This is an optimization exercise on Yosys and OpenROAD, whose aim is small area, not a production implementation.
RTL that was checked went through simulation tests only; none was proved equivalent to the original.
The series may have gaps, and a smaller design here may also do less where the tests do not look.
The RTL of runs 2, 3 and 6 to 8 was laid out without a check of its function.
Power is estimated from default activity; no workload was simulated.

==> design.v <==
module cpu65xx
(
  clk,
  enable,
  reset,
  nmi_n,
  irq_n,
  so_n,
  din,
  dout,
  addr,
  we,
  debugOpcode,
  debugPc,
  debugA,
  debugX,
  debugY,
  debugS
);
parameter pipelineOpcode = 1'b0;
parameter pipelineAluMux = 1'b0;
parameter pipelineAluOut = 1'b0;
input         clk;
input         enable;
input         reset;
input         nmi_n;
input         irq_n;
input         so_n;
input   [7:0] din;
output  [7:0] dout;
output [15:0] addr;
output        we;
output  [7:0] debugOpcode;
output [15:0] debugPc;
output  [7:0] debugA;
output  [7:0] debugX;
output  [7:0] debugY;
output  [7:0] debugS;
localparam [4:0]
  opcodeFetch       = 5'b00000,   
  cycle2            = 5'b00001,
  cycle3            = 5'b00010,
  cyclePreIndirect  = 5'b00011,
  cycleIndirect     = 5'b00100,
  cycleBranchTaken  = 5'b00101,
  cycleBranchPage   = 5'b00110,
  cyclePreRead      = 5'b00111,   
  cycleRead         = 5'b01000,   
  cycleRead2        = 5'b01001,   
  cycleRmw          = 5'b01010,   
  cyclePreWrite     = 5'b01011,   
  cycleWrite        = 5'b01100,   
  cycleStack1       = 5'b01101,
  cycleStack2       = 5'b01110,
  cycleStack3       = 5'b01111,
  cycleStack4       = 5'b10000,
  cycleJump         = 5'b10001,   
  cycleEnd          = 5'b10010;
  reg  [4:0] theCpuCycle;
  reg  [4:0] nextCpuCycle;
  reg        updateRegisters;
  reg        processIrq;
  reg        nmiReg;
  reg        nmiEdge;
  reg        irqReg;  
  reg        soReg;   
localparam [15:0]
          immediate        = 16'b1000000000000000,
          implied          = 16'b0000000000000000,
          readZp           = 16'b1010000000000000,
          writeZp          = 16'b1010000000010000,
          rmwZp            = 16'b1010000000001000,
          readZpX          = 16'b1010000010000000,
          writeZpX         = 16'b1010000010010000,
          rmwZpX           = 16'b1010000010001000,
          readZpY          = 16'b1010000001000000,
          writeZpY         = 16'b1010000001010000,
          rmwZpY           = 16'b1010000001001000,
          readIndX         = 16'b1001000010000000,
          writeIndX        = 16'b1001000010010000,
          rmwIndX          = 16'b1001000010001000,
          readIndY         = 16'b1001000001000000,
          writeIndY        = 16'b1001000001010000,
          rmwIndY          = 16'b1001000001001000,
          readAbs          = 16'b1100000000000000,
          writeAbs         = 16'b1100000000010000,
          rmwAbs           = 16'b1100000000001000,
          readAbsX         = 16'b1100000010000000,
          writeAbsX        = 16'b1100000010010000,
          rmwAbsX          = 16'b1100000010001000,
          readAbsY         = 16'b1100000001000000,
          writeAbsY        = 16'b1100000001010000,
          rmwAbsY          = 16'b1100000001001000,
          push             = 16'b0000010000000000,
          pop              = 16'b0000010000100000,
          jsr              = 16'b1000101000000000,
          jumpAbs          = 16'b1000001000000000,
          jumpInd          = 16'b1100001000000000,
          relative         = 16'b1000000100000000,
          rts              = 16'b0000101000100100,
          rti              = 16'b0000111000100010,
          brk              = 16'b1000111000000001,
          xxxxxxxx         = 16'b0000000000000000;
localparam [7:0]
  aluInA   = 8'b10000000,
  aluInE   = 8'b01000000,
  aluInEXT = 8'b01100100,
  aluInET  = 8'b01000100,
  aluInX   = 8'b00100000,
  aluInXH  = 8'b00100010,
  aluInY   = 8'b00010000,
  aluInYH  = 8'b00010010,
  aluInS   = 8'b00001000,
  aluInT   = 8'b00000100,
  aluInAX  = 8'b10100000,
  aluInAXH = 8'b10100010,
  aluInAT  = 8'b10000100,
  aluInXT  = 8'b00100100,
  aluInST  = 8'b00001100,
  aluInSet = 8'b00000000,
  aluInClr = 8'b00000001,
  aluInXXX = 8'b00000000;
localparam [3:0]
  aluModeInp = 4'b0000,
  aluModeP   = 4'b0001,
  aluModeInc = 4'b0010,
  aluModeDec = 4'b0011,
  aluModeFlg = 4'b0100,
  aluModeBit = 4'b0101,
  aluModeLsr = 4'b1000,
  aluModeRor = 4'b1001,
  aluModeAsl = 4'b1010,
  aluModeRol = 4'b1011,
  aluModeAnc = 4'b1111;
localparam [2:0]
  aluModePss = 3'b000,
  aluModeCmp = 3'b001,
  aluModeAdc = 3'b010,
  aluModeSbc = 3'b011,
  aluModeAnd = 3'b100,
  aluModeOra = 3'b101,
  aluModeEor = 3'b110,
  aluModeArr = 3'b111;
localparam [9:0]
  aluInp = { aluModeInp, aluModePss, 3'b000 },
  aluP   = { aluModeP  , aluModePss, 3'b000 },
  aluInc = { aluModeInc, aluModePss, 3'b000 },
  aluDec = { aluModeDec, aluModePss, 3'b000 },
  aluFlg = { aluModeFlg, aluModePss, 3'b000 },
  aluBit = { aluModeBit, aluModeAnd, 3'b000 },
  aluRor = { aluModeRor, aluModePss, 3'b000 },
  aluLsr = { aluModeLsr, aluModePss, 3'b000 },
  aluRol = { aluModeRol, aluModePss, 3'b000 },
  aluAsl = { aluModeAsl, aluModePss, 3'b000 },
  aluCmp = { aluModeInp, aluModeCmp, 3'b100 },
  aluCpx = { aluModeInp, aluModeCmp, 3'b010 },
  aluCpy = { aluModeInp, aluModeCmp, 3'b001 },
  aluAdc = { aluModeInp, aluModeAdc, 3'b000 },
  aluSbc = { aluModeInp, aluModeSbc, 3'b000 },
  aluAnd = { aluModeInp, aluModeAnd, 3'b000 },
  aluOra = { aluModeInp, aluModeOra, 3'b000 },
  aluEor = { aluModeInp, aluModeEor, 3'b000 },
  aluSlo = { aluModeAsl, aluModeOra, 3'b000 },
  aluSre = { aluModeLsr, aluModeEor, 3'b000 },
  aluRra = { aluModeRor, aluModeAdc, 3'b000 },
  aluRla = { aluModeRol, aluModeAnd, 3'b000 },
  aluDcp = { aluModeDec, aluModeCmp, 3'b100 },
  aluIsc = { aluModeInc, aluModeSbc, 3'b000 },
  aluAnc = { aluModeAnc, aluModeAnd, 3'b000 },
  aluArr = { aluModeRor, aluModeArr, 3'b000 },
  aluSbx = { aluModeInp, aluModeCmp, 3'b110 },
  aluXXX = { 4'b0000   , 3'b000    , 3'b000 };
localparam [0:0]
  stackInc = 1'b0,
  stackDec = 1'b1,
  stackXXX = 1'b0;
  wire [43:0] opcodeInfoTable [0:255];
  assign opcodeInfoTable[8'h00] = { 4'b0000, 6'b000100, brk       , aluInXXX , aluP   };   
  assign opcodeInfoTable[8'h01] = { 4'b1000, 6'b100010, readIndX  , aluInT   , aluOra };   
  assign opcodeInfoTable[8'h02] = { 4'b0000, 6'b000000, xxxxxxxx  , aluInXXX , aluXXX };   
  assign opcodeInfoTable[8'h03] = { 4'b1000, 6'b100011, rmwIndX   , aluInT   , aluSlo };   
  assign opcodeInfoTable[8'h04] = { 4'b0000, 6'b000000, readZp    , aluInXXX , aluXXX };   
  assign opcodeInfoTable[8'h05] = { 4'b1000, 6'b100010, readZp    , aluInT   , aluOra };   
  assign opcodeInfoTable[8'h06] = { 4'b0000, 6'b100011, rmwZp     , aluInT   , aluAsl };   
  assign opcodeInfoTable[8'h07] = { 4'b1000, 6'b100011, rmwZp     , aluInT   , aluSlo };   
  assign opcodeInfoTable[8'h08] = { 4'b0000, 6'b000000, push      , aluInXXX , aluP   };   
  assign opcodeInfoTable[8'h09] = { 4'b1000, 6'b100010, immediate , aluInT   , aluOra };   
  assign opcodeInfoTable[8'h0A] = { 4'b1000, 6'b100011, implied   , aluInA   , aluAsl };   
  assign opcodeInfoTable[8'h0B] = { 4'b1000, 6'b100011, immediate , aluInT   , aluAnc };   
  assign opcodeInfoTable[8'h0C] = { 4'b0000, 6'b000000, readAbs   , aluInXXX , aluXXX };   
  assign opcodeInfoTable[8'h0D] = { 4'b1000, 6'b100010, readAbs   , aluInT   , aluOra };   
  assign opcodeInfoTable[8'h0E] = { 4'b0000, 6'b100011, rmwAbs    , aluInT   , aluAsl };   
  assign opcodeInfoTable[8'h0F] = { 4'b1000, 6'b100011, rmwAbs    , aluInT   , aluSlo };   
  assign opcodeInfoTable[8'h10] = { 4'b0000, 6'b000000, relative  , aluInXXX , aluXXX };   
  assign opcodeInfoTable[8'h11] = { 4'b1000, 6'b100010, readIndY  , aluInT   , aluOra };   
  assign opcodeInfoTable[8'h12] = { 4'b0000, 6'b000000, xxxxxxxx  , aluInXXX , aluXXX };   
  assign opcodeInfoTable[8'h13] = { 4'b1000, 6'b100011, rmwIndY   , aluInT   , aluSlo };   
  assign opcodeInfoTable[8'h14] = { 4'b0000, 6'b000000, readZpX   , aluInXXX , aluXXX };   
  assign opcodeInfoTable[8'h15] = { 4'b1000, 6'b100010, readZpX   , aluInT   , aluOra };   
  assign opcodeInfoTable[8'h16] = { 4'b0000, 6'b100011, rmwZpX    , aluInT   , aluAsl };   
  assign opcodeInfoTable[8'h17] = { 4'b1000, 6'b100011, rmwZpX    , aluInT   , aluSlo };   
  assign opcodeInfoTable[8'h18] = { 4'b0000, 6'b000001, implied   , aluInClr , aluFlg };   
  assign opcodeInfoTable[8'h19] = { 4'b1000, 6'b100010, readAbsY  , aluInT   , aluOra };   
  assign opcodeInfoTable[8'h1A] = { 4'b0000, 6'b000000, implied   , aluInXXX , aluXXX };   
  assign opcodeInfoTable[8'h1B] = { 4'b1000, 6'b100011, rmwAbsY   , aluInT   , aluSlo };   
  assign opcodeInfoTable[8'h1C] = { 4'b0000, 6'b000000, readAbsX  , aluInXXX , aluXXX };   
  assign opcodeInfoTable[8'h1D] = { 4'b1000, 6'b100010, readAbsX  , aluInT   , aluOra };   
  assign opcodeInfoTable[8'h1E] = { 4'b0000, 6'b100011, rmwAbsX   , aluInT   , aluAsl };   
  assign opcodeInfoTable[8'h1F] = { 4'b1000, 6'b100011, rmwAbsX   , aluInT   , aluSlo };   
  assign opcodeInfoTable[8'h20] = { 4'b0000, 6'b000000, jsr       , aluInXXX , aluXXX };   
  assign opcodeInfoTable[8'h21] = { 4'b1000, 6'b100010, readIndX  , aluInT   , aluAnd };   
  assign opcodeInfoTable[8'h22] = { 4'b0000, 6'b000000, xxxxxxxx  , aluInXXX , aluXXX };   
  assign opcodeInfoTable[8'h23] = { 4'b1000, 6'b100011, rmwIndX   , aluInT   , aluRla };   
  assign opcodeInfoTable[8'h24] = { 4'b0000, 6'b110010, readZp    , aluInT   , aluBit };   
  assign opcodeInfoTable[8'h25] = { 4'b1000, 6'b100010, readZp    , aluInT   , aluAnd };   
  assign opcodeInfoTable[8'h26] = { 4'b0000, 6'b100011, rmwZp     , aluInT   , aluRol };   
  assign opcodeInfoTable[8'h27] = { 4'b1000, 6'b100011, rmwZp     , aluInT   , aluRla };   
  assign opcodeInfoTable[8'h28] = { 4'b0000, 6'b111111, pop       , aluInT   , aluFlg };   
  assign opcodeInfoTable[8'h29] = { 4'b1000, 6'b100010, immediate , aluInT   , aluAnd };   
  assign opcodeInfoTable[8'h2A] = { 4'b1000, 6'b100011, implied   , aluInA   , aluRol };   
  assign opcodeInfoTable[8'h2B] = { 4'b1000, 6'b100011, immediate , aluInT   , aluAnc };   
  assign opcodeInfoTable[8'h2C] = { 4'b0000, 6'b110010, readAbs   , aluInT   , aluBit };   
  assign opcodeInfoTable[8'h2D] = { 4'b1000, 6'b100010, readAbs   , aluInT   , aluAnd };   
  assign opcodeInfoTable[8'h2E] = { 4'b0000, 6'b100011, rmwAbs    , aluInT   , aluRol };   
  assign opcodeInfoTable[8'h2F] = { 4'b1000, 6'b100011, rmwAbs    , aluInT   , aluRla };   
  assign opcodeInfoTable[8'h30] = { 4'b0000, 6'b000000, relative  , aluInXXX , aluXXX };   
  assign opcodeInfoTable[8'h31] = { 4'b1000, 6'b100010, readIndY  , aluInT   , aluAnd };   
  assign opcodeInfoTable[8'h32] = { 4'b0000, 6'b000000, xxxxxxxx  , aluInXXX , aluXXX };   
  assign opcodeInfoTable[8'h33] = { 4'b1000, 6'b100011, rmwIndY   , aluInT   , aluRla };   
  assign opcodeInfoTable[8'h34] = { 4'b0000, 6'b000000, readZpX   , aluInXXX , aluXXX };   
  assign opcodeInfoTable[8'h35] = { 4'b1000, 6'b100010, readZpX   , aluInT   , aluAnd };   
  assign opcodeInfoTable[8'h36] = { 4'b0000, 6'b100011, rmwZpX    , aluInT   , aluRol };   
  assign opcodeInfoTable[8'h37] = { 4'b1000, 6'b100011, rmwZpX    , aluInT   , aluRla };   
  assign opcodeInfoTable[8'h38] = { 4'b0000, 6'b000001, implied   , aluInSet , aluFlg };   
  assign opcodeInfoTable[8'h39] = { 4'b1000, 6'b100010, readAbsY  , aluInT   , aluAnd };   
  assign opcodeInfoTable[8'h3A] = { 4'b0000, 6'b000000, implied   , aluInXXX , aluXXX };   
  assign opcodeInfoTable[8'h3B] = { 4'b1000, 6'b100011, rmwAbsY   , aluInT   , aluRla };   
  assign opcodeInfoTable[8'h3C] = { 4'b0000, 6'b000000, readAbsX  , aluInXXX , aluXXX };   
  assign opcodeInfoTable[8'h3D] = { 4'b1000, 6'b100010, readAbsX  , aluInT   , aluAnd };   
  assign opcodeInfoTable[8'h3E] = { 4'b0000, 6'b100011, rmwAbsX   , aluInT   , aluRol };   
  assign opcodeInfoTable[8'h3F] = { 4'b1000, 6'b100011, rmwAbsX   , aluInT   , aluRla };   
  assign opcodeInfoTable[8'h40] = { 4'b0000, 6'b111111, rti       , aluInT   , aluFlg };   
  assign opcodeInfoTable[8'h41] = { 4'b1000, 6'b100010, readIndX  , aluInT   , aluEor };   
  assign opcodeInfoTable[8'h42] = { 4'b0000, 6'b000000, xxxxxxxx  , aluInXXX , aluXXX };   
  assign opcodeInfoTable[8'h43] = { 4'b1000, 6'b100011, rmwIndX   , aluInT   , aluSre };   
  assign opcodeInfoTable[8'h44] = { 4'b0000, 6'b000000, readZp    , aluInXXX , aluXXX };   
  assign opcodeInfoTable[8'h45] = { 4'b1000, 6'b100010, readZp    , aluInT   , aluEor };   
  assign opcodeInfoTable[8'h46] = { 4'b0000, 6'b100011, rmwZp     , aluInT   , aluLsr };   
  assign opcodeInfoTable[8'h47] = { 4'b1000, 6'b100011, rmwZp     , aluInT   , aluSre };   
  assign opcodeInfoTable[8'h48] = { 4'b0000, 6'b000000, push      , aluInA   , aluInp };   
  assign opcodeInfoTable[8'h49] = { 4'b1000, 6'b100010, immediate , aluInT   , aluEor };   
  assign opcodeInfoTable[8'h4A] = { 4'b1000, 6'b100011, implied   , aluInA   , aluLsr };   
  assign opcodeInfoTable[8'h4B] = { 4'b1000, 6'b100011, immediate , aluInAT  , aluLsr };   
  assign opcodeInfoTable[8'h4C] = { 4'b0000, 6'b000000, jumpAbs   , aluInXXX , aluXXX };   
  assign opcodeInfoTable[8'h4D] = { 4'b1000, 6'b100010, readAbs   , aluInT   , aluEor };   
  assign opcodeInfoTable[8'h4E] = { 4'b0000, 6'b100011, rmwAbs    , aluInT   , aluLsr };   
  assign opcodeInfoTable[8'h4F] = { 4'b1000, 6'b100011, rmwAbs    , aluInT   , aluSre };   
  assign opcodeInfoTable[8'h50] = { 4'b0000, 6'b000000, relative  , aluInXXX , aluXXX };   
  assign opcodeInfoTable[8'h51] = { 4'b1000, 6'b100010, readIndY  , aluInT   , aluEor };   
  assign opcodeInfoTable[8'h52] = { 4'b0000, 6'b000000, xxxxxxxx  , aluInXXX , aluXXX };   
  assign opcodeInfoTable[8'h53] = { 4'b1000, 6'b100011, rmwIndY   , aluInT   , aluSre };   
  assign opcodeInfoTable[8'h54] = { 4'b0000, 6'b000000, readZpX   , aluInXXX , aluXXX };   
  assign opcodeInfoTable[8'h55] = { 4'b1000, 6'b100010, readZpX   , aluInT   , aluEor };   
  assign opcodeInfoTable[8'h56] = { 4'b0000, 6'b100011, rmwZpX    , aluInT   , aluLsr };   
  assign opcodeInfoTable[8'h57] = { 4'b1000, 6'b100011, rmwZpX    , aluInT   , aluSre };   
  assign opcodeInfoTable[8'h58] = { 4'b0000, 6'b000100, implied   , aluInClr , aluXXX };   
  assign opcodeInfoTable[8'h59] = { 4'b1000, 6'b100010, readAbsY  , aluInT   , aluEor };   
  assign opcodeInfoTable[8'h5A] = { 4'b0000, 6'b000000, implied   , aluInXXX , aluXXX };   
  assign opcodeInfoTable[8'h5B] = { 4'b1000, 6'b100011, rmwAbsY   , aluInT   , aluSre };   
  assign opcodeInfoTable[8'h5C] = { 4'b0000, 6'b000000, readAbsX  , aluInXXX , aluXXX };   
  assign opcodeInfoTable[8'h5D] = { 4'b1000, 6'b100010, readAbsX  , aluInT   , aluEor };   
  assign opcodeInfoTable[8'h5E] = { 4'b0000, 6'b100011, rmwAbsX   , aluInT   , aluLsr };   
  assign opcodeInfoTable[8'h5F] = { 4'b1000, 6'b100011, rmwAbsX   , aluInT   , aluSre };   
  assign opcodeInfoTable[8'h60] = { 4'b0000, 6'b000000, rts       , aluInXXX , aluXXX };   
  assign opcodeInfoTable[8'h61] = { 4'b1000, 6'b110011, readIndX  , aluInT   , aluAdc };   
  assign opcodeInfoTable[8'h62] = { 4'b0000, 6'b000000, xxxxxxxx  , aluInXXX , aluXXX };   
  assign opcodeInfoTable[8'h63] = { 4'b1000, 6'b110011, rmwIndX   , aluInT   , aluRra };   
  assign opcodeInfoTable[8'h64] = { 4'b0000, 6'b000000, readZp    , aluInXXX , aluXXX };   
  assign opcodeInfoTable[8'h65] = { 4'b1000, 6'b110011, readZp    , aluInT   , aluAdc };   
  assign opcodeInfoTable[8'h66] = { 4'b0000, 6'b100011, rmwZp     , aluInT   , aluRor };   
  assign opcodeInfoTable[8'h67] = { 4'b1000, 6'b110011, rmwZp     , aluInT   , aluRra };   
  assign opcodeInfoTable[8'h68] = { 4'b1000, 6'b100010, pop       , aluInT   , aluInp };   
  assign opcodeInfoTable[8'h69] = { 4'b1000, 6'b110011, immediate , aluInT   , aluAdc };   
  assign opcodeInfoTable[8'h6A] = { 4'b1000, 6'b100011, implied   , aluInA   , aluRor };   
  assign opcodeInfoTable[8'h6B] = { 4'b1000, 6'b110011, immediate , aluInAT  , aluArr };   
  assign opcodeInfoTable[8'h6C] = { 4'b0000, 6'b000000, jumpInd   , aluInXXX , aluXXX };   
  assign opcodeInfoTable[8'h6D] = { 4'b1000, 6'b110011, readAbs   , aluInT   , aluAdc };   
  assign opcodeInfoTable[8'h6E] = { 4'b0000, 6'b100011, rmwAbs    , aluInT   , aluRor };   
  assign opcodeInfoTable[8'h6F] = { 4'b1000, 6'b110011, rmwAbs    , aluInT   , aluRra };   
  assign opcodeInfoTable[8'h70] = { 4'b0000, 6'b000000, relative  , aluInXXX , aluXXX };   
  assign opcodeInfoTable[8'h71] = { 4'b1000, 6'b110011, readIndY  , aluInT   , aluAdc };   
  assign opcodeInfoTable[8'h72] = { 4'b0000, 6'b000000, xxxxxxxx  , aluInXXX , aluXXX };   
  assign opcodeInfoTable[8'h73] = { 4'b1000, 6'b110011, rmwIndY   , aluInT   , aluRra };   
  assign opcodeInfoTable[8'h74] = { 4'b0000, 6'b000000, readZpX   , aluInXXX , aluXXX };   
  assign opcodeInfoTable[8'h75] = { 4'b1000, 6'b110011, readZpX   , aluInT   , aluAdc };   
  assign opcodeInfoTable[8'h76] = { 4'b0000, 6'b100011, rmwZpX    , aluInT   , aluRor };   
  assign opcodeInfoTable[8'h77] = { 4'b1000, 6'b110011, rmwZpX    , aluInT   , aluRra };   
  assign opcodeInfoTable[8'h78] = { 4'b0000, 6'b000100, implied   , aluInSet , aluXXX };   
  assign opcodeInfoTable[8'h79] = { 4'b1000, 6'b110011, readAbsY  , aluInT   , aluAdc };   
  assign opcodeInfoTable[8'h7A] = { 4'b0000, 6'b000000, implied   , aluInXXX , aluXXX };   
  assign opcodeInfoTable[8'h7B] = { 4'b1000, 6'b110011, rmwAbsY   , aluInT   , aluRra };   
  assign opcodeInfoTable[8'h7C] = { 4'b0000, 6'b000000, readAbsX  , aluInXXX , aluXXX };   
  assign opcodeInfoTable[8'h7D] = { 4'b1000, 6'b110011, readAbsX  , aluInT   , aluAdc };   
  assign opcodeInfoTable[8'h7E] = { 4'b0000, 6'b100011, rmwAbsX   , aluInT   , aluRor };   
  assign opcodeInfoTable[8'h7F] = { 4'b1000, 6'b110011, rmwAbsX   , aluInT   , aluRra };   
  assign opcodeInfoTable[8'h80] = { 4'b0000, 6'b000000, immediate , aluInXXX , aluXXX };   
  assign opcodeInfoTable[8'h81] = { 4'b0000, 6'b000000, writeIndX , aluInA   , aluInp };   
  assign opcodeInfoTable[8'h82] = { 4'b0000, 6'b000000, immediate , aluInXXX , aluXXX };   
  assign opcodeInfoTable[8'h83] = { 4'b0000, 6'b000000, writeIndX , aluInAX  , aluInp };   
  assign opcodeInfoTable[8'h84] = { 4'b0000, 6'b000000, writeZp   , aluInY   , aluInp };   
  assign opcodeInfoTable[8'h85] = { 4'b0000, 6'b000000, writeZp   , aluInA   , aluInp };   
  assign opcodeInfoTable[8'h86] = { 4'b0000, 6'b000000, writeZp   , aluInX   , aluInp };   
  assign opcodeInfoTable[8'h87] = { 4'b0000, 6'b000000, writeZp   , aluInAX  , aluInp };   
  assign opcodeInfoTable[8'h88] = { 4'b0010, 6'b100010, implied   , aluInY   , aluDec };   
  assign opcodeInfoTable[8'h89] = { 4'b0000, 6'b000000, immediate , aluInXXX , aluXXX };   
  assign opcodeInfoTable[8'h8A] = { 4'b1000, 6'b100010, implied   , aluInX   , aluInp };   
  assign opcodeInfoTable[8'h8B] = { 4'b1000, 6'b100010, immediate , aluInEXT , aluInp };   
  assign opcodeInfoTable[8'h8C] = { 4'b0000, 6'b000000, writeAbs  , aluInY   , aluInp };   
  assign opcodeInfoTable[8'h8D] = { 4'b0000, 6'b000000, writeAbs  , aluInA   , aluInp };   
  assign opcodeInfoTable[8'h8E] = { 4'b0000, 6'b000000, writeAbs  , aluInX   , aluInp };   
  assign opcodeInfoTable[8'h8F] = { 4'b0000, 6'b000000, writeAbs  , aluInAX  , aluInp };   
  assign opcodeInfoTable[8'h90] = { 4'b0000, 6'b000000, relative  , aluInXXX , aluXXX };   
  assign opcodeInfoTable[8'h91] = { 4'b0000, 6'b000000, writeIndY , aluInA   , aluInp };   
  assign opcodeInfoTable[8'h92] = { 4'b0000, 6'b000000, xxxxxxxx  , aluInXXX , aluXXX };   
  assign opcodeInfoTable[8'h93] = { 4'b0000, 6'b000000, writeIndY , aluInAXH , aluInp };   
  assign opcodeInfoTable[8'h94] = { 4'b0000, 6'b000000, writeZpX  , aluInY   , aluInp };   
  assign opcodeInfoTable[8'h95] = { 4'b0000, 6'b000000, writeZpX  , aluInA   , aluInp };   
  assign opcodeInfoTable[8'h96] = { 4'b0000, 6'b000000, writeZpY  , aluInX   , aluInp };   
  assign opcodeInfoTable[8'h97] = { 4'b0000, 6'b000000, writeZpY  , aluInAX  , aluInp };   
  assign opcodeInfoTable[8'h98] = { 4'b1000, 6'b100010, implied   , aluInY   , aluInp };   
  assign opcodeInfoTable[8'h99] = { 4'b0000, 6'b000000, writeAbsY , aluInA   , aluInp };   
  assign opcodeInfoTable[8'h9A] = { 4'b0001, 6'b000000, implied   , aluInX   , aluInp };   
  assign opcodeInfoTable[8'h9B] = { 4'b0001, 6'b000000, writeAbsY , aluInAXH , aluInp };   
  assign opcodeInfoTable[8'h9C] = { 4'b0000, 6'b000000, writeAbsX , aluInYH  , aluInp };   
  assign opcodeInfoTable[8'h9D] = { 4'b0000, 6'b000000, writeAbsX , aluInA   , aluInp };   
  assign opcodeInfoTable[8'h9E] = { 4'b0000, 6'b000000, writeAbsY , aluInXH  , aluInp };   
  assign opcodeInfoTable[8'h9F] = { 4'b0000, 6'b000000, writeAbsY , aluInAXH , aluInp };   
  assign opcodeInfoTable[8'hA0] = { 4'b0010, 6'b100010, immediate , aluInT   , aluInp };   
  assign opcodeInfoTable[8'hA1] = { 4'b1000, 6'b100010, readIndX  , aluInT   , aluInp };   
  assign opcodeInfoTable[8'hA2] = { 4'b0100, 6'b100010, immediate , aluInT   , aluInp };   
  assign opcodeInfoTable[8'hA3] = { 4'b1100, 6'b100010, readIndX  , aluInT   , aluInp };   
  assign opcodeInfoTable[8'hA4] = { 4'b0010, 6'b100010, readZp    , aluInT   , aluInp };   
  assign opcodeInfoTable[8'hA5] = { 4'b1000, 6'b100010, readZp    , aluInT   , aluInp };   
  assign opcodeInfoTable[8'hA6] = { 4'b0100, 6'b100010, readZp    , aluInT   , aluInp };   
  assign opcodeInfoTable[8'hA7] = { 4'b1100, 6'b100010, readZp    , aluInT   , aluInp };   
  assign opcodeInfoTable[8'hA8] = { 4'b0010, 6'b100010, implied   , aluInA   , aluInp };   
  assign opcodeInfoTable[8'hA9] = { 4'b1000, 6'b100010, immediate , aluInT   , aluInp };   
  assign opcodeInfoTable[8'hAA] = { 4'b0100, 6'b100010, implied   , aluInA   , aluInp };   
  assign opcodeInfoTable[8'hAB] = { 4'b1100, 6'b100010, immediate , aluInET  , aluInp };   
  assign opcodeInfoTable[8'hAC] = { 4'b0010, 6'b100010, readAbs   , aluInT   , aluInp };   
  assign opcodeInfoTable[8'hAD] = { 4'b1000, 6'b100010, readAbs   , aluInT   , aluInp };   
  assign opcodeInfoTable[8'hAE] = { 4'b0100, 6'b100010, readAbs   , aluInT   , aluInp };   
  assign opcodeInfoTable[8'hAF] = { 4'b1100, 6'b100010, readAbs   , aluInT   , aluInp };   
  assign opcodeInfoTable[8'hB0] = { 4'b0000, 6'b000000, relative  , aluInXXX , aluXXX };   
  assign opcodeInfoTable[8'hB1] = { 4'b1000, 6'b100010, readIndY  , aluInT   , aluInp };   
  assign opcodeInfoTable[8'hB2] = { 4'b0000, 6'b000000, xxxxxxxx  , aluInXXX , aluXXX };   
  assign opcodeInfoTable[8'hB3] = { 4'b1100, 6'b100010, readIndY  , aluInT   , aluInp };   
  assign opcodeInfoTable[8'hB4] = { 4'b0010, 6'b100010, readZpX   , aluInT   , aluInp };   
  assign opcodeInfoTable[8'hB5] = { 4'b1000, 6'b100010, readZpX   , aluInT   , aluInp };   
  assign opcodeInfoTable[8'hB6] = { 4'b0100, 6'b100010, readZpY   , aluInT   , aluInp };   
  assign opcodeInfoTable[8'hB7] = { 4'b1100, 6'b100010, readZpY   , aluInT   , aluInp };   
  assign opcodeInfoTable[8'hB8] = { 4'b0000, 6'b010000, implied   , aluInClr , aluFlg };   
  assign opcodeInfoTable[8'hB9] = { 4'b1000, 6'b100010, readAbsY  , aluInT   , aluInp };   
  assign opcodeInfoTable[8'hBA] = { 4'b0100, 6'b100010, implied   , aluInS   , aluInp };   
  assign opcodeInfoTable[8'hBB] = { 4'b1101, 6'b100010, readAbsY  , aluInST  , aluInp };   
  assign opcodeInfoTable[8'hBC] = { 4'b0010, 6'b100010, readAbsX  , aluInT   , aluInp };   
  assign opcodeInfoTable[8'hBD] = { 4'b1000, 6'b100010, readAbsX  , aluInT   , aluInp };   
  assign opcodeInfoTable[8'hBE] = { 4'b0100, 6'b100010, readAbsY  , aluInT   , aluInp };   
  assign opcodeInfoTable[8'hBF] = { 4'b1100, 6'b100010, readAbsY  , aluInT   , aluInp };   
  assign opcodeInfoTable[8'hC0] = { 4'b0000, 6'b100011, immediate , aluInT   , aluCpy };   
  assign opcodeInfoTable[8'hC1] = { 4'b0000, 6'b100011, readIndX  , aluInT   , aluCmp };   
  assign opcodeInfoTable[8'hC2] = { 4'b0000, 6'b000000, immediate , aluInXXX , aluXXX };   
  assign opcodeInfoTable[8'hC3] = { 4'b0000, 6'b100011, rmwIndX   , aluInT   , aluDcp };   
  assign opcodeInfoTable[8'hC4] = { 4'b0000, 6'b100011, readZp    , aluInT   , aluCpy };   
  assign opcodeInfoTable[8'hC5] = { 4'b0000, 6'b100011, readZp    , aluInT   , aluCmp };   
  assign opcodeInfoTable[8'hC6] = { 4'b0000, 6'b100010, rmwZp     , aluInT   , aluDec };   
  assign opcodeInfoTable[8'hC7] = { 4'b0000, 6'b100011, rmwZp     , aluInT   , aluDcp };   
  assign opcodeInfoTable[8'hC8] = { 4'b0010, 6'b100010, implied   , aluInY   , aluInc };   
  assign opcodeInfoTable[8'hC9] = { 4'b0000, 6'b100011, immediate , aluInT   , aluCmp };   
  assign opcodeInfoTable[8'hCA] = { 4'b0100, 6'b100010, implied   , aluInX   , aluDec };   
  assign opcodeInfoTable[8'hCB] = { 4'b0100, 6'b100011, immediate , aluInT   , aluSbx };   
  assign opcodeInfoTable[8'hCC] = { 4'b0000, 6'b100011, readAbs   , aluInT   , aluCpy };   
  assign opcodeInfoTable[8'hCD] = { 4'b0000, 6'b100011, readAbs   , aluInT   , aluCmp };   
  assign opcodeInfoTable[8'hCE] = { 4'b0000, 6'b100010, rmwAbs    , aluInT   , aluDec };   
  assign opcodeInfoTable[8'hCF] = { 4'b0000, 6'b100011, rmwAbs    , aluInT   , aluDcp };   
  assign opcodeInfoTable[8'hD0] = { 4'b0000, 6'b000000, relative  , aluInXXX , aluXXX };   
  assign opcodeInfoTable[8'hD1] = { 4'b0000, 6'b100011, readIndY  , aluInT   , aluCmp };   
  assign opcodeInfoTable[8'hD2] = { 4'b0000, 6'b000000, xxxxxxxx  , aluInXXX , aluXXX };   
  assign opcodeInfoTable[8'hD3] = { 4'b0000, 6'b100011, rmwIndY   , aluInT   , aluDcp };   
  assign opcodeInfoTable[8'hD4] = { 4'b0000, 6'b000000, readZpX   , aluInXXX , aluXXX };   
  assign opcodeInfoTable[8'hD5] = { 4'b0000, 6'b100011, readZpX   , aluInT   , aluCmp };   
  assign opcodeInfoTable[8'hD6] = { 4'b0000, 6'b100010, rmwZpX    , aluInT   , aluDec };   
  assign opcodeInfoTable[8'hD7] = { 4'b0000, 6'b100011, rmwZpX    , aluInT   , aluDcp };   
  assign opcodeInfoTable[8'hD8] = { 4'b0000, 6'b001000, implied   , aluInClr , aluXXX };   
  assign opcodeInfoTable[8'hD9] = { 4'b0000, 6'b100011, readAbsY  , aluInT   , aluCmp };   
  assign opcodeInfoTable[8'hDA] = { 4'b0000, 6'b000000, implied   , aluInXXX , aluXXX };   
  assign opcodeInfoTable[8'hDB] = { 4'b0000, 6'b100011, rmwAbsY   , aluInT   , aluDcp };   
  assign opcodeInfoTable[8'hDC] = { 4'b0000, 6'b000000, readAbsX  , aluInXXX , aluXXX };   
  assign opcodeInfoTable[8'hDD] = { 4'b0000, 6'b100011, readAbsX  , aluInT   , aluCmp };   
  assign opcodeInfoTable[8'hDE] = { 4'b0000, 6'b100010, rmwAbsX   , aluInT   , aluDec };   
  assign opcodeInfoTable[8'hDF] = { 4'b0000, 6'b100011, rmwAbsX   , aluInT   , aluDcp };   
  assign opcodeInfoTable[8'hE0] = { 4'b0000, 6'b100011, immediate , aluInT   , aluCpx };   
  assign opcodeInfoTable[8'hE1] = { 4'b1000, 6'b110011, readIndX  , aluInT   , aluSbc };   
  assign opcodeInfoTable[8'hE2] = { 4'b0000, 6'b000000, immediate , aluInXXX , aluXXX };   
  assign opcodeInfoTable[8'hE3] = { 4'b1000, 6'b110011, rmwIndX   , aluInT   , aluIsc };   
  assign opcodeInfoTable[8'hE4] = { 4'b0000, 6'b100011, readZp    , aluInT   , aluCpx };   
  assign opcodeInfoTable[8'hE5] = { 4'b1000, 6'b110011, readZp    , aluInT   , aluSbc };   
  assign opcodeInfoTable[8'hE6] = { 4'b0000, 6'b100010, rmwZp     , aluInT   , aluInc };   
  assign opcodeInfoTable[8'hE7] = { 4'b1000, 6'b110011, rmwZp     , aluInT   , aluIsc };   
  assign opcodeInfoTable[8'hE8] = { 4'b0100, 6'b100010, implied   , aluInX   , aluInc };   
  assign opcodeInfoTable[8'hE9] = { 4'b1000, 6'b110011, immediate , aluInT   , aluSbc };   
  assign opcodeInfoTable[8'hEA] = { 4'b0000, 6'b000000, implied   , aluInXXX , aluXXX };   
  assign opcodeInfoTable[8'hEB] = { 4'b1000, 6'b110011, immediate , aluInT   , aluSbc };   
  assign opcodeInfoTable[8'hEC] = { 4'b0000, 6'b100011, readAbs   , aluInT   , aluCpx };   
  assign opcodeInfoTable[8'hED] = { 4'b1000, 6'b110011, readAbs   , aluInT   , aluSbc };   
  assign opcodeInfoTable[8'hEE] = { 4'b0000, 6'b100010, rmwAbs    , aluInT   , aluInc };   
  assign opcodeInfoTable[8'hEF] = { 4'b1000, 6'b110011, rmwAbs    , aluInT   , aluIsc };   
  assign opcodeInfoTable[8'hF0] = { 4'b0000, 6'b000000, relative  , aluInXXX , aluXXX };   
  assign opcodeInfoTable[8'hF1] = { 4'b1000, 6'b110011, readIndY  , aluInT   , aluSbc };   
  assign opcodeInfoTable[8'hF2] = { 4'b0000, 6'b000000, xxxxxxxx  , aluInXXX , aluXXX };   
  assign opcodeInfoTable[8'hF3] = { 4'b1000, 6'b110011, rmwIndY   , aluInT   , aluIsc };   
  assign opcodeInfoTable[8'hF4] = { 4'b0000, 6'b000000, readZpX   , aluInXXX , aluXXX };   
  assign opcodeInfoTable[8'hF5] = { 4'b1000, 6'b110011, readZpX   , aluInT   , aluSbc };   
  assign opcodeInfoTable[8'hF6] = { 4'b0000, 6'b100010, rmwZpX    , aluInT   , aluInc };   
  assign opcodeInfoTable[8'hF7] = { 4'b1000, 6'b110011, rmwZpX    , aluInT   , aluIsc };   
  assign opcodeInfoTable[8'hF8] = { 4'b0000, 6'b001000, implied   , aluInSet , aluXXX };   
  assign opcodeInfoTable[8'hF9] = { 4'b1000, 6'b110011, readAbsY  , aluInT   , aluSbc };   
  assign opcodeInfoTable[8'hFA] = { 4'b0000, 6'b000000, implied   , aluInXXX , aluXXX };   
  assign opcodeInfoTable[8'hFB] = { 4'b1000, 6'b110011, rmwAbsY   , aluInT   , aluIsc };   
  assign opcodeInfoTable[8'hFC] = { 4'b0000, 6'b000000, readAbsX  , aluInXXX , aluXXX };   
  assign opcodeInfoTable[8'hFD] = { 4'b1000, 6'b110011, readAbsX  , aluInT   , aluSbc };   
  assign opcodeInfoTable[8'hFE] = { 4'b0000, 6'b100010, rmwAbsX   , aluInT   , aluInc };   
  assign opcodeInfoTable[8'hFF] = { 4'b1000, 6'b110011, rmwAbsX   , aluInT   , aluIsc };   
  reg  [43:0] opcInfo;
  wire [43:0] nextOpcInfo;      
  reg  [43:0] nextOpcInfoReg;   
  reg  [ 7:0] theOpcode;
  wire [ 7:0] nextOpcode;
  reg  [15:0] PC;               
localparam [3:0]
  nextAddrHold       = 4'b0000,
  nextAddrIncr       = 4'b0001,
  nextAddrIncrL      = 4'b0010,  
  nextAddrIncrH      = 4'b0011,  
  nextAddrDecrH      = 4'b0100,  
  nextAddrPc         = 4'b0101,
  nextAddrIrq        = 4'b0110,
  nextAddrReset      = 4'b0111,
  nextAddrAbs        = 4'b1000,
  nextAddrAbsIndexed = 4'b1001,
  nextAddrZeroPage   = 4'b1010,
  nextAddrZPIndexed  = 4'b1011,
  nextAddrStack      = 4'b1100,
  nextAddrRelative   = 4'b1101;
  reg   [3:0] nextAddr;
  reg  [15:0] myAddr;
  wire [15:0] myAddrIncr;
  wire  [7:0] myAddrIncrH;
  wire  [7:0] myAddrDecrH;
  reg         theWe;
  reg         irqActive;
  reg   [7:0] doReg;
  reg   [7:0] T;
  reg   [7:0] A;  
  reg   [7:0] X;  
  reg   [7:0] Y;  
  reg   [7:0] S;  
  reg         C;  
  reg         Z;  
  reg         I;  
  reg         D;  
  reg         V;  
  reg         N;  
  wire  [7:0] aluInput;
  wire  [7:0] aluCmpInput;
  wire  [7:0] aluRegisterOut;
  wire  [7:0] aluRmwOut;
  wire        aluC;
  wire        aluZ;
  wire        aluV;
  wire        aluN;
  reg   [7:0] aluInputReg;
  reg   [7:0] aluCmpInputReg;
  reg   [7:0] aluRmwReg;
  reg   [7:0] aluNineReg;
  reg         aluCReg;
  reg         aluZReg;
  reg         aluVReg;
  reg         aluNReg;
  reg   [8:0] indexOut;
  wire  [7:0] aluTemp;
  wire  [7:0] aluTemp0;
  wire  [7:0] aluTemp1;
  wire  [7:0] aluTemp2;
  wire  [7:0] aluTemp3;
  wire  [7:0] aluTemp4;
  wire  [7:0] aluTemp5;
  wire  [7:0] aluTemp6;
  wire  [7:0] cmpTemp;
  wire  [7:0] cmpTemp0;
  wire  [7:0] cmpTemp1;
  wire  [7:0] cmpTemp2;
  wire  [5:0] lowBits;
  wire  [8:0] nineBits;
  wire  [8:0] nineBits0;
  wire  [8:0] nineBits1;
  wire  [8:0] rmwBits;
  wire        varC;
  wire        varC0;
  wire        varZ;
  wire        varV;
  wire        varV0;
  wire        varV1;
  wire        varN;
  wire  [3:0] aluMode1;
  wire  [2:0] aluMode2;
  wire  [7:0] myNextOpcode;
  reg   [7:0] sIncDec;
  reg         updateFlag;
  assign aluTemp0 =                        8'hFF;
  assign aluTemp1 = opcInfo[17]     ? (aluTemp0 & A)           : aluTemp0;
  assign aluTemp2 = opcInfo[16]     ? (aluTemp1 & (A | 8'hEE)) : aluTemp1;
  assign aluTemp3 = opcInfo[15]     ? (aluTemp2 & X)           : aluTemp2;
  assign aluTemp4 = opcInfo[14]     ? (aluTemp3 & Y)           : aluTemp3;
  assign aluTemp5 = opcInfo[13]     ? (aluTemp4 & S)           : aluTemp4;
  assign aluTemp6 = opcInfo[12]     ? (aluTemp5 & T)           : aluTemp5;
  assign aluTemp  = opcInfo[10] ? 8'h00                    : aluTemp6;
  always @(posedge clk)
  begin
    aluInputReg <= aluTemp;
  end
  assign aluInput = pipelineAluMux ? aluInputReg : aluTemp;
  assign cmpTemp0 =                      8'hFF;
  assign cmpTemp1 = opcInfo[2] ? (cmpTemp0 & A) : cmpTemp0;
  assign cmpTemp2 = opcInfo[1] ? (cmpTemp1 & X) : cmpTemp1;
  assign cmpTemp  = opcInfo[0] ? (cmpTemp2 & Y) : cmpTemp2;
  always @(posedge clk)
  begin
    aluCmpInputReg <= cmpTemp;
  end
  assign aluCmpInput = pipelineAluMux ? aluCmpInputReg : cmpTemp;
  assign varV0 = aluInput[6];
  assign aluMode1 = opcInfo[9:6];
  assign rmwBits = (aluMode1 == aluModeInp) ? {C, aluInput} :
                   (aluMode1 == aluModeP  ) ? {C, N, V, 1'b1, ~irqActive, D, I, Z, C} :
                   (aluMode1 == aluModeInc) ? {C, aluInput + 8'd1} :
                   (aluMode1 == aluModeDec) ? {C, aluInput - 8'd1} :
                   (aluMode1 == aluModeAsl) ? {aluInput, 1'b0} :
                   (aluMode1 == aluModeFlg) ? {aluInput[0], aluInput} :
                   (aluMode1 == aluModeLsr) ? {aluInput[0], 1'b0, aluInput[7:1]} :
                   (aluMode1 == aluModeRol) ? {aluInput, C} :
                   (aluMode1 == aluModeRor) ? {aluInput[0], C, aluInput[7:1]} :
                   (aluMode1 == aluModeAnc) ? {aluInput[7] & A[7], aluInput} :
                   {C, aluInput};
  assign aluMode2 = opcInfo[5:3];
  assign lowBits = (aluMode2 == aluModeAdc) ? {1'b0, A[3:0], rmwBits[8]} + {1'b0, rmwBits[3:0], 1'b1} :
                   (aluMode2 == aluModeSbc) ? {1'b0, A[3:0], rmwBits[8]} + {1'b0, ~rmwBits[3:0], 1'b1} :
                   {6'b111111};
  assign nineBits0 = (aluMode2 == aluModeAdc) ? {1'b0, A} + {1'b0, rmwBits[7:0]} + {8'b00000000, rmwBits[8]} :
                     (aluMode2 == aluModeSbc) ? {1'b0, A} + {1'b0, ~rmwBits[7:0]} + {8'b00000000, rmwBits[8]} :
                     (aluMode2 == aluModeCmp) ? {1'b0, aluCmpInput} + {1'b0, ~rmwBits[7:0]} + 9'd1 :
                     (aluMode2 == aluModeAnd) ? {rmwBits[8], A & rmwBits[7:0]} :
                     (aluMode2 == aluModeEor) ? {rmwBits[8], A ^ rmwBits[7:0]} :
                     (aluMode2 == aluModeOra) ? {rmwBits[8], A | rmwBits[7:0]} :
                     rmwBits;
  assign varZ = (aluMode1 == aluModeFlg) ? rmwBits[1] :
                (nineBits0[7:0] == 8'd0) ? 1'b1 :
                1'b0;
  assign nineBits1[3:0] = (aluMode2 == aluModeAdc) & D & (lowBits[5:1] > 5'd9)
                          ? nineBits0[3:0] + 4'd6 : nineBits0[3:0];
  assign nineBits1[8:4] = (aluMode2 == aluModeAdc) & D & (lowBits[5:1] > 5'd9)
                          & ~lowBits[5]
                          ? nineBits0[8:4] + 5'd1 : nineBits0[8:4];
  assign varN = (aluMode1 == aluModeBit) || (aluMode1 == aluModeFlg) ? rmwBits[7] : nineBits1[7];
  assign varC0 = (aluMode2 == aluModeArr) ? aluInput[7] : nineBits1[8];
  assign varV1 = (aluMode2 == aluModeArr) ? aluInput[7] ^ aluInput[6] : varV0;
  assign varV = (aluMode2 == aluModeAdc) ? (A[7] ^ nineBits1[7]) & (rmwBits[7] ^ nineBits1[7]) :
                (aluMode2 == aluModeSbc) ? (A[7] ^ nineBits1[7]) & (~rmwBits[7] ^ nineBits1[7]) :
                varV1;
  assign nineBits[8:4] = (aluMode2 == aluModeAdc) & D & (nineBits1[8:4] > 5'd9) ? nineBits1[8:4] + 5'd6 :
                         (aluMode2 == aluModeSbc) & D & ~nineBits1[8] ? nineBits1[8:4] - 5'd6 :
                         (aluMode2 == aluModeArr) & D & (({1'b0, aluInput[7:4]} + {4'd0, aluInput[4]}) > 5'd5) ? nineBits1[8:4] + 5'd6 :
                         nineBits1[8:4];
  assign nineBits[3:0] = (aluMode2 == aluModeSbc) & D & ~lowBits[5] ? nineBits1[3:0] - 4'd6 :
                         (aluMode2 == aluModeArr) & D & (({1'b0, aluInput[3:0]} + {4'd0, aluInput[0]}) > 5'd5) ? nineBits1[3:0] + 4'd6 :
                         nineBits1[3:0];
  assign varC = (aluMode2 == aluModeAdc) & D & (nineBits1[8:4] > 5'd9) ? 1'b1 :
                (aluMode2 == aluModeArr) & D & (({1'b0, aluInput[7:4]} + {4'd0, aluInput[4]}) > 5'd5) ? 1'b1 :
                (aluMode2 == aluModeArr) & D ? 1'b0 :
                varC0;
  always @(posedge clk)
  begin
    aluRmwReg <= rmwBits[7:0];
    aluNineReg <= nineBits[7:0];
    aluCReg <= varC;
    aluZReg <= varZ;
    aluVReg <= varV;
    aluNReg <= varN;
  end
  assign aluRmwOut = pipelineAluOut ? aluRmwReg : rmwBits[7:0];
  assign aluRegisterOut = pipelineAluOut ? aluNineReg : nineBits[7:0];
  assign aluC = pipelineAluOut ? aluCReg : varC;
  assign aluZ = pipelineAluOut ? aluZReg : varZ;
  assign aluV = pipelineAluOut ? aluVReg : varV;
  assign aluN = pipelineAluOut ? aluNReg : varN;
  always @(posedge clk)
  begin
    if (enable) begin
      if ((theCpuCycle == cycleStack4) || reset) begin
        nmiReg <= 1'b1;
      end
      if ((nextCpuCycle != cycleBranchTaken) && (nextCpuCycle != opcodeFetch)) begin
        irqReg <= irq_n;
        nmiEdge <= nmi_n;
        if (nmiEdge && !nmi_n) begin
          nmiReg <= 1'b0;
        end
      end
      processIrq <= !((nmiReg && (irqReg || I)) || opcInfo[18]);
    end
  end
  assign myNextOpcode = reset ? 8'h4C :
                        processIrq ? 8'h00 :
                        din;
  assign nextOpcode = myNextOpcode;
  assign nextOpcInfo = opcodeInfoTable[nextOpcode];
  always @(posedge clk)
  begin
    nextOpcInfoReg <= nextOpcInfo;
  end
  always @(posedge clk)
  begin
    if (enable) begin
      if (reset || (theCpuCycle == opcodeFetch)) begin
        opcInfo <= nextOpcInfo;
        if (pipelineOpcode) begin
          opcInfo <= nextOpcInfoReg;
        end
      end
    end
  end
  always @(posedge clk)
  begin
    if (enable) begin
      if (theCpuCycle == opcodeFetch) begin
        irqActive <= 1'b0;
        if (processIrq) begin
          irqActive <= 1'b1;
        end
        theOpcode <= nextOpcode;
      end
    end
  end
  always @(*)
  begin
    updateRegisters = 1'b0;
    if (enable) begin
      if (opcInfo[19]) begin
        if (theCpuCycle == cycleRead) begin
          updateRegisters = 1'b1;
        end
      end else if (theCpuCycle == opcodeFetch) begin
        updateRegisters = 1'b1;
      end
    end
  end
  assign debugOpcode = theOpcode;
  always @(posedge clk)
  begin
    if (enable) begin
      theCpuCycle <= nextCpuCycle;
    end
    if (reset) begin
      theCpuCycle <= cycle2;
    end
  end
  always @(*)
  begin
    nextCpuCycle = opcodeFetch;
    case (theCpuCycle)
      opcodeFetch : begin
        nextCpuCycle = cycle2;
      end
      cycle2 : begin
        if (opcInfo[26]) begin
          if ( ((N == theOpcode[5]) && (theOpcode[7:6] == 2'b00))
            || ((V == theOpcode[5]) && (theOpcode[7:6] == 2'b01))
            || ((C == theOpcode[5]) && (theOpcode[7:6] == 2'b10))
            || ((Z == theOpcode[5]) && (theOpcode[7:6] == 2'b11)) ) begin
            nextCpuCycle = cycleBranchTaken;
          end
        end else if (opcInfo[23]) begin
          nextCpuCycle = cycleStack1;
        end else if (opcInfo[29] && opcInfo[28]) begin
          nextCpuCycle = cycleStack2;
        end else if (opcInfo[29]) begin
          nextCpuCycle = cycleStack1;
        end else if (opcInfo[28]) begin
          nextCpuCycle = cycleWrite;
        end else if (opcInfo[32]) begin
          nextCpuCycle = cycle3;
        end else if (opcInfo[30]) begin
          if (opcInfo[25]) begin
            nextCpuCycle = cyclePreIndirect;
          end else begin
            nextCpuCycle = cycleIndirect;
          end
        end else if (opcInfo[31]) begin
          if (opcInfo[22]) begin
            if (opcInfo[25] || opcInfo[24]) begin
              nextCpuCycle = cyclePreWrite;
            end else begin
              nextCpuCycle = cycleWrite;
            end
          end else begin
            if (opcInfo[25] || opcInfo[24]) begin
              nextCpuCycle = cyclePreRead;
            end else begin
              nextCpuCycle = cycleRead2;
            end
          end
        end else if (opcInfo[27]) begin
          nextCpuCycle = cycleJump;
        end
      end
      cycle3 : begin
        nextCpuCycle = cycleRead;
        if (opcInfo[22]) begin
          if (opcInfo[25] || opcInfo[24]) begin
            nextCpuCycle = cyclePreWrite;
          end else begin
            nextCpuCycle = cycleWrite;
          end
        end
        if (opcInfo[30] && opcInfo[25]) begin
          if (opcInfo[22]) begin
            nextCpuCycle = cycleWrite;
          end else begin
            nextCpuCycle = cycleRead2;
          end
        end
      end
      cyclePreIndirect : begin
        nextCpuCycle = cycleIndirect;
      end
      cycleIndirect : begin
        nextCpuCycle = cycle3;
      end
      cycleBranchTaken : begin
        if (indexOut[8] != T[7]) begin
          nextCpuCycle = cycleBranchPage;
        end
      end
      cyclePreRead : begin
        if (opcInfo[31]) begin
          nextCpuCycle = cycleRead2;
        end
      end
      cycleRead : begin
        if (opcInfo[27]) begin
          nextCpuCycle = cycleJump;
        end else if (indexOut[8]) begin
          nextCpuCycle = cycleRead2;
        end else if (opcInfo[21]) begin
          nextCpuCycle = cycleRmw;
          if (opcInfo[25] || opcInfo[24]) begin
            nextCpuCycle = cycleRead2;
          end
        end
      end
      cycleRead2 : begin
        if (opcInfo[21]) begin
          nextCpuCycle = cycleRmw;
        end
      end
      cycleRmw : begin
         nextCpuCycle = cycleWrite;
      end
      cyclePreWrite : begin
        nextCpuCycle = cycleWrite;
      end
      cycleStack1 : begin
        nextCpuCycle = cycleRead;
        if (opcInfo[29]) begin
          nextCpuCycle = cycleStack2;
        end
      end
      cycleStack2 : begin
        nextCpuCycle = cycleStack3;
        if (opcInfo[19]) begin
          nextCpuCycle = cycleRead;
        end
        if (!opcInfo[28] && opcInfo[23]) begin
          nextCpuCycle = cycleJump;
        end
      end
      cycleStack3 : begin
        nextCpuCycle = cycleRead;
        if (!opcInfo[28] || opcInfo[23]) begin
          nextCpuCycle = cycleJump;
        end else if (opcInfo[29]) begin
          nextCpuCycle = cycleStack4;
        end
      end
      cycleStack4 : begin
        nextCpuCycle = cycleRead;
      end
      cycleJump : begin
        if (opcInfo[20]) begin
          nextCpuCycle = cycleEnd;
        end
      end
      default : begin
      end
    endcase
  end
  always @(posedge clk)
  begin
    if (enable) begin
      case (theCpuCycle)
        cycle2 : begin
          T <= din;
        end
        cycleStack1, cycleStack2 : begin
          if (opcInfo[23]) begin
            T <= din;
          end
        end
        cycleIndirect, cycleRead, cycleRead2 : begin
          T <= din;
        end
        default : begin
        end
      endcase
    end
  end
  always @(posedge clk)
  begin
    if (updateRegisters) begin
      if (opcInfo[43]) begin
        A <= aluRegisterOut;
      end
    end
  end
  always @(posedge clk)
  begin
    if (updateRegisters) begin
      if (opcInfo[42]) begin
        X <= aluRegisterOut;
      end
    end
  end
  always @(posedge clk)
  begin
    if (updateRegisters) begin
      if (opcInfo[41]) begin
        Y <= aluRegisterOut;
      end
    end
  end
  always @(posedge clk)
  begin
  if (updateRegisters) begin
      if (opcInfo[34]) begin
        C <= aluC;
      end
    end
  end
  always @(posedge clk)
  begin
    if (updateRegisters) begin
      if (opcInfo[35]) begin
        Z <= aluZ;
      end
    end
  end
  always @(posedge clk)
  begin
    if (updateRegisters) begin
      if (opcInfo[36]) begin
        I <= aluInput[2];
      end
    end
  end
  always @(posedge clk)
  begin
    if (updateRegisters) begin
      if (opcInfo[37]) begin
        D <= aluInput[3];
      end
    end
  end
  always @(posedge clk)
  begin
    if (updateRegisters) begin
      if (opcInfo[38]) begin
        V <= aluV;
      end
    end
    if (enable) begin
      if (soReg && !so_n) begin
        V <= 1'b1;
      end
      soReg <= so_n;
    end
  end
  always @(posedge clk)
  begin
    if (updateRegisters) begin
      if (opcInfo[39]) begin
        N <= aluN;
      end
    end
  end
  always @(*)
  begin
    if (opcInfo[23]) begin
      sIncDec = S + 1;
    end else begin
      sIncDec = S - 1;
    end
    updateFlag = 1'b0;
    case (nextCpuCycle)
      cycleStack1 : begin
        if (opcInfo[23] || opcInfo[28]) begin
          updateFlag = 1'b1;
        end
      end
      cycleStack2, cycleStack3, cycleStack4 : begin
        updateFlag = 1'b1;
      end
      cycleRead : begin
        if (opcInfo[19]) begin
          updateFlag = 1'b1;
        end
      end
      cycleWrite : begin
        if (opcInfo[28]) begin
          updateFlag = 1'b1;
        end
      end
      default : begin
      end
    endcase
  end
  always @(posedge clk)
  begin
    if (enable) begin
      if (updateFlag) begin
        S <= sIncDec;
      end
    end
    if (updateRegisters) begin
      if (opcInfo[40]) begin
        S <= aluRegisterOut;
      end
    end
  end
  always @(posedge clk)
  begin
    if (enable) begin
      doReg <= aluRmwOut;
      if (opcInfo[11]) begin
        doReg <= aluRmwOut & myAddrIncrH;
      end
      case (nextCpuCycle)
        cycleStack2 : begin
          if (opcInfo[18] && !irqActive) begin
            doReg <= myAddrIncr[15:8];
          end else begin
            doReg <= PC[15:8];
          end
        end
        cycleStack3 : begin
          doReg <= PC[7:0];
        end
        cycleRmw : begin
          doReg <= din;  
        end
        default : begin
        end
      endcase
    end
  end
  assign dout = doReg;
  always @(posedge clk)
  begin
    if (enable) begin
      theWe <= 1'b0;
      case (nextCpuCycle)
        cycleStack1 : begin
          if (!opcInfo[23]
              && (!opcInfo[29] || opcInfo[28])) begin
             theWe <= 1'b1;
          end
        end
        cycleStack2, cycleStack3, cycleStack4 : begin
          if (!opcInfo[23]) begin
            theWe <= 1'b1;
          end
        end
        cycleRmw, cycleWrite : begin
          theWe <= 1'b1;
        end
        default : begin
        end
      endcase
    end
  end
  assign we = theWe;
  always @(posedge clk)
  begin
    if (enable) begin
      case (theCpuCycle)
        opcodeFetch : begin
          PC <= myAddr;
        end
        cycle2 :  begin
          if (!irqActive) begin
            if (opcInfo[33]) begin
              PC <= myAddrIncr;
             end else begin
              PC <= myAddr;
            end
          end
        end
        cycle3 : begin
          if (opcInfo[32]) begin
            PC <= myAddrIncr;
          end
        end
        default: begin
        end
      endcase
    end
  end
  assign debugPc = PC;
  always @(*)
  begin
    nextAddr = nextAddrIncr;
    case (theCpuCycle)
      cycle2 : begin
        if (opcInfo[29] || opcInfo[28]) begin
          nextAddr = nextAddrStack;
        end else if (opcInfo[32]) begin
          nextAddr = nextAddrIncr;
        end else if (opcInfo[31]) begin
          nextAddr = nextAddrZeroPage;
        end else if (opcInfo[30]) begin
          nextAddr = nextAddrZeroPage;
        end else if (opcInfo[33]) begin
          nextAddr = nextAddrIncr;
        end else begin
          nextAddr = nextAddrHold;
        end
      end
      cycle3 : begin
        if (opcInfo[30] && opcInfo[25]) begin
          nextAddr = nextAddrAbs;
        end else begin
          nextAddr = nextAddrAbsIndexed;
        end
      end
      cyclePreIndirect : begin
        nextAddr = nextAddrZPIndexed;
      end
      cycleIndirect : begin
         nextAddr = nextAddrIncrL;
      end
      cycleBranchTaken : begin
        nextAddr = nextAddrRelative;
      end
      cycleBranchPage : begin
        if (!T[7]) begin
          nextAddr = nextAddrIncrH;
        end else begin
          nextAddr = nextAddrDecrH;
        end
      end
      cyclePreRead : begin
        nextAddr = nextAddrZPIndexed;
      end
      cycleRead : begin
        nextAddr = nextAddrPc;
        if (opcInfo[27]) begin
          nextAddr = nextAddrIncrL;
        end else if (indexOut[8]) begin
          nextAddr = nextAddrIncrH;
        end else if (opcInfo[21]) begin
          nextAddr = nextAddrHold;
        end
      end
      cycleRead2 : begin
        nextAddr = nextAddrPc;
        if (opcInfo[21]) begin
          nextAddr = nextAddrHold;
        end
      end
      cycleRmw : begin
        nextAddr = nextAddrHold;
      end
      cyclePreWrite : begin
        nextAddr = nextAddrHold;
        if (opcInfo[31]) begin
          nextAddr = nextAddrZPIndexed;
        end else if (indexOut[8]) begin
          nextAddr = nextAddrIncrH;
        end
      end
      cycleWrite : begin
        nextAddr = nextAddrPc;
      end
      cycleStack1, cycleStack2 : begin
        nextAddr = nextAddrStack;
      end
      cycleStack3 : begin
        nextAddr = nextAddrStack;
        if (!opcInfo[28]) begin
          nextAddr = nextAddrPc;
        end
      end
      cycleStack4 : begin
        nextAddr = nextAddrIrq;
      end
      cycleJump : begin
        nextAddr = nextAddrAbs;
      end
      default : begin
      end
    endcase
    if (reset) begin
      nextAddr = nextAddrReset;
    end
  end
  always @(*)
  begin
    if (opcInfo[25]) begin
      indexOut = {1'b0, T} + {1'b0, X};
    end else if (opcInfo[24]) begin
      indexOut = {1'b0, T} + {1'b0, Y};
    end else if (opcInfo[26]) begin
      indexOut = {1'b0, T} + {1'b0, myAddr[7:0]};
    end else begin
      indexOut = {1'b0, T};
    end
  end
  always @(posedge clk)
  begin
    if (enable) begin
      case (nextAddr)
        nextAddrIncr : begin
          myAddr <= myAddrIncr;
        end
        nextAddrIncrL : begin
          myAddr[7:0] <= myAddrIncr[7:0];
        end
        nextAddrIncrH : begin
          myAddr[15:8] <= myAddrIncrH;
        end
        nextAddrDecrH : begin
          myAddr[15:8] <= myAddrDecrH;
        end
        nextAddrPc : begin
          myAddr <= PC;
        end
        nextAddrIrq : begin
          myAddr <= 16'hFFFE;
          if (!nmiReg) begin
            myAddr <= 16'hFFFA;
          end
        end
        nextAddrReset : begin
          myAddr <= 16'hFFFC;
        end
        nextAddrAbs : begin
          myAddr <= {din, T};
        end
        nextAddrAbsIndexed : begin
         myAddr <= {din, indexOut[7:0]};
        end
        nextAddrZeroPage : begin
          myAddr <= {8'd0, din};
        end
        nextAddrZPIndexed : begin
          myAddr <= {8'd0, indexOut[7:0]};
        end
        nextAddrStack : begin
          myAddr <= {8'd1, S};
        end
        nextAddrRelative : begin
          myAddr[7:0] <= indexOut[7:0];
        end
        default : begin
        end
      endcase
    end
  end
  assign myAddrIncr = myAddr + 1'b1;
  assign myAddrIncrH = myAddr[15:8] + 1'b1;
  assign myAddrDecrH = myAddr[15:8] - 1'b1;
  assign addr = myAddr;
  assign debugA = A;
  assign debugX = X;
  assign debugY = Y;
  assign debugS = S;
endmodule
==> run.sh <==
#!/bin/bash
# synth_recipe.tcl (not shown) runs the flow's synth.tcl, then flattens the netlist and writes it again
# the make line also repeats each setting of config.mk as NAME=value (left out here)
make -C /OpenROAD-flow-scripts/flow DESIGN_CONFIG=/design/flow/config.mk WORK_HOME=/design/flow/orfs CLKGATE_MAP_FILE= SYNTH_SCRIPT=/design/flow/synth_recipe.tcl finish
==> config.mk <==
export PLATFORM = sky130hd
export DESIGN_NAME = cpu65xx
export DESIGN_NICKNAME = cpu65xx
export VERILOG_FILES = /design/flow/design.v
export SDC_FILE = /design/flow/constraint.sdc
export NUM_CORES = 4
export LEC_CHECK = 0
export CAP_MARGIN = 20
export CORE_MARGIN = 2
export CORE_UTILIZATION = 40
export SLEW_MARGIN = 20
==> constraint.sdc <==
create_clock -name core_clock -period 10.0 [get_ports {clk}]
set_input_delay 2.0000 -clock core_clock [delete_from_list [all_inputs] [get_ports {clk}]]
set_output_delay 2.0000 -clock core_clock [all_outputs]
set_load 0.01 [all_outputs]
==> flow_summary.json, run 1 <==
{
  "status": "complete, no violations",
  "setup_violations": 0,
  "hold_slack_ps": 555,
  "pre_cts_slack_ps": 3140,
  "ys_ff_latch": 149,
  "critPathLaunchType": "flip-flop",
  "fmax_mhz": 145,
  "hold_violations": 0,
  "grt_pass1_vias": 15900,
  "fin_nets": 2116,
  "crit_fanout": 23,
  "drive_gt1_share_pct": 7.16,
  "cts_tree": "done",
  "antennaDiodeCount": 0,
  "numPortBuffers": 94,
  "cts_resized": 0,
  "hold_buffers": 0,
  "slew_headroom_pct": 15.6,
  "yosysSeqAreaShare_pct": 27.7,
  "vdd_drop_max_mv": 0.106,
  "hold_depth": 1,
  "hpwl_um": 51300,
  "ant_nets": 0,
  "grt_pass1_wl_um": 102000,
  "min_period_ps": 6910,
  "drc_errors": 0,
  "ys_async_sr_fraction_pct": 0,
  "synth_common_cells": "nor2_1, nand2_1, a21oi_1, edfxtp_1, o21ai_0",
  "netlist_area_um2": 15600,
  "syn_inst": 1986,
  "die_x_um": 202,
  "reg2reg_to": "V",
  "htree_levels": 4,
  "synth_edf_count": 135,
  "wl_per_cell_um": 26.8,
  "antenna_found_initial": 0,
  "boundaryPins": 95,
  "avgSynthCellArea_um2": 7.87,
  "start_util_pct": 40.5,
  "ys_warn_count": 1,
  "crit-reg2reg-launch": "opcInfo[7]",
  "row_count": 72,
  "synth_area_leader_cell": "edfxtp_1",
  "reg2reg_depth": 21,
  "detail_route.wirelength_um": 68000,
  "min_period_over_period_pct": 69.1,
  "synth_nets": 2091,
  "yosysTopAreaCellShare_pct": 26.0,
  "tightest_slew_ps": 1260,
  "cap_violations": 0,
  "clock_latency_ps": 440,
  "placedCellCount": 2509,
  "synth_most_common_cell": "nor2_1",
  "worstPathRequired_ps": 10320,
  "min_path_type": "reg -> reg",
  "firstDrtPassIters": 7,
  "rrSetupSlack_ps": 3090,
  "end_kind": "flip-flop",
  "tns_ps": 0,
  "grt_max_degree": 49,
  "vias_per_cell": 6.61,
  "synth_ff_type": "edfxtp_1",
  "vias": 16800
}
==> run 1: sequential cells by signal, summed over array words and instances, names as in the netlist, 5 cells and up <==
register / flops
myAddr: 16
PC: 16
A: 8
theCpuCycle: 5
opcInfo: 43
theOpcode: 8
Y: 8
X: 8
T: 8
doReg: 8
S: 8
==> run 1: final cells by class <==
cell class / instances / area [um2]
clock buffers: 19 / 433
clock inverters: 13 / 146
fillers: 3920 / 21000
inverters: 105 / 403
multi-input cells: 1617 / 10500
flip-flops and latches: 149 / 4330
well taps: 518 / 648
repair buffers: 121 / 1140
==> run 1: logic make-up after synthesis <==
logic type      count (synthesis)  synth area share, %
flops                         149                 27.7
buf+inv                       220                 5.62
xor+xnor                       94                 5.32
simple gates                  724                 22.3
mux                            30                 2.19
compound gates                678                 29.1
fa+ha+maj                      91                 7.72
==> run 1: report_power, final <==
part,leakage [nW],switching (mW),internal (mW)
clock,0.274,0.288,0.372
combinational,4.89,0.793,0.529
sequential,1.40,0.167,0.798
==> run 1: through the flow <==
| step | total power [mW] | utilization, % | instance area, um2 |
|---|---|---|---|
| 5_1_grt | 3.10 | 45.6 | 17600 |
| 4_1_cts | 2.92 | 45.5 | 17500 |
| 6_report | 2.95 | 45.6 | 17600 |
| 3_5_place_dp | 2.26 | 44.0 | 17000 |
| 3_3_place_gp | 2.25 | 44.0 | 17000 |
| 2_1_floorplan | 1.80 | - | 15600 |
==> run 1: critical path, cell delays in order (launching register included) <==
cell	delay [ps]
edfxtp_1	720
nor2_1	330
nand2_1	120
or2_2	380
o22ai_1	150
a311oi_1	70
a21oi_1	780
inv_1	270
fa_1	500
fa_1	440
a21o_1	180
a21oi_1	310
o21bai_1	100
a21oi_1	310
xnor2_1	160
o22ai_1	100
a21o_1	270
nor4_4	260
xor2_2	290
mux2i_1	620
a221oi_1	190
a211o_1	240
==> run 1: how the worst max path moves through the flow <==
stage,depth (start not counted),start,slack [ps],to
CTS,22,T[1],3140,V
floorplan,26,opcInfo[17],4540,A[6]
global route,21,opcInfo[7],2790,X[6]
detailed placement,22,S[1],3140,V
finish,21,opcInfo[7],3090,V
global placement,21,opcInfo[7],3180,V
==> run 1: routing by layer <==
layer  track usage [%]  wire length, um
met2              50.0            29700
met1              42.3            27100
met3              8.49             7070
met4              18.3             4170
met5             0.476                0
Run 1, drive-strength map:
Drawn at 2 px/um.
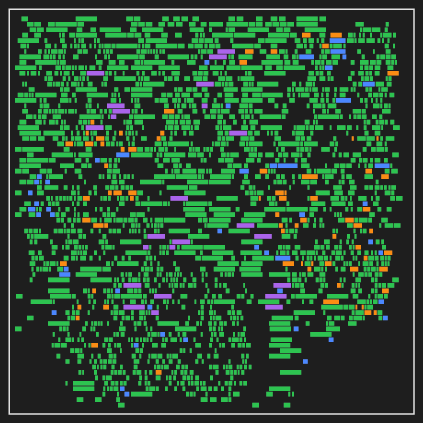
- orange: drive 2 (cells 73; share 3.6%)
- blue: drive 3 to 4 (cells 48; share 2.4%)
- purple: drive 6 and up (cells 24; share 1.2%)
- green: drive 1 or less (cells 1879; share 93%)
worst setup margin: 3090 ps
Design Area, Final: 17600 um2
Non-CTS buffers: 121
Area Growth Syn to Fin: 12.5%

Run 1, selected gate families:
Drawn at 2 px/um.
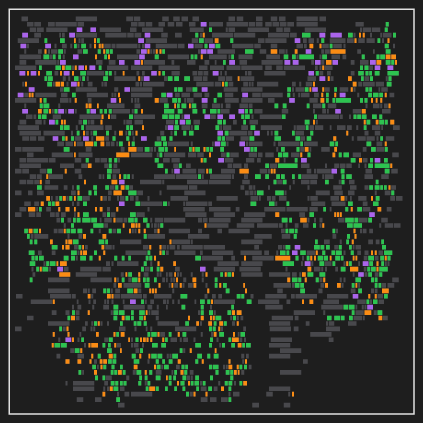
- green: inverting AOI/OAI gates (cells 593; most used a21oi_1; where all over the die)
- purple: XOR/XNOR gates (cells 94; most used xnor2_1)
- orange: NOR gates (cells 332; most used nor2_1; where all over the die)
fraction of area in multi-input gates: 59.5%
commonest non-fill, non-tap cell in the layout: nor2_1
non-filler cells, final: 2542

Run 1, signal wires on met3:
Drawn at 3 px/um.
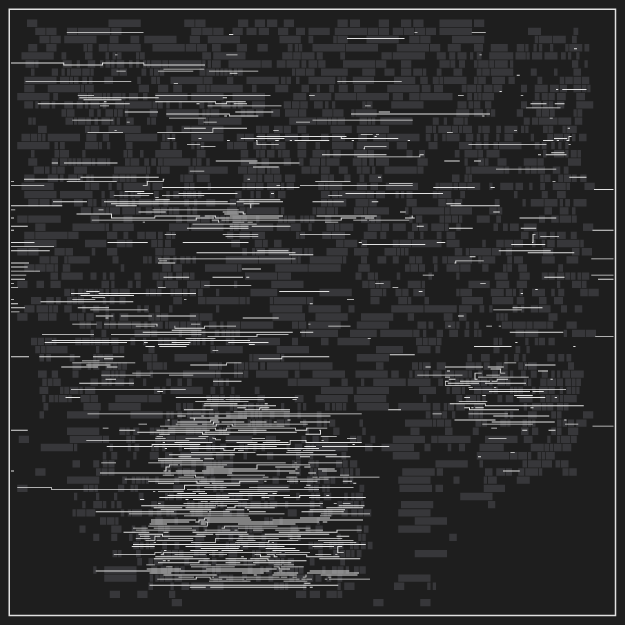
- share of all routed wire: 10%
- main direction: horizontal
- nets with wire on the layer: 359
- wire length on this layer: 7070 um

Run 1, clock routing:
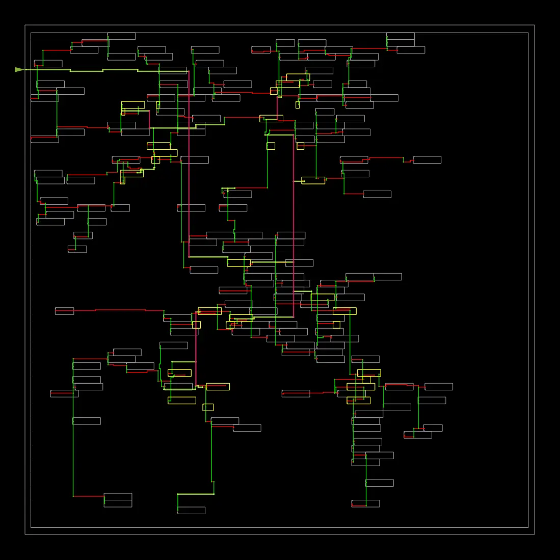

==> run 2: changes to the inputs <==
--- a/design.v
+++ b/design.v
@@ -431,7 +431,7 @@
   assign opcodeInfoTable[8'hFD] = { 4'b1000, 6'b110011, readAbsX  , aluInT   , aluSbc };   
   assign opcodeInfoTable[8'hFE] = { 4'b0000, 6'b100010, rmwAbsX   , aluInT   , aluInc };   
   assign opcodeInfoTable[8'hFF] = { 4'b1000, 6'b110011, rmwAbsX   , aluInT   , aluIsc };   
-  reg  [43:0] opcInfo;
+  wire [43:0] opcInfo;
   wire [43:0] nextOpcInfo;      
   reg  [43:0] nextOpcInfoReg;   
   reg  [ 7:0] theOpcode;
@@ -517,34 +517,22 @@
   wire  [7:0] myNextOpcode;
   reg   [7:0] sIncDec;
   reg         updateFlag;
-  assign aluTemp0 =                        8'hFF;
-  assign aluTemp1 = opcInfo[17]     ? (aluTemp0 & A)           : aluTemp0;
-  assign aluTemp2 = opcInfo[16]     ? (aluTemp1 & (A | 8'hEE)) : aluTemp1;
-  assign aluTemp3 = opcInfo[15]     ? (aluTemp2 & X)           : aluTemp2;
-  assign aluTemp4 = opcInfo[14]     ? (aluTemp3 & Y)           : aluTemp3;
-  assign aluTemp5 = opcInfo[13]     ? (aluTemp4 & S)           : aluTemp4;
-  assign aluTemp6 = opcInfo[12]     ? (aluTemp5 & T)           : aluTemp5;
-  assign aluTemp  = opcInfo[10] ? 8'h00                    : aluTemp6;
-  always @(posedge clk)
-  begin
-    aluInputReg <= aluTemp;
-  end
-  assign aluInput = pipelineAluMux ? aluInputReg : aluTemp;
-  assign cmpTemp0 =                      8'hFF;
-  assign cmpTemp1 = opcInfo[2] ? (cmpTemp0 & A) : cmpTemp0;
-  assign cmpTemp2 = opcInfo[1] ? (cmpTemp1 & X) : cmpTemp1;
-  assign cmpTemp  = opcInfo[0] ? (cmpTemp2 & Y) : cmpTemp2;
-  always @(posedge clk)
-  begin
-    aluCmpInputReg <= cmpTemp;
-  end
-  assign aluCmpInput = pipelineAluMux ? aluCmpInputReg : cmpTemp;
-  assign varV0 = aluInput[6];
+  assign aluInput = opcInfo[10] ? 8'h00 :
+                    ((opcInfo[17] ? A : 8'hFF) &
+                     (opcInfo[16] ? (A | 8'hEE) : 8'hFF) &
+                     (opcInfo[15] ? X : 8'hFF) &
+                     (opcInfo[14] ? Y : 8'hFF) &
+                     (opcInfo[13] ? S : 8'hFF) &
+                     (opcInfo[12] ? T : 8'hFF));
+  assign aluCmpInput = (opcInfo[2] ? A : 8'hFF) &
+                       (opcInfo[1] ? X : 8'hFF) &
+                       (opcInfo[0] ? Y : 8'hFF);
   assign aluMode1 = opcInfo[9:6];
-  assign rmwBits = (aluMode1 == aluModeInp) ? {C, aluInput} :
-                   (aluMode1 == aluModeP  ) ? {C, N, V, 1'b1, ~irqActive, D, I, Z, C} :
-                   (aluMode1 == aluModeInc) ? {C, aluInput + 8'd1} :
-                   (aluMode1 == aluModeDec) ? {C, aluInput - 8'd1} :
+  assign aluMode2 = opcInfo[5:3];
+  wire       modeIncDec = (aluMode1 == aluModeInc) || (aluMode1 == aluModeDec);
+  wire [7:0] incDecOut  = aluInput + {{7{aluMode1[0]}}, 1'b1};
+  assign rmwBits = (aluMode1 == aluModeP  ) ? {C, N, V, 1'b1, ~irqActive, D, I, Z, C} :
+                   modeIncDec               ? {C, incDecOut} :
                    (aluMode1 == aluModeAsl) ? {aluInput, 1'b0} :
                    (aluMode1 == aluModeFlg) ? {aluInput[0], aluInput} :
                    (aluMode1 == aluModeLsr) ? {aluInput[0], 1'b0, aluInput[7:1]} :
@@ -552,57 +540,53 @@
                    (aluMode1 == aluModeRor) ? {aluInput[0], C, aluInput[7:1]} :
                    (aluMode1 == aluModeAnc) ? {aluInput[7] & A[7], aluInput} :
                    {C, aluInput};
-  assign aluMode2 = opcInfo[5:3];
-  assign lowBits = (aluMode2 == aluModeAdc) ? {1'b0, A[3:0], rmwBits[8]} + {1'b0, rmwBits[3:0], 1'b1} :
-                   (aluMode2 == aluModeSbc) ? {1'b0, A[3:0], rmwBits[8]} + {1'b0, ~rmwBits[3:0], 1'b1} :
-                   {6'b111111};
-  assign nineBits0 = (aluMode2 == aluModeAdc) ? {1'b0, A} + {1'b0, rmwBits[7:0]} + {8'b00000000, rmwBits[8]} :
-                     (aluMode2 == aluModeSbc) ? {1'b0, A} + {1'b0, ~rmwBits[7:0]} + {8'b00000000, rmwBits[8]} :
-                     (aluMode2 == aluModeCmp) ? {1'b0, aluCmpInput} + {1'b0, ~rmwBits[7:0]} + 9'd1 :
-                     (aluMode2 == aluModeAnd) ? {rmwBits[8], A & rmwBits[7:0]} :
-                     (aluMode2 == aluModeEor) ? {rmwBits[8], A ^ rmwBits[7:0]} :
-                     (aluMode2 == aluModeOra) ? {rmwBits[8], A | rmwBits[7:0]} :
+  wire modeAdc = (aluMode2 == aluModeAdc);
+  wire modeSbc = (aluMode2 == aluModeSbc);
+  wire modeCmp = (aluMode2 == aluModeCmp);
+  wire modeArr = (aluMode2 == aluModeArr);
+  wire modeSub = modeSbc || modeCmp;
+  wire [7:0] addA   = modeCmp ? aluCmpInput : A;
+  wire [7:0] addB   = rmwBits[7:0] ^ {8{modeSub}};
+  wire       addCin = modeCmp | rmwBits[8];
+  wire [4:0] sumLo  = {1'b0, addA[3:0]} + {1'b0, addB[3:0]} + {4'd0, addCin};
+  wire       decLo  = modeAdc & D & (sumLo > 5'd9);
+  wire [4:0] sumHi  = {1'b0, addA[7:4]} + {1'b0, addB[7:4]} + {4'd0, sumLo[4] | decLo};
+  wire       decCy  = decLo & ~sumLo[4];
+  wire       zeroHi = (sumHi[3:1] == 3'd0) & (sumHi[0] == decCy);
+  assign nineBits0 = (modeAdc | modeSub)         ? {sumHi, sumLo[3:0]} :
+                     (aluMode2 == aluModeAnd)    ? {rmwBits[8], A & rmwBits[7:0]} :
+                     (aluMode2 == aluModeEor)    ? {rmwBits[8], A ^ rmwBits[7:0]} :
+                     (aluMode2 == aluModeOra)    ? {rmwBits[8], A | rmwBits[7:0]} :
                      rmwBits;
   assign varZ = (aluMode1 == aluModeFlg) ? rmwBits[1] :
-                (nineBits0[7:0] == 8'd0) ? 1'b1 :
-                1'b0;
-  assign nineBits1[3:0] = (aluMode2 == aluModeAdc) & D & (lowBits[5:1] > 5'd9)
-                          ? nineBits0[3:0] + 4'd6 : nineBits0[3:0];
-  assign nineBits1[8:4] = (aluMode2 == aluModeAdc) & D & (lowBits[5:1] > 5'd9)
-                          & ~lowBits[5]
-                          ? nineBits0[8:4] + 5'd1 : nineBits0[8:4];
+                (modeAdc | modeSub) ? (zeroHi & (sumLo[3:0] == 4'd0)) :
+                (nineBits0[7:0] == 8'd0);
+  assign nineBits1[8:4] = modeAdc ? sumHi : nineBits0[8:4];
   assign varN = (aluMode1 == aluModeBit) || (aluMode1 == aluModeFlg) ? rmwBits[7] : nineBits1[7];
-  assign varC0 = (aluMode2 == aluModeArr) ? aluInput[7] : nineBits1[8];
-  assign varV1 = (aluMode2 == aluModeArr) ? aluInput[7] ^ aluInput[6] : varV0;
-  assign varV = (aluMode2 == aluModeAdc) ? (A[7] ^ nineBits1[7]) & (rmwBits[7] ^ nineBits1[7]) :
-                (aluMode2 == aluModeSbc) ? (A[7] ^ nineBits1[7]) & (~rmwBits[7] ^ nineBits1[7]) :
-                varV1;
-  assign nineBits[8:4] = (aluMode2 == aluModeAdc) & D & (nineBits1[8:4] > 5'd9) ? nineBits1[8:4] + 5'd6 :
-                         (aluMode2 == aluModeSbc) & D & ~nineBits1[8] ? nineBits1[8:4] - 5'd6 :
-                         (aluMode2 == aluModeArr) & D & (({1'b0, aluInput[7:4]} + {4'd0, aluInput[4]}) > 5'd5) ? nineBits1[8:4] + 5'd6 :
-                         nineBits1[8:4];
-  assign nineBits[3:0] = (aluMode2 == aluModeSbc) & D & ~lowBits[5] ? nineBits1[3:0] - 4'd6 :
-                         (aluMode2 == aluModeArr) & D & (({1'b0, aluInput[3:0]} + {4'd0, aluInput[0]}) > 5'd5) ? nineBits1[3:0] + 4'd6 :
-                         nineBits1[3:0];
-  assign varC = (aluMode2 == aluModeAdc) & D & (nineBits1[8:4] > 5'd9) ? 1'b1 :
-                (aluMode2 == aluModeArr) & D & (({1'b0, aluInput[7:4]} + {4'd0, aluInput[4]}) > 5'd5) ? 1'b1 :
-                (aluMode2 == aluModeArr) & D ? 1'b0 :
-                varC0;
-  always @(posedge clk)
-  begin
-    aluRmwReg <= rmwBits[7:0];
-    aluNineReg <= nineBits[7:0];
-    aluCReg <= varC;
-    aluZReg <= varZ;
-    aluVReg <= varV;
-    aluNReg <= varN;
-  end
-  assign aluRmwOut = pipelineAluOut ? aluRmwReg : rmwBits[7:0];
-  assign aluRegisterOut = pipelineAluOut ? aluNineReg : nineBits[7:0];
-  assign aluC = pipelineAluOut ? aluCReg : varC;
-  assign aluZ = pipelineAluOut ? aluZReg : varZ;
-  assign aluV = pipelineAluOut ? aluVReg : varV;
-  assign aluN = pipelineAluOut ? aluNReg : varN;
+  assign varV = modeAdc ? (A[7] ^ nineBits1[7]) & (rmwBits[7] ^ nineBits1[7]) :
+                modeSbc ? (A[7] ^ nineBits1[7]) & (~rmwBits[7] ^ nineBits1[7]) :
+                modeArr ? aluInput[7] ^ aluInput[6] :
+                aluInput[6];
+  wire arrHi = modeArr & D & (({1'b0, aluInput[7:4]} + {4'd0, aluInput[4]}) > 5'd5);
+  wire arrLo = modeArr & D & (({1'b0, aluInput[3:0]} + {4'd0, aluInput[0]}) > 5'd5);
+  wire adcHi = modeAdc & D & (nineBits1[8:4] > 5'd9);
+  wire sbcHi = modeSbc & D & ~nineBits1[8];
+  wire sbcLo = modeSbc & D & ~sumLo[4];
+  wire fixHi = adcHi | arrHi;
+  wire fixLo = decLo | arrLo;
+  assign nineBits[7:4] = nineBits1[7:4] + {sbcHi, fixHi, fixHi | sbcHi, 1'b0};
+  assign nineBits[3:0] = nineBits0[3:0] + {sbcLo, fixLo, fixLo | sbcLo, 1'b0};
+  assign nineBits[8]   = 1'b0;
+  assign varC = fixHi ? 1'b1 :
+                (modeArr & D) ? 1'b0 :
+                modeArr ? aluInput[7] :
+                nineBits1[8];
+  assign aluRmwOut = rmwBits[7:0];
+  assign aluRegisterOut = nineBits[7:0];
+  assign aluC = varC;
+  assign aluZ = varZ;
+  assign aluV = varV;
+  assign aluN = varN;
   always @(posedge clk)
   begin
     if (enable) begin
@@ -628,25 +612,14 @@
   begin
     nextOpcInfoReg <= nextOpcInfo;
   end
-  always @(posedge clk)
-  begin
-    if (enable) begin
-      if (reset || (theCpuCycle == opcodeFetch)) begin
-        opcInfo <= nextOpcInfo;
-        if (pipelineOpcode) begin
-          opcInfo <= nextOpcInfoReg;
-        end
-      end
-    end
-  end
+  assign opcInfo = opcodeInfoTable[theOpcode];
   always @(posedge clk)
   begin
     if (enable) begin
       if (theCpuCycle == opcodeFetch) begin
-        irqActive <= 1'b0;
-        if (processIrq) begin
-          irqActive <= 1'b1;
-        end
+        irqActive <= processIrq;
+      end
+      if (reset || (theCpuCycle == opcodeFetch)) begin
         theOpcode <= nextOpcode;
       end
     end
Run 2, clock routing:
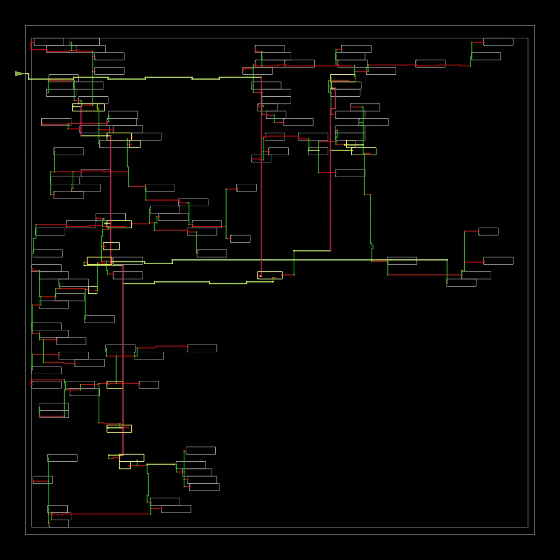
clock net sink count: 106
CTS buffer count: 9

Run 2, worst path highlighted:
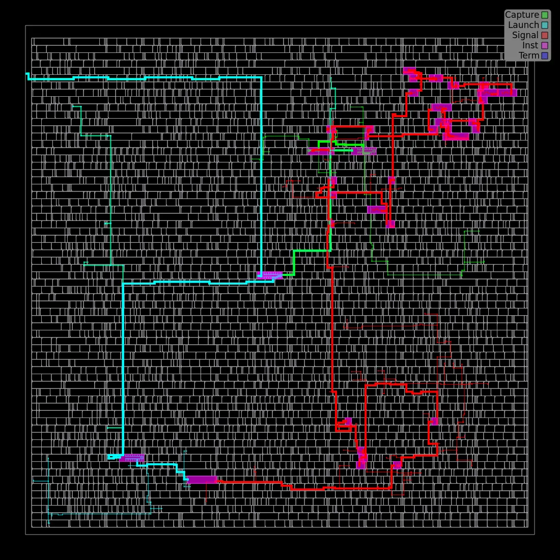
utilization after layout: 46.8%
TNS Setup: 0 ps

==> flow_summary.json, run 2 <==
{
  "area_dominant_class": "multi-input combinational cells",
  "synth_edf_count": 92,
  "setup_violations": 0,
  "globalplace.congestion": 1.03,
  "vias_per_cell": 6.92,
  "min_path_type": "reg -> reg",
  "drc_errors": 0,
  "grt_pass1_vias": 14900,
  "hold_violations": 0,
  "final_common_cell": "nor2_1",
  "inverters": 72,
  "status": "complete, no violations",
  "start_util_pct": 40.9,
  "multi_input_gates": 1483,
  "syn_to_final_growth_pct": 14.4,
  "drive_gt1_share_pct": 8.37,
  "boundaryPins": 95,
  "clk_share_pct": 1.94,
  "cts_buffer_depth": 2,
  "firstDrtPassIters": 8,
  "critPathLaunchType": "flip-flop",
  "ys_warn_count": 1,
  "grt_max_degree": 70,
  "reg_top3": "PC: 16 flops, myAddr: 16 flops",
  "htree_levels": 3,
  "end_kind": "flip-flop",
  "root_buffer": "clkbuf_16",
  "tightest_slew_ps": 1150,
  "cp_slowest_cell": "edfxtp_1",
  "dieArea_um2": 36000,
  "clkbuf_count": 9,
  "bufAreaShareNonClock_pct": 10.7,
  "power_leakage_nw": 5.85,
  "synth_most_common_cell": "nor2_1",
  "min_period_over_period_pct": 95.5,
  "placedCellCount": 2295,
  "multi_input_area_um2": 9900,
  "sh_seq_area_pct": 19.3,
  "grt_pass1_wl_um": 101000,
  "power_density_nw_per_um2": 172,
  "cpPeakStageDelay_ps": 680,
  "path_buf_inv": 2,
  "clock_skew_ps": 21.3,
  "wl_per_cell_um": 30.1,
  "path_class": "reg -> reg",
  "worst_path_most_repeated_cell": "fa_1",
  "slew_headroom_pct": 22.9,
  "fillers": 3469,
  "grtUsageTotal_pct": 38.0,
  "critPathTopFamily": "compound AO/OA/AOI/OAI gates",
  "core_area_um2": 33700,
  "ys_async_sr_fraction_pct": 0,
  "ant_nets": 0,
  "cp.arrival_ps": 9890,
  "netlist_area_um2": 13800,
  "rsz0062_at_grt": "no",
  "num-nonclk-buffers": 186,
  "cts_tree": "done",
  "worstPathRequired_ps": 10340,
  "synth_area_leader_cell": "edfxtp_1",
  "tap_cells": 448,
  "yosysSeqAreaShare_pct": 22.1,
  "die_h_um": 190,
  "clock_latency_ps": 400,
  "fin_nets": 1954,
  "synth_ff_type": "edfxtp_1",
  "synth_common_cells": "nor2_1, nand2_1, a21oi_1, o21ai_0, edfxtp_1",
  "detail_route.wirelength_um": 69600,
  "path_clk_slew_ps": 100,
  "fmax_mhz": 105,
  "vdd_drop_max_mv": 0.126,
  "ys_ff_latch": 106,
  "seq_cells": 106,
  "cap_violations": 0,
  "slew_viol_final": 0,
  "synth_area_leaders": "edfxtp_1, ha_1, nor2_1",
  "min_period_ps": 9550,
  "fin_area_um2": 15800,
  "overflow": 0,
  "yosysTopAreaCellShare_pct": 20.0,
  "layout_common_cells": "nor2_1, nand2_1, a21oi_1",
  "avgSynthCellArea_um2": 7.72,
  "antenna_found_initial": 7,
  "seq_area_um2": 3040,
  "synth_nets": 1883,
  "syn_inst": 1787,
  "vias": 16000,
  "antennaDiodeCount": 4,
  "synthDistinctLibCells": 97,
  "drt_iter0_markers": 2196,
  "crit_fanout": 19,
  "die_x_um": 190,
  "placed_area_um2": 15500,
  "row_count": 67,
  "hpwl_um": 53900,
  "numPortBuffers": 94
}
Run 2, selected gate families:
Drawn at 2 px/um.
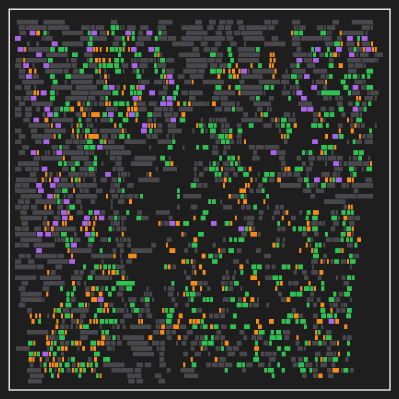
- purple: XOR/XNOR gates (cells 89; most used xor2_1)
- green: inverting AOI/OAI gates (cells 451; most used a21oi_1; where all over the die)
- orange: NOR gates (cells 334; most used nor2_1; where all over the die)
fraction of area in multi-input gates: 62.8%
non-filler cells, final: 2315

-- run 2: changes by cell type in the layout (fill, tap and decap cells not counted), moves of 12 or more --
cell	before	now
a21oi_1	188	114
buf_4	26	88
nand2_1	194	140
edfxtp_1	135	92
o22ai_1	56	27
nor3_1	36	60
o21ai_0	115	91
inv_1	89	69
xnor2_1	58	44
a31oi_1	36	24
nand4_1	5	17
-- run 2: per-layer routing --
metal / part of all wire (%) / global-route usage (%) / vias up
met5: 0.033 / 0 / -
met4: 4.9 / 17.3 / 4
met3: 11 / 8.49 / 226
met2: 43 / 58.0 / 1177
met1: 40 / 51.1 / 7660
li1: - / - / 6956
-- run 2: repair_timing --
action,in CTS,in global routing
endpoints found under the setup margin,0,2
hold buffers,0,0
buffers inserted,0,0
gates resized for setup,0,1
-- run 2: stage by stage --
stage	utilization, %	power [mW]	hold slack [ps]	setup WS, ps
final	46.8	2.72	605	446
after global routing	46.8	2.85	637	63.0
after CTS	46.8	2.66	609	715
after detailed placement	45.9	2.27	600	747
after global placement	45.9	2.27	590	802
after floorplan	-	1.66	451	1520
-- run 2: final timing paths --
path                start         end  slack (ps)  depth (start not counted)
max reg2reg  theOpcode[2]        S[7]         450                         35
min                PC[15]  myAddr[15]         610                          2
min reg2reg        PC[15]  myAddr[15]         610                          2
max          theOpcode[2]        S[7]         450                         35
-- run 2: where the power goes --
group          switching (mW)  internal, mW  total [mW]  leakage, nW
clock network           0.216         0.179       0.395        0.146
logic                   0.972         0.635        1.61         4.74
registers               0.126         0.588       0.714        0.967
total                    1.31          1.40        2.72         5.85
-- run 2: worst reg2reg max path: cells and delay by family, from the launching register on --
family                   cells  cell delay, ps
AO/OA/AOI/OAI               15            2750
XOR/XNOR                     4             890
adder cells (fa/ha/maj)      6            2150
buffers and inverters        2             550
flip-flops                   1             680
AND/OR/NAND/NOR              8            2450
-- run 2: cell families (layout without fill, tap and decap cells) --
family                   count (synthesis)  in the layout  share of synthesized area [%]
AND/OR/NAND/NOR                        706            706                           26.3
AO/OA/AOI/OAI                          581            581                           29.8
buffers and inverters                  198            274                           6.23
flip-flops                             106            106                           22.1
XOR/XNOR                                89             89                           5.65
adder cells (fa/ha/maj)                 82             82                           8.04
multiplexers                            25             25                           1.91
other                                    0              4                              0
Run 2, sequential cells grouped by signal name:
Drawn at 4 px/um. Other sequential cells in the stronger grey, the rest of the logic in the fainter grey.
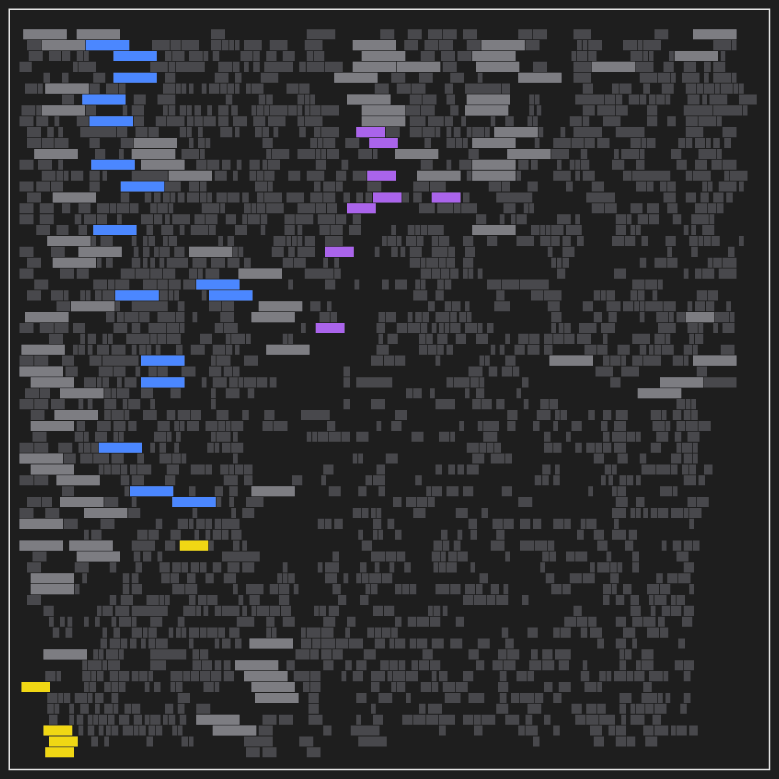

## Run 3: files that changed since run 2, shown whole
==> design.v <==
module cpu65xx
(
  clk,
  enable,
  reset,
  nmi_n,
  irq_n,
  so_n,
  din,
  dout,
  addr,
  we,
  debugOpcode,
  debugPc,
  debugA,
  debugX,
  debugY,
  debugS
);
parameter pipelineOpcode = 1'b0;
parameter pipelineAluMux = 1'b0;
parameter pipelineAluOut = 1'b0;
input         clk;
input         enable;
input         reset;
input         nmi_n;
input         irq_n;
input         so_n;
input   [7:0] din;
output  [7:0] dout;
output [15:0] addr;
output        we;
output  [7:0] debugOpcode;
output [15:0] debugPc;
output  [7:0] debugA;
output  [7:0] debugX;
output  [7:0] debugY;
output  [7:0] debugS;
localparam [4:0]
  opcodeFetch       = 5'b00000,   
  cycle2            = 5'b00001,
  cycle3            = 5'b00010,
  cyclePreIndirect  = 5'b00011,
  cycleIndirect     = 5'b00100,
  cycleBranchTaken  = 5'b00101,
  cycleBranchPage   = 5'b00110,
  cyclePreRead      = 5'b00111,   
  cycleRead         = 5'b01000,   
  cycleRead2        = 5'b01001,   
  cycleRmw          = 5'b01010,   
  cyclePreWrite     = 5'b01011,   
  cycleWrite        = 5'b01100,   
  cycleStack1       = 5'b01101,
  cycleStack2       = 5'b01110,
  cycleStack3       = 5'b01111,
  cycleStack4       = 5'b10000,
  cycleJump         = 5'b10001,   
  cycleEnd          = 5'b10010;
  reg  [4:0] theCpuCycle;
  reg  [4:0] nextCpuCycle;
  reg        updateRegisters;
  reg        processIrq;
  reg        nmiReg;
  reg        nmiEdge;
  reg        irqReg;  
  reg        soReg;   
localparam [15:0]
          immediate        = 16'b1000000000000000,
          implied          = 16'b0000000000000000,
          readZp           = 16'b1010000000000000,
          writeZp          = 16'b1010000000010000,
          rmwZp            = 16'b1010000000001000,
          readZpX          = 16'b1010000010000000,
          writeZpX         = 16'b1010000010010000,
          rmwZpX           = 16'b1010000010001000,
          readZpY          = 16'b1010000001000000,
          writeZpY         = 16'b1010000001010000,
          rmwZpY           = 16'b1010000001001000,
          readIndX         = 16'b1001000010000000,
          writeIndX        = 16'b1001000010010000,
          rmwIndX          = 16'b1001000010001000,
          readIndY         = 16'b1001000001000000,
          writeIndY        = 16'b1001000001010000,
          rmwIndY          = 16'b1001000001001000,
          readAbs          = 16'b1100000000000000,
          writeAbs         = 16'b1100000000010000,
          rmwAbs           = 16'b1100000000001000,
          readAbsX         = 16'b1100000010000000,
          writeAbsX        = 16'b1100000010010000,
          rmwAbsX          = 16'b1100000010001000,
          readAbsY         = 16'b1100000001000000,
          writeAbsY        = 16'b1100000001010000,
          rmwAbsY          = 16'b1100000001001000,
          push             = 16'b0000010000000000,
          pop              = 16'b0000010000100000,
          jsr              = 16'b1000101000000000,
          jumpAbs          = 16'b1000001000000000,
          jumpInd          = 16'b1100001000000000,
          relative         = 16'b1000000100000000,
          rts              = 16'b0000101000100100,
          rti              = 16'b0000111000100010,
          brk              = 16'b1000111000000001,
          xxxxxxxx         = 16'b0000000000000000;
localparam [7:0]
  aluInA   = 8'b10000000,
  aluInE   = 8'b01000000,
  aluInEXT = 8'b01100100,
  aluInET  = 8'b01000100,
  aluInX   = 8'b00100000,
  aluInXH  = 8'b00100010,
  aluInY   = 8'b00010000,
  aluInYH  = 8'b00010010,
  aluInS   = 8'b00001000,
  aluInT   = 8'b00000100,
  aluInAX  = 8'b10100000,
  aluInAXH = 8'b10100010,
  aluInAT  = 8'b10000100,
  aluInXT  = 8'b00100100,
  aluInST  = 8'b00001100,
  aluInSet = 8'b00000000,
  aluInClr = 8'b00000001,
  aluInXXX = 8'b00000000;
localparam [3:0]
  aluModeInp = 4'b0000,
  aluModeP   = 4'b0001,
  aluModeInc = 4'b0010,
  aluModeDec = 4'b0011,
  aluModeFlg = 4'b0100,
  aluModeBit = 4'b0101,
  aluModeLsr = 4'b1000,
  aluModeRor = 4'b1001,
  aluModeAsl = 4'b1010,
  aluModeRol = 4'b1011,
  aluModeAnc = 4'b1111;
localparam [2:0]
  aluModePss = 3'b000,
  aluModeCmp = 3'b001,
  aluModeAdc = 3'b010,
  aluModeSbc = 3'b011,
  aluModeAnd = 3'b100,
  aluModeOra = 3'b101,
  aluModeEor = 3'b110,
  aluModeArr = 3'b111;
localparam [9:0]
  aluInp = { aluModeInp, aluModePss, 3'b000 },
  aluP   = { aluModeP  , aluModePss, 3'b000 },
  aluInc = { aluModeInc, aluModePss, 3'b000 },
  aluDec = { aluModeDec, aluModePss, 3'b000 },
  aluFlg = { aluModeFlg, aluModePss, 3'b000 },
  aluBit = { aluModeBit, aluModeAnd, 3'b000 },
  aluRor = { aluModeRor, aluModePss, 3'b000 },
  aluLsr = { aluModeLsr, aluModePss, 3'b000 },
  aluRol = { aluModeRol, aluModePss, 3'b000 },
  aluAsl = { aluModeAsl, aluModePss, 3'b000 },
  aluCmp = { aluModeInp, aluModeCmp, 3'b100 },
  aluCpx = { aluModeInp, aluModeCmp, 3'b010 },
  aluCpy = { aluModeInp, aluModeCmp, 3'b001 },
  aluAdc = { aluModeInp, aluModeAdc, 3'b000 },
  aluSbc = { aluModeInp, aluModeSbc, 3'b000 },
  aluAnd = { aluModeInp, aluModeAnd, 3'b000 },
  aluOra = { aluModeInp, aluModeOra, 3'b000 },
  aluEor = { aluModeInp, aluModeEor, 3'b000 },
  aluSlo = { aluModeAsl, aluModeOra, 3'b000 },
  aluSre = { aluModeLsr, aluModeEor, 3'b000 },
  aluRra = { aluModeRor, aluModeAdc, 3'b000 },
  aluRla = { aluModeRol, aluModeAnd, 3'b000 },
  aluDcp = { aluModeDec, aluModeCmp, 3'b100 },
  aluIsc = { aluModeInc, aluModeSbc, 3'b000 },
  aluAnc = { aluModeAnc, aluModeAnd, 3'b000 },
  aluArr = { aluModeRor, aluModeArr, 3'b000 },
  aluSbx = { aluModeInp, aluModeCmp, 3'b110 },
  aluXXX = { 4'b0000   , 3'b000    , 3'b000 };
localparam [0:0]
  stackInc = 1'b0,
  stackDec = 1'b1,
  stackXXX = 1'b0;
  wire [43:0] opcInfo;
  reg  [ 7:0] theOpcode;
  wire [ 7:0] nextOpcode;
  reg  [15:0] PC;               
localparam [3:0]
  nextAddrHold       = 4'b0000,
  nextAddrIncr       = 4'b0001,
  nextAddrIncrL      = 4'b0010,  
  nextAddrIncrH      = 4'b0011,  
  nextAddrDecrH      = 4'b0100,  
  nextAddrPc         = 4'b0101,
  nextAddrIrq        = 4'b0110,
  nextAddrReset      = 4'b0111,
  nextAddrAbs        = 4'b1000,
  nextAddrAbsIndexed = 4'b1001,
  nextAddrZeroPage   = 4'b1010,
  nextAddrZPIndexed  = 4'b1011,
  nextAddrStack      = 4'b1100,
  nextAddrRelative   = 4'b1101;
  reg   [3:0] nextAddr;
  reg  [15:0] myAddr;
  wire [15:0] myAddrIncr;
  wire  [7:0] myAddrIncrH;
  wire  [7:0] myAddrDecrH;
  reg         theWe;
  reg         irqActive;
  reg   [7:0] doReg;
  reg   [7:0] T;
  reg   [7:0] A;  
  reg   [7:0] X;  
  reg   [7:0] Y;  
  reg   [7:0] S;  
  reg         C;  
  reg         Z;  
  reg         I;  
  reg         D;  
  reg         V;  
  reg         N;  
  wire  [7:0] aluInput;
  wire  [7:0] aluCmpInput;
  wire  [7:0] aluRegisterOut;
  wire  [7:0] aluRmwOut;
  wire        aluC;
  wire        aluZ;
  wire        aluV;
  wire        aluN;
  reg   [7:0] aluInputReg;
  reg   [7:0] aluCmpInputReg;
  reg   [7:0] aluRmwReg;
  reg   [7:0] aluNineReg;
  reg         aluCReg;
  reg         aluZReg;
  reg         aluVReg;
  reg         aluNReg;
  reg   [8:0] indexOut;
  wire  [7:0] aluTemp;
  wire  [7:0] aluTemp0;
  wire  [7:0] aluTemp1;
  wire  [7:0] aluTemp2;
  wire  [7:0] aluTemp3;
  wire  [7:0] aluTemp4;
  wire  [7:0] aluTemp5;
  wire  [7:0] aluTemp6;
  wire  [7:0] cmpTemp;
  wire  [7:0] cmpTemp0;
  wire  [7:0] cmpTemp1;
  wire  [7:0] cmpTemp2;
  wire  [5:0] lowBits;
  wire  [8:0] nineBits;
  wire  [8:0] nineBits0;
  wire  [8:0] nineBits1;
  wire  [8:0] rmwBits;
  wire        varC;
  wire        varC0;
  wire        varZ;
  wire        varV;
  wire        varV0;
  wire        varV1;
  wire        varN;
  wire  [3:0] aluMode1;
  wire  [2:0] aluMode2;
  wire  [7:0] myNextOpcode;
  reg   [7:0] sIncDec;
  reg         updateFlag;
  assign aluInput = opcInfo[10] ? 8'h00 :
                    ((opcInfo[17] ? A : 8'hFF) &
                     (opcInfo[16] ? (A | 8'hEE) : 8'hFF) &
                     (opcInfo[15] ? X : 8'hFF) &
                     (opcInfo[14] ? Y : 8'hFF) &
                     (opcInfo[13] ? S : 8'hFF) &
                     (opcInfo[12] ? T : 8'hFF));
  assign aluCmpInput = (opcInfo[2] ? A : 8'hFF) &
                       (opcInfo[1] ? X : 8'hFF) &
                       (opcInfo[0] ? Y : 8'hFF);
  assign aluMode1 = opcInfo[9:6];
  assign aluMode2 = opcInfo[5:3];
  wire       modeIncDec = (aluMode1 == aluModeInc) || (aluMode1 == aluModeDec);
  wire [7:0] incDecOut  = aluInput + {{7{aluMode1[0]}}, 1'b1};
  assign rmwBits = (aluMode1 == aluModeP  ) ? {C, N, V, 1'b1, ~irqActive, D, I, Z, C} :
                   modeIncDec               ? {C, incDecOut} :
                   (aluMode1 == aluModeAsl) ? {aluInput, 1'b0} :
                   (aluMode1 == aluModeFlg) ? {aluInput[0], aluInput} :
                   (aluMode1 == aluModeLsr) ? {aluInput[0], 1'b0, aluInput[7:1]} :
                   (aluMode1 == aluModeRol) ? {aluInput, C} :
                   (aluMode1 == aluModeRor) ? {aluInput[0], C, aluInput[7:1]} :
                   (aluMode1 == aluModeAnc) ? {aluInput[7] & A[7], aluInput} :
                   {C, aluInput};
  wire modeAdc = (aluMode2 == aluModeAdc);
  wire modeSbc = (aluMode2 == aluModeSbc);
  wire modeCmp = (aluMode2 == aluModeCmp);
  wire modeArr = (aluMode2 == aluModeArr);
  wire modeSub = modeSbc || modeCmp;
  wire [7:0] addA   = modeCmp ? aluCmpInput : A;
  wire [7:0] addB   = rmwBits[7:0] ^ {8{modeSub}};
  wire       addCin = modeCmp | rmwBits[8];
  wire [4:0] sumLo  = {1'b0, addA[3:0]} + {1'b0, addB[3:0]} + {4'd0, addCin};
  wire       decLo  = modeAdc & D & (sumLo > 5'd9);
  wire [4:0] sumHi  = {1'b0, addA[7:4]} + {1'b0, addB[7:4]} + {4'd0, sumLo[4] | decLo};
  wire       decCy  = decLo & ~sumLo[4];
  wire       zeroHi = (sumHi[3:1] == 3'd0) & (sumHi[0] == decCy);
  assign nineBits0 = (modeAdc | modeSub)         ? {sumHi, sumLo[3:0]} :
                     (aluMode2 == aluModeAnd)    ? {rmwBits[8], A & rmwBits[7:0]} :
                     (aluMode2 == aluModeEor)    ? {rmwBits[8], A ^ rmwBits[7:0]} :
                     (aluMode2 == aluModeOra)    ? {rmwBits[8], A | rmwBits[7:0]} :
                     rmwBits;
  assign varZ = (aluMode1 == aluModeFlg) ? rmwBits[1] :
                (modeAdc | modeSub) ? (zeroHi & (sumLo[3:0] == 4'd0)) :
                (nineBits0[7:0] == 8'd0);
  assign nineBits1[8:4] = modeAdc ? sumHi : nineBits0[8:4];
  assign varN = (aluMode1 == aluModeBit) || (aluMode1 == aluModeFlg) ? rmwBits[7] : nineBits1[7];
  assign varV = modeAdc ? (A[7] ^ nineBits1[7]) & (rmwBits[7] ^ nineBits1[7]) :
                modeSbc ? (A[7] ^ nineBits1[7]) & (~rmwBits[7] ^ nineBits1[7]) :
                modeArr ? aluInput[7] ^ aluInput[6] :
                aluInput[6];
  wire arrHi = modeArr & D & (({1'b0, aluInput[7:4]} + {4'd0, aluInput[4]}) > 5'd5);
  wire arrLo = modeArr & D & (({1'b0, aluInput[3:0]} + {4'd0, aluInput[0]}) > 5'd5);
  wire adcHi = modeAdc & D & (nineBits1[8:4] > 5'd9);
  wire sbcHi = modeSbc & D & ~nineBits1[8];
  wire sbcLo = modeSbc & D & ~sumLo[4];
  wire fixHi = adcHi | arrHi;
  wire fixLo = decLo | arrLo;
  assign nineBits[7:4] = nineBits1[7:4] + {sbcHi, fixHi, fixHi | sbcHi, 1'b0};
  assign nineBits[3:0] = nineBits0[3:0] + {sbcLo, fixLo, fixLo | sbcLo, 1'b0};
  assign nineBits[8]   = 1'b0;
  assign varC = fixHi ? 1'b1 :
                (modeArr & D) ? 1'b0 :
                modeArr ? aluInput[7] :
                nineBits1[8];
  assign aluRmwOut = rmwBits[7:0];
  assign aluRegisterOut = nineBits[7:0];
  assign aluC = varC;
  assign aluZ = varZ;
  assign aluV = varV;
  assign aluN = varN;
  always @(posedge clk)
  begin
    if (enable) begin
      if ((theCpuCycle == cycleStack4) || reset) begin
        nmiReg <= 1'b1;
      end
      if ((nextCpuCycle != cycleBranchTaken) && (nextCpuCycle != opcodeFetch)) begin
        irqReg <= irq_n;
        nmiEdge <= nmi_n;
        if (nmiEdge && !nmi_n) begin
          nmiReg <= 1'b0;
        end
      end
      processIrq <= !((nmiReg && (irqReg || I)) || opcInfo[18]);
    end
  end
  assign myNextOpcode = reset ? 8'h4C :
                        processIrq ? 8'h00 :
                        din;
  assign nextOpcode = myNextOpcode;
  wire dec000;
  wire dec001;
  wire dec002;
  wire dec003;
  wire dec004;
  wire dec005;
  wire dec006;
  wire dec007;
  wire dec008;
  wire dec009;
  wire dec010;
  wire dec011;
  wire dec012;
  wire dec013;
  wire dec014;
  wire dec015;
  wire dec016;
  wire dec017;
  wire dec018;
  wire dec019;
  wire dec020;
  wire dec021;
  wire dec022;
  wire dec023;
  wire dec024;
  wire dec025;
  wire dec026;
  wire dec027;
  wire dec028;
  wire dec029;
  wire dec030;
  wire dec031;
  wire dec032;
  wire dec033;
  wire dec034;
  wire dec035;
  wire dec036;
  wire dec037;
  wire dec038;
  wire dec039;
  wire dec040;
  wire dec041;
  wire dec042;
  wire dec043;
  wire dec044;
  wire dec045;
  wire dec046;
  wire dec047;
  wire dec048;
  wire dec049;
  wire dec050;
  wire dec051;
  wire dec052;
  wire dec053;
  wire dec054;
  wire dec055;
  wire dec056;
  wire dec057;
  wire dec058;
  wire dec059;
  wire dec060;
  wire dec061;
  wire dec062;
  wire dec063;
  wire dec064;
  wire dec065;
  wire dec066;
  wire dec067;
  wire dec068;
  wire dec069;
  wire dec070;
  wire dec071;
  wire dec072;
  wire dec073;
  wire dec074;
  wire dec075;
  wire dec076;
  wire dec077;
  wire dec078;
  wire dec079;
  wire dec080;
  wire dec081;
  wire dec082;
  wire dec083;
  wire dec084;
  wire dec085;
  wire dec086;
  wire dec087;
  wire dec088;
  wire dec089;
  wire dec090;
  wire dec091;
  wire dec092;
  wire dec093;
  wire dec094;
  wire dec095;
  wire dec096;
  wire dec097;
  wire dec098;
  wire dec099;
  wire dec100;
  wire dec101;
  wire dec102;
  wire dec103;
  wire dec104;
  wire dec105;
  wire dec106;
  wire dec107;
  wire dec108;
  wire dec109;
  wire dec110;
  wire dec111;
  wire dec112;
  wire dec113;
  wire dec114;
  wire dec115;
  wire dec116;
  wire dec117;
  wire dec118;
  wire dec119;
  wire dec120;
  wire dec121;
  wire dec122;
  wire dec123;
  wire dec124;
  wire dec125;
  wire dec126;
  wire dec127;
  wire dec128;
  wire dec129;
  wire dec130;
  wire dec131;
  wire dec132;
  wire dec133;
  wire dec134;
  wire dec135;
  wire dec136;
  wire dec137;
  wire dec138;
  wire dec139;
  wire dec140;
  wire dec141;
  wire dec142;
  wire dec143;
  wire dec144;
  wire dec145;
  wire dec146;
  wire dec147;
  wire dec148;
  wire dec149;
  wire dec150;
  wire dec151;
  wire dec152;
  wire dec153;
  wire dec154;
  wire dec155;
  wire dec156;
  wire dec157;
  wire dec158;
  wire dec159;
  wire dec160;
  wire dec161;
  wire dec162;
  wire dec163;
  wire dec164;
  wire dec165;
  wire dec166;
  wire dec167;
  wire dec168;
  wire dec169;
  wire dec170;
  wire dec171;
  wire dec172;
  wire dec173;
  wire dec174;
  wire dec175;
  wire dec176;
  wire dec177;
  wire dec178;
  wire dec179;
  wire dec180;
  wire dec181;
  wire dec182;
  wire dec183;
  wire dec184;
  wire dec185;
  wire dec186;
  wire dec187;
  wire dec188;
  wire dec189;
  wire dec190;
  wire dec191;
  wire dec192;
  wire dec193;
  wire dec194;
  wire dec195;
  wire dec196;
  wire dec197;
  wire dec198;
  wire dec199;
  wire dec200;
  wire dec201;
  wire dec202;
  wire dec203;
  wire dec204;
  wire dec205;
  wire dec206;
  wire dec207;
  wire dec208;
  wire dec209;
  wire dec210;
  wire dec211;
  wire dec212;
  assign dec168 = ~theOpcode[1];
  assign dec169 = theOpcode[7] & ~(theOpcode[6]);
  assign dec170 = dec169 & ~(dec168);
  assign dec171 = ~(theOpcode[4] & theOpcode[2]);
  assign dec172 = dec170 & ~(dec171);
  assign dec173 = theOpcode[2] | ~(theOpcode[4]);
  assign dec174 = theOpcode[0] & ~(dec173);
  assign opcInfo[24] = dec174 | dec172;
  assign dec175 = ~(theOpcode[0] | theOpcode[1]);
  assign dec176 = dec173 | theOpcode[3];
  assign opcInfo[26] = dec175 & ~(dec176);
  assign dec177 = ~theOpcode[4];
  assign dec178 = ~(theOpcode[3] | theOpcode[2]);
  assign dec179 = ~(dec178 & dec177);
  assign dec180 = theOpcode[0] & ~(dec179);
  assign dec181 = ~(dec171 | dec170);
  assign opcInfo[25] = dec181 | dec180;
  assign dec182 = ~theOpcode[5];
  assign dec183 = theOpcode[6] & ~(dec179);
  assign dec184 = ~(dec183 & dec168);
  assign dec185 = dec182 & ~(dec184);
  assign dec186 = ~(theOpcode[2] | theOpcode[0]);
  assign dec187 = ~dec186;
  assign dec188 = dec175 | dec169;
  assign dec189 = dec187 & ~(dec188);
  assign dec190 = theOpcode[5] & theOpcode[0];
  assign dec191 = theOpcode[5] & theOpcode[2];
  assign dec192 = theOpcode[6] | theOpcode[4];
  assign dec193 = dec191 & ~(dec192);
  assign dec194 = dec193 | dec190;
  assign dec195 = dec194 | dec189;
  assign dec196 = dec195 | dec185;
  assign dec197 = ~theOpcode[6];
  assign dec198 = theOpcode[7] & ~(theOpcode[4]);
  assign dec199 = dec198 & ~(dec197);
  assign dec200 = dec199 & ~(theOpcode[1]);
  assign dec201 = dec200 & ~(theOpcode[3]);
  assign dec202 = theOpcode[3] & ~(theOpcode[2]);
  assign dec203 = ~(dec169 & theOpcode[5]);
  assign dec204 = dec173 & ~(dec203);
  assign dec205 = dec204 & ~(dec202);
  assign dec206 = dec205 | dec201;
  assign dec207 = ~(theOpcode[7] | theOpcode[4]);
  assign dec208 = ~(dec207 & dec202);
  assign dec209 = theOpcode[5] & ~(dec208);
  assign dec210 = dec209 & ~(theOpcode[1]);
  assign dec211 = ~theOpcode[0];
  assign dec212 = ~(theOpcode[4] | theOpcode[2]);
  assign dec000 = ~(theOpcode[3] & theOpcode[1]);
  assign dec001 = dec212 & ~(dec000);
  assign dec002 = dec001 & ~(dec211);
  assign dec003 = dec199 & theOpcode[2];
  assign dec004 = dec003 | dec002;
  assign dec005 = dec004 | dec210;
  assign dec006 = dec005 | dec206;
  assign opcInfo[12] = dec006 | dec196;
  assign dec007 = theOpcode[7] & ~(theOpcode[5]);
  assign dec008 = dec007 & ~(theOpcode[6]);
  assign dec009 = theOpcode[0] & ~(theOpcode[1]);
  assign dec010 = dec008 & ~(dec009);
  assign dec011 = theOpcode[3] & theOpcode[2];
  assign dec012 = ~(dec011 & theOpcode[4]);
  assign dec013 = dec012 & ~(dec174);
  assign opcInfo[11] = dec010 & ~(dec013);
  assign dec014 = theOpcode[3] & ~(dec173);
  assign dec015 = theOpcode[5] & ~(theOpcode[0]);
  assign dec016 = dec015 & ~(theOpcode[1]);
  assign dec017 = ~(dec016 & dec169);
  assign dec018 = ~(theOpcode[5] | theOpcode[0]);
  assign dec019 = dec018 & ~(theOpcode[1]);
  assign dec020 = dec019 & ~(dec169);
  assign dec021 = dec017 & ~(dec020);
  assign opcInfo[10] = dec014 & ~(dec021);
  assign dec022 = dec207 & ~(dec000);
  assign dec023 = theOpcode[1] & ~(dec186);
  assign dec024 = dec023 & ~(theOpcode[7]);
  assign dec025 = ~(dec024 | dec022);
  assign opcInfo[9] = ~dec025;
  assign dec026 = ~dec178;
  assign dec027 = ~theOpcode[7];
  assign dec028 = dec027 & ~(dec192);
  assign dec029 = ~(dec028 & dec026);
  assign dec030 = dec016 & ~(dec029);
  assign dec031 = ~dec019;
  assign dec032 = ~(dec207 & dec178);
  assign dec033 = theOpcode[6] & ~(dec032);
  assign dec034 = dec033 & ~(dec031);
  assign dec035 = dec034 | dec030;
  assign dec036 = ~(theOpcode[6] | theOpcode[7]);
  assign dec037 = ~dec036;
  assign dec038 = dec002 & ~(dec037);
  assign dec039 = ~dec175;
  assign dec040 = dec014 & ~(dec039);
  assign dec041 = theOpcode[6] | ~(theOpcode[5]);
  assign dec042 = dec040 & ~(dec041);
  assign dec043 = dec040 & ~(dec037);
  assign dec044 = dec043 | dec042;
  assign dec045 = dec044 | dec038;
  assign opcInfo[8] = dec045 | dec035;
  assign dec046 = ~(dec170 & theOpcode[5]);
  assign opcInfo[13] = dec014 & ~(dec046);
  assign dec047 = theOpcode[3] & ~(theOpcode[4]);
  assign dec048 = dec047 & ~(theOpcode[2]);
  assign dec049 = ~(dec019 & dec048);
  assign dec050 = theOpcode[7] & ~(dec049);
  assign dec051 = ~(dec019 & dec169);
  assign dec052 = dec026 & ~(dec051);
  assign opcInfo[14] = dec052 | dec050;
  assign dec053 = theOpcode[5] & ~(dec025);
  assign dec054 = theOpcode[6] & theOpcode[7];
  assign dec055 = dec054 & ~(dec168);
  assign dec056 = dec048 | dec186;
  assign dec057 = dec055 & ~(dec056);
  assign dec058 = dec057 & ~(theOpcode[5]);
  assign dec059 = dec058 | dec053;
  assign dec060 = theOpcode[2] | ~(dec019);
  assign dec061 = dec191 & ~(theOpcode[0]);
  assign dec062 = dec060 & ~(dec061);
  assign dec063 = dec028 & ~(dec062);
  assign dec064 = ~(dec018 & dec047);
  assign dec065 = dec055 & ~(dec064);
  assign dec066 = dec065 | dec038;
  assign dec067 = dec197 & ~(dec049);
  assign dec068 = dec067 | dec066;
  assign dec069 = dec068 | dec063;
  assign opcInfo[6] = dec069 | dec059;
  assign dec070 = theOpcode[6] | ~(theOpcode[0]);
  assign dec071 = dec027 & ~(dec070);
  assign dec072 = ~dec190;
  assign dec073 = dec022 & ~(theOpcode[2]);
  assign dec074 = dec073 & ~(dec072);
  assign dec075 = dec074 | dec071;
  assign dec076 = theOpcode[5] | ~(theOpcode[0]);
  assign dec077 = dec027 & ~(dec076);
  assign dec078 = dec077 & ~(dec001);
  assign dec079 = ~(dec193 & dec027);
  assign dec080 = dec168 & ~(dec079);
  assign dec081 = dec080 | dec078;
  assign opcInfo[5] = dec081 | dec075;
  assign dec082 = dec202 & dec175;
  assign dec083 = dec060 & ~(dec082);
  assign opcInfo[28] = dec207 & ~(dec083);
  assign dec084 = ~(dec001 & dec182);
  assign dec085 = theOpcode[0] & ~(dec007);
  assign dec086 = ~(dec085 & theOpcode[6]);
  assign opcInfo[4] = dec084 & ~(dec086);
  assign dec087 = dec054 & ~(dec211);
  assign dec088 = dec200 & ~(dec202);
  assign dec089 = dec088 | dec087;
  assign dec090 = dec190 & ~(dec197);
  assign dec091 = dec090 & dec001;
  assign dec092 = dec078 & ~(theOpcode[6]);
  assign dec093 = dec092 | dec091;
  assign opcInfo[3] = dec093 | dec089;
  assign dec094 = dec197 & ~(dec025);
  assign dec095 = dec082 & dec199;
  assign dec096 = dec095 | dec065;
  assign dec097 = dec096 | dec057;
  assign dec098 = dec097 | dec050;
  assign opcInfo[7] = dec098 | dec094;
  assign opcInfo[29] = dec175 & ~(dec032);
  assign dec099 = theOpcode[7] | ~(theOpcode[6]);
  assign dec100 = dec177 & ~(dec099);
  assign dec101 = ~(dec011 & dec175);
  assign dec102 = dec100 & ~(dec101);
  assign opcInfo[27] = dec102 | opcInfo[29];
  assign opcInfo[20] = dec033 & dec016;
  assign dec103 = ~(dec100 & dec019);
  assign opcInfo[19] = dec178 & ~(dec103);
  assign dec104 = dec048 | dec169;
  assign opcInfo[21] = dec023 & ~(dec104);
  assign dec105 = ~(dec033 | dec209);
  assign opcInfo[23] = dec175 & ~(dec105);
  assign dec106 = dec001 & ~(theOpcode[6]);
  assign dec107 = ~(dec106 | dec209);
  assign dec108 = dec041 & ~(dec107);
  assign dec109 = dec085 | dec073;
  assign dec110 = dec014 & ~(dec051);
  assign dec111 = dec110 | dec109;
  assign opcInfo[43] = dec111 | dec108;
  assign dec112 = ~dec015;
  assign dec113 = dec088 & ~(dec112);
  assign dec114 = ~(dec007 & theOpcode[6]);
  assign dec115 = dec001 & ~(dec114);
  assign dec116 = dec115 & ~(dec211);
  assign opcInfo[1] = dec116 | dec113;
  assign opcInfo[0] = dec088 & dec018;
  assign dec117 = dec000 & ~(dec023);
  assign dec118 = dec008 & ~(dec117);
  assign dec119 = ~(dec016 & dec202);
  assign dec120 = dec199 & ~(dec119);
  assign dec121 = ~(dec018 & theOpcode[7]);
  assign dec122 = dec001 & ~(dec121);
  assign dec123 = dec122 | dec120;
  assign opcInfo[15] = dec123 | dec118;
  assign opcInfo[22] = dec008 & ~(dec056);
  assign dec124 = ~(dec015 & dec048);
  assign dec125 = ~(dec076 | dec048);
  assign dec126 = dec124 & ~(dec125);
  assign dec127 = dec169 & ~(dec126);
  assign dec128 = dec073 & dec070;
  assign dec129 = ~(dec099 | theOpcode[2]);
  assign dec130 = dec129 & ~(dec064);
  assign dec131 = dec130 | dec128;
  assign opcInfo[17] = dec131 | dec127;
  assign dec132 = dec176 & ~(dec046);
  assign dec133 = dec132 | dec120;
  assign dec134 = dec170 & ~(dec072);
  assign dec135 = dec134 | dec115;
  assign opcInfo[42] = dec135 | dec133;
  assign dec136 = ~(dec014 & dec170);
  assign opcInfo[40] = dec112 & ~(dec136);
  assign dec137 = dec014 & ~(dec017);
  assign dec138 = dec090 | dec137;
  assign opcInfo[38] = dec138 | dec035;
  assign dec139 = ~(dec016 & dec048);
  assign dec140 = dec036 & ~(dec139);
  assign dec141 = dec040 & dec054;
  assign dec142 = dec141 | dec034;
  assign opcInfo[37] = dec142 | dec140;
  assign dec143 = dec204 & ~(dec039);
  assign opcInfo[41] = dec143 | dec050;
  assign opcInfo[2] = dec054 & ~(dec076);
  assign dec144 = theOpcode[3] & ~(dec046);
  assign dec145 = ~(dec022 | dec204);
  assign dec146 = ~(dec145 & dec107);
  assign dec147 = dec146 | dec144;
  assign dec148 = dec047 & ~(dec114);
  assign dec149 = dec082 & dec008;
  assign dec150 = dec149 | dec200;
  assign dec151 = dec150 | dec148;
  assign dec152 = dec151 | dec196;
  assign opcInfo[35] = dec152 | dec147;
  assign opcInfo[16] = dec002 & dec169;
  assign dec153 = dec183 & ~(dec031);
  assign dec154 = dec036 & ~(dec119);
  assign dec155 = dec154 | dec043;
  assign dec156 = dec155 | dec153;
  assign dec157 = dec090 | ~(dec025);
  assign dec158 = dec157 | dec089;
  assign opcInfo[34] = dec158 | dec156;
  assign dec159 = dec040 & ~(dec099);
  assign dec160 = dec019 & ~(dec032);
  assign dec161 = dec160 | dec140;
  assign opcInfo[36] = dec161 | dec159;
  assign opcInfo[18] = dec160 & ~(theOpcode[6]);
  assign dec162 = ~theOpcode[3];
  assign dec163 = dec186 | dec162;
  assign dec164 = dec163 | dec212;
  assign opcInfo[32] = dec103 & ~(dec164);
  assign opcInfo[31] = theOpcode[2] & ~(theOpcode[3]);
  assign opcInfo[30] = dec178 & ~(dec211);
  assign dec165 = theOpcode[1] & ~(dec198);
  assign dec166 = dec165 | dec100;
  assign dec167 = dec162 & ~(dec166);
  assign opcInfo[33] = dec167 | dec187;
  assign \opcodeInfoTable[255]  = 44'h8cf02201098;
  assign \opcodeInfoTable[254]  = 44'h08b02201080;
  assign \opcodeInfoTable[253]  = 44'h8cf02001018;
  assign \opcodeInfoTable[252]  = 44'h00302000000;
  assign \opcodeInfoTable[251]  = 44'h8cf01201098;
  assign \opcodeInfoTable[250]  = 44'h00000000000;
  assign \opcodeInfoTable[249]  = 44'h8cf01001018;
  assign \opcodeInfoTable[248]  = 44'h02000000000;
  assign \opcodeInfoTable[247]  = 44'h8ce82201098;
  assign \opcodeInfoTable[246]  = 44'h08a82201080;
  assign \opcodeInfoTable[245]  = 44'h8ce82001018;
  assign \opcodeInfoTable[244]  = 44'h00282000000;
  assign \opcodeInfoTable[243]  = 44'h8ce41201098;
  assign \opcodeInfoTable[242]  = 44'h00000000000;
  assign \opcodeInfoTable[241]  = 44'h8ce41001018;
  assign \opcodeInfoTable[240]  = 44'h00204000000;
  assign \opcodeInfoTable[239]  = 44'h8cf00201098;
  assign \opcodeInfoTable[238]  = 44'h08b00201080;
  assign \opcodeInfoTable[237]  = 44'h8cf00001018;
  assign \opcodeInfoTable[236]  = 44'h08f0000100a;
  assign \opcodeInfoTable[235]  = 44'h8ce00001018;
  assign \opcodeInfoTable[234]  = 44'h00000000000;
  assign \opcodeInfoTable[233]  = 44'h8ce00001018;
  assign \opcodeInfoTable[232]  = 44'h48800008080;
  assign \opcodeInfoTable[231]  = 44'h8ce80201098;
  assign \opcodeInfoTable[230]  = 44'h08a80201080;
  assign \opcodeInfoTable[229]  = 44'h8ce80001018;
  assign \opcodeInfoTable[228]  = 44'h08e8000100a;
  assign \opcodeInfoTable[227]  = 44'h8ce42201098;
  assign \opcodeInfoTable[226]  = 44'h00200000000;
  assign \opcodeInfoTable[225]  = 44'h8ce42001018;
  assign \opcodeInfoTable[224]  = 44'h08e0000100a;
  assign \opcodeInfoTable[223]  = 44'h08f022010cc;
  assign \opcodeInfoTable[222]  = 44'h08b022010c0;
  assign \opcodeInfoTable[221]  = 44'h08f0200100c;
  assign \opcodeInfoTable[220]  = 44'h00302000000;
  assign \opcodeInfoTable[219]  = 44'h08f012010cc;
  assign \opcodeInfoTable[218]  = 44'h00000000000;
  assign \opcodeInfoTable[217]  = 44'h08f0100100c;
  assign \opcodeInfoTable[216]  = 44'h02000000400;
  assign \opcodeInfoTable[215]  = 44'h08e822010cc;
  assign \opcodeInfoTable[214]  = 44'h08a822010c0;
  assign \opcodeInfoTable[213]  = 44'h08e8200100c;
  assign \opcodeInfoTable[212]  = 44'h00282000000;
  assign \opcodeInfoTable[211]  = 44'h08e412010cc;
  assign \opcodeInfoTable[210]  = 44'h00000000000;
  assign \opcodeInfoTable[209]  = 44'h08e4100100c;
  assign \opcodeInfoTable[208]  = 44'h00204000000;
  assign \opcodeInfoTable[207]  = 44'h08f002010cc;
  assign \opcodeInfoTable[206]  = 44'h08b002010c0;
  assign \opcodeInfoTable[205]  = 44'h08f0000100c;
  assign \opcodeInfoTable[204]  = 44'h08f00001009;
  assign \opcodeInfoTable[203]  = 44'h48e0000100e;
  assign \opcodeInfoTable[202]  = 44'h488000080c0;
  assign \opcodeInfoTable[201]  = 44'h08e0000100c;
  assign \opcodeInfoTable[200]  = 44'h28800004080;
  assign \opcodeInfoTable[199]  = 44'h08e802010cc;
  assign \opcodeInfoTable[198]  = 44'h08a802010c0;
  assign \opcodeInfoTable[197]  = 44'h08e8000100c;
  assign \opcodeInfoTable[196]  = 44'h08e80001009;
  assign \opcodeInfoTable[195]  = 44'h08e422010cc;
  assign \opcodeInfoTable[194]  = 44'h00200000000;
  assign \opcodeInfoTable[193]  = 44'h08e4200100c;
  assign \opcodeInfoTable[192]  = 44'h08e00001009;
  assign \opcodeInfoTable[191]  = 44'hc8b01001000;
  assign \opcodeInfoTable[190]  = 44'h48b01001000;
  assign \opcodeInfoTable[189]  = 44'h88b02001000;
  assign \opcodeInfoTable[188]  = 44'h28b02001000;
  assign \opcodeInfoTable[187]  = 44'hd8b01003000;
  assign \opcodeInfoTable[186]  = 44'h48800002000;
  assign \opcodeInfoTable[185]  = 44'h88b01001000;
  assign \opcodeInfoTable[184]  = 44'h04000000500;
  assign \opcodeInfoTable[183]  = 44'hc8a81001000;
  assign \opcodeInfoTable[182]  = 44'h48a81001000;
  assign \opcodeInfoTable[181]  = 44'h88a82001000;
  assign \opcodeInfoTable[180]  = 44'h28a82001000;
  assign \opcodeInfoTable[179]  = 44'hc8a41001000;
  assign \opcodeInfoTable[178]  = 44'h00000000000;
  assign \opcodeInfoTable[177]  = 44'h88a41001000;
  assign \opcodeInfoTable[176]  = 44'h00204000000;
  assign \opcodeInfoTable[175]  = 44'hc8b00001000;
  assign \opcodeInfoTable[174]  = 44'h48b00001000;
  assign \opcodeInfoTable[173]  = 44'h88b00001000;
  assign \opcodeInfoTable[172]  = 44'h28b00001000;
  assign \opcodeInfoTable[171]  = 44'hc8a00011000;
  assign \opcodeInfoTable[170]  = 44'h48800020000;
  assign \opcodeInfoTable[169]  = 44'h88a00001000;
  assign \opcodeInfoTable[168]  = 44'h28800020000;
  assign \opcodeInfoTable[167]  = 44'hc8a80001000;
  assign \opcodeInfoTable[166]  = 44'h48a80001000;
  assign \opcodeInfoTable[165]  = 44'h88a80001000;
  assign \opcodeInfoTable[164]  = 44'h28a80001000;
  assign \opcodeInfoTable[163]  = 44'hc8a42001000;
  assign \opcodeInfoTable[162]  = 44'h48a00001000;
  assign \opcodeInfoTable[161]  = 44'h88a42001000;
  assign \opcodeInfoTable[160]  = 44'h28a00001000;
  assign \opcodeInfoTable[159]  = 44'h00301428800;
  assign \opcodeInfoTable[158]  = 44'h00301408800;
  assign \opcodeInfoTable[157]  = 44'h00302420000;
  assign \opcodeInfoTable[156]  = 44'h00302404800;
  assign \opcodeInfoTable[155]  = 44'h10301428800;
  assign \opcodeInfoTable[154]  = 44'h10000008000;
  assign \opcodeInfoTable[153]  = 44'h00301420000;
  assign \opcodeInfoTable[152]  = 44'h88800004000;
  assign \opcodeInfoTable[151]  = 44'h00281428000;
  assign \opcodeInfoTable[150]  = 44'h00281408000;
  assign \opcodeInfoTable[149]  = 44'h00282420000;
  assign \opcodeInfoTable[148]  = 44'h00282404000;
  assign \opcodeInfoTable[147]  = 44'h00241428800;
  assign \opcodeInfoTable[146]  = 44'h00000000000;
  assign \opcodeInfoTable[145]  = 44'h00241420000;
  assign \opcodeInfoTable[144]  = 44'h00204000000;
  assign \opcodeInfoTable[143]  = 44'h00300428000;
  assign \opcodeInfoTable[142]  = 44'h00300408000;
  assign \opcodeInfoTable[141]  = 44'h00300420000;
  assign \opcodeInfoTable[140]  = 44'h00300404000;
  assign \opcodeInfoTable[139]  = 44'h88a00019000;
  assign \opcodeInfoTable[138]  = 44'h88800008000;
  assign \opcodeInfoTable[137]  = 44'h00200000000;
  assign \opcodeInfoTable[136]  = 44'h288000040c0;
  assign \opcodeInfoTable[135]  = 44'h00280428000;
  assign \opcodeInfoTable[134]  = 44'h00280408000;
  assign \opcodeInfoTable[133]  = 44'h00280420000;
  assign \opcodeInfoTable[132]  = 44'h00280404000;
  assign \opcodeInfoTable[131]  = 44'h00242428000;
  assign \opcodeInfoTable[130]  = 44'h00200000000;
  assign \opcodeInfoTable[129]  = 44'h00242420000;
  assign \opcodeInfoTable[128]  = 44'h00200000000;
  assign \opcodeInfoTable[127]  = 44'h8cf02201250;
  assign \opcodeInfoTable[126]  = 44'h08f02201240;
  assign \opcodeInfoTable[125]  = 44'h8cf02001010;
  assign \opcodeInfoTable[124]  = 44'h00302000000;
  assign \opcodeInfoTable[123]  = 44'h8cf01201250;
  assign \opcodeInfoTable[122]  = 44'h00000000000;
  assign \opcodeInfoTable[121]  = 44'h8cf01001010;
  assign \opcodeInfoTable[120]  = 44'h01000000000;
  assign \opcodeInfoTable[119]  = 44'h8ce82201250;
  assign \opcodeInfoTable[118]  = 44'h08e82201240;
  assign \opcodeInfoTable[117]  = 44'h8ce82001010;
  assign \opcodeInfoTable[116]  = 44'h00282000000;
  assign \opcodeInfoTable[115]  = 44'h8ce41201250;
  assign \opcodeInfoTable[114]  = 44'h00000000000;
  assign \opcodeInfoTable[113]  = 44'h8ce41001010;
  assign \opcodeInfoTable[112]  = 44'h00204000000;
  assign \opcodeInfoTable[111]  = 44'h8cf00201250;
  assign \opcodeInfoTable[110]  = 44'h08f00201240;
  assign \opcodeInfoTable[109]  = 44'h8cf00001010;
  assign \opcodeInfoTable[108]  = 44'h00308000000;
  assign \opcodeInfoTable[107]  = 44'h8ce00021278;
  assign \opcodeInfoTable[106]  = 44'h88c00020240;
  assign \opcodeInfoTable[105]  = 44'h8ce00001010;
  assign \opcodeInfoTable[104]  = 44'h88810801000;
  assign \opcodeInfoTable[103]  = 44'h8ce80201250;
  assign \opcodeInfoTable[102]  = 44'h08e80201240;
  assign \opcodeInfoTable[101]  = 44'h8ce80001010;
  assign \opcodeInfoTable[100]  = 44'h00280000000;
  assign \opcodeInfoTable[99]  = 44'h8ce42201250;
  assign \opcodeInfoTable[98]  = 44'h00000000000;
  assign \opcodeInfoTable[97]  = 44'h8ce42001010;
  assign \opcodeInfoTable[96]  = 44'h00028900000;
  assign \opcodeInfoTable[95]  = 44'h88f02201230;
  assign \opcodeInfoTable[94]  = 44'h08f02201200;
  assign \opcodeInfoTable[93]  = 44'h88b02001030;
  assign \opcodeInfoTable[92]  = 44'h00302000000;
  assign \opcodeInfoTable[91]  = 44'h88f01201230;
  assign \opcodeInfoTable[90]  = 44'h00000000000;
  assign \opcodeInfoTable[89]  = 44'h88b01001030;
  assign \opcodeInfoTable[88]  = 44'h01000000400;
  assign \opcodeInfoTable[87]  = 44'h88e82201230;
  assign \opcodeInfoTable[86]  = 44'h08e82201200;
  assign \opcodeInfoTable[85]  = 44'h88a82001030;
  assign \opcodeInfoTable[84]  = 44'h00282000000;
  assign \opcodeInfoTable[83]  = 44'h88e41201230;
  assign \opcodeInfoTable[82]  = 44'h00000000000;
  assign \opcodeInfoTable[81]  = 44'h88a41001030;
  assign \opcodeInfoTable[80]  = 44'h00204000000;
  assign \opcodeInfoTable[79]  = 44'h88f00201230;
  assign \opcodeInfoTable[78]  = 44'h08f00201200;
  assign \opcodeInfoTable[77]  = 44'h88b00001030;
  assign \opcodeInfoTable[76]  = 44'h00208000000;
  assign \opcodeInfoTable[75]  = 44'h88e00021200;
  assign \opcodeInfoTable[74]  = 44'h88c00020200;
  assign \opcodeInfoTable[73]  = 44'h88a00001030;
  assign \opcodeInfoTable[72]  = 44'h00010020000;
  assign \opcodeInfoTable[71]  = 44'h88e80201230;
  assign \opcodeInfoTable[70]  = 44'h08e80201200;
  assign \opcodeInfoTable[69]  = 44'h88a80001030;
  assign \opcodeInfoTable[68]  = 44'h00280000000;
  assign \opcodeInfoTable[67]  = 44'h88e42201230;
  assign \opcodeInfoTable[66]  = 44'h00000000000;
  assign \opcodeInfoTable[65]  = 44'h88a42001030;
  assign \opcodeInfoTable[64]  = 44'h0fc38881100;
  assign \opcodeInfoTable[63]  = 44'h88f022012e0;
  assign \opcodeInfoTable[62]  = 44'h08f022012c0;
  assign \opcodeInfoTable[61]  = 44'h88b02001020;
  assign \opcodeInfoTable[60]  = 44'h00302000000;
  assign \opcodeInfoTable[59]  = 44'h88f012012e0;
  assign \opcodeInfoTable[58]  = 44'h00000000000;
  assign \opcodeInfoTable[57]  = 44'h88b01001020;
  assign \opcodeInfoTable[56]  = 44'h00400000100;
  assign \opcodeInfoTable[55]  = 44'h88e822012e0;
  assign \opcodeInfoTable[54]  = 44'h08e822012c0;
  assign \opcodeInfoTable[53]  = 44'h88a82001020;
  assign \opcodeInfoTable[52]  = 44'h00282000000;
  assign \opcodeInfoTable[51]  = 44'h88e412012e0;
  assign \opcodeInfoTable[50]  = 44'h00000000000;
  assign \opcodeInfoTable[49]  = 44'h88a41001020;
  assign \opcodeInfoTable[48]  = 44'h00204000000;
  assign \opcodeInfoTable[47]  = 44'h88f002012e0;
  assign \opcodeInfoTable[46]  = 44'h08f002012c0;
  assign \opcodeInfoTable[45]  = 44'h88b00001020;
  assign \opcodeInfoTable[44]  = 44'h0cb00001160;
  assign \opcodeInfoTable[43]  = 44'h88e000013e0;
  assign \opcodeInfoTable[42]  = 44'h88c000202c0;
  assign \opcodeInfoTable[41]  = 44'h88a00001020;
  assign \opcodeInfoTable[40]  = 44'h0fc10801100;
  assign \opcodeInfoTable[39]  = 44'h88e802012e0;
  assign \opcodeInfoTable[38]  = 44'h08e802012c0;
  assign \opcodeInfoTable[37]  = 44'h88a80001020;
  assign \opcodeInfoTable[36]  = 44'h0ca80001160;
  assign \opcodeInfoTable[35]  = 44'h88e422012e0;
  assign \opcodeInfoTable[34]  = 44'h00000000000;
  assign \opcodeInfoTable[33]  = 44'h88a42001020;
  assign \opcodeInfoTable[32]  = 44'h00228000000;
  assign \opcodeInfoTable[31]  = 44'h88f022012a8;
  assign \opcodeInfoTable[30]  = 44'h08f02201280;
  assign \opcodeInfoTable[29]  = 44'h88b02001028;
  assign \opcodeInfoTable[28]  = 44'h00302000000;
  assign \opcodeInfoTable[27]  = 44'h88f012012a8;
  assign \opcodeInfoTable[26]  = 44'h00000000000;
  assign \opcodeInfoTable[25]  = 44'h88b01001028;
  assign \opcodeInfoTable[24]  = 44'h00400000500;
  assign \opcodeInfoTable[23]  = 44'h88e822012a8;
  assign \opcodeInfoTable[22]  = 44'h08e82201280;
  assign \opcodeInfoTable[21]  = 44'h88a82001028;
  assign \opcodeInfoTable[20]  = 44'h00282000000;
  assign \opcodeInfoTable[19]  = 44'h88e412012a8;
  assign \opcodeInfoTable[18]  = 44'h00000000000;
  assign \opcodeInfoTable[17]  = 44'h88a41001028;
  assign \opcodeInfoTable[16]  = 44'h00204000000;
  assign \opcodeInfoTable[15]  = 44'h88f002012a8;
  assign \opcodeInfoTable[14]  = 44'h08f00201280;
  assign \opcodeInfoTable[13]  = 44'h88b00001028;
  assign \opcodeInfoTable[12]  = 44'h00300000000;
  assign \opcodeInfoTable[11]  = 44'h88e000013e0;
  assign \opcodeInfoTable[10]  = 44'h88c00020280;
  assign \opcodeInfoTable[9]  = 44'h88a00001028;
  assign \opcodeInfoTable[8]  = 44'h00010000040;
  assign \opcodeInfoTable[7]  = 44'h88e802012a8;
  assign \opcodeInfoTable[6]  = 44'h08e80201280;
  assign \opcodeInfoTable[5]  = 44'h88a80001028;
  assign \opcodeInfoTable[4]  = 44'h00280000000;
  assign \opcodeInfoTable[3]  = 44'h88e422012a8;
  assign \opcodeInfoTable[2]  = 44'h00000000000;
  assign \opcodeInfoTable[1]  = 44'h88a42001028;
  assign \opcodeInfoTable[0]  = 44'h01238040040;
  assign opcInfo[39] = opcInfo[35];
  always @(posedge clk)
  begin
    if (enable) begin
      if (theCpuCycle == opcodeFetch) begin
        irqActive <= processIrq;
      end
      if (reset || (theCpuCycle == opcodeFetch)) begin
        theOpcode <= nextOpcode;
      end
    end
  end
  always @(*)
  begin
    updateRegisters = 1'b0;
    if (enable) begin
      if (opcInfo[19]) begin
        if (theCpuCycle == cycleRead) begin
          updateRegisters = 1'b1;
        end
      end else if (theCpuCycle == opcodeFetch) begin
        updateRegisters = 1'b1;
      end
    end
  end
  assign debugOpcode = theOpcode;
  always @(posedge clk)
  begin
    if (enable) begin
      theCpuCycle <= nextCpuCycle;
    end
    if (reset) begin
      theCpuCycle <= cycle2;
    end
  end
  always @(*)
  begin
    nextCpuCycle = opcodeFetch;
    case (theCpuCycle)
      opcodeFetch : begin
        nextCpuCycle = cycle2;
      end
      cycle2 : begin
        if (opcInfo[26]) begin
          if ( ((N == theOpcode[5]) && (theOpcode[7:6] == 2'b00))
            || ((V == theOpcode[5]) && (theOpcode[7:6] == 2'b01))
            || ((C == theOpcode[5]) && (theOpcode[7:6] == 2'b10))
            || ((Z == theOpcode[5]) && (theOpcode[7:6] == 2'b11)) ) begin
            nextCpuCycle = cycleBranchTaken;
          end
        end else if (opcInfo[23]) begin
          nextCpuCycle = cycleStack1;
        end else if (opcInfo[29] && opcInfo[28]) begin
          nextCpuCycle = cycleStack2;
        end else if (opcInfo[29]) begin
          nextCpuCycle = cycleStack1;
        end else if (opcInfo[28]) begin
          nextCpuCycle = cycleWrite;
        end else if (opcInfo[32]) begin
          nextCpuCycle = cycle3;
        end else if (opcInfo[30]) begin
          if (opcInfo[25]) begin
            nextCpuCycle = cyclePreIndirect;
          end else begin
            nextCpuCycle = cycleIndirect;
          end
        end else if (opcInfo[31]) begin
          if (opcInfo[22]) begin
            if (opcInfo[25] || opcInfo[24]) begin
              nextCpuCycle = cyclePreWrite;
            end else begin
              nextCpuCycle = cycleWrite;
            end
          end else begin
            if (opcInfo[25] || opcInfo[24]) begin
              nextCpuCycle = cyclePreRead;
            end else begin
              nextCpuCycle = cycleRead2;
            end
          end
        end else if (opcInfo[27]) begin
          nextCpuCycle = cycleJump;
        end
      end
      cycle3 : begin
        nextCpuCycle = cycleRead;
        if (opcInfo[22]) begin
          if (opcInfo[25] || opcInfo[24]) begin
            nextCpuCycle = cyclePreWrite;
          end else begin
            nextCpuCycle = cycleWrite;
          end
        end
        if (opcInfo[30] && opcInfo[25]) begin
          if (opcInfo[22]) begin
            nextCpuCycle = cycleWrite;
          end else begin
            nextCpuCycle = cycleRead2;
          end
        end
      end
      cyclePreIndirect : begin
        nextCpuCycle = cycleIndirect;
      end
      cycleIndirect : begin
        nextCpuCycle = cycle3;
      end
      cycleBranchTaken : begin
        if (indexOut[8] != T[7]) begin
          nextCpuCycle = cycleBranchPage;
        end
      end
      cyclePreRead : begin
        if (opcInfo[31]) begin
          nextCpuCycle = cycleRead2;
        end
      end
      cycleRead : begin
        if (opcInfo[27]) begin
          nextCpuCycle = cycleJump;
        end else if (indexOut[8]) begin
          nextCpuCycle = cycleRead2;
        end else if (opcInfo[21]) begin
          nextCpuCycle = cycleRmw;
          if (opcInfo[25] || opcInfo[24]) begin
            nextCpuCycle = cycleRead2;
          end
        end
      end
      cycleRead2 : begin
        if (opcInfo[21]) begin
          nextCpuCycle = cycleRmw;
        end
      end
      cycleRmw : begin
         nextCpuCycle = cycleWrite;
      end
      cyclePreWrite : begin
        nextCpuCycle = cycleWrite;
      end
      cycleStack1 : begin
        nextCpuCycle = cycleRead;
        if (opcInfo[29]) begin
          nextCpuCycle = cycleStack2;
        end
      end
      cycleStack2 : begin
        nextCpuCycle = cycleStack3;
        if (opcInfo[19]) begin
          nextCpuCycle = cycleRead;
        end
        if (!opcInfo[28] && opcInfo[23]) begin
          nextCpuCycle = cycleJump;
        end
      end
      cycleStack3 : begin
        nextCpuCycle = cycleRead;
        if (!opcInfo[28] || opcInfo[23]) begin
          nextCpuCycle = cycleJump;
        end else if (opcInfo[29]) begin
          nextCpuCycle = cycleStack4;
        end
      end
      cycleStack4 : begin
        nextCpuCycle = cycleRead;
      end
      cycleJump : begin
        if (opcInfo[20]) begin
          nextCpuCycle = cycleEnd;
        end
      end
      default : begin
      end
    endcase
  end
  always @(posedge clk)
  begin
    if (enable) begin
      case (theCpuCycle)
        cycle2 : begin
          T <= din;
        end
        cycleStack1, cycleStack2 : begin
          if (opcInfo[23]) begin
            T <= din;
          end
        end
        cycleIndirect, cycleRead, cycleRead2 : begin
          T <= din;
        end
        default : begin
        end
      endcase
    end
  end
  always @(posedge clk)
  begin
    if (updateRegisters) begin
      if (opcInfo[43]) begin
        A <= aluRegisterOut;
      end
    end
  end
  always @(posedge clk)
  begin
    if (updateRegisters) begin
      if (opcInfo[42]) begin
        X <= aluRegisterOut;
      end
    end
  end
  always @(posedge clk)
  begin
    if (updateRegisters) begin
      if (opcInfo[41]) begin
        Y <= aluRegisterOut;
      end
    end
  end
  always @(posedge clk)
  begin
  if (updateRegisters) begin
      if (opcInfo[34]) begin
        C <= aluC;
      end
    end
  end
  always @(posedge clk)
  begin
    if (updateRegisters) begin
      if (opcInfo[35]) begin
        Z <= aluZ;
      end
    end
  end
  always @(posedge clk)
  begin
    if (updateRegisters) begin
      if (opcInfo[36]) begin
        I <= aluInput[2];
      end
    end
  end
  always @(posedge clk)
  begin
    if (updateRegisters) begin
      if (opcInfo[37]) begin
        D <= aluInput[3];
      end
    end
  end
  always @(posedge clk)
  begin
    if (updateRegisters) begin
      if (opcInfo[38]) begin
        V <= aluV;
      end
    end
    if (enable) begin
      if (soReg && !so_n) begin
        V <= 1'b1;
      end
      soReg <= so_n;
    end
  end
  always @(posedge clk)
  begin
    if (updateRegisters) begin
      if (opcInfo[39]) begin
        N <= aluN;
      end
    end
  end
  always @(*)
  begin
    sIncDec = S + {{7{~opcInfo[23]}}, 1'b1};
    updateFlag = 1'b0;
    case (nextCpuCycle)
      cycleStack1 : begin
        if (opcInfo[23] || opcInfo[28]) begin
          updateFlag = 1'b1;
        end
      end
      cycleStack2, cycleStack3, cycleStack4 : begin
        updateFlag = 1'b1;
      end
      cycleRead : begin
        if (opcInfo[19]) begin
          updateFlag = 1'b1;
        end
      end
      cycleWrite : begin
        if (opcInfo[28]) begin
          updateFlag = 1'b1;
        end
      end
      default : begin
      end
    endcase
  end
  always @(posedge clk)
  begin
    if (enable) begin
      if (updateFlag) begin
        S <= sIncDec;
      end
    end
    if (updateRegisters) begin
      if (opcInfo[40]) begin
        S <= aluRegisterOut;
      end
    end
  end
  always @(posedge clk)
  begin
    if (enable) begin
      doReg <= aluRmwOut;
      if (opcInfo[11]) begin
        doReg <= aluRmwOut & myAddrIncrH;
      end
      case (nextCpuCycle)
        cycleStack2 : begin
          if (opcInfo[18] && !irqActive) begin
            doReg <= myAddrIncr[15:8];
          end else begin
            doReg <= PC[15:8];
          end
        end
        cycleStack3 : begin
          doReg <= PC[7:0];
        end
        cycleRmw : begin
          doReg <= din;  
        end
        default : begin
        end
      endcase
    end
  end
  assign dout = doReg;
  always @(posedge clk)
  begin
    if (enable) begin
      theWe <= 1'b0;
      case (nextCpuCycle)
        cycleStack1 : begin
          if (!opcInfo[23]
              && (!opcInfo[29] || opcInfo[28])) begin
             theWe <= 1'b1;
          end
        end
        cycleStack2, cycleStack3, cycleStack4 : begin
          if (!opcInfo[23]) begin
            theWe <= 1'b1;
          end
        end
        cycleRmw, cycleWrite : begin
          theWe <= 1'b1;
        end
        default : begin
        end
      endcase
    end
  end
  assign we = theWe;
  always @(posedge clk)
  begin
    if (enable) begin
      case (theCpuCycle)
        opcodeFetch : begin
          PC <= myAddr;
        end
        cycle2 :  begin
          if (!irqActive) begin
            if (opcInfo[33]) begin
              PC <= myAddrIncr;
             end else begin
              PC <= myAddr;
            end
          end
        end
        cycle3 : begin
          if (opcInfo[32]) begin
            PC <= myAddrIncr;
          end
        end
        default: begin
        end
      endcase
    end
  end
  assign debugPc = PC;
  always @(*)
  begin
    nextAddr = nextAddrIncr;
    case (theCpuCycle)
      cycle2 : begin
        if (opcInfo[29] || opcInfo[28]) begin
          nextAddr = nextAddrStack;
        end else if (opcInfo[32]) begin
          nextAddr = nextAddrIncr;
        end else if (opcInfo[31]) begin
          nextAddr = nextAddrZeroPage;
        end else if (opcInfo[30]) begin
          nextAddr = nextAddrZeroPage;
        end else if (opcInfo[33]) begin
          nextAddr = nextAddrIncr;
        end else begin
          nextAddr = nextAddrHold;
        end
      end
      cycle3 : begin
        if (opcInfo[30] && opcInfo[25]) begin
          nextAddr = nextAddrAbs;
        end else begin
          nextAddr = nextAddrAbsIndexed;
        end
      end
      cyclePreIndirect : begin
        nextAddr = nextAddrZPIndexed;
      end
      cycleIndirect : begin
         nextAddr = nextAddrIncrL;
      end
      cycleBranchTaken : begin
        nextAddr = nextAddrRelative;
      end
      cycleBranchPage : begin
        if (!T[7]) begin
          nextAddr = nextAddrIncrH;
        end else begin
          nextAddr = nextAddrDecrH;
        end
      end
      cyclePreRead : begin
        nextAddr = nextAddrZPIndexed;
      end
      cycleRead : begin
        nextAddr = nextAddrPc;
        if (opcInfo[27]) begin
          nextAddr = nextAddrIncrL;
        end else if (indexOut[8]) begin
          nextAddr = nextAddrIncrH;
        end else if (opcInfo[21]) begin
          nextAddr = nextAddrHold;
        end
      end
      cycleRead2 : begin
        nextAddr = nextAddrPc;
        if (opcInfo[21]) begin
          nextAddr = nextAddrHold;
        end
      end
      cycleRmw : begin
        nextAddr = nextAddrHold;
      end
      cyclePreWrite : begin
        nextAddr = nextAddrHold;
        if (opcInfo[31]) begin
          nextAddr = nextAddrZPIndexed;
        end else if (indexOut[8]) begin
          nextAddr = nextAddrIncrH;
        end
      end
      cycleWrite : begin
        nextAddr = nextAddrPc;
      end
      cycleStack1, cycleStack2 : begin
        nextAddr = nextAddrStack;
      end
      cycleStack3 : begin
        nextAddr = nextAddrStack;
        if (!opcInfo[28]) begin
          nextAddr = nextAddrPc;
        end
      end
      cycleStack4 : begin
        nextAddr = nextAddrIrq;
      end
      cycleJump : begin
        nextAddr = nextAddrAbs;
      end
      default : begin
      end
    endcase
    if (reset) begin
      nextAddr = nextAddrReset;
    end
  end
  always @(*)
  begin
    indexOut = {1'b0, T} + {1'b0, ({8{opcInfo[25]}} & X) |
                                  ({8{opcInfo[24]}} & Y) |
                                  ({8{opcInfo[26]}} & myAddr[7:0])};
  end
  always @(posedge clk)
  begin
    if (enable) begin
      case (nextAddr)
        nextAddrIncr : begin
          myAddr <= myAddrIncr;
        end
        nextAddrIncrL : begin
          myAddr[7:0] <= myAddrIncr[7:0];
        end
        nextAddrIncrH : begin
          myAddr[15:8] <= myAddrIncrH;
        end
        nextAddrDecrH : begin
          myAddr[15:8] <= myAddrDecrH;
        end
        nextAddrPc : begin
          myAddr <= PC;
        end
        nextAddrIrq : begin
          myAddr <= 16'hFFFE;
          if (!nmiReg) begin
            myAddr <= 16'hFFFA;
          end
        end
        nextAddrReset : begin
          myAddr <= 16'hFFFC;
        end
        nextAddrAbs : begin
          myAddr <= {din, T};
        end
        nextAddrAbsIndexed : begin
         myAddr <= {din, indexOut[7:0]};
        end
        nextAddrZeroPage : begin
          myAddr <= {8'd0, din};
        end
        nextAddrZPIndexed : begin
          myAddr <= {8'd0, indexOut[7:0]};
        end
        nextAddrStack : begin
          myAddr <= {8'd1, S};
        end
        nextAddrRelative : begin
          myAddr[7:0] <= indexOut[7:0];
        end
        default : begin
        end
      endcase
    end
  end
  wire [8:0] myAddrLoIncr = {1'b0, myAddr[7:0]} + 9'd1;
  wire       hiDec = (nextAddr == nextAddrDecrH);
  wire       hiInc = (nextAddr == nextAddrIncrH) ||
                     (opcInfo[11] && (theCpuCycle == cyclePreWrite));
  wire [7:0] hiAdd = myAddr[15:8] + {{7{hiDec}}, hiDec | hiInc | myAddrLoIncr[8]};
  assign myAddrIncr = {hiAdd, myAddrLoIncr[7:0]};
  assign myAddrIncrH = hiAdd;
  assign myAddrDecrH = hiAdd;
  assign addr = myAddr;
  assign debugA = A;
  assign debugX = X;
  assign debugY = Y;
  assign debugS = S;
endmodule
Run 3, sequential cells grouped by signal name:
Drawn at 4 px/um. Other sequential cells in the stronger grey, the rest of the logic in the fainter grey.
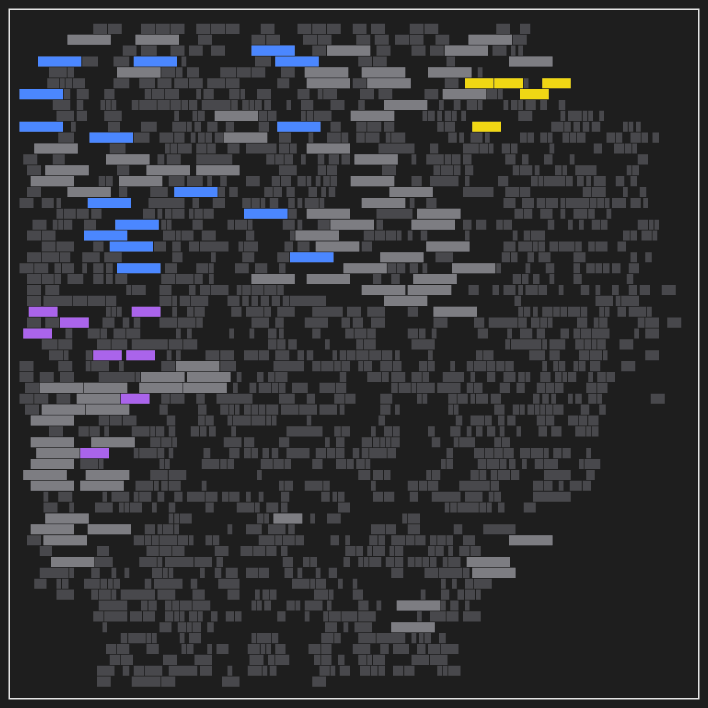
- blue: myAddr (sequential cells 16; where north-west)
- purple: S (sequential cells 8; where west)
- yellow: theCpuCycle (sequential cells 5; where north-east)
FF+latch area: 3040 um2
seq pwr: 0.657 mW
utilization after layout: 46.3%

Run 3, clock routing:
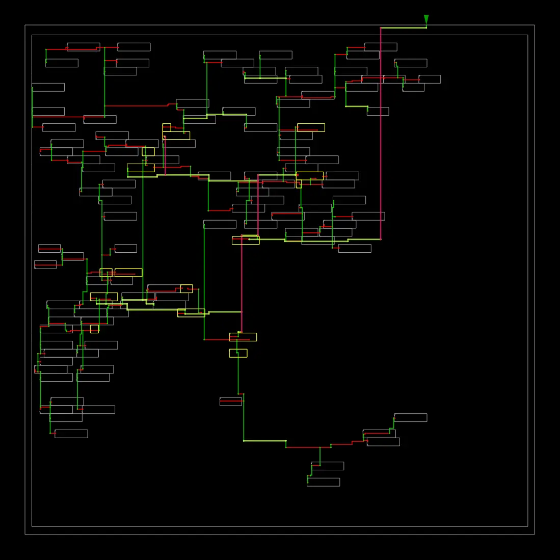
clock group total power: 0.370 mW
Clock Latency Late Sink: 370 ps
clock buf count: 9
clk_skew: 13.5 ps
Seq cells: 106

Run 3, selected gate families:
Drawn at 3 px/um.
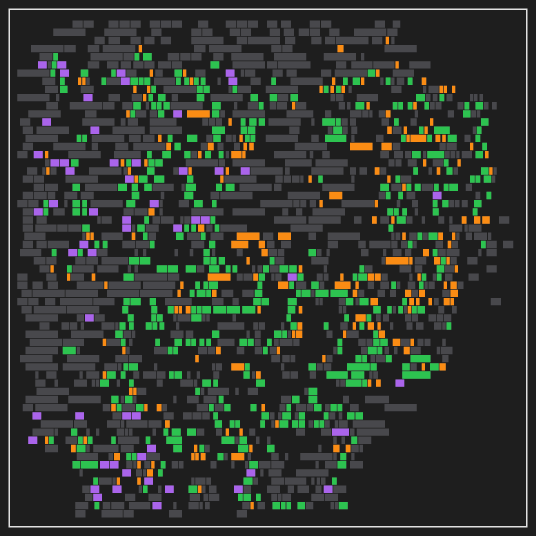
- purple: XOR/XNOR gates (cells 57; most used xnor2_1)
- orange: NOR gates (cells 185; most used nor2_1; where all over the die)
- green: inverting AOI/OAI gates (cells 377; most used a21oi_1)

==> flow_summary.json, run 3 <==
{
  "status": "complete, no violations",
  "power_leakage_nw": 4.78,
  "rsz0062_at_grt": "no",
  "grt_use_met3_pct": 6.82,
  "fin_nets": 1473,
  "antennaDiodeCount": 0,
  "cpPeakStageDelay_ps": 730,
  "hold_violations": 0,
  "slew_headroom_pct": 31.7,
  "root_buffer": "clkbuf_16",
  "min_period_over_period_pct": 89.4,
  "dieArea_um2": 29600,
  "cap_violations": 0,
  "firstDrtPassIters": 8,
  "cp.arrival_ps": 9040,
  "placed_area_um2": 12600,
  "grt_pass1_wl_um": 68300,
  "synthDistinctLibCells": 114,
  "die_h_um": 172,
  "path_class": "reg -> reg",
  "reg_top3": "PC: 16 flops, myAddr: 16 flops",
  "avgSynthCellArea_um2": 8.46,
  "synth_nets": 1418,
  "top_usage_layer": "met2",
  "wl_per_cell_um": 25.7,
  "worst_path_most_repeated_cell": "fa_1",
  "ys_async_sr_fraction_pct": 0,
  "final_common_cell": "nor2_1",
  "fin_area_um2": 12900,
  "die_x_um": 172,
  "setup_violations": 0,
  "crit_fanout": 25,
  "vdd_drop_max_mv": 0.126,
  "critPathTopFamily": "adder cells",
  "synth_common_cells": "nor2_1, a21oi_1, edfxtp_1, nand2_1, inv_1",
  "min_path_type": "reg -> reg",
  "layout_common_cells": "nor2_1, a21oi_1, clkdlybuf4s50_1",
  "tightest_slew_ps": 1020,
  "cts_resized": 0,
  "clkSinkCount": 106,
  "numPortBuffers": 94,
  "syn_inst": 1334,
  "slew_viol_final": 0,
  "drc_errors": 0,
  "cts_buffers": 9,
  "grt_max_degree": 40,
  "htree_levels": 3,
  "grtUsageTotal_pct": 30.9,
  "row_count": 61,
  "final_cells": 1772,
  "path_clk_slew_ps": 80,
  "synth_most_common_cell": "nor2_1",
  "postCtsSetupBuffers": 0,
  "globalplace.congestion": 1.01,
  "hpwl_um": 35400,
  "vias": 11700,
  "hold_buffers": 0,
  "ys_ff_latch": 106,
  "synth_area_leaders": "edfxtp_1, ha_1, a21oi_1",
  "grtUsageMet1_pct": 44.2,
  "vias_per_cell": 6.60,
  "use_met2_pct": 46.0,
  "cts_tree": "done",
  "drive_gt1_share_pct": 8.82,
  "overflow": 0,
  "yosysTopAreaCellShare_pct": 24.5,
  "antenna_found_initial": 0,
  "worstPathRequired_ps": 10100,
  "boundaryPins": 95,
  "path_buf_inv": 4,
  "end_kind": "flip-flop",
  "ys_warn_count": 257,
  "grt_pass1_vias": 10900,
  "yosysSeqAreaShare_pct": 27.0,
  "detail_route.wirelength_um": 45600,
  "min_period_ps": 8940,
  "synth_edf_count": 92,
  "start_util_pct": 40.6,
  "tns_ps": 0,
  "cts_buffer_depth": 2,
  "synth_ff_type": "edfxtp_1",
  "ant_nets": 0,
  "synth_area_leader_cell": "edfxtp_1",
  "fmax_mhz": 112,
  "drt_iter0_markers": 1820,
  "critPathLaunchType": "flip-flop",
  "core_area_um2": 27800,
  "cp_slowest_cell": "edfxtp_1",
  "syn_to_final_growth_pct": 14.1,
  "power_density_nw_per_um2": 152,
  "netlist_area_um2": 11300,
  "placedCellCount": 1756
}
## run 3: cell types whose count changed in the layout (fill, tap and decap cells not counted), moves of 11 or more
cell,delta
o21ai_0,-34
a211oi_1,-11
o32ai_1,-14
nor2_1,-94
buf_4,-65
nand2_1,-53
a2111oi_0,-12
nor3_1,-35
nor4_1,-16
ha_1,-11
a22o_1,-11
mux2_2,+15
xor2_1,-27
## run 3: power by group
part	internal, mW	switching (mW)	leakage (nW)
clock network	0.177	0.193	0.140
registers	0.560	0.0966	0.976
logic	0.381	0.551	3.67
## run 3: stage by stage
stage	total power [mW]	hold slack [ps]	setup WS (ps)
3_3_place_gp	1.57	479	1450
4_1_cts	1.94	501	1220
5_1_grt	2.07	530	555
2_1_floorplan	1.24	451	2540
3_5_place_dp	1.57	470	1240
6_report	1.96	505	1060
## run 3: worst paths after layout
| path | startpoint | slack, ps | cells past startpoint | end |
|---|---|---|---|---|
| max | theOpcode[4] | 1060 | 33 | A[7] |
| max reg2reg | theOpcode[4] | 1060 | 33 | A[7] |
| min | processIrq | 510 | 0 | irqActive |
| min reg2reg | processIrq | 510 | 0 | irqActive |
## run 3: area by class of cell
cell class | count | area, um2
clock inverter | 7 | 70.1
clock buffer | 9 | 225
tap | 378 | 473
sequential | 106 | 3040
multi-input combinational | 1075 | 7630
fill | 2761 | 14900
inverter | 79 | 297
timing repair buffer | 118 | 1130
## run 3: logic make-up (layout without fill, tap and decap cells)
kind of cell	count (synthesis)	in the layout	synth area share, %
buffers and inverters	153	213	5.62
adder cells (fa/ha/maj)	70	70	8.42
AO/OA/AOI/OAI	454	454	28.8
XOR/XNOR	57	57	4.49
flip-flops	106	106	27.0
multiplexers	41	41	3.93
AND/OR/NAND/NOR	453	453	21.8
## run 3: metal layers
metal | up-vias | part of all wire, %
met1 | 5654 | 42
met5 | - | 0
met4 | 0 | 3.6
met2 | 759 | 43
li1 | 5192 | -
met3 | 99 | 11
## run 3: worst reg2reg max path, delay by kind of cell, from the launching register on
family	cells	cell delay, ps
flip-flops	1	730
multiplexers	1	260
XOR/XNOR	4	720
adder cells (fa/ha/maj)	6	2230
AO/OA/AOI/OAI	9	2030
AND/OR/NAND/NOR	9	2030
buffers and inverters	4	670
Run 3, worst path highlighted:
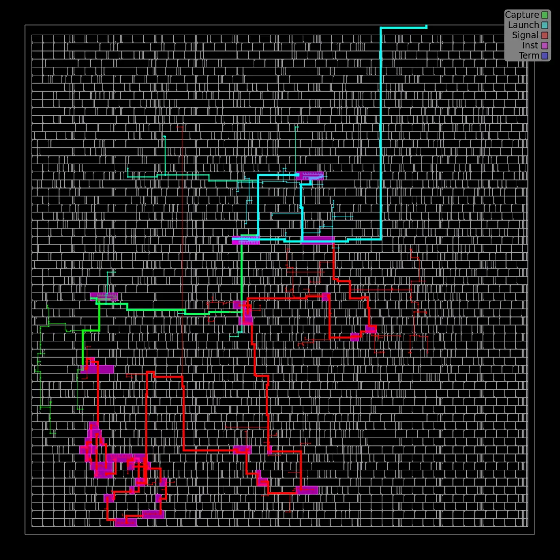

==> run 4: changes to the inputs <==
--- a/design.v
+++ b/design.v
@@ -201,6 +201,7 @@
   reg         theWe;
   reg         irqActive;
   reg   [7:0] doReg;
+  reg         Vprev;   
   reg   [7:0] T;
   reg   [7:0] A;  
   reg   [7:0] X;  
@@ -272,7 +273,7 @@
   assign aluMode2 = opcInfo[5:3];
   wire       modeIncDec = (aluMode1 == aluModeInc) || (aluMode1 == aluModeDec);
   wire [7:0] incDecOut  = aluInput + {{7{aluMode1[0]}}, 1'b1};
-  assign rmwBits = (aluMode1 == aluModeP  ) ? {C, N, V, 1'b1, ~irqActive, D, I, Z, C} :
+  assign rmwBits = (aluMode1 == aluModeP  ) ? {C, N, Vprev, 1'b1, ~irqActive, D, I, Z, C} :
                    modeIncDec               ? {C, incDecOut} :
                    (aluMode1 == aluModeAsl) ? {aluInput, 1'b0} :
                    (aluMode1 == aluModeFlg) ? {aluInput[0], aluInput} :
@@ -1332,6 +1333,7 @@
       end
     end
     if (enable) begin
+      Vprev <= V;
       if (soReg && !so_n) begin
         V <= 1'b1;
       end
@@ -1386,56 +1388,37 @@
       end
     end
   end
-  always @(posedge clk)
+  always @(*)
   begin
-    if (enable) begin
-      doReg <= aluRmwOut;
-      if (opcInfo[11]) begin
-        doReg <= aluRmwOut & myAddrIncrH;
-      end
-      case (nextCpuCycle)
-        cycleStack2 : begin
-          if (opcInfo[18] && !irqActive) begin
-            doReg <= myAddrIncr[15:8];
-          end else begin
-            doReg <= PC[15:8];
-          end
-        end
-        cycleStack3 : begin
-          doReg <= PC[7:0];
-        end
-        cycleRmw : begin
-          doReg <= din;  
-        end
-        default : begin
-        end
-      endcase
-    end
+    case (theCpuCycle)
+      cycleRmw : begin
+        doReg = T;
+      end
+      cycleStack2 : begin
+        doReg = PC[15:8];
+      end
+      cycleStack3 : begin
+        doReg = PC[7:0];
+      end
+      default : begin
+        doReg = aluRmwOut & (opcInfo[11] ? myAddrIncrH : 8'hFF);
+      end
+    endcase
   end
   assign dout = doReg;
-  always @(posedge clk)
+  always @(*)
   begin
-    if (enable) begin
-      theWe <= 1'b0;
-      case (nextCpuCycle)
-        cycleStack1 : begin
-          if (!opcInfo[23]
-              && (!opcInfo[29] || opcInfo[28])) begin
-             theWe <= 1'b1;
-          end
-        end
-        cycleStack2, cycleStack3, cycleStack4 : begin
-          if (!opcInfo[23]) begin
-            theWe <= 1'b1;
-          end
-        end
-        cycleRmw, cycleWrite : begin
-          theWe <= 1'b1;
-        end
-        default : begin
-        end
-      endcase
-    end
+    theWe = 1'b0;
+    case (theCpuCycle)
+      cycleStack2, cycleStack3, cycleStack4 : begin
+        theWe = !opcInfo[23];
+      end
+      cycleRmw, cycleWrite : begin
+        theWe = 1'b1;
+      end
+      default : begin
+      end
+    endcase
   end
   assign we = theWe;
   always @(posedge clk)
@@ -1622,7 +1605,7 @@
   wire [8:0] myAddrLoIncr = {1'b0, myAddr[7:0]} + 9'd1;
   wire       hiDec = (nextAddr == nextAddrDecrH);
   wire       hiInc = (nextAddr == nextAddrIncrH) ||
-                     (opcInfo[11] && (theCpuCycle == cyclePreWrite));
+                     (opcInfo[11] && (theCpuCycle == cycleWrite) && !indexOut[8]);
   wire [7:0] hiAdd = myAddr[15:8] + {{7{hiDec}}, hiDec | hiInc | myAddrLoIncr[8]};
   assign myAddrIncr = {hiAdd, myAddrLoIncr[7:0]};
   assign myAddrIncrH = hiAdd;
Run 4, worst path highlighted:
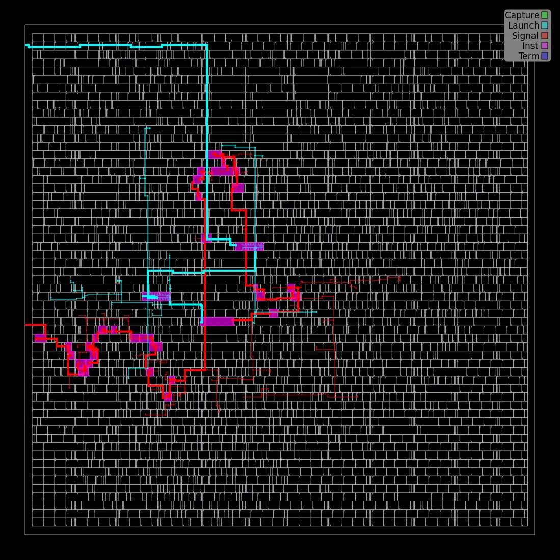
utilization after layout: 46.8%
Final min period: 9130 ps
worst setup margin: 868 ps
non-filler cells, final: 1656

Run 4, clock routing:
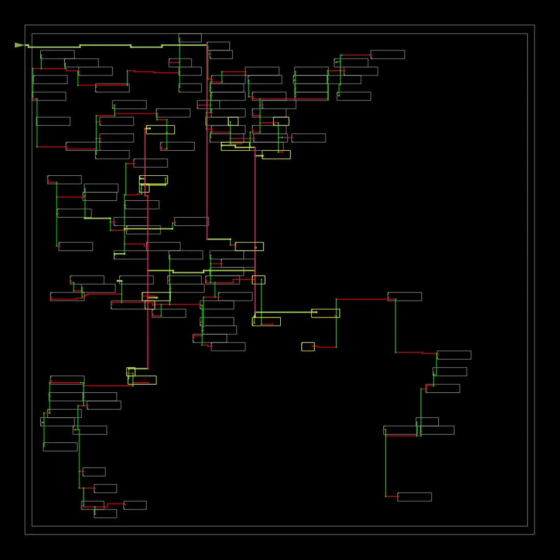
clock group total power: 0.353 mW
clock buf count: 10
Seq cells: 98
clock net sink count: 98
clk_skew: 19.4 ps

Run 4, sequential cells grouped by signal name:
Drawn at 4 px/um. Other sequential cells in the stronger grey, the rest of the logic in the fainter grey.
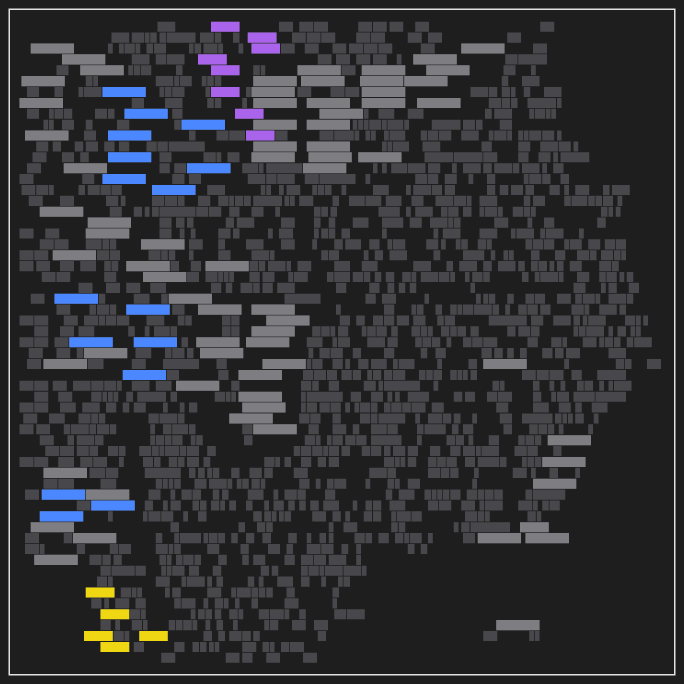
- blue: myAddr (sequential cells 16)
- purple: S (sequential cells 8)
- yellow: theCpuCycle (sequential cells 5; where south-west)
- not coloured: 69
seq pwr: 0.603 mW
FF+latch area: 2800 um2
register share of the cell area: 23.1%

==> flow_summary.json, run 4 <==
{
  "status": "complete, no violations",
  "worst_path_most_repeated_cell": "o21ai_0",
  "clock_latency_ps": 370,
  "power_density_nw_per_um2": 148,
  "synth_area_leaders": "edfxtp_1, ha_1, a21oi_1",
  "drive_gt1_share_pct": 10.9,
  "power.total_mw": 1.80,
  "grtUsageMet1_pct": 40.0,
  "end_kind": "output pin",
  "cts_buffers": 9,
  "globalplace.congestion": 1.01,
  "drc_errors": 0,
  "ys_async_sr_fraction_pct": 0,
  "path_class": "reg -> out",
  "path_clk_slew_ps": 80,
  "grt_pass1_wl_um": 62700,
  "vias_per_cell": 6.48,
  "fin_nets": 1400,
  "power_leakage_nw": 4.49,
  "cpPeakStageDelay_ps": 570,
  "use_met2_pct": 46.8,
  "cap_violations": 0,
  "tns_ps": 0,
  "rsz0062_at_grt": "no",
  "min_path_type": "reg -> reg",
  "pre_cts_slack_ps": 857,
  "ant_nets": 0,
  "placed_area_um2": 11800,
  "tightest_slew_ps": 1060,
  "netlist_area_um2": 10500,
  "die_h_um": 166,
  "htree_levels": 3,
  "detail_route.wirelength_um": 41300,
  "slew_headroom_pct": 29.3,
  "hold_buffers": 0,
  "row_count": 59,
  "syn_to_final_growth_pct": 15.5,
  "ys_ff_latch": 98,
  "critPathLaunchType": "flip-flop",
  "min_period_over_period_pct": 91.3,
  "core_area_um2": 25900,
  "worstPathRequired_ps": 8000,
  "cp.arrival_ps": 7130,
  "crit_fanout": 12,
  "layout_common_cells": "nor2_1, clkdlybuf4s50_1, a21oi_1",
  "antenna_found_initial": 0,
  "firstDrtPassIters": 6,
  "rrSetupSlack_ps": 950,
  "grt_use_met3_pct": 3.00,
  "boundaryPins": 95,
  "grt_pass1_vias": 10100,
  "ys_warn_count": 257,
  "fin_area_um2": 12100,
  "antennaDiodeCount": 0,
  "synth_nets": 1331,
  "overflow": 0,
  "hold_violations": 0,
  "top_usage_layer": "met2",
  "synth_most_common_cell": "nor2_1",
  "root_buffer": "clkbuf_16",
  "wl_per_cell_um": 24.9,
  "setup_violations": 0,
  "drt_iter0_markers": 1325,
  "cts_buffer_depth": 2,
  "cts_tree": "done",
  "dieArea_um2": 27600,
  "hold_slack_ps": 466,
  "synth_area_leader_cell": "edfxtp_1",
  "grtUsageTotal_pct": 29.1,
  "synthDistinctLibCells": 104,
  "vdd_drop_max_mv": 0.0885,
  "yosysSeqAreaShare_pct": 26.7,
  "hpwl_um": 31500,
  "synth_edf_count": 84,
  "vias": 10700,
  "numPortBuffers": 94,
  "yosysTopAreaCellShare_pct": 24.0,
  "die_x_um": 166,
  "fmax_mhz": 110,
  "reg_top3": "PC: 16 flops, myAddr: 16 flops",
  "final_common_cell": "nor2_1",
  "start_util_pct": 40.5,
  "avgSynthCellArea_um2": 8.42,
  "syn_inst": 1247,
  "slew_viol_final": 0,
  "cp_slowest_cell": "clkdlybuf4s50_1",
  "grt_max_degree": 28,
  "synth_common_cells": "nor2_1, a21oi_1, edfxtp_1, nand2_1"
}
[run 4: cell types whose count changed after synthesis, sizes merged, moves of 8 or more]
cell | before | now
mux2i | 23 | 7
a21oi | 109 | 94
nand2 | 87 | 75
edfxtp | 92 | 84
nand3 | 50 | 31
a22o | 3 | 11
o21ai | 70 | 82
nand2b | 28 | 17
and2 | 28 | 20
o22ai | 29 | 9
o221a | 8 | 16
a31oi | 28 | 16
[run 4: per-layer routing]
metal	share of wire, %	up-vias
li1	-	4864
met5	0	-
met2	45	642
met3	8.1	117
met4	4.3	0
met1	42	5109
[run 4: layout make-up]
class	count	area, um2
Fill cell	2587	13800
Multi-Input combinational cell	992	7060
Sequential cell	98	2800
Timing Repair Buffer	136	1260
Tap cell	335	419
Inverter	79	297
Clock buffer	10	239
Clock inverter	6	56.3
[run 4: critical path: cells and delay by family, from the launching register on]
kind	cells	cell delay (ps)
AOI/OAI and AO/OA	13	2600
and+or+nand+nor	8	1530
buffers and inverters	5	1130
adders and majority gates	3	670
DFF	1	480
xor gates and xnor gates	2	370
[run 4: worst paths after layout]
| path | startpoint | to | depth (start not counted) |
|---|---|---|---|
| setup / recovery | theOpcode[6] | dout[7] | 31 |
| hold / removal | V | Vprev | 0 |
| setup reg to reg | theOpcode[5] | S[7] | 35 |
| hold reg to reg | V | Vprev | 0 |
[run 4: metrics by stage]
stage,utilization (%),std cells
finish,46.8,1656
floorplan,-,1247
CTS,46.6,1651
global route,46.8,1656
global placement,45.5,1635
detailed placement,45.5,1635
[run 4: power breakdown]
group	switching, mW	total, mW	internal, mW
clock network	0.172	0.353	0.181
registers	0.0906	0.603	0.512
logic	0.483	0.844	0.361
total	0.746	1.80	1.05
[run 4: cell families (layout without fill, tap and decap cells)]
kind of cell	after synthesis	after routing	share of synthesized area, %
AO/OA/AOI/OAI	417	417	28.8
XOR/XNOR	59	59	4.92
adder cells (fa/ha/maj)	70	70	9.06
buffers and inverters	157	231	6.48
flip-flops	98	98	26.7
multiplexers	29	29	3.13
AND/OR/NAND/NOR	417	417	20.9
[run 4: repair_timing]
| action | in CTS | in global routing |
|---|---|---|
| setup buffers | 0 | 5 |
| setup endpoints to repair | 0 | 1 |
| resized for setup | 0 | 4 |
Run 4, selected gate families:
Drawn at 3 px/um.
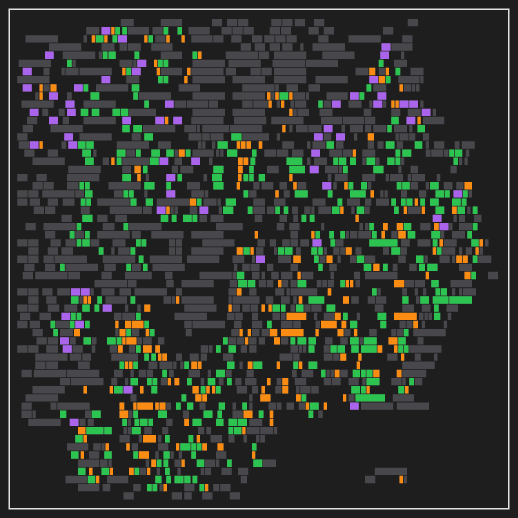

==> run 5: changes to the inputs <==
==> flow/run.sh (new file) <==
#!/bin/bash
# Standard ORFS layout (standard.sh), with two changes:
#  - the port buffers are the smallest buffer (buf_1) instead of the
#    default choice;
#  - clock tree synthesis inserts no dummy loads.
set -euo pipefail
export BUFFER_PORTS_ARGS="-buffer_cell sky130_fd_sc_hd__buf_1"
export CTS_ARGS="-sink_clustering_enable -repair_clock_nets -dont_use_dummy_load"
bash standard.sh > standard.log 2>&1
==> standard.sh (new file) <==
#!/bin/bash
# synth_recipe.tcl (not shown) runs the flow's synth.tcl, then flattens the netlist and writes it again
# the make line also repeats each setting of config.mk as NAME=value (left out here)
make -C /OpenROAD-flow-scripts/flow DESIGN_CONFIG=/design/flow/config.mk WORK_HOME=/design/flow/orfs CLKGATE_MAP_FILE= SYNTH_SCRIPT=/design/flow/synth_recipe.tcl "${@:-finish}"
removed: run.sh
Run 5, selected gate families:
Drawn at 3 px/um.
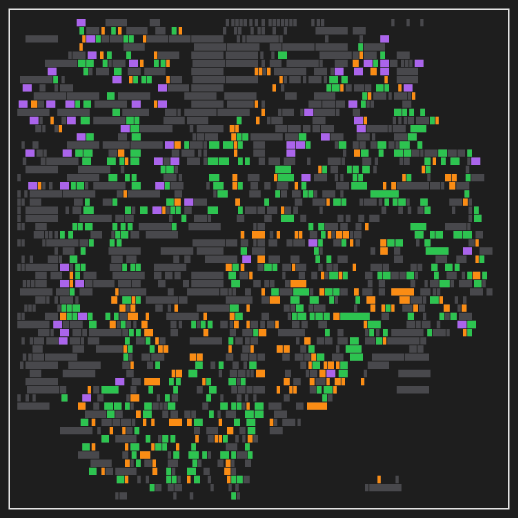
- purple: XOR/XNOR gates (cells 59; most used xnor2_1)
- green: inverting AOI/OAI gates (cells 328; most used a21oi_1; where all over the die)
- orange: NOR gates (cells 196; most used nor2_1)
non-filler cells, final: 1637
fraction of area in multi-input gates: 62.0%

Run 5, drive-strength map:
Drawn at 2 px/um.
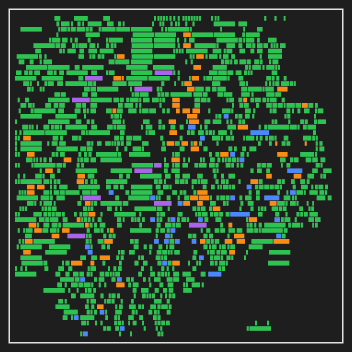
- purple: drive 6 and up (cells 10; share 0.77%)
- green: drive 1 or less (cells 1177; share 90%)
- orange: drive 2 (cells 78; share 6.0%)
- blue: drive 3 to 4 (cells 37; share 2.8%)
worst setup margin: 687 ps
Area Growth Syn to Fin: 8.32%

==> flow_summary.json, run 5 <==
{
  "die_h_um": 166,
  "crit_fanout": 16,
  "synth_mux_area_share_pct": 3.13,
  "synth_adder_area_share_pct": 9.06,
  "reg_top3": "PC: 16 flops, myAddr: 16 flops",
  "grt_max_degree": 41,
  "fillers": 2570,
  "worstPathRequired_ps": 8000,
  "ys_async_sr_fraction_pct": 0,
  "synth_edf_count": 84,
  "root_buffer": "clkbuf_16",
  "cts_tree": "done",
  "yosysTopAreaCellShare_pct": 24.0,
  "status": "complete, no violations",
  "synth_top_family_by_area": "compound AO/OA/AOI/OAI gates",
  "vias": 10900,
  "yosysSeqAreaShare_pct": 26.7,
  "critPathLaunchType": "flip-flop",
  "antennaDiodeCount": 0,
  "drt_iter0_markers": 1408,
  "antenna_found_initial": 1,
  "avgSynthCellArea_um2": 8.42,
  "synthDistinctLibCells": 104,
  "slew_headroom_pct": 30.9,
  "ys_warn_count": 257,
  "drive_gt1_share_pct": 9.60,
  "cts_buffer_depth": 2,
  "die_x_um": 166,
  "clkSinkCount": 98,
  "seq_area_um2": 2800,
  "start_util_pct": 40.5,
  "synth_common_cells": "nor2_1, a21oi_1, edfxtp_1, nand2_1",
  "globalplace.congestion": 1.00,
  "cp.arrival_ps": 7310,
  "path_clk_slew_ps": 60,
  "core_area_um2": 25900,
  "clock_skew_ps": 25.4,
  "synth_xor_area_share_pct": 4.92,
  "synth_area_leaders": "edfxtp_1, ha_1, a21oi_1",
  "layout_common_cells": "nor2_1, buf_1, a21oi_1",
  "synth_most_common_cell": "nor2_1"
}
Run 5, sequential cells grouped by signal name:
Drawn at 4 px/um. Other sequential cells in the stronger grey, the rest of the logic in the fainter grey.
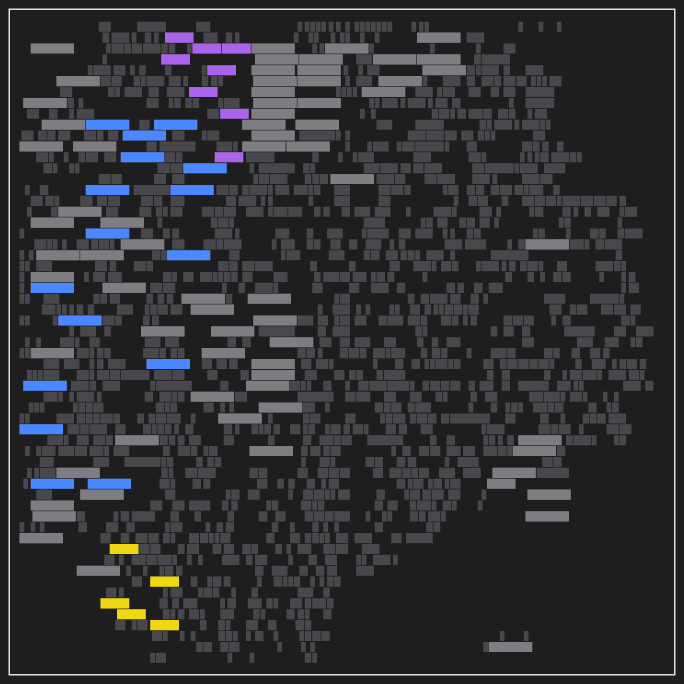
- blue: myAddr (sequential cells 16)
- yellow: theCpuCycle (sequential cells 5; where south-west)
- purple: S (sequential cells 8)
- not coloured: 69

==> run 5: kinds of logic after synthesis <==
family	count (synthesis)
AND/OR/NAND/NOR	417
AO/OA/AOI/OAI	417
XOR/XNOR	59
multiplexers	29
flip-flops	98
buffers and inverters	157
adder cells (fa/ha/maj)	70
==> run 5: per-stage QoR <==
stage                     cells  util [%]  area (um2)  setup slack, ps
final                      1637      43.9       11400              687
after global routing       1637      43.9       11400              188
after CTS                  1636      43.8       11400              646
after detailed placement   1627      43.0       11100              797
after global placement     1627      43.0       11100              856
after floorplan            1247         -       10500             1830
==> run 5: timing repair <==
| action | CTS | global route |
|---|---|---|
| resized for setup | 0 | 2 |
| setup endpoints to repair | 0 | 5 |
| hold buffers | 0 | 0 |
| setup buffers | 0 | 1 |
==> run 5: critical path, delay by kind of cell (launching register included) <==
kind,cells,cell delay [ps]
AO/OA/AOI/OAI,12,2600
XOR/XNOR,2,370
adder cells (fa/ha/maj),3,730
buffers and inverters,6,1020
flip-flops,1,670
AND/OR/NAND/NOR,9,1580
==> run 5: final timing paths <==
path / start / end / slack (ps) / cells past startpoint
worst max-delay path: theOpcode[0] / dout[7] / 690 / 32
worst min-delay path: processIrq / irqActive / 470 / 0
worst max register to register: theOpcode[4] / S[7] / 750 / 35
worst min register to register: processIrq / irqActive / 470 / 0
==> run 5: power by group <==
group | switching, mW | leakage, nW | internal [mW] | total (mW)
logic | 0.479 | 3.14 | 0.301 | 0.780
registers | 0.0941 | 0.892 | 0.513 | 0.607
clock network | 0.145 | 0.111 | 0.159 | 0.305
==> run 5: final cells by class <==
cell class,count,area share (%)
Clock buffer,9,1.98
Inverter,79,2.61
Multi-Input combinational cell,992,62.0
Sequential cell,98,24.6
Tap cell,335,3.68
Timing Repair Buffer,124,5.11
==> run 5: metal layers <==
metal | track usage [%] | wire, um | vias up
met5 | 0 | 0 | -
met1 | 40.5 | 17500 | 5199
met2 | 46.9 | 19300 | 690
li1 | - | - | 4836
met4 | 11.8 | 1710 | 0
met3 | 3.93 | 3670 | 125
Run 5, worst path highlighted:
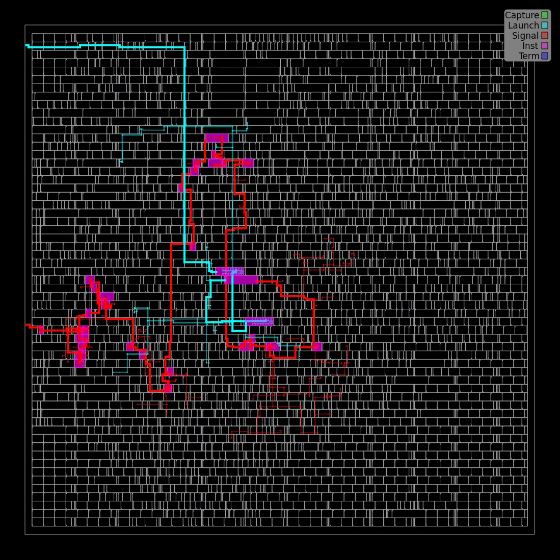

==> run 6: changes to the inputs <==
--- a/design.v
+++ b/design.v
@@ -818,262 +818,6 @@
   assign dec166 = dec165 | dec100;
   assign dec167 = dec162 & ~(dec166);
   assign opcInfo[33] = dec167 | dec187;
-  assign \opcodeInfoTable[255]  = 44'h8cf02201098;
-  assign \opcodeInfoTable[254]  = 44'h08b02201080;
-  assign \opcodeInfoTable[253]  = 44'h8cf02001018;
-  assign \opcodeInfoTable[252]  = 44'h00302000000;
-  assign \opcodeInfoTable[251]  = 44'h8cf01201098;
-  assign \opcodeInfoTable[250]  = 44'h00000000000;
-  assign \opcodeInfoTable[249]  = 44'h8cf01001018;
-  assign \opcodeInfoTable[248]  = 44'h02000000000;
-  assign \opcodeInfoTable[247]  = 44'h8ce82201098;
-  assign \opcodeInfoTable[246]  = 44'h08a82201080;
-  assign \opcodeInfoTable[245]  = 44'h8ce82001018;
-  assign \opcodeInfoTable[244]  = 44'h00282000000;
-  assign \opcodeInfoTable[243]  = 44'h8ce41201098;
-  assign \opcodeInfoTable[242]  = 44'h00000000000;
-  assign \opcodeInfoTable[241]  = 44'h8ce41001018;
-  assign \opcodeInfoTable[240]  = 44'h00204000000;
-  assign \opcodeInfoTable[239]  = 44'h8cf00201098;
-  assign \opcodeInfoTable[238]  = 44'h08b00201080;
-  assign \opcodeInfoTable[237]  = 44'h8cf00001018;
-  assign \opcodeInfoTable[236]  = 44'h08f0000100a;
-  assign \opcodeInfoTable[235]  = 44'h8ce00001018;
-  assign \opcodeInfoTable[234]  = 44'h00000000000;
-  assign \opcodeInfoTable[233]  = 44'h8ce00001018;
-  assign \opcodeInfoTable[232]  = 44'h48800008080;
-  assign \opcodeInfoTable[231]  = 44'h8ce80201098;
-  assign \opcodeInfoTable[230]  = 44'h08a80201080;
-  assign \opcodeInfoTable[229]  = 44'h8ce80001018;
-  assign \opcodeInfoTable[228]  = 44'h08e8000100a;
-  assign \opcodeInfoTable[227]  = 44'h8ce42201098;
-  assign \opcodeInfoTable[226]  = 44'h00200000000;
-  assign \opcodeInfoTable[225]  = 44'h8ce42001018;
-  assign \opcodeInfoTable[224]  = 44'h08e0000100a;
-  assign \opcodeInfoTable[223]  = 44'h08f022010cc;
-  assign \opcodeInfoTable[222]  = 44'h08b022010c0;
-  assign \opcodeInfoTable[221]  = 44'h08f0200100c;
-  assign \opcodeInfoTable[220]  = 44'h00302000000;
-  assign \opcodeInfoTable[219]  = 44'h08f012010cc;
-  assign \opcodeInfoTable[218]  = 44'h00000000000;
-  assign \opcodeInfoTable[217]  = 44'h08f0100100c;
-  assign \opcodeInfoTable[216]  = 44'h02000000400;
-  assign \opcodeInfoTable[215]  = 44'h08e822010cc;
-  assign \opcodeInfoTable[214]  = 44'h08a822010c0;
-  assign \opcodeInfoTable[213]  = 44'h08e8200100c;
-  assign \opcodeInfoTable[212]  = 44'h00282000000;
-  assign \opcodeInfoTable[211]  = 44'h08e412010cc;
-  assign \opcodeInfoTable[210]  = 44'h00000000000;
-  assign \opcodeInfoTable[209]  = 44'h08e4100100c;
-  assign \opcodeInfoTable[208]  = 44'h00204000000;
-  assign \opcodeInfoTable[207]  = 44'h08f002010cc;
-  assign \opcodeInfoTable[206]  = 44'h08b002010c0;
-  assign \opcodeInfoTable[205]  = 44'h08f0000100c;
-  assign \opcodeInfoTable[204]  = 44'h08f00001009;
-  assign \opcodeInfoTable[203]  = 44'h48e0000100e;
-  assign \opcodeInfoTable[202]  = 44'h488000080c0;
-  assign \opcodeInfoTable[201]  = 44'h08e0000100c;
-  assign \opcodeInfoTable[200]  = 44'h28800004080;
-  assign \opcodeInfoTable[199]  = 44'h08e802010cc;
-  assign \opcodeInfoTable[198]  = 44'h08a802010c0;
-  assign \opcodeInfoTable[197]  = 44'h08e8000100c;
-  assign \opcodeInfoTable[196]  = 44'h08e80001009;
-  assign \opcodeInfoTable[195]  = 44'h08e422010cc;
-  assign \opcodeInfoTable[194]  = 44'h00200000000;
-  assign \opcodeInfoTable[193]  = 44'h08e4200100c;
-  assign \opcodeInfoTable[192]  = 44'h08e00001009;
-  assign \opcodeInfoTable[191]  = 44'hc8b01001000;
-  assign \opcodeInfoTable[190]  = 44'h48b01001000;
-  assign \opcodeInfoTable[189]  = 44'h88b02001000;
-  assign \opcodeInfoTable[188]  = 44'h28b02001000;
-  assign \opcodeInfoTable[187]  = 44'hd8b01003000;
-  assign \opcodeInfoTable[186]  = 44'h48800002000;
-  assign \opcodeInfoTable[185]  = 44'h88b01001000;
-  assign \opcodeInfoTable[184]  = 44'h04000000500;
-  assign \opcodeInfoTable[183]  = 44'hc8a81001000;
-  assign \opcodeInfoTable[182]  = 44'h48a81001000;
-  assign \opcodeInfoTable[181]  = 44'h88a82001000;
-  assign \opcodeInfoTable[180]  = 44'h28a82001000;
-  assign \opcodeInfoTable[179]  = 44'hc8a41001000;
-  assign \opcodeInfoTable[178]  = 44'h00000000000;
-  assign \opcodeInfoTable[177]  = 44'h88a41001000;
-  assign \opcodeInfoTable[176]  = 44'h00204000000;
-  assign \opcodeInfoTable[175]  = 44'hc8b00001000;
-  assign \opcodeInfoTable[174]  = 44'h48b00001000;
-  assign \opcodeInfoTable[173]  = 44'h88b00001000;
-  assign \opcodeInfoTable[172]  = 44'h28b00001000;
-  assign \opcodeInfoTable[171]  = 44'hc8a00011000;
-  assign \opcodeInfoTable[170]  = 44'h48800020000;
-  assign \opcodeInfoTable[169]  = 44'h88a00001000;
-  assign \opcodeInfoTable[168]  = 44'h28800020000;
-  assign \opcodeInfoTable[167]  = 44'hc8a80001000;
-  assign \opcodeInfoTable[166]  = 44'h48a80001000;
-  assign \opcodeInfoTable[165]  = 44'h88a80001000;
-  assign \opcodeInfoTable[164]  = 44'h28a80001000;
-  assign \opcodeInfoTable[163]  = 44'hc8a42001000;
-  assign \opcodeInfoTable[162]  = 44'h48a00001000;
-  assign \opcodeInfoTable[161]  = 44'h88a42001000;
-  assign \opcodeInfoTable[160]  = 44'h28a00001000;
-  assign \opcodeInfoTable[159]  = 44'h00301428800;
-  assign \opcodeInfoTable[158]  = 44'h00301408800;
-  assign \opcodeInfoTable[157]  = 44'h00302420000;
-  assign \opcodeInfoTable[156]  = 44'h00302404800;
-  assign \opcodeInfoTable[155]  = 44'h10301428800;
-  assign \opcodeInfoTable[154]  = 44'h10000008000;
-  assign \opcodeInfoTable[153]  = 44'h00301420000;
-  assign \opcodeInfoTable[152]  = 44'h88800004000;
-  assign \opcodeInfoTable[151]  = 44'h00281428000;
-  assign \opcodeInfoTable[150]  = 44'h00281408000;
-  assign \opcodeInfoTable[149]  = 44'h00282420000;
-  assign \opcodeInfoTable[148]  = 44'h00282404000;
-  assign \opcodeInfoTable[147]  = 44'h00241428800;
-  assign \opcodeInfoTable[146]  = 44'h00000000000;
-  assign \opcodeInfoTable[145]  = 44'h00241420000;
-  assign \opcodeInfoTable[144]  = 44'h00204000000;
-  assign \opcodeInfoTable[143]  = 44'h00300428000;
-  assign \opcodeInfoTable[142]  = 44'h00300408000;
-  assign \opcodeInfoTable[141]  = 44'h00300420000;
-  assign \opcodeInfoTable[140]  = 44'h00300404000;
-  assign \opcodeInfoTable[139]  = 44'h88a00019000;
-  assign \opcodeInfoTable[138]  = 44'h88800008000;
-  assign \opcodeInfoTable[137]  = 44'h00200000000;
-  assign \opcodeInfoTable[136]  = 44'h288000040c0;
-  assign \opcodeInfoTable[135]  = 44'h00280428000;
-  assign \opcodeInfoTable[134]  = 44'h00280408000;
-  assign \opcodeInfoTable[133]  = 44'h00280420000;
-  assign \opcodeInfoTable[132]  = 44'h00280404000;
-  assign \opcodeInfoTable[131]  = 44'h00242428000;
-  assign \opcodeInfoTable[130]  = 44'h00200000000;
-  assign \opcodeInfoTable[129]  = 44'h00242420000;
-  assign \opcodeInfoTable[128]  = 44'h00200000000;
-  assign \opcodeInfoTable[127]  = 44'h8cf02201250;
-  assign \opcodeInfoTable[126]  = 44'h08f02201240;
-  assign \opcodeInfoTable[125]  = 44'h8cf02001010;
-  assign \opcodeInfoTable[124]  = 44'h00302000000;
-  assign \opcodeInfoTable[123]  = 44'h8cf01201250;
-  assign \opcodeInfoTable[122]  = 44'h00000000000;
-  assign \opcodeInfoTable[121]  = 44'h8cf01001010;
-  assign \opcodeInfoTable[120]  = 44'h01000000000;
-  assign \opcodeInfoTable[119]  = 44'h8ce82201250;
-  assign \opcodeInfoTable[118]  = 44'h08e82201240;
-  assign \opcodeInfoTable[117]  = 44'h8ce82001010;
-  assign \opcodeInfoTable[116]  = 44'h00282000000;
-  assign \opcodeInfoTable[115]  = 44'h8ce41201250;
-  assign \opcodeInfoTable[114]  = 44'h00000000000;
-  assign \opcodeInfoTable[113]  = 44'h8ce41001010;
-  assign \opcodeInfoTable[112]  = 44'h00204000000;
-  assign \opcodeInfoTable[111]  = 44'h8cf00201250;
-  assign \opcodeInfoTable[110]  = 44'h08f00201240;
-  assign \opcodeInfoTable[109]  = 44'h8cf00001010;
-  assign \opcodeInfoTable[108]  = 44'h00308000000;
-  assign \opcodeInfoTable[107]  = 44'h8ce00021278;
-  assign \opcodeInfoTable[106]  = 44'h88c00020240;
-  assign \opcodeInfoTable[105]  = 44'h8ce00001010;
-  assign \opcodeInfoTable[104]  = 44'h88810801000;
-  assign \opcodeInfoTable[103]  = 44'h8ce80201250;
-  assign \opcodeInfoTable[102]  = 44'h08e80201240;
-  assign \opcodeInfoTable[101]  = 44'h8ce80001010;
-  assign \opcodeInfoTable[100]  = 44'h00280000000;
-  assign \opcodeInfoTable[99]  = 44'h8ce42201250;
-  assign \opcodeInfoTable[98]  = 44'h00000000000;
-  assign \opcodeInfoTable[97]  = 44'h8ce42001010;
-  assign \opcodeInfoTable[96]  = 44'h00028900000;
-  assign \opcodeInfoTable[95]  = 44'h88f02201230;
-  assign \opcodeInfoTable[94]  = 44'h08f02201200;
-  assign \opcodeInfoTable[93]  = 44'h88b02001030;
-  assign \opcodeInfoTable[92]  = 44'h00302000000;
-  assign \opcodeInfoTable[91]  = 44'h88f01201230;
-  assign \opcodeInfoTable[90]  = 44'h00000000000;
-  assign \opcodeInfoTable[89]  = 44'h88b01001030;
-  assign \opcodeInfoTable[88]  = 44'h01000000400;
-  assign \opcodeInfoTable[87]  = 44'h88e82201230;
-  assign \opcodeInfoTable[86]  = 44'h08e82201200;
-  assign \opcodeInfoTable[85]  = 44'h88a82001030;
-  assign \opcodeInfoTable[84]  = 44'h00282000000;
-  assign \opcodeInfoTable[83]  = 44'h88e41201230;
-  assign \opcodeInfoTable[82]  = 44'h00000000000;
-  assign \opcodeInfoTable[81]  = 44'h88a41001030;
-  assign \opcodeInfoTable[80]  = 44'h00204000000;
-  assign \opcodeInfoTable[79]  = 44'h88f00201230;
-  assign \opcodeInfoTable[78]  = 44'h08f00201200;
-  assign \opcodeInfoTable[77]  = 44'h88b00001030;
-  assign \opcodeInfoTable[76]  = 44'h00208000000;
-  assign \opcodeInfoTable[75]  = 44'h88e00021200;
-  assign \opcodeInfoTable[74]  = 44'h88c00020200;
-  assign \opcodeInfoTable[73]  = 44'h88a00001030;
-  assign \opcodeInfoTable[72]  = 44'h00010020000;
-  assign \opcodeInfoTable[71]  = 44'h88e80201230;
-  assign \opcodeInfoTable[70]  = 44'h08e80201200;
-  assign \opcodeInfoTable[69]  = 44'h88a80001030;
-  assign \opcodeInfoTable[68]  = 44'h00280000000;
-  assign \opcodeInfoTable[67]  = 44'h88e42201230;
-  assign \opcodeInfoTable[66]  = 44'h00000000000;
-  assign \opcodeInfoTable[65]  = 44'h88a42001030;
-  assign \opcodeInfoTable[64]  = 44'h0fc38881100;
-  assign \opcodeInfoTable[63]  = 44'h88f022012e0;
-  assign \opcodeInfoTable[62]  = 44'h08f022012c0;
-  assign \opcodeInfoTable[61]  = 44'h88b02001020;
-  assign \opcodeInfoTable[60]  = 44'h00302000000;
-  assign \opcodeInfoTable[59]  = 44'h88f012012e0;
-  assign \opcodeInfoTable[58]  = 44'h00000000000;
-  assign \opcodeInfoTable[57]  = 44'h88b01001020;
-  assign \opcodeInfoTable[56]  = 44'h00400000100;
-  assign \opcodeInfoTable[55]  = 44'h88e822012e0;
-  assign \opcodeInfoTable[54]  = 44'h08e822012c0;
-  assign \opcodeInfoTable[53]  = 44'h88a82001020;
-  assign \opcodeInfoTable[52]  = 44'h00282000000;
-  assign \opcodeInfoTable[51]  = 44'h88e412012e0;
-  assign \opcodeInfoTable[50]  = 44'h00000000000;
-  assign \opcodeInfoTable[49]  = 44'h88a41001020;
-  assign \opcodeInfoTable[48]  = 44'h00204000000;
-  assign \opcodeInfoTable[47]  = 44'h88f002012e0;
-  assign \opcodeInfoTable[46]  = 44'h08f002012c0;
-  assign \opcodeInfoTable[45]  = 44'h88b00001020;
-  assign \opcodeInfoTable[44]  = 44'h0cb00001160;
-  assign \opcodeInfoTable[43]  = 44'h88e000013e0;
-  assign \opcodeInfoTable[42]  = 44'h88c000202c0;
-  assign \opcodeInfoTable[41]  = 44'h88a00001020;
-  assign \opcodeInfoTable[40]  = 44'h0fc10801100;
-  assign \opcodeInfoTable[39]  = 44'h88e802012e0;
-  assign \opcodeInfoTable[38]  = 44'h08e802012c0;
-  assign \opcodeInfoTable[37]  = 44'h88a80001020;
-  assign \opcodeInfoTable[36]  = 44'h0ca80001160;
-  assign \opcodeInfoTable[35]  = 44'h88e422012e0;
-  assign \opcodeInfoTable[34]  = 44'h00000000000;
-  assign \opcodeInfoTable[33]  = 44'h88a42001020;
-  assign \opcodeInfoTable[32]  = 44'h00228000000;
-  assign \opcodeInfoTable[31]  = 44'h88f022012a8;
-  assign \opcodeInfoTable[30]  = 44'h08f02201280;
-  assign \opcodeInfoTable[29]  = 44'h88b02001028;
-  assign \opcodeInfoTable[28]  = 44'h00302000000;
-  assign \opcodeInfoTable[27]  = 44'h88f012012a8;
-  assign \opcodeInfoTable[26]  = 44'h00000000000;
-  assign \opcodeInfoTable[25]  = 44'h88b01001028;
-  assign \opcodeInfoTable[24]  = 44'h00400000500;
-  assign \opcodeInfoTable[23]  = 44'h88e822012a8;
-  assign \opcodeInfoTable[22]  = 44'h08e82201280;
-  assign \opcodeInfoTable[21]  = 44'h88a82001028;
-  assign \opcodeInfoTable[20]  = 44'h00282000000;
-  assign \opcodeInfoTable[19]  = 44'h88e412012a8;
-  assign \opcodeInfoTable[18]  = 44'h00000000000;
-  assign \opcodeInfoTable[17]  = 44'h88a41001028;
-  assign \opcodeInfoTable[16]  = 44'h00204000000;
-  assign \opcodeInfoTable[15]  = 44'h88f002012a8;
-  assign \opcodeInfoTable[14]  = 44'h08f00201280;
-  assign \opcodeInfoTable[13]  = 44'h88b00001028;
-  assign \opcodeInfoTable[12]  = 44'h00300000000;
-  assign \opcodeInfoTable[11]  = 44'h88e000013e0;
-  assign \opcodeInfoTable[10]  = 44'h88c00020280;
-  assign \opcodeInfoTable[9]  = 44'h88a00001028;
-  assign \opcodeInfoTable[8]  = 44'h00010000040;
-  assign \opcodeInfoTable[7]  = 44'h88e802012a8;
-  assign \opcodeInfoTable[6]  = 44'h08e80201280;
-  assign \opcodeInfoTable[5]  = 44'h88a80001028;
-  assign \opcodeInfoTable[4]  = 44'h00280000000;
-  assign \opcodeInfoTable[3]  = 44'h88e422012a8;
-  assign \opcodeInfoTable[2]  = 44'h00000000000;
-  assign \opcodeInfoTable[1]  = 44'h88a42001028;
-  assign \opcodeInfoTable[0]  = 44'h01238040040;
   assign opcInfo[39] = opcInfo[35];
   always @(posedge clk)
   begin
@@ -1401,7 +1145,7 @@
         doReg = PC[7:0];
       end
       default : begin
-        doReg = aluRmwOut & (opcInfo[11] ? myAddrIncrH : 8'hFF);
+        doReg = aluRmwOut & (opcInfo[11] ? (indexOut[8] ? myAddr[15:8] : myAddrIncrH) : 8'hFF);
       end
     endcase
   end
@@ -1604,8 +1348,7 @@
   end
   wire [8:0] myAddrLoIncr = {1'b0, myAddr[7:0]} + 9'd1;
   wire       hiDec = (nextAddr == nextAddrDecrH);
-  wire       hiInc = (nextAddr == nextAddrIncrH) ||
-                     (opcInfo[11] && (theCpuCycle == cycleWrite) && !indexOut[8]);
+  wire       hiInc = (nextAddr == nextAddrIncrH) || (theCpuCycle == cycleWrite);
   wire [7:0] hiAdd = myAddr[15:8] + {{7{hiDec}}, hiDec | hiInc | myAddrLoIncr[8]};
   assign myAddrIncr = {hiAdd, myAddrLoIncr[7:0]};
   assign myAddrIncrH = hiAdd;
Run 6, worst path highlighted:
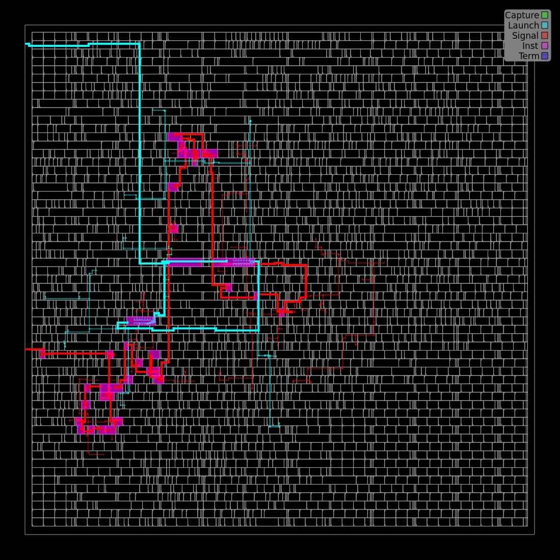
non-filler cells, final: 1664
utilization after layout: 44.0%
Final min period: 9300 ps

Run 6, selected gate families:
Drawn at 3 px/um.
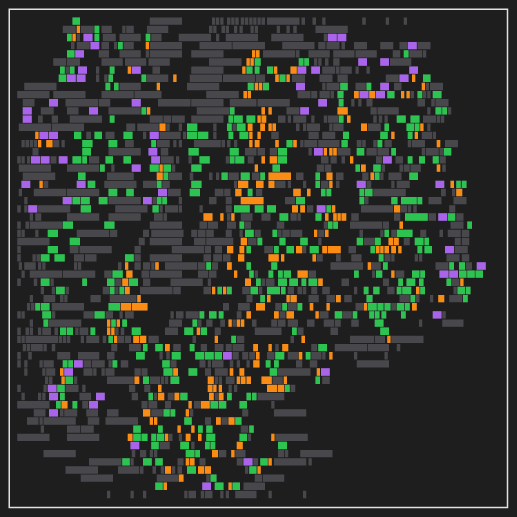
- purple: XOR/XNOR gates (cells 65; most used xnor2_1; where all over the die)
- orange: NOR gates (cells 214; most used nor2_1)
- green: inverting AOI/OAI gates (cells 319; most used a21oi_1; where all over the die)

==> flow_summary.json, run 6 <==
{
  "postCtsSetupBuffers": 0,
  "cts_buffers": 9,
  "reg_top3": "PC: 16 flops, myAddr: 16 flops",
  "detail_route.wirelength_um": 40100,
  "antennaDiodeCount": 0,
  "hold_buffers": 0,
  "cp_slowest_cell": "or4_4",
  "rrSetupSlack_ps": 1340,
  "syn_to_final_growth_pct": 8.99,
  "grt_pass1_vias": 9889,
  "ys_async_sr_fraction_pct": 0,
  "netlist_area_um2": 10400,
  "yosysTopAreaCellShare_pct": 24.2,
  "cp.arrival_ps": 7300,
  "cap_violations": 0,
  "slew_viol_final": 0,
  "p_sw_share_pct": 43.0,
  "grtUsageTotal_pct": 29.2,
  "path_buf_inv": 6,
  "ys_warn_count": 1,
  "die_x_um": 166,
  "boundaryPins": 95,
  "grt_max_degree": 47,
  "synth_most_common_cell": "nand2_1",
  "clock_latency_ps": 370,
  "tightest_slew_ps": 1060,
  "top_usage_layer": "met2",
  "row_count": 59,
  "power_frac_clock_pct": 17.3,
  "synth_area_leaders": "edfxtp_1, ha_1, nand2_1",
  "wl_per_cell_um": 24.1,
  "seq_power_share_pct": 35.0,
  "power_switching_mw": 0.766,
  "setup_violations": 0,
  "antenna_found_initial": 2,
  "ant_nets": 0,
  "clkSinkCount": 98,
  "synth_edf_count": 84,
  "reg2reg_depth": 33,
  "numPortBuffers": 94,
  "syn_inst": 1268,
  "synth_nets": 1352,
  "synth_ff_type": "edfxtp_1",
  "overflow": 0,
  "worstSetupPathDepth": 32,
  "avgSynthCellArea_um2": 8.23,
  "reg2reg_to": "S[7]",
  "drive_gt1_share_pct": 7.15,
  "vias": 10700,
  "htree_levels": 3,
  "drc_errors": 0,
  "root_buffer": "clkbuf_16",
  "status": "complete, no violations",
  "worst_path_most_repeated_cell": "inv_1",
  "slew_headroom_pct": 28.9,
  "cts_tree": "done",
  "path_clk_slew_ps": 60,
  "hold_start": "V",
  "clock_skew_ps": 22.2,
  "drt_iter0_markers": 1442,
  "tns_ps": 0,
  "rsz0062_at_grt": "no",
  "layout_common_cells": "nand2_1, nor2_1, buf_1",
  "comb_power_share_pct": 47.7,
  "cpPeakStageDelay_ps": 630,
  "die_h_um": 166
}
Run 6, drive-strength map:
Drawn at 2 px/um.
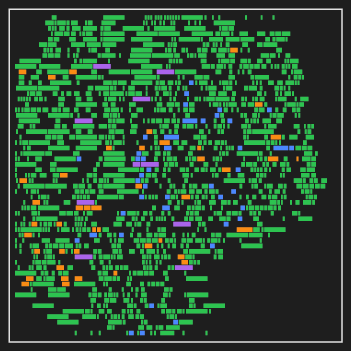
- orange: drive 2 (cells 43; share 3.2%)
- purple: drive 6 and up (cells 10; share 0.75%)
- blue: drive 3 to 4 (cells 42; share 3.2%)
- green: drive 1 or less (cells 1234; share 93%)

[run 6: cell count changes after synthesis, moves of 10 or more]
| cell | before | now |
|---|---|---|
| nand2b_1 | 17 | 31 |
| a221oi_1 | 7 | 17 |
| o221a_2 | 16 | 1 |
| nand2_1 | 75 | 127 |
| inv_1 | 73 | 60 |
| o21ai_0 | 73 | 49 |
| nand3_1 | 30 | 16 |
[run 6: logic make-up after synthesis]
| family | Yosys count | share of synthesized area (%) |
|---|---|---|
| adders and majority gates | 70 | 9.11 |
| AOI/OAI and AO/OA | 397 | 27.2 |
| xor gates and xnor gates | 65 | 5.45 |
| buffers and inverters | 142 | 5.63 |
| DFF | 98 | 26.8 |
| muxes | 31 | 3.28 |
| and+or+nand+nor | 465 | 22.4 |
[run 6: repair_timing]
action                     in CTS  in global routing
hold endpoints to repair        0                  0
setup endpoints to repair       0                  1
resized for setup               0                  6
[run 6: per-stage QoR]
step                      area (um2)  cells  worst slack, ps  hold WS [ps]
after floorplan                10400   1268             1210           425
after global placement         11100   1655              930           451
after detailed placement       11100   1655              742           443
after CTS                      11400   1664              336           466
after global routing           11400   1664             64.0           490
final                          11400   1664              704           463
[run 6: how the worst min path moves through the flow]
stage,end,slack [ps],cells past startpoint
global placement,Vprev,450,0
global route,Vprev,490,0
floorplan,Vprev,430,0
detailed placement,Vprev,440,0
finish,Vprev,460,0
CTS,Vprev,470,0
[run 6: layer usage]
layer | part of all wire (%) | vias to the layer above
li1 | - | 4894
met1 | 42 | 5052
met2 | 46 | 678
met3 | 8.4 | 118
met4 | 4.5 | 0
met5 | 0 | -
[run 6: layout make-up]
type	count	area [um2]	share of cell area [%]
multi-input cells	1028	7060	62.1
flip-flops and latches	98	2800	24.6
repair buffers	131	634	5.57
well taps	335	419	3.68
inverters	63	236	2.08
clock buffers	9	225	1.98
[run 6: power groups by stage]
stage          clock (mW)  sequential, mW  combinational (mW)
2_1_floorplan           0           0.595               0.581
3_3_place_gp            0           0.629               0.824
3_5_place_dp            0           0.630               0.832
4_1_cts             0.311           0.621               0.838
5_1_grt             0.324           0.627               0.938
6_report            0.309           0.624               0.850
Run 6, clock routing:
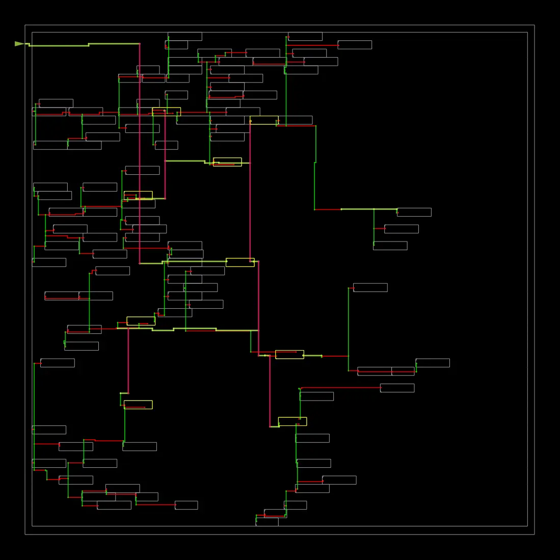

## Run 7: large edit since run 6, in outline
design.v: 1361 -> 3265 lines; modules unchanged: 0
  cpu65xx: edited, 1361 -> 3265 lines
==> flow/run.sh (replaced) <==
#!/bin/bash
# Standard ORFS layout (standard.sh), with two changes:
#  - the port buffers are the smallest buffer (buf_1) instead of the
#    default choice;
#  - clock tree synthesis uses clkbuf_8 and inserts no dummy loads.
set -euo pipefail
export BUFFER_PORTS_ARGS="-buffer_cell sky130_fd_sc_hd__buf_1"
export CTS_ARGS="-sink_clustering_enable -repair_clock_nets -dont_use_dummy_load -buf_list sky130_fd_sc_hd__clkbuf_8"
bash standard.sh > standard.log 2>&1
Run 7, clock routing:
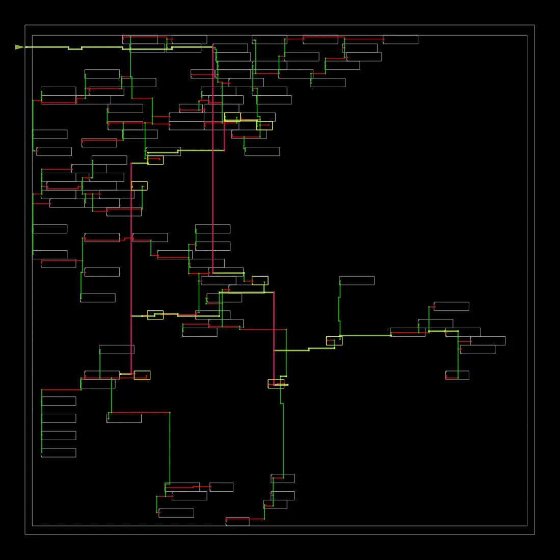
clk_skew: 45.2 ps
clock buf count: 9
Clock Latency Late Sink: 410 ps
clock group total power: 0.217 mW

Run 7, worst path highlighted:
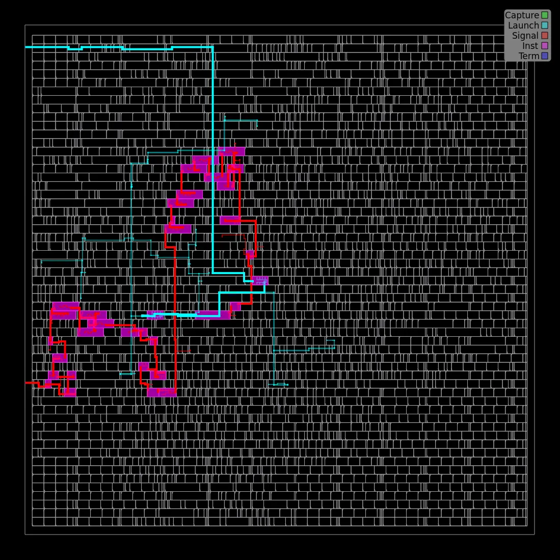
Final min period: 10350 ps
non-filler cells, final: 1562
TNS Setup: -591 ps

==> flow_summary.json, run 7 <==
{
  "placedCellCount": 1541,
  "syn_inst": 1143,
  "drive_gt1_share_pct": 13.3,
  "ant_nets": 0,
  "cts_tree": "done",
  "clkSinkCount": 98,
  "yosysTopAreaCellShare_pct": 27.4,
  "path_clk_slew_ps": 90,
  "cp.arrival_ps": 8350,
  "power.total_mw": 1.48,
  "status": "failed layout checks",
  "drc_errors": 0,
  "hold_violations": 0,
  "numPortBuffers": 94,
  "critPathLaunchType": "flip-flop",
  "ys_warn_count": 1,
  "cts_buffers": 9,
  "vdd_drop_max_mv": 0.0749,
  "drt_iter0_markers": 1501,
  "grt_max_degree": 37,
  "synth_area_leaders": "edfxtp_1, fa_1, ha_1",
  "min_path_type": "reg -> reg",
  "vias_per_cell": 6.54,
  "die_h_um": 161,
  "reg_top3": "addr: 16 flops, debugPc: 16 flops",
  "cp_slowest_cell": "or4b_4",
  "setup_slack_ps": -348,
  "die_x_um": 161,
  "boundaryPins": 95,
  "detail_route.wirelength_um": 39600,
  "avgSynthCellArea_um2": 8.63,
  "power_leakage_nw": 4.12,
  "start_util_pct": 40.7,
  "root_buffer": "clkbuf_8",
  "syn_to_final_growth_pct": 11.8,
  "layout_common_cells": "nor2_1, nand2_1, buf_1",
  "end_kind": "output pin",
  "yosysSeqAreaShare_pct": 29.0,
  "synth_edf_count": 90,
  "cts_buffer_depth": 2,
  "fmax_mhz": 96.6,
  "violations": "negative setup slack",
  "path_buf_inv": 4,
  "synth_common_cells": "nor2_1, nand2_1, edfxtp_1, a21oi_1, inv_1",
  "overflow": 0,
  "setup_violations": 3,
  "netlist_area_um2": 9860
}
Run 7, sequential cells grouped by signal name:
Drawn at 4 px/um. Other sequential cells in the stronger grey, the rest of the logic in the fainter grey.
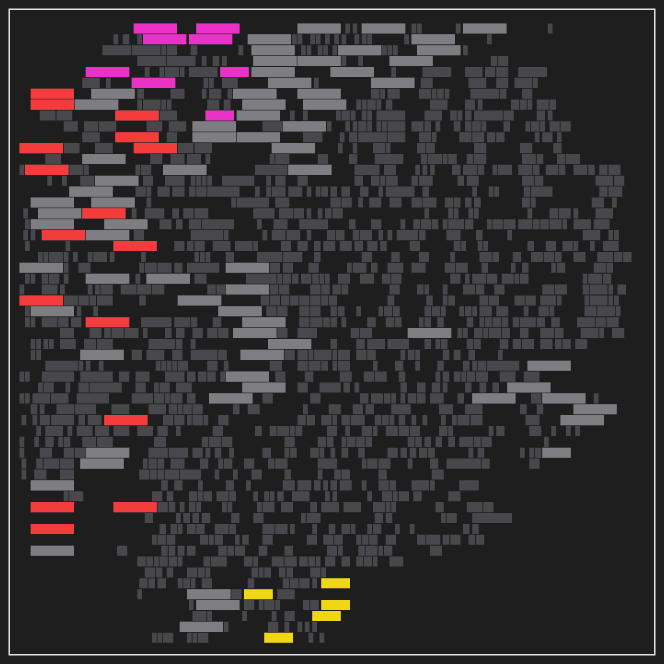
- magenta: debugS (sequential cells 8; where north-west)
- red: debugPc (sequential cells 16)
- yellow: theCpuCycle (sequential cells 5; where south)
- not coloured: 69

-- run 7: changes by cell type after synthesis, moves of 10 or more --
cell	previous run	this run
nand3_1	16	35
nand2_1	127	103
xor2_1	22	10
nor2_1	125	108
ha_1	60	36
o211ai_1	10	20
nand2b_1	31	18
a21oi_1	85	61
fa_1	10	25
xnor2_1	43	15
-- run 7: where the power goes --
part,leakage (nW),switching [mW],internal [mW],total (mW)
Combinational,3.16,0.435,0.269,0.704
Clock,0.0647,0.136,0.0811,0.217
Sequential,0.894,0.0509,0.506,0.557
-- run 7: routing by layer --
| layer | vias to the layer above | wire length, um | GRT usage (%) |
|---|---|---|---|
| li1 | 4530 | - | - |
| met1 | 4869 | 15700 | 40.5 |
| met2 | 675 | 17600 | 46.3 |
| met3 | 134 | 4120 | 6.09 |
| met4 | 0 | 2160 | 15.5 |
| met5 | - | 0 | 0 |
-- run 7: kinds of logic (layout without fill, tap and decap cells) --
logic type                 Yosys count  count (layout)  share of synthesized area, %
and+or+nand+nor                    428             428                          22.5
AOI/OAI and AO/OA                  360             360                          26.8
buffers and inverters              134             228                          5.66
DFF                                 98              98                          29.0
adders and majority gates           61              61                          9.64
muxes                               37              37                          4.16
xor gates and xnor gates            25              25                          2.22
other                                0               1                             0
-- run 7: metrics by stage --
stage,instance area (um2),hold slack (ps)
after floorplan,9970,427
after global placement,10800,468
after detailed placement,10800,497
after CTS,11000,515
after global routing,11000,530
final,11000,506
-- run 7: what timing repair did --
| action | in CTS | in global routing |
|---|---|---|
| setup buffers | 9 | 2 |
| gates resized for setup | 11 | 3 |
| pin swaps | 11 | 2 |
| setup endpoints to repair | 4 | 6 |
| endpoints found under the hold margin | 0 | 0 |
-- run 7: area by class of cell --
type	count	area [um2]
fill	2470	13200
sequential	98	2860
timing repair buffer	155	827
tap	324	405
multi-input combinational	911	6560
inverter	64	244
clock buffer	9	124
antenna	1	2.50
-- run 7: path summary, 6_finish.rpt --
path	start	to	slack, ps	cells after the start
setup reg to reg	debugOpcode[2]	debugS[7]	530	32
hold reg to reg	processIrq	irqActive	510	0
hold / removal	processIrq	irqActive	510	0
setup / recovery	debugOpcode[6]	dout[7]	-350	32
Run 7, selected gate families:
Drawn at 3 px/um.
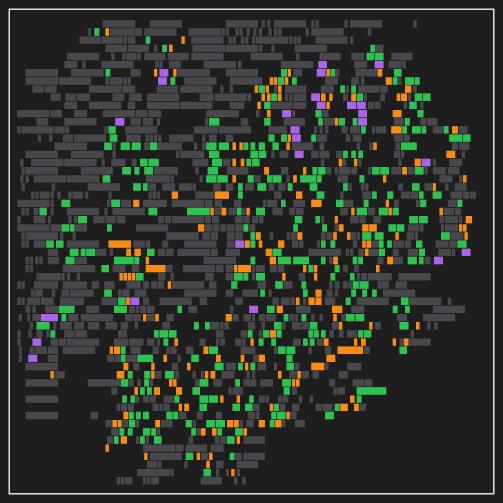

==> run 8: too many edits to list; what changed since run 7 <==
design.v: 3265 -> 3319 lines; modules unchanged: 0
  cpu65xx: edited, 3265 -> 3319 lines
==> flow/run.sh (replaced) <==
#!/bin/bash
# Standard ORFS layout (standard.sh), with two changes:
#  - the port buffers are the smallest buffer (buf_1) instead of the
#    default choice;
#  - clock tree synthesis inserts no dummy loads.
set -euo pipefail
export BUFFER_PORTS_ARGS="-buffer_cell sky130_fd_sc_hd__buf_1"
export CTS_ARGS="-sink_clustering_enable -repair_clock_nets -dont_use_dummy_load"
bash standard.sh > standard.log 2>&1
Run 8, selected gate families:
Drawn at 3 px/um.
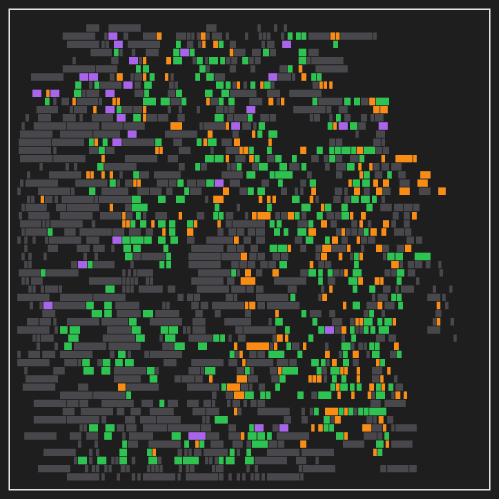
- purple: XOR/XNOR gates (cells 28; most used xnor2_1)
- green: inverting AOI/OAI gates (cells 298; most used a21oi_1)
- orange: NOR gates (cells 189; most used nor2_1)

Run 8, sequential cells grouped by signal name:
Drawn at 4 px/um. Other sequential cells in the stronger grey, the rest of the logic in the fainter grey.
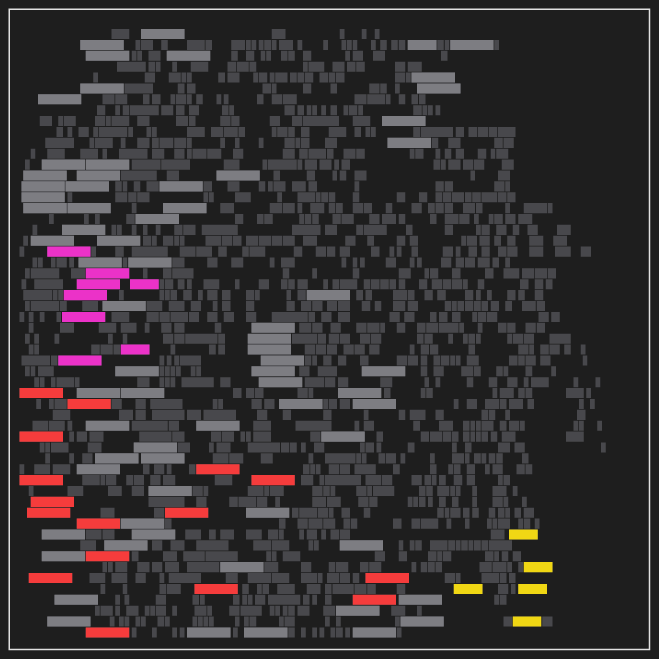
- red: debugPc (sequential cells 16)
- yellow: theCpuCycle (sequential cells 5; where south-east)
- magenta: debugS (sequential cells 8; where west)
- not coloured: 69
utilization after layout: 46.2%
FF+latch area: 2860 um2
register share of the cell area: 26.2%
seq pwr: 0.564 mW

==> flow_summary.json, run 8 <==
{
  "overflow": 0,
  "start_util_pct": 41.1,
  "grt_max_degree": 44,
  "setup_slack_ps": -312,
  "final_common_cell": "nor2_1",
  "p_sw_share_pct": 40.9,
  "min_path_type": "reg -> reg",
  "power_switching_mw": 0.650,
  "grt_pass1_wl_um": 59100,
  "num-nonclk-buffers": 148,
  "worst_path_most_repeated_cell": "fa_2",
  "cp.arrival_ps": 8310,
  "status": "failed layout checks",
  "hpwl_um": 29600,
  "fillers": 2372,
  "min_period_over_period_pct": 103,
  "path_clk_slew_ps": 60,
  "vias_per_cell": 6.62,
  "avgSynthCellArea_um2": 8.56,
  "boundaryPins": 95,
  "fin_area_um2": 10900,
  "area_dominant_class": "multi-input combinational cells",
  "ys_warn_count": 1,
  "inverters": 53,
  "vdd_drop_max_mv": 0.0970,
  "wl_per_cell_um": 25.6,
  "violations": "negative setup slack",
  "setup_violations": 2,
  "antennaDiodeCount": 0,
  "synth_edf_count": 90,
  "synth_area_leaders": "edfxtp_1, fa_1, nor2_1",
  "die_x_um": 160,
  "netlist_area_um2": 9700,
  "clkSinkCount": 98,
  "htree_levels": 3,
  "intPower_mw": 0.938,
  "tap_cells": 319,
  "hold_violations": 0,
  "hold_buffers": 0,
  "synth_ff_type": "edfxtp_1",
  "die_h_um": 160,
  "antenna_found_initial": 1,
  "numPortBuffers": 94,
  "clock_latency_ps": 370,
  "rsz0062_at_grt": "yes",
  "layout_common_cells": "nor2_1, nand2_1, buf_1",
  "cap_violations": 0,
  "power_frac_clock_pct": 19.7,
  "tightest_slew_ps": 1020,
  "synth_area_leader_cell": "edfxtp_1",
  "power_clock_mw": 0.312,
  "power_density_nw_per_um2": 145,
  "synth_nets": 1207,
  "ant_nets": 0,
  "cts_buffers": 9,
  "ys_ff_latch": 98,
  "globalplace.congestion": 0.979,
  "slew_viol_final": 0,
  "fmax_mhz": 97.0,
  "cts_buffer_depth": 2,
  "core_area_um2": 23600,
  "syn_to_final_growth_pct": 12.6,
  "cts_tree": "done",
  "path_class": "reg -> out",
  "critPathLaunchType": "flip-flop",
  "slew_headroom_pct": 31.9,
  "yosysTopAreaCellShare_pct": 27.9,
  "clkbuf_count": 9,
  "dieArea_um2": 25500,
  "multi_input_gates": 910,
  "p_comb_mw": 0.712,
  "seq_cells": 98,
  "vias": 10200,
  "bufAreaShareNonClock_pct": 6.98,
  "cp_slowest_cell": "edfxtp_1",
  "synth_common_cells": "nor2_1, nand2_1, edfxtp_1, a21oi_1, o21ai_0",
  "reg_top3": "addr: 16 flops, debugPc: 16 flops",
  "synthDistinctLibCells": 93,
  "yosysSeqAreaShare_pct": 29.5,
  "row_count": 56,
  "firstDrtPassIters": 7,
  "root_buffer": "clkbuf_16",
  "clk_share_pct": 2.06,
  "multi_input_area_um2": 6470,
  "end_kind": "output pin",
  "cpPeakStageDelay_ps": 460,
  "min_period_ps": 10310,
  "drc_errors": 0
}
Run 8, worst path highlighted:
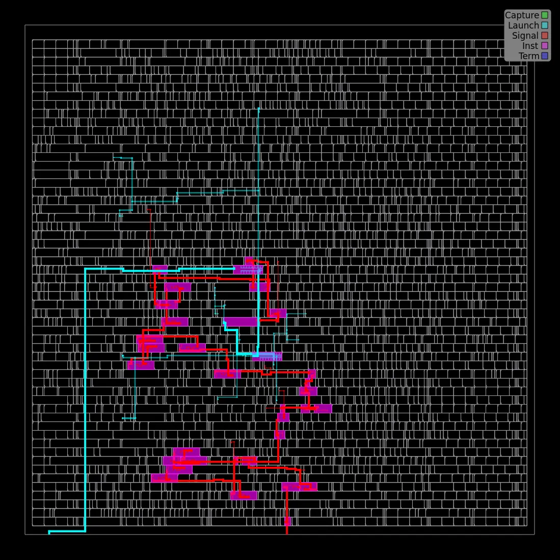
worst setup margin: -312 ps
non-filler cells, final: 1537
TNS Setup: -462 ps

run 8: cell types whose count changed after synthesis, sizes merged, moves of 6 or more:
| cell | delta |
|---|---|
| inv | -10 |
| a221oi | +7 |
| nand2 | -8 |
| a21oi | +9 |
| a2111oi | -6 |
| and2 | -13 |
| a22oi | +8 |
| a31oi | +11 |
| a221o | -14 |
run 8: repair_timing:
item	in CTS	in global routing
gates cloned	0	0
pin swaps	3	3
setup buffers	4	9
endpoints found under the setup margin	2	4
resized for setup	7	5
run 8: logic make-up (layout without fill, tap and decap cells):
| logic type | Yosys count | after routing | share of synthesized area (%) |
|---|---|---|---|
| AND/OR/NAND/NOR | 413 | 413 | 21.5 |
| AO/OA/AOI/OAI | 373 | 373 | 27.2 |
| buffers and inverters | 125 | 210 | 5.33 |
| flip-flops | 98 | 98 | 29.5 |
| adder cells (fa/ha/maj) | 60 | 60 | 9.83 |
| multiplexers | 36 | 36 | 4.08 |
| XOR/XNOR | 28 | 28 | 2.53 |
run 8: path summary, 6_finish.rpt:
path	startpoint	endpoint	slack [ps]	cells after the start
max	debugOpcode[6]	dout[7]	-310	33
min	V	Vprev	480	0
max reg2reg	debugOpcode[2]	debugS[7]	770	39
min reg2reg	V	Vprev	480	0
run 8: worst max-delay path, delay by kind of cell, from the launching register on:
| kind | cells | cell delay [ps] |
|---|---|---|
| AOI/OAI and AO/OA | 9 | 1530 |
| and+or+nand+nor | 7 | 910 |
| adders and majority gates | 14 | 4660 |
| buffers and inverters | 3 | 410 |
| DFF | 1 | 460 |
run 8: stage by stage:
| step | power (mW) | TNS, ps | instances | hold slack, ps | worst slack, ps |
|---|---|---|---|---|---|
| finish | 1.59 | -462 | 1537 | 483 | -312 |
| global route | 1.67 | -1070 | 1537 | 494 | -551 |
| CTS | 1.56 | -335 | 1528 | 487 | -250 |
| detailed placement | 1.25 | -23.4 | 1515 | 465 | -23.4 |
| global placement | 1.25 | 0 | 1515 | 466 | 98.9 |
| floorplan | 1.03 | -290 | 1133 | 427 | -262 |
run 8: routing by layer:
metal	vias up	global-route usage, %	part of all wire, %
met3	88	4.81	10
li1	4494	-	-
met5	-	0	0.033
met2	667	43.3	43
met1	4919	44.8	43
met4	2	12.1	4.1
Run 8, drive-strength map:
Drawn at 2 px/um.
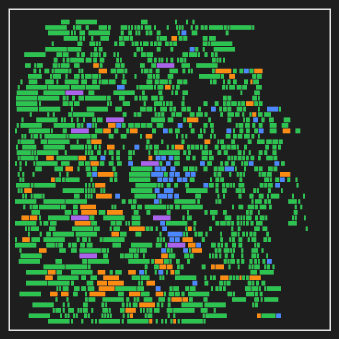

--- run 9: outline of the changes from run 8 ---
design.v: 3319 -> 3297 lines; modules unchanged: 0
  cpu65xx: edited, 3319 -> 3297 lines
--- a/config.mk
+++ b/config.mk
@@ -6,4 +6,5 @@
 export NUM_CORES = 4
 export LEC_CHECK = 0
+export ABC_AREA = 1
 export CAP_MARGIN = 20
 export CORE_MARGIN = 2
Run 9, drive-strength map:
Drawn at 2 px/um.
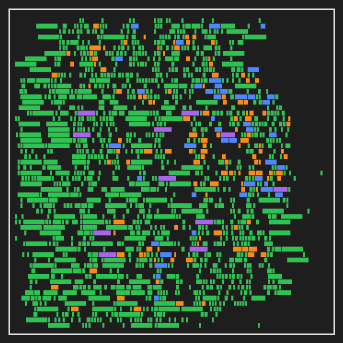
- green: drive 1 or less (cells 1264; share 88%)
- orange: drive 2 (cells 120; share 8.4%)
- purple: drive 6 and up (cells 11; share 0.77%)
- blue: drive 3 to 4 (cells 42; share 2.9%)
worst setup margin: 888 ps
Non-CTS buffers: 100
Area Growth Syn to Fin: 9.24%
Design Area, Final: 10900 um2

Run 9, worst path highlighted:
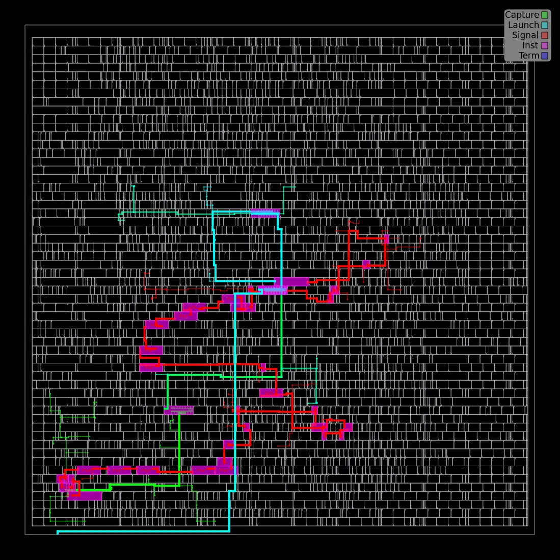
Final min period: 9110 ps
non-filler cells, final: 1762
utilization after layout: 44.6%
TNS Setup: 0 ps

Run 9, sequential cells grouped by signal name:
Drawn at 4 px/um. Other sequential cells in the stronger grey, the rest of the logic in the fainter grey.
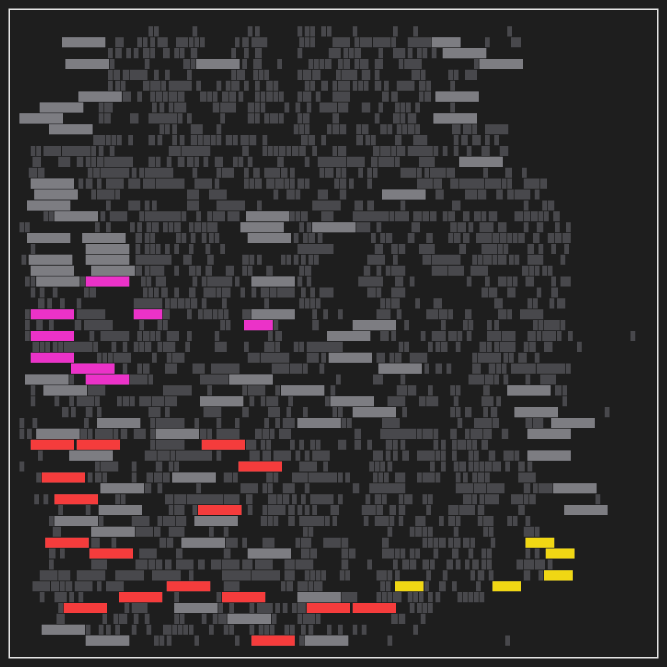
- yellow: theCpuCycle (sequential cells 5; where south-east)
- magenta: debugS (sequential cells 8; where west)
- red: debugPc (sequential cells 16)
register share of the cell area: 26.3%
seq pwr: 0.563 mW

==> flow_summary.json, run 9 <==
{
  "hold_violations": 0,
  "power.total_mw": 1.53,
  "antenna_found_initial": 2,
  "cts_tree": "done",
  "power_frac_clock_pct": 20.2,
  "cp.arrival_ps": 9200,
  "synth_top_family_by_area": "simple AND/OR/NAND/NOR gates",
  "fmax_mhz": 110,
  "fin_nets": 1524,
  "synth_xor_area_share_pct": 1.66,
  "synth_edf_count": 90,
  "core_area_um2": 24400,
  "min_period_over_period_pct": 91.1,
  "intPower_mw": 0.883,
  "worstPathRequired_ps": 10080,
  "comb_power_share_pct": 43.0,
  "clock_skew_ps": 36.7,
  "crit_fanout": 10,
  "p_sw_share_pct": 42.3,
  "vias_per_cell": 5.70,
  "hold_buffers": 0,
  "slew_viol_final": 0,
  "ys_ff_latch": 98,
  "critPathLaunchType": "flip-flop",
  "cts_buffers": 9,
  "rsz0062_at_grt": "no",
  "cp_slowest_cell": "edfxtp_1",
  "placedCellCount": 1751,
  "reg_top3": "addr: 16 flops, debugPc: 16 flops",
  "worst_path_most_repeated_cell": "fa_1",
  "synth_common_cells": "nand2_1, inv_1, nor2_1, edfxtp_1",
  "grt_pass1_wl_um": 57500,
  "synth_area_leaders": "edfxtp_1, nand2_1, inv_1",
  "globalplace.congestion": 0.957,
  "drive_gt1_share_pct": 12.0,
  "overflow": 0,
  "drc_errors": 0,
  "cts_buffer_depth": 2,
  "numPortBuffers": 94,
  "start_util_pct": 40.8,
  "grtUsageTotal_pct": 28.8,
  "ys_warn_count": 1,
  "dieArea_um2": 26200,
  "die_h_um": 162,
  "status": "complete, no violations",
  "yosysSeqAreaShare_pct": 28.8,
  "synth_ff_type": "edfxtp_1",
  "yosysTopAreaCellShare_pct": 27.2,
  "detail_route.wirelength_um": 37600,
  "grt_max_degree": 25,
  "slew_headroom_pct": 26.2,
  "layout_common_cells": "nand2_1, inv_1, nor2_1",
  "synth_nets": 1431,
  "wl_per_cell_um": 21.3,
  "vdd_drop_max_mv": 0.0816,
  "ys_async_sr_fraction_pct": 0,
  "cap_violations": 0,
  "syn_inst": 1346,
  "die_x_um": 162,
  "synthDistinctLibCells": 67,
  "row_count": 57,
  "vias": 10000,
  "synth_compound_area_share_pct": 14.9,
  "synth_most_common_cell": "nand2_1",
  "path_class": "reg -> reg",
  "setup_violations": 0,
  "htree_levels": 3,
  "power_leakage_nw": 4.89,
  "hpwl_um": 30500,
  "postCtsSetupBuffers": 0,
  "rrSetupSlack_ps": 890,
  "seq_power_share_pct": 36.8,
  "ant_nets": 0,
  "avgSynthCellArea_um2": 7.39,
  "pre_cts_slack_ps": 938,
  "tightest_slew_ps": 1110,
  "netlist_area_um2": 9950,
  "drt_iter0_markers": 1176,
  "cpPeakStageDelay_ps": 770,
  "min_path_type": "reg -> reg",
  "firstDrtPassIters": 5,
  "power_density_nw_per_um2": 141,
  "clock_latency_ps": 370,
  "synth_adder_area_share_pct": 11.0,
  "power_switching_mw": 0.647,
  "grt_pass1_vias": 9644,
  "synth_mux_area_share_pct": 0.792,
  "root_buffer": "clkbuf_16",
  "synth_area_leader_cell": "edfxtp_1",
  "synth-simple-area-share_pct": 32.2,
  "boundaryPins": 95,
  "clkSinkCount": 98
}
run 9: cell types whose count changed in the layout (fill, tap and decap cells not counted), sizes merged, moves of 17 or more:
cell	change
nand3	+57
nor2	+54
nand2b	-22
mux2i	-17
nand2	+243
o21ai	+28
a21o	-18
nor2b	-18
buf	-48
a21oi	-19
inv	+194
run 9: per-stage QoR:
stage                     hold slack, ps  cell area, um2
after detailed placement             486           10600
final                                486           10900
after global routing                 526           10900
after global placement               490           10600
after CTS                            492           10900
after floorplan                      431            9950
run 9: path summary, 6_finish.rpt:
path,start,endpoint,cells after the start
hold reg to reg,V,Vprev,0
hold / removal,V,Vprev,0
setup reg to reg,debugOpcode[7],debugPc[15],36
setup / recovery,debugOpcode[7],debugPc[15],36
run 9: cell families (layout without fill, tap and decap cells):
group,Yosys count,in the layout
mux,7,7
compound gates,233,233
xor+xnor,18,18
other cells,0,1
simple gates,654,654
buf+inv,265,356
flops,98,98
fa+ha+maj,71,71
run 9: layout make-up:
cell class	count	area (um2)
Clock buffer	9	225
Antenna cell	1	2.50
Timing Repair Buffer	100	398
Sequential cell	98	2860
Tap cell	324	405
Multi-Input combinational cell	983	6040
Inverter	247	935
Fill cell	2608	13500
run 9: worst max-delay path: cells and delay by family, from the launching register on:
family	cells	cell delay (ps)
flip-flops	1	770
XOR/XNOR	1	150
adder cells (fa/ha/maj)	14	5110
AO/OA/AOI/OAI	7	1140
buffers and inverters	7	810
AND/OR/NAND/NOR	7	880
run 9: power by group through the flow:
stage / clock network (mW) / logic [mW] / registers (mW)
after global routing: 0.326 / 0.730 / 0.567
after global placement: 0 / 0.646 / 0.571
after CTS: 0.314 / 0.649 / 0.562
after floorplan: 0 / 0.439 / 0.560
final: 0.308 / 0.658 / 0.563
after detailed placement: 0 / 0.643 / 0.571
run 9: layer usage:
layer	vias up	routed length, um	track usage (%)
met5	-	13	0
met4	2	1570	11.6
met3	90	2980	3.80
met2	500	16300	43.4
met1	4818	16700	41.9
li1	4633	-	-
Run 9, signal wires on met3:
Drawn at 4 px/um.
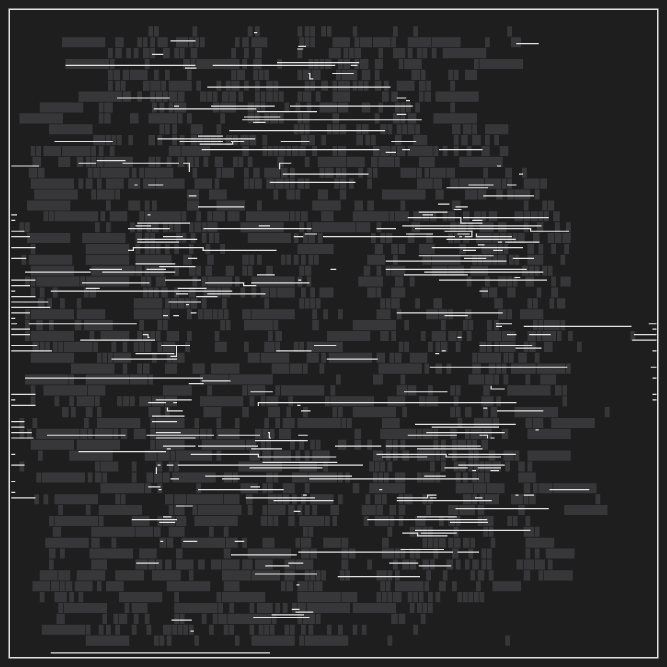

==> run 10: changes to the inputs <==
--- a/config.mk
+++ b/config.mk
@@ -5,8 +5,7 @@
 export SDC_FILE = /design/flow/constraint.sdc
 export NUM_CORES = 4
 export LEC_CHECK = 0
-export ABC_AREA = 1
 export CAP_MARGIN = 20
 export CORE_MARGIN = 2
-export CORE_UTILIZATION = 40
+export CORE_UTILIZATION = 55
 export SLEW_MARGIN = 20
Run 10, signal wires on met3:
Drawn at 4 px/um.
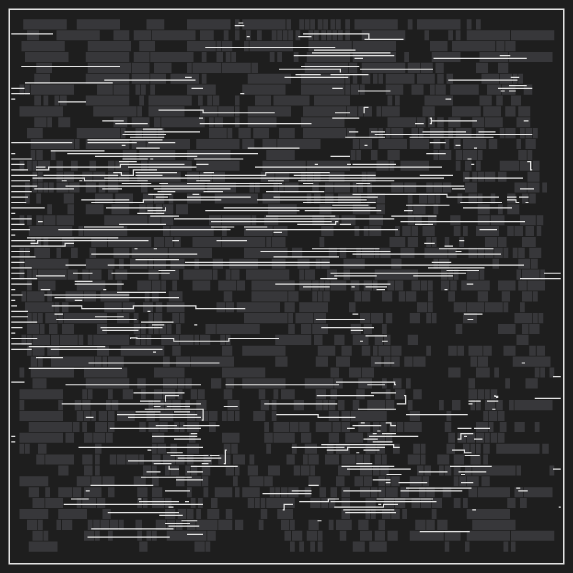
- main direction: horizontal
- longest straight run: 104 um
- share of all routed wire: 11%

Run 10, sequential cells grouped by signal name:
Drawn at 6 px/um. Other sequential cells in the stronger grey, the rest of the logic in the fainter grey.
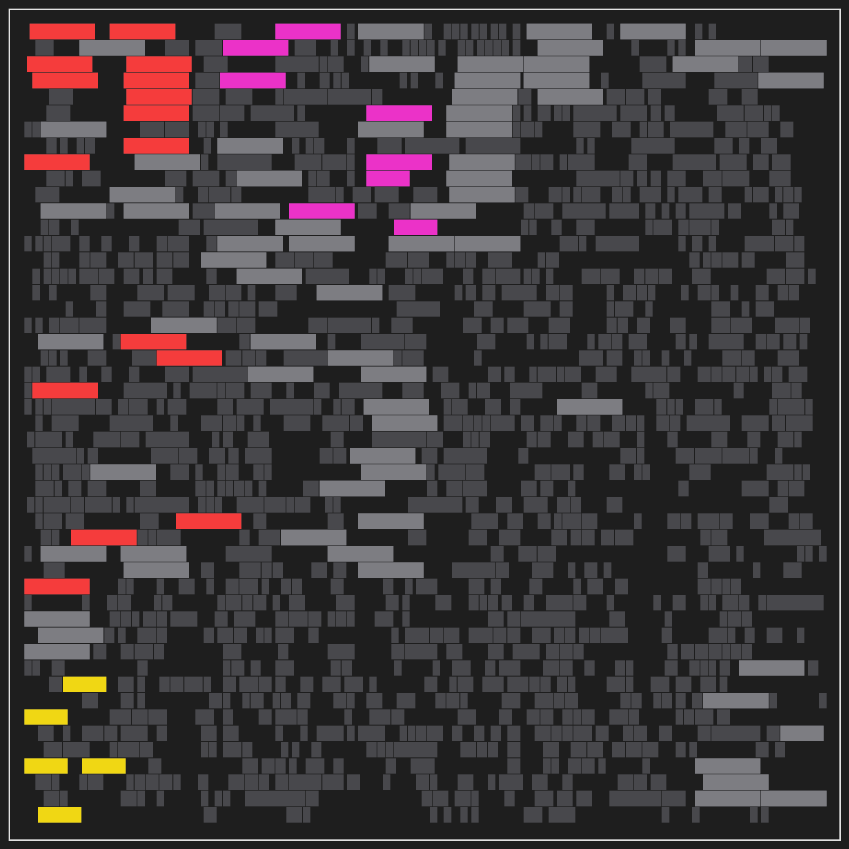
- red: debugPc (sequential cells 16)
- yellow: theCpuCycle (sequential cells 5; where south-west)
- magenta: debugS (sequential cells 8; where north)
- not coloured: 69
register share of the cell area: 27.0%
seq pwr: 0.573 mW
utilization after layout: 59.4%

Run 10, drive-strength map:
Drawn at 3 px/um.
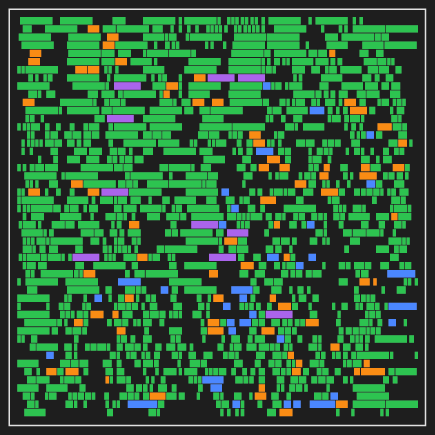
- purple: drive 6 and up (cells 10; share 0.86%)
- orange: drive 2 (cells 73; share 6.3%)
- blue: drive 3 to 4 (cells 35; share 3.0%)
- green: drive 1 or less (cells 1046; share 90%)

==> flow_summary.json, run 10 <==
{
  "layout_common_cells": "nor2_1, buf_1, edfxtp_1",
  "ant_nets": 0,
  "fmax_mhz": 107,
  "power_density_nw_per_um2": 140,
  "dieArea_um2": 19100,
  "root_buffer": "clkbuf_16",
  "cts_resized": 0,
  "clkSinkCount": 98,
  "min_period_ps": 9350,
  "drc_errors": 0,
  "grt_pass1_wl_um": 57100,
  "hold_buffers": 0,
  "critPathTopFamily": "adder cells",
  "final_common_cell": "nor2_1",
  "rrSetupSlack_ps": 650,
  "drt_iter0_markers": 1450,
  "avgSynthCellArea_um2": 8.95,
  "globalplace.congestion": 1.01,
  "boundaryPins": 95,
  "vias": 9820,
  "grt_pass1_vias": 9280,
  "cp.arrival_ps": 9630,
  "tightest_slew_ps": 1030,
  "path_buf_inv": 2,
  "wl_per_cell_um": 27.1,
  "setup_violations": 0,
  "cts_tree": "done",
  "die_h_um": 138,
  "synth_common_cells": "nor2_1, edfxtp_1, nand2_1, a21oi_1, inv_1",
  "core_area_um2": 17800,
  "ys_async_sr_fraction_pct": 0,
  "power_leakage_nw": 3.87,
  "yosysTopAreaCellShare_pct": 27.3,
  "htree_levels": 3,
  "postCtsSetupBuffers": 0,
  "cp_slowest_cell": "edfxtp_1",
  "hpwl_um": 28800,
  "drive_gt1_share_pct": 10.1,
  "syn_inst": 1107,
  "cap_violations": 0,
  "start_util_pct": 55.5,
  "hold_violations": 0,
  "slew_viol_final": 0,
  "vias_per_cell": 7.04,
  "synth_area_leader_cell": "edfxtp_1",
  "cts_buffer_depth": 2,
  "overflow": 0,
  "clock_skew_ps": 26.8,
  "rsz0062_at_grt": "no",
  "cts_buffers": 9,
  "syn_to_final_growth_pct": 7.00,
  "tns_ps": 0,
  "synth_nets": 1192,
  "ys_ff_latch": 98,
  "synth_area_leaders": "edfxtp_1, ha_1, fa_1",
  "vdd_drop_max_mv": 0.0960,
  "synth_ff_type": "edfxtp_1",
  "cpPeakStageDelay_ps": 810,
  "final_cells": 1394,
  "detail_route.wirelength_um": 37700,
  "yosysSeqAreaShare_pct": 28.9,
  "grt_max_degree": 41,
  "die_x_um": 138,
  "min_period_over_period_pct": 93.5,
  "status": "complete, no violations",
  "critPathLaunchType": "flip-flop",
  "ys_warn_count": 1,
  "placedCellCount": 1384,
  "netlist_area_um2": 9910,
  "path_clk_slew_ps": 60,
  "synth_edf_count": 90,
  "row_count": 49,
  "fin_nets": 1251,
  "min_path_type": "reg -> reg",
  "worstPathRequired_ps": 10290,
  "crit_fanout": 20,
  "numPortBuffers": 94,
  "synthDistinctLibCells": 115,
  "antenna_found_initial": 1,
  "grtUsageTotal_pct": 38.9,
  "fillers": 1659,
  "clock_latency_ps": 350,
  "end_kind": "flip-flop",
  "synth_most_common_cell": "nor2_1",
  "slew_headroom_pct": 31.0,
  "firstDrtPassIters": 9,
  "path_class": "reg -> reg",
  "reg_top3": "addr: 16 flops, debugPc: 16 flops"
}
## run 10: cell count changes after synthesis, sizes merged, moves of 19 or more
cell,previous run,this run
nand2,338,73
inv,245,53
nand3,90,38
nor2,168,117
o21ai,91,56
clkbuf,6,37
and2,1,25
nor2b,0,21
buf,12,32
nand2b,0,20
a21oi,51,70
## run 10: routing by layer
layer / GRT usage (%) / up-vias / routed length, um
met3: 6.96 / 122 / 4100
li1: - / 4313 / -
met1: 51.7 / 4669 / 14300
met2: 61.3 / 716 / 17200
met5: 0 / - / 0
met4: 19.6 / 0 / 2150
## run 10: final cells by class
class	instances	area (um2)	area share (%)
antenna	1	2.50	0.0236
clock buffer	9	225	2.12
inverter	55	206	1.95
multi-input combinational	885	6480	61.1
sequential	98	2860	27.0
tap	229	287	2.70
timing repair buffer	117	538	5.07
## run 10: final timing paths
path,cells after the start,from,to
worst max register to register,33,debugOpcode[4],debugS[7]
worst min-delay path,0,V,Vprev
worst max-delay path,33,debugOpcode[4],debugS[7]
worst min register to register,0,V,Vprev
## run 10: where the power goes
| part | switching [mW] | internal, mW | leakage (nW) |
|---|---|---|---|
| registers | 0.0648 | 0.508 | 0.895 |
| clock network | 0.139 | 0.159 | 0.111 |
| logic | 0.384 | 0.233 | 2.87 |
| total | 0.588 | 0.900 | 3.87 |
## run 10: through the flow
stage,hold slack (ps),instance area [um2],power (mW),utilization [%],setup WS [ps]
3_3_place_gp,453,10400,1.17,58.2,987
2_1_floorplan,427,9910,0.977,-,1400
4_1_cts,482,10600,1.47,59.4,843
6_report,472,10600,1.49,59.4,654
5_1_grt,489,10600,1.55,59.4,246
3_5_place_dp,468,10400,1.18,58.2,791
## run 10: kinds of logic after synthesis
family,count (synthesis),share of synthesized area (%)
AND/OR/NAND/NOR,403,22.0
adder cells (fa/ha/maj),71,11.0
multiplexers,35,3.99
buffers and inverters,124,5.82
AO/OA/AOI/OAI,345,25.6
flip-flops,98,28.9
XOR/XNOR,31,2.74
Run 10, worst path highlighted:
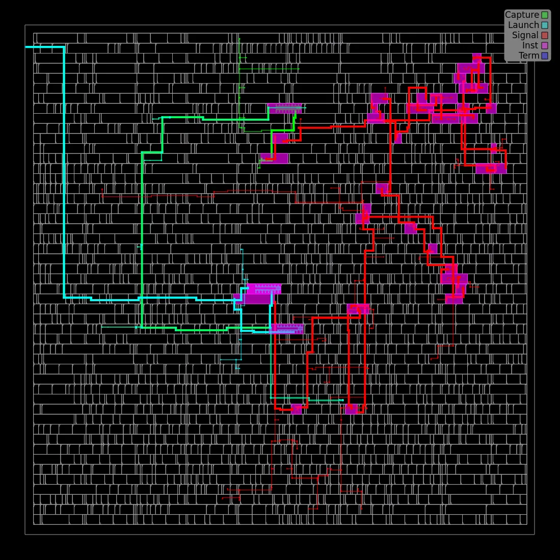

==> run 11: changes to the inputs <==
--- a/config.mk
+++ b/config.mk
@@ -8,4 +8,5 @@
 export CAP_MARGIN = 20
 export CORE_MARGIN = 2
 export CORE_UTILIZATION = 55
+export GPL_TIMING_DRIVEN = 0
 export SLEW_MARGIN = 20
Run 11, worst path highlighted:
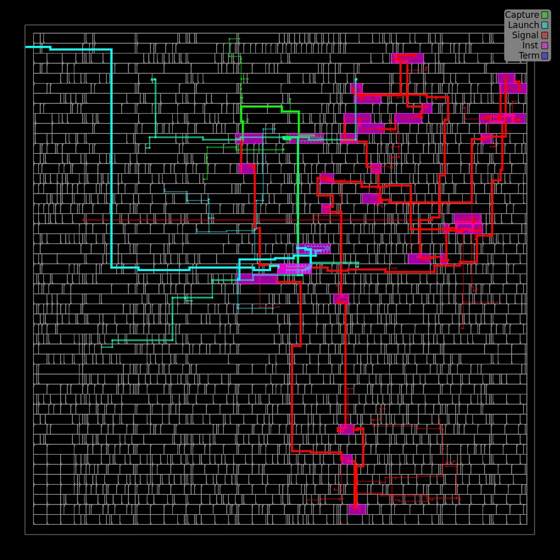
worst setup margin: 371 ps
Final min period: 9630 ps
utilization after layout: 60.7%

Run 11, drive-strength map:
Drawn at 3 px/um.
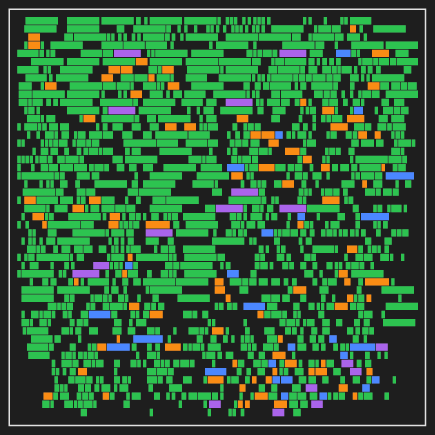
- green: drive 1 or less (cells 1081; share 89%)
- orange: drive 2 (cells 88; share 7.3%)
- blue: drive 3 to 4 (cells 26; share 2.1%)
- purple: drive 6 and up (cells 17; share 1.4%)
Design Area, Final: 10800 um2
Area Growth Syn to Fin: 9.22%
Non-CTS buffers: 165

==> flow_summary.json, run 11 <==
{
  "clkSinkCount": 98,
  "synth_ff_type": "edfxtp_1",
  "vdd_drop_max_mv": 0.108,
  "netlist_area_um2": 9910,
  "worstPathRequired_ps": 10290,
  "crit_start": "debugOpcode[4]",
  "clock_latency_ps": 360,
  "end_kind": "flip-flop",
  "cts_buffer_depth": 2,
  "synth_area_leader_cell": "edfxtp_1",
  "numPortBuffers": 94,
  "ys_ff_latch": 98,
  "cts_buffers": 9,
  "dieArea_um2": 19100,
  "critPathLaunchType": "flip-flop",
  "vias_per_cell": 7.18,
  "yosysSeqAreaShare_pct": 28.9,
  "yosysTopAreaCellShare_pct": 27.3,
  "firstDrtPassIters": 7,
  "synthDistinctLibCells": 115,
  "crit_path_end": "debugS[7]",
  "globalplace.congestion": 1.04,
  "worst_path_most_repeated_cell": "fa_1",
  "seq_area_um2": 2860,
  "tns_ps": 0,
  "drive_gt1_share_pct": 10.8,
  "cp_slowest_cell": "xnor2_1",
  "root_buffer": "clkbuf_16",
  "synth_nets": 1192,
  "ant_nets": 0,
  "avgSynthCellArea_um2": 8.95,
  "antenna_found_initial": 0,
  "overflow": 0,
  "slew_viol_final": 0,
  "path_clk_slew_ps": 70,
  "fin_nets": 1299,
  "layout_common_cells": "nor2_1, buf_1, edfxtp_1",
  "detail_route.wirelength_um": 39500,
  "drc_errors": 0,
  "min_period_over_period_pct": 96.3,
  "die_x_um": 138,
  "grt_pass1_vias": 9738,
  "crit_fanout": 10,
  "clock_skew_ps": 21.5,
  "row_count": 49,
  "hold_violations": 0,
  "synth_edf_count": 90,
  "drt_iter0_markers": 1871,
  "die_h_um": 138,
  "synth_area_leaders": "edfxtp_1, ha_1, fa_1",
  "htree_levels": 3,
  "cap_violations": 0,
  "cpPeakStageDelay_ps": 610,
  "min_path_type": "reg -> reg",
  "fmax_mhz": 104,
  "ys_warn_count": 1,
  "synth_common_cells": "nor2_1, edfxtp_1, nand2_1, a21oi_1, inv_1",
  "power_density_nw_per_um2": 140,
  "path_class": "reg -> reg",
  "grt_max_degree": 17,
  "wl_per_cell_um": 27.4,
  "vias": 10400,
  "fillers": 1633,
  "hold_buffers": 0,
  "rsz0062_at_grt": "no",
  "ys_async_sr_fraction_pct": 0,
  "core_area_um2": 17800,
  "placed_area_um2": 10600,
  "cts_tree": "done",
  "start_util_pct": 55.5,
  "setup_violations": 0,
  "grtUsageTotal_pct": 40.4,
  "hpwl_um": 30700,
  "crit-reg2reg-launch": "debugOpcode[4]",
  "reg2reg_depth": 31,
  "boundaryPins": 95,
  "syn_inst": 1107,
  "status": "complete, no violations",
  "power_leakage_nw": 3.97,
  "synth_most_common_cell": "nor2_1",
  "reg2reg_to": "debugS[7]",
  "tightest_slew_ps": 1140,
  "slew_headroom_pct": 23.6,
  "final_common_cell": "nor2_1",
  "multi_input_area_um2": 6490,
  "rrSetupSlack_ps": 370,
  "grt_pass1_wl_um": 59400,
  "reg_top3": "addr: 16 flops, debugPc: 16 flops",
  "cp.arrival_ps": 9920
}
Run 11, selected gate families:
Drawn at 3 px/um.
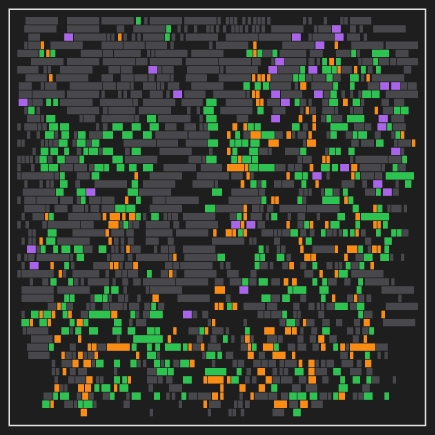
- purple: XOR/XNOR gates (cells 31; most used xnor2_1)
- green: inverting AOI/OAI gates (cells 293; most used a21oi_1; where all over the die)
- orange: NOR gates (cells 182; most used nor2_1; where all over the die)
fraction of area in multi-input gates: 60.0%
non-filler cells, final: 1442

## run 11: cell types whose count changed in the layout (fill, tap and decap cells not counted), sizes merged
cell,previous run,this run
buf,117,128
clkbuf,9,46
## run 11: repair_timing
item | in CTS | in global routing
resized for setup | 0 | 3
endpoints found under the setup margin | 0 | 3
hold endpoints to repair | 0 | 0
buffers inserted | 0 | 1
## run 11: per-layer routing
metal  vias to the layer above  track usage (%)  share of wire (%)  wire length, um
met1                      4961             53.7                 38            15000
li1                       4401                -                  -                -
met5                         -                0                  0                0
met4                         0             17.2                5.4             2140
met2                       829             63.3                 44            17500
met3                       165             10.0                 12             4920
## run 11: cell type report
class                           instances  share of cell area (%)
Sequential cell                        98                    26.5
Buffer                                 69                    3.43
Tap cell                              229                    2.65
Clock buffer                            9                    2.08
Antenna cell                            1                  0.0231
Multi-Input combinational cell        885                    60.0
Inverter                               55                    1.91
Timing Repair Buffer                   96                    3.47
## run 11: metrics by stage
stage	hold slack (ps)	std cells	utilization [%]	total power, mW	setup WS, ps
2_1_floorplan	427	1107	-	0.977	1400
6_report	491	1442	60.7	1.52	371
5_1_grt	501	1441	60.6	1.58	36.0
4_1_cts	488	1440	60.5	1.49	214
3_3_place_gp	463	1430	59.1	1.18	272
3_5_place_dp	473	1431	59.3	1.19	195
## run 11: cell families after synthesis
kind of cell	after synthesis	synth area share, %
adders and majority gates	71	11.0
muxes	35	3.99
buffers and inverters	124	5.82
and+or+nand+nor	403	22.0
xor gates and xnor gates	31	2.74
AOI/OAI and AO/OA	345	25.6
DFF	98	28.9
## run 11: worst min-delay path by stage
stage / start / to / slack [ps] / depth (start not counted)
after floorplan: V / Vprev / 430 / 0
after global placement: processIrq / irqActive / 460 / 0
after detailed placement: processIrq / irqActive / 470 / 0
after CTS: processIrq / irqActive / 490 / 0
after global routing: processIrq / irqActive / 500 / 0
final: processIrq / irqActive / 490 / 0
## run 11: where the power goes
part           leakage [nW]  total (mW)  switching, mW  internal [mW]
Sequential            0.895       0.562         0.0540          0.508
Combinational          2.97       0.647          0.408          0.239
Clock                 0.111       0.306          0.147          0.159
Total                  3.97        1.52          0.609          0.906
## run 11: critical path, delay by kind of cell, from the launching register on
kind                       cells  cell delay, ps
adders and majority gates     10            3740
DFF                            1             520
and+or+nand+nor                5            1390
xor gates and xnor gates       3            1040
buffers and inverters          2             310
muxes                          3             890
AOI/OAI and AO/OA              8            1670
Run 11, signal wires on met3:
Drawn at 4 px/um.
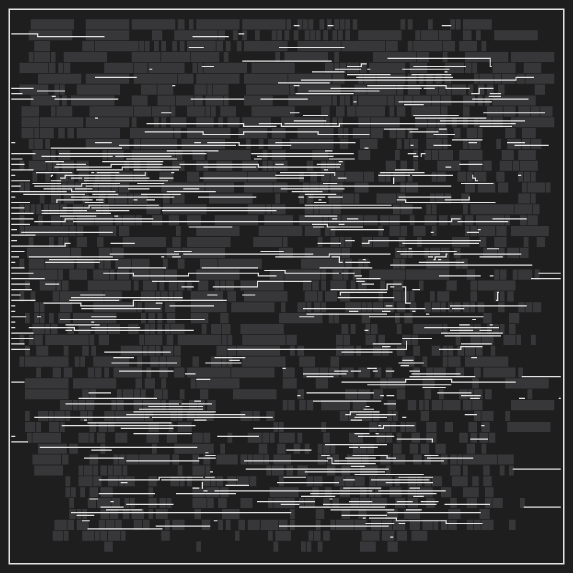

==> run 12: changes to the inputs <==
--- a/config.mk
+++ b/config.mk
@@ -5,8 +5,8 @@
 export SDC_FILE = /design/flow/constraint.sdc
 export NUM_CORES = 4
 export LEC_CHECK = 0
+export ABC_CLOCK_PERIOD_IN_PS = 14000
 export CAP_MARGIN = 20
 export CORE_MARGIN = 2
-export CORE_UTILIZATION = 55
-export GPL_TIMING_DRIVEN = 0
+export CORE_UTILIZATION = 40
 export SLEW_MARGIN = 20
Run 12, signal wires on met3:
Drawn at 4 px/um.
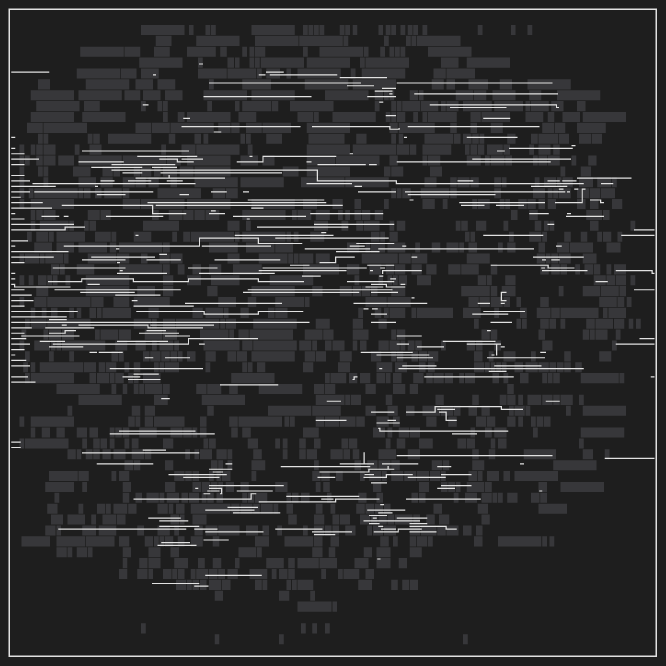
- longest straight run: 74.3 um
- nets with wire on the layer: 251
- wire length on this layer: 3720 um
- main direction: horizontal

Run 12, drive-strength map:
Drawn at 2 px/um.
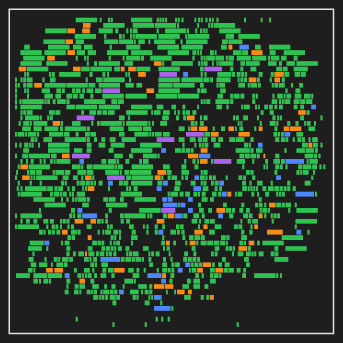
- green: drive 1 or less (cells 1045; share 89%)
- orange: drive 2 (cells 74; share 6.3%)
- blue: drive 3 to 4 (cells 40; share 3.4%)
- purple: drive 6 and up (cells 10; share 0.86%)
Area Growth Syn to Fin: 8.59%
Design Area, Final: 10800 um2
Non-CTS buffers: 122

Run 12, worst path highlighted:
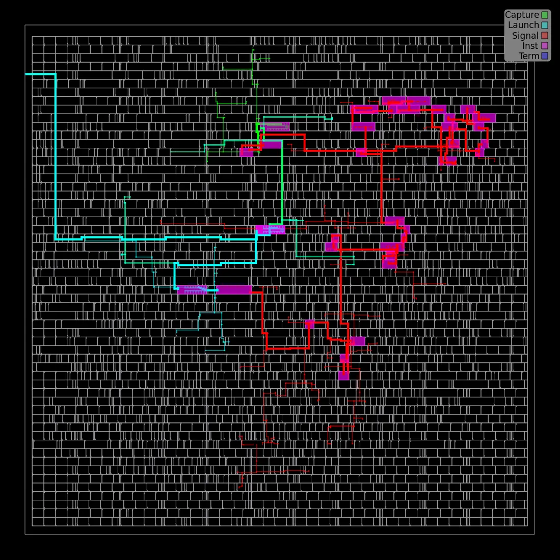
Final min period: 9470 ps
non-filler cells, final: 1493

==> flow_summary.json, run 12 <==
{
  "end_kind": "flip-flop",
  "die_h_um": 161,
  "drive_gt1_share_pct": 10.6,
  "fmax_mhz": 106,
  "firstDrtPassIters": 7,
  "path_class": "reg -> reg",
  "synthDistinctLibCells": 115,
  "placedCellCount": 1483,
  "core_area_um2": 24300,
  "detail_route.wirelength_um": 39500,
  "globalplace.congestion": 0.957,
  "syn_inst": 1107,
  "cp.arrival_ps": 9770,
  "rsz0062_at_grt": "no",
  "postLayoutCoreUtil_pct": 44.2,
  "synth_area_leaders": "edfxtp_1, ha_1, fa_1",
  "die_x_um": 161,
  "drt_iter0_markers": 1462,
  "grt_pass1_wl_um": 59900,
  "synth_common_cells": "nor2_1, edfxtp_1, nand2_1, a21oi_1, inv_1",
  "numPortBuffers": 94,
  "hold_violations": 0,
  "crit_fanout": 22,
  "yosysSeqAreaShare_pct": 28.9,
  "htree_levels": 3,
  "cpPeakStageDelay_ps": 900,
  "path_clk_slew_ps": 60,
  "tns_ps": 0,
  "reg_top3": "addr: 16 flops, debugPc: 16 flops",
  "layout_common_cells": "nor2_1, buf_1, edfxtp_1",
  "netlist_area_um2": 9910,
  "min_path_type": "reg -> reg",
  "ys_async_sr_fraction_pct": 0,
  "avgSynthCellArea_um2": 8.95,
  "synth_area_leader_cell": "edfxtp_1",
  "worst_path_most_repeated_cell": "fa_1",
  "wl_per_cell_um": 26.4,
  "cp_slowest_cell": "edfxtp_1",
  "grt_pass1_vias": 9376,
  "antennaDiodeCount": 0,
  "setup_violations": 0,
  "cts_tree": "done",
  "synth_edf_count": 90,
  "power_leakage_nw": 3.90,
  "vias_per_cell": 6.57,
  "overflow": 0,
  "antenna_found_initial": 0,
  "row_count": 57,
  "dieArea_um2": 26000,
  "grt_max_degree": 38,
  "min_period_over_period_pct": 94.7,
  "synth_nets": 1192,
  "tightest_slew_ps": 963,
  "start_util_pct": 40.7,
  "boundaryPins": 95,
  "vdd_drop_max_mv": 0.0901,
  "hpwl_um": 30600,
  "critPathLaunchType": "flip-flop",
  "grtUsageTotal_pct": 30.2,
  "hold_buffers": 0,
  "cts_buffer_depth": 2,
  "ys_warn_count": 1,
  "synth_ff_type": "edfxtp_1",
  "clock_latency_ps": 360,
  "slew_viol_final": 0,
  "clock_skew_ps": 17.8,
  "fin_nets": 1256,
  "yosysTopAreaCellShare_pct": 27.3,
  "cts_buffers": 9,
  "status": "complete, no violations",
  "synth_most_common_cell": "nor2_1",
  "clkSinkCount": 98,
  "postCtsSetupBuffers": 0,
  "final_common_cell": "nor2_1",
  "cts_resized": 0,
  "slew_headroom_pct": 35.8,
  "ys_ff_latch": 98,
  "drc_errors": 0,
  "cap_violations": 0,
  "root_buffer": "clkbuf_16",
  "worstPathRequired_ps": 10290,
  "power_density_nw_per_um2": 139,
  "ant_nets": 0,
  "vias": 9806
}
==> run 12: cell types whose count changed in the layout (fill, tap and decap cells not counted), moves of 7 or more <==
cell / change
buf_6: -7
clkbuf_1: -36
buf_2: -14
buf_4: +14
==> run 12: worst paths after layout <==
path / startpoint / endpoint / slack (ps) / depth (start not counted)
setup / recovery: debugOpcode[2] / debugS[7] / 530 / 32
hold / removal: V / Vprev / 470 / 0
setup reg to reg: debugOpcode[2] / debugS[7] / 530 / 32
hold reg to reg: V / Vprev / 470 / 0
==> run 12: cells by family (layout without fill, tap and decap cells) <==
family / count (synthesis) / in the layout / synth area share (%)
DFF: 98 / 98 / 28.9
AOI/OAI and AO/OA: 345 / 345 / 25.6
xor gates and xnor gates: 31 / 31 / 2.74
muxes: 35 / 35 / 3.99
and+or+nand+nor: 403 / 403 / 22.0
buffers and inverters: 124 / 186 / 5.82
adders and majority gates: 71 / 71 / 11.0
==> run 12: power breakdown <==
group          switching (mW)  leakage (nW)  total (mW)  internal [mW]
Sequential             0.0653         0.895       0.573          0.508
Clock                   0.147         0.111       0.306          0.159
Combinational           0.385          2.89       0.620          0.235
Total                   0.597          3.90        1.50          0.902
==> run 12: critical path: cells and delay by family, from the launching register on <==
kind,cells,cell delay (ps)
buf+inv,2,400
compound gates,9,1720
flops,1,900
simple gates,6,1450
fa+ha+maj,10,3680
xor+xnor,3,850
mux,2,360
==> run 12: cell type report <==
cell class	instances	area (um2)
flip-flops and latches	98	2860
repair buffers	122	576
clock buffers	9	225
multi-input cells	885	6480
fillers	2453	13600
well taps	324	405
inverters	55	206
==> run 12: stage by stage <==
step           hold slack, ps  total power [mW]  area, um2  setup WS (ps)
5_1_grt                   489              1.58      10800            114
3_5_place_dp              463              1.18      10500            718
4_1_cts                   476              1.49      10700            676
6_report                  470              1.50      10800            529
3_3_place_gp              460              1.18      10500            933
2_1_floorplan             427             0.977       9910           1400
==> run 12: per-layer routing <==
metal | vias up | global-route usage (%) | wire length [um]
met5 | - | 0 | 0
met4 | 0 | 9.74 | 1280
met3 | 90 | 5.60 | 3720
met2 | 626 | 48.3 | 18300
met1 | 4763 | 41.5 | 16200
li1 | 4327 | - | -

==> gallery <==
Clock routing.
(a)
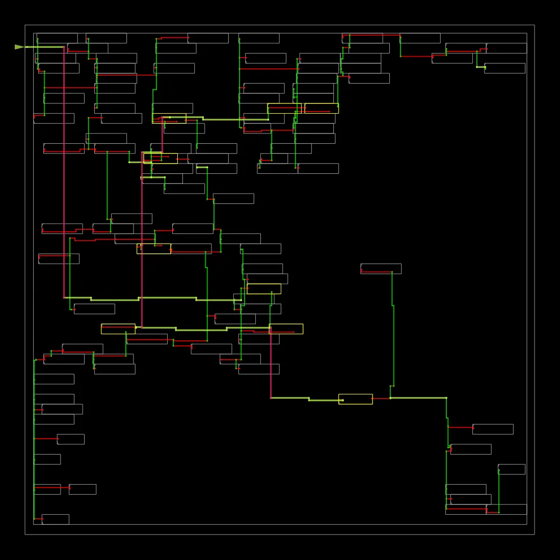
(b)
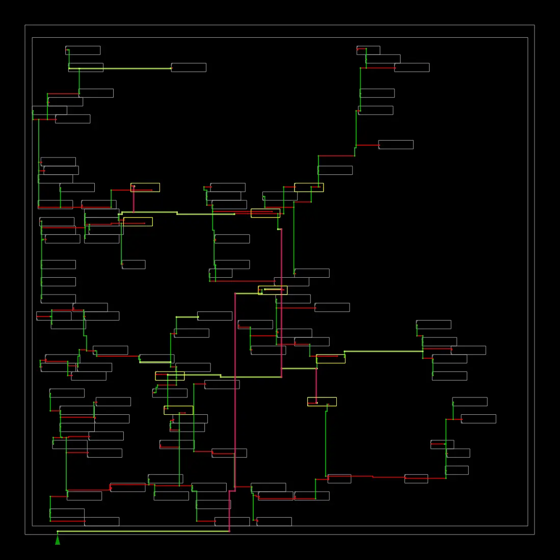
(c)
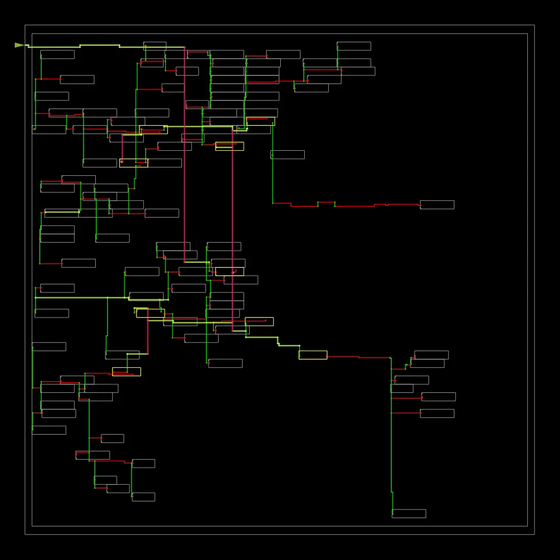
(d)
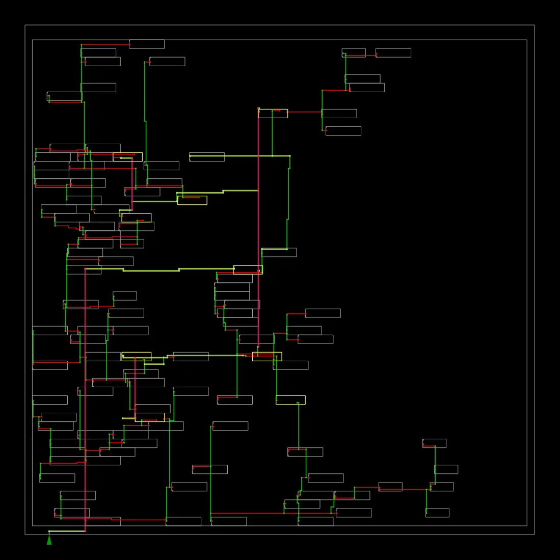
(d): run 8
(c): run 5
(a): run 10
(b): run 9


==> gallery <==
Selected gate families.
Drawn at 3 px/um.
shot_01.png
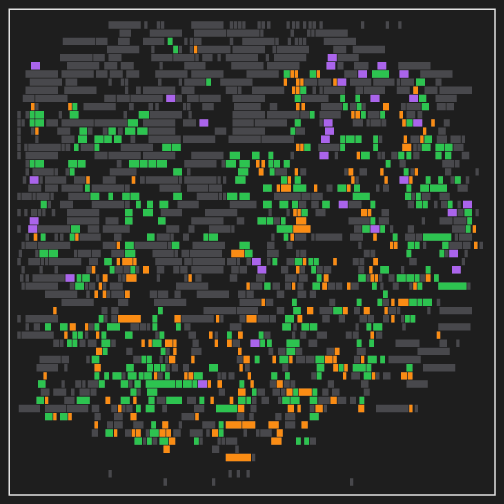
shot_02.png
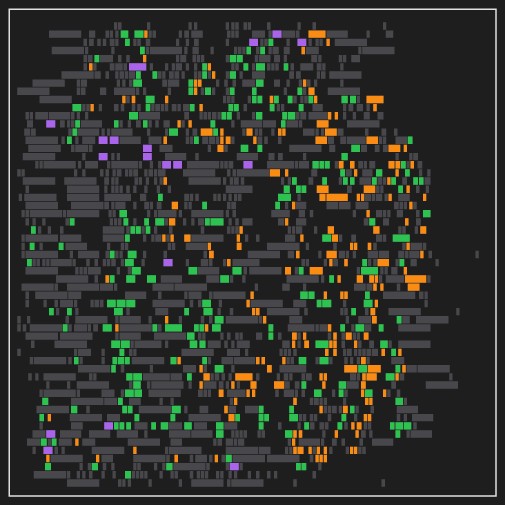
shot_03.png
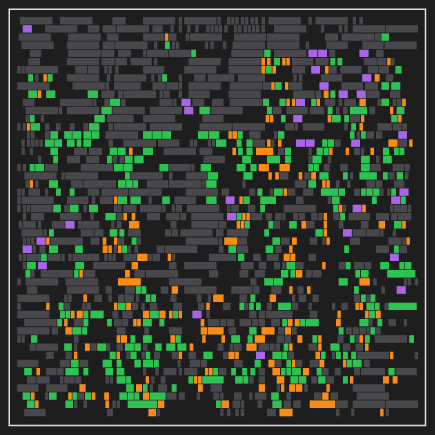
The one with the most cells is shot_02.png.
shot_02.png comes from run 9.
shot_01.png comes from run 12.
shot_03.png comes from run 10.

Key to shot_02.png:
- purple: XOR/XNOR gates (cells 18; most used xor2_1)
- orange: NOR gates (cells 196; most used nor2_1)
- green: inverting AOI/OAI gates (cells 225; most used o21ai_0)

==> afterwards: timing with drivers on the ports <==
Ports are ideal in the flow. The routed layouts listed here were re-timed in OpenROAD. Step 1 sets driving cells, clkbuf_16 on the clock port and buf_2 on the other inputs (assumed; they add their load-dependent delay and slew). Step 2 also shifts input and output timing later by t, the mid clock arrival at the registers, as if the neighbouring blocks saw the same clock. Slacks: ideal ports / drivers / drivers and shift; pairs: ideal ports / drivers.
run	shift t [ns]	setup slack, ns	worst hold slack (ns)	worst register clock-pin slew, ns	worst data-port slew with drivers (ns)
run 1	0.485	3.090 / 3.090 / 3.090	0.555 / 0.555 / 0.555	0.07 / 0.07	0.03
run 2	0.444	0.446 / 0.446 / 0.446	0.605 / 0.605 / 0.605	0.10 / 0.10	0.09
run 3	0.404	1.063 / 1.063 / 1.063	0.505 / 0.505 / 0.505	0.09 / 0.09	0.04
run 4	0.404	0.868 / 0.821 / 0.948	0.466 / 0.466 / 0.466	0.08 / 0.08	0.03
run 5	0.393	0.687 / 0.641 / 0.746	0.470 / 0.470 / 0.470	0.08 / 0.08	0.03
run 6	0.399	0.704 / 0.659 / 1.058	0.463 / 0.463 / 0.463	0.08 / 0.08	0.04
run 7	0.431	-0.348 / -0.391 / 0.040	0.506 / 0.506 / 0.506	0.12 / 0.12	0.05
run 8	0.401	-0.312 / -0.360 / 0.041	0.483 / 0.483 / 0.483	0.08 / 0.08	0.04
run 9	0.393	0.888 / 0.888 / 0.888	0.486 / 0.486 / 0.486	0.09 / 0.09	0.05
run 10	0.389	0.654 / 0.654 / 0.654	0.472 / 0.472 / 0.472	0.07 / 0.07	0.05
run 11	0.395	0.371 / 0.371 / 0.371	0.491 / 0.491 / 0.491	0.07 / 0.07	0.03
run 12	0.398	0.529 / 0.529 / 0.529	0.470 / 0.470 / 0.470	0.08 / 0.08	0.04
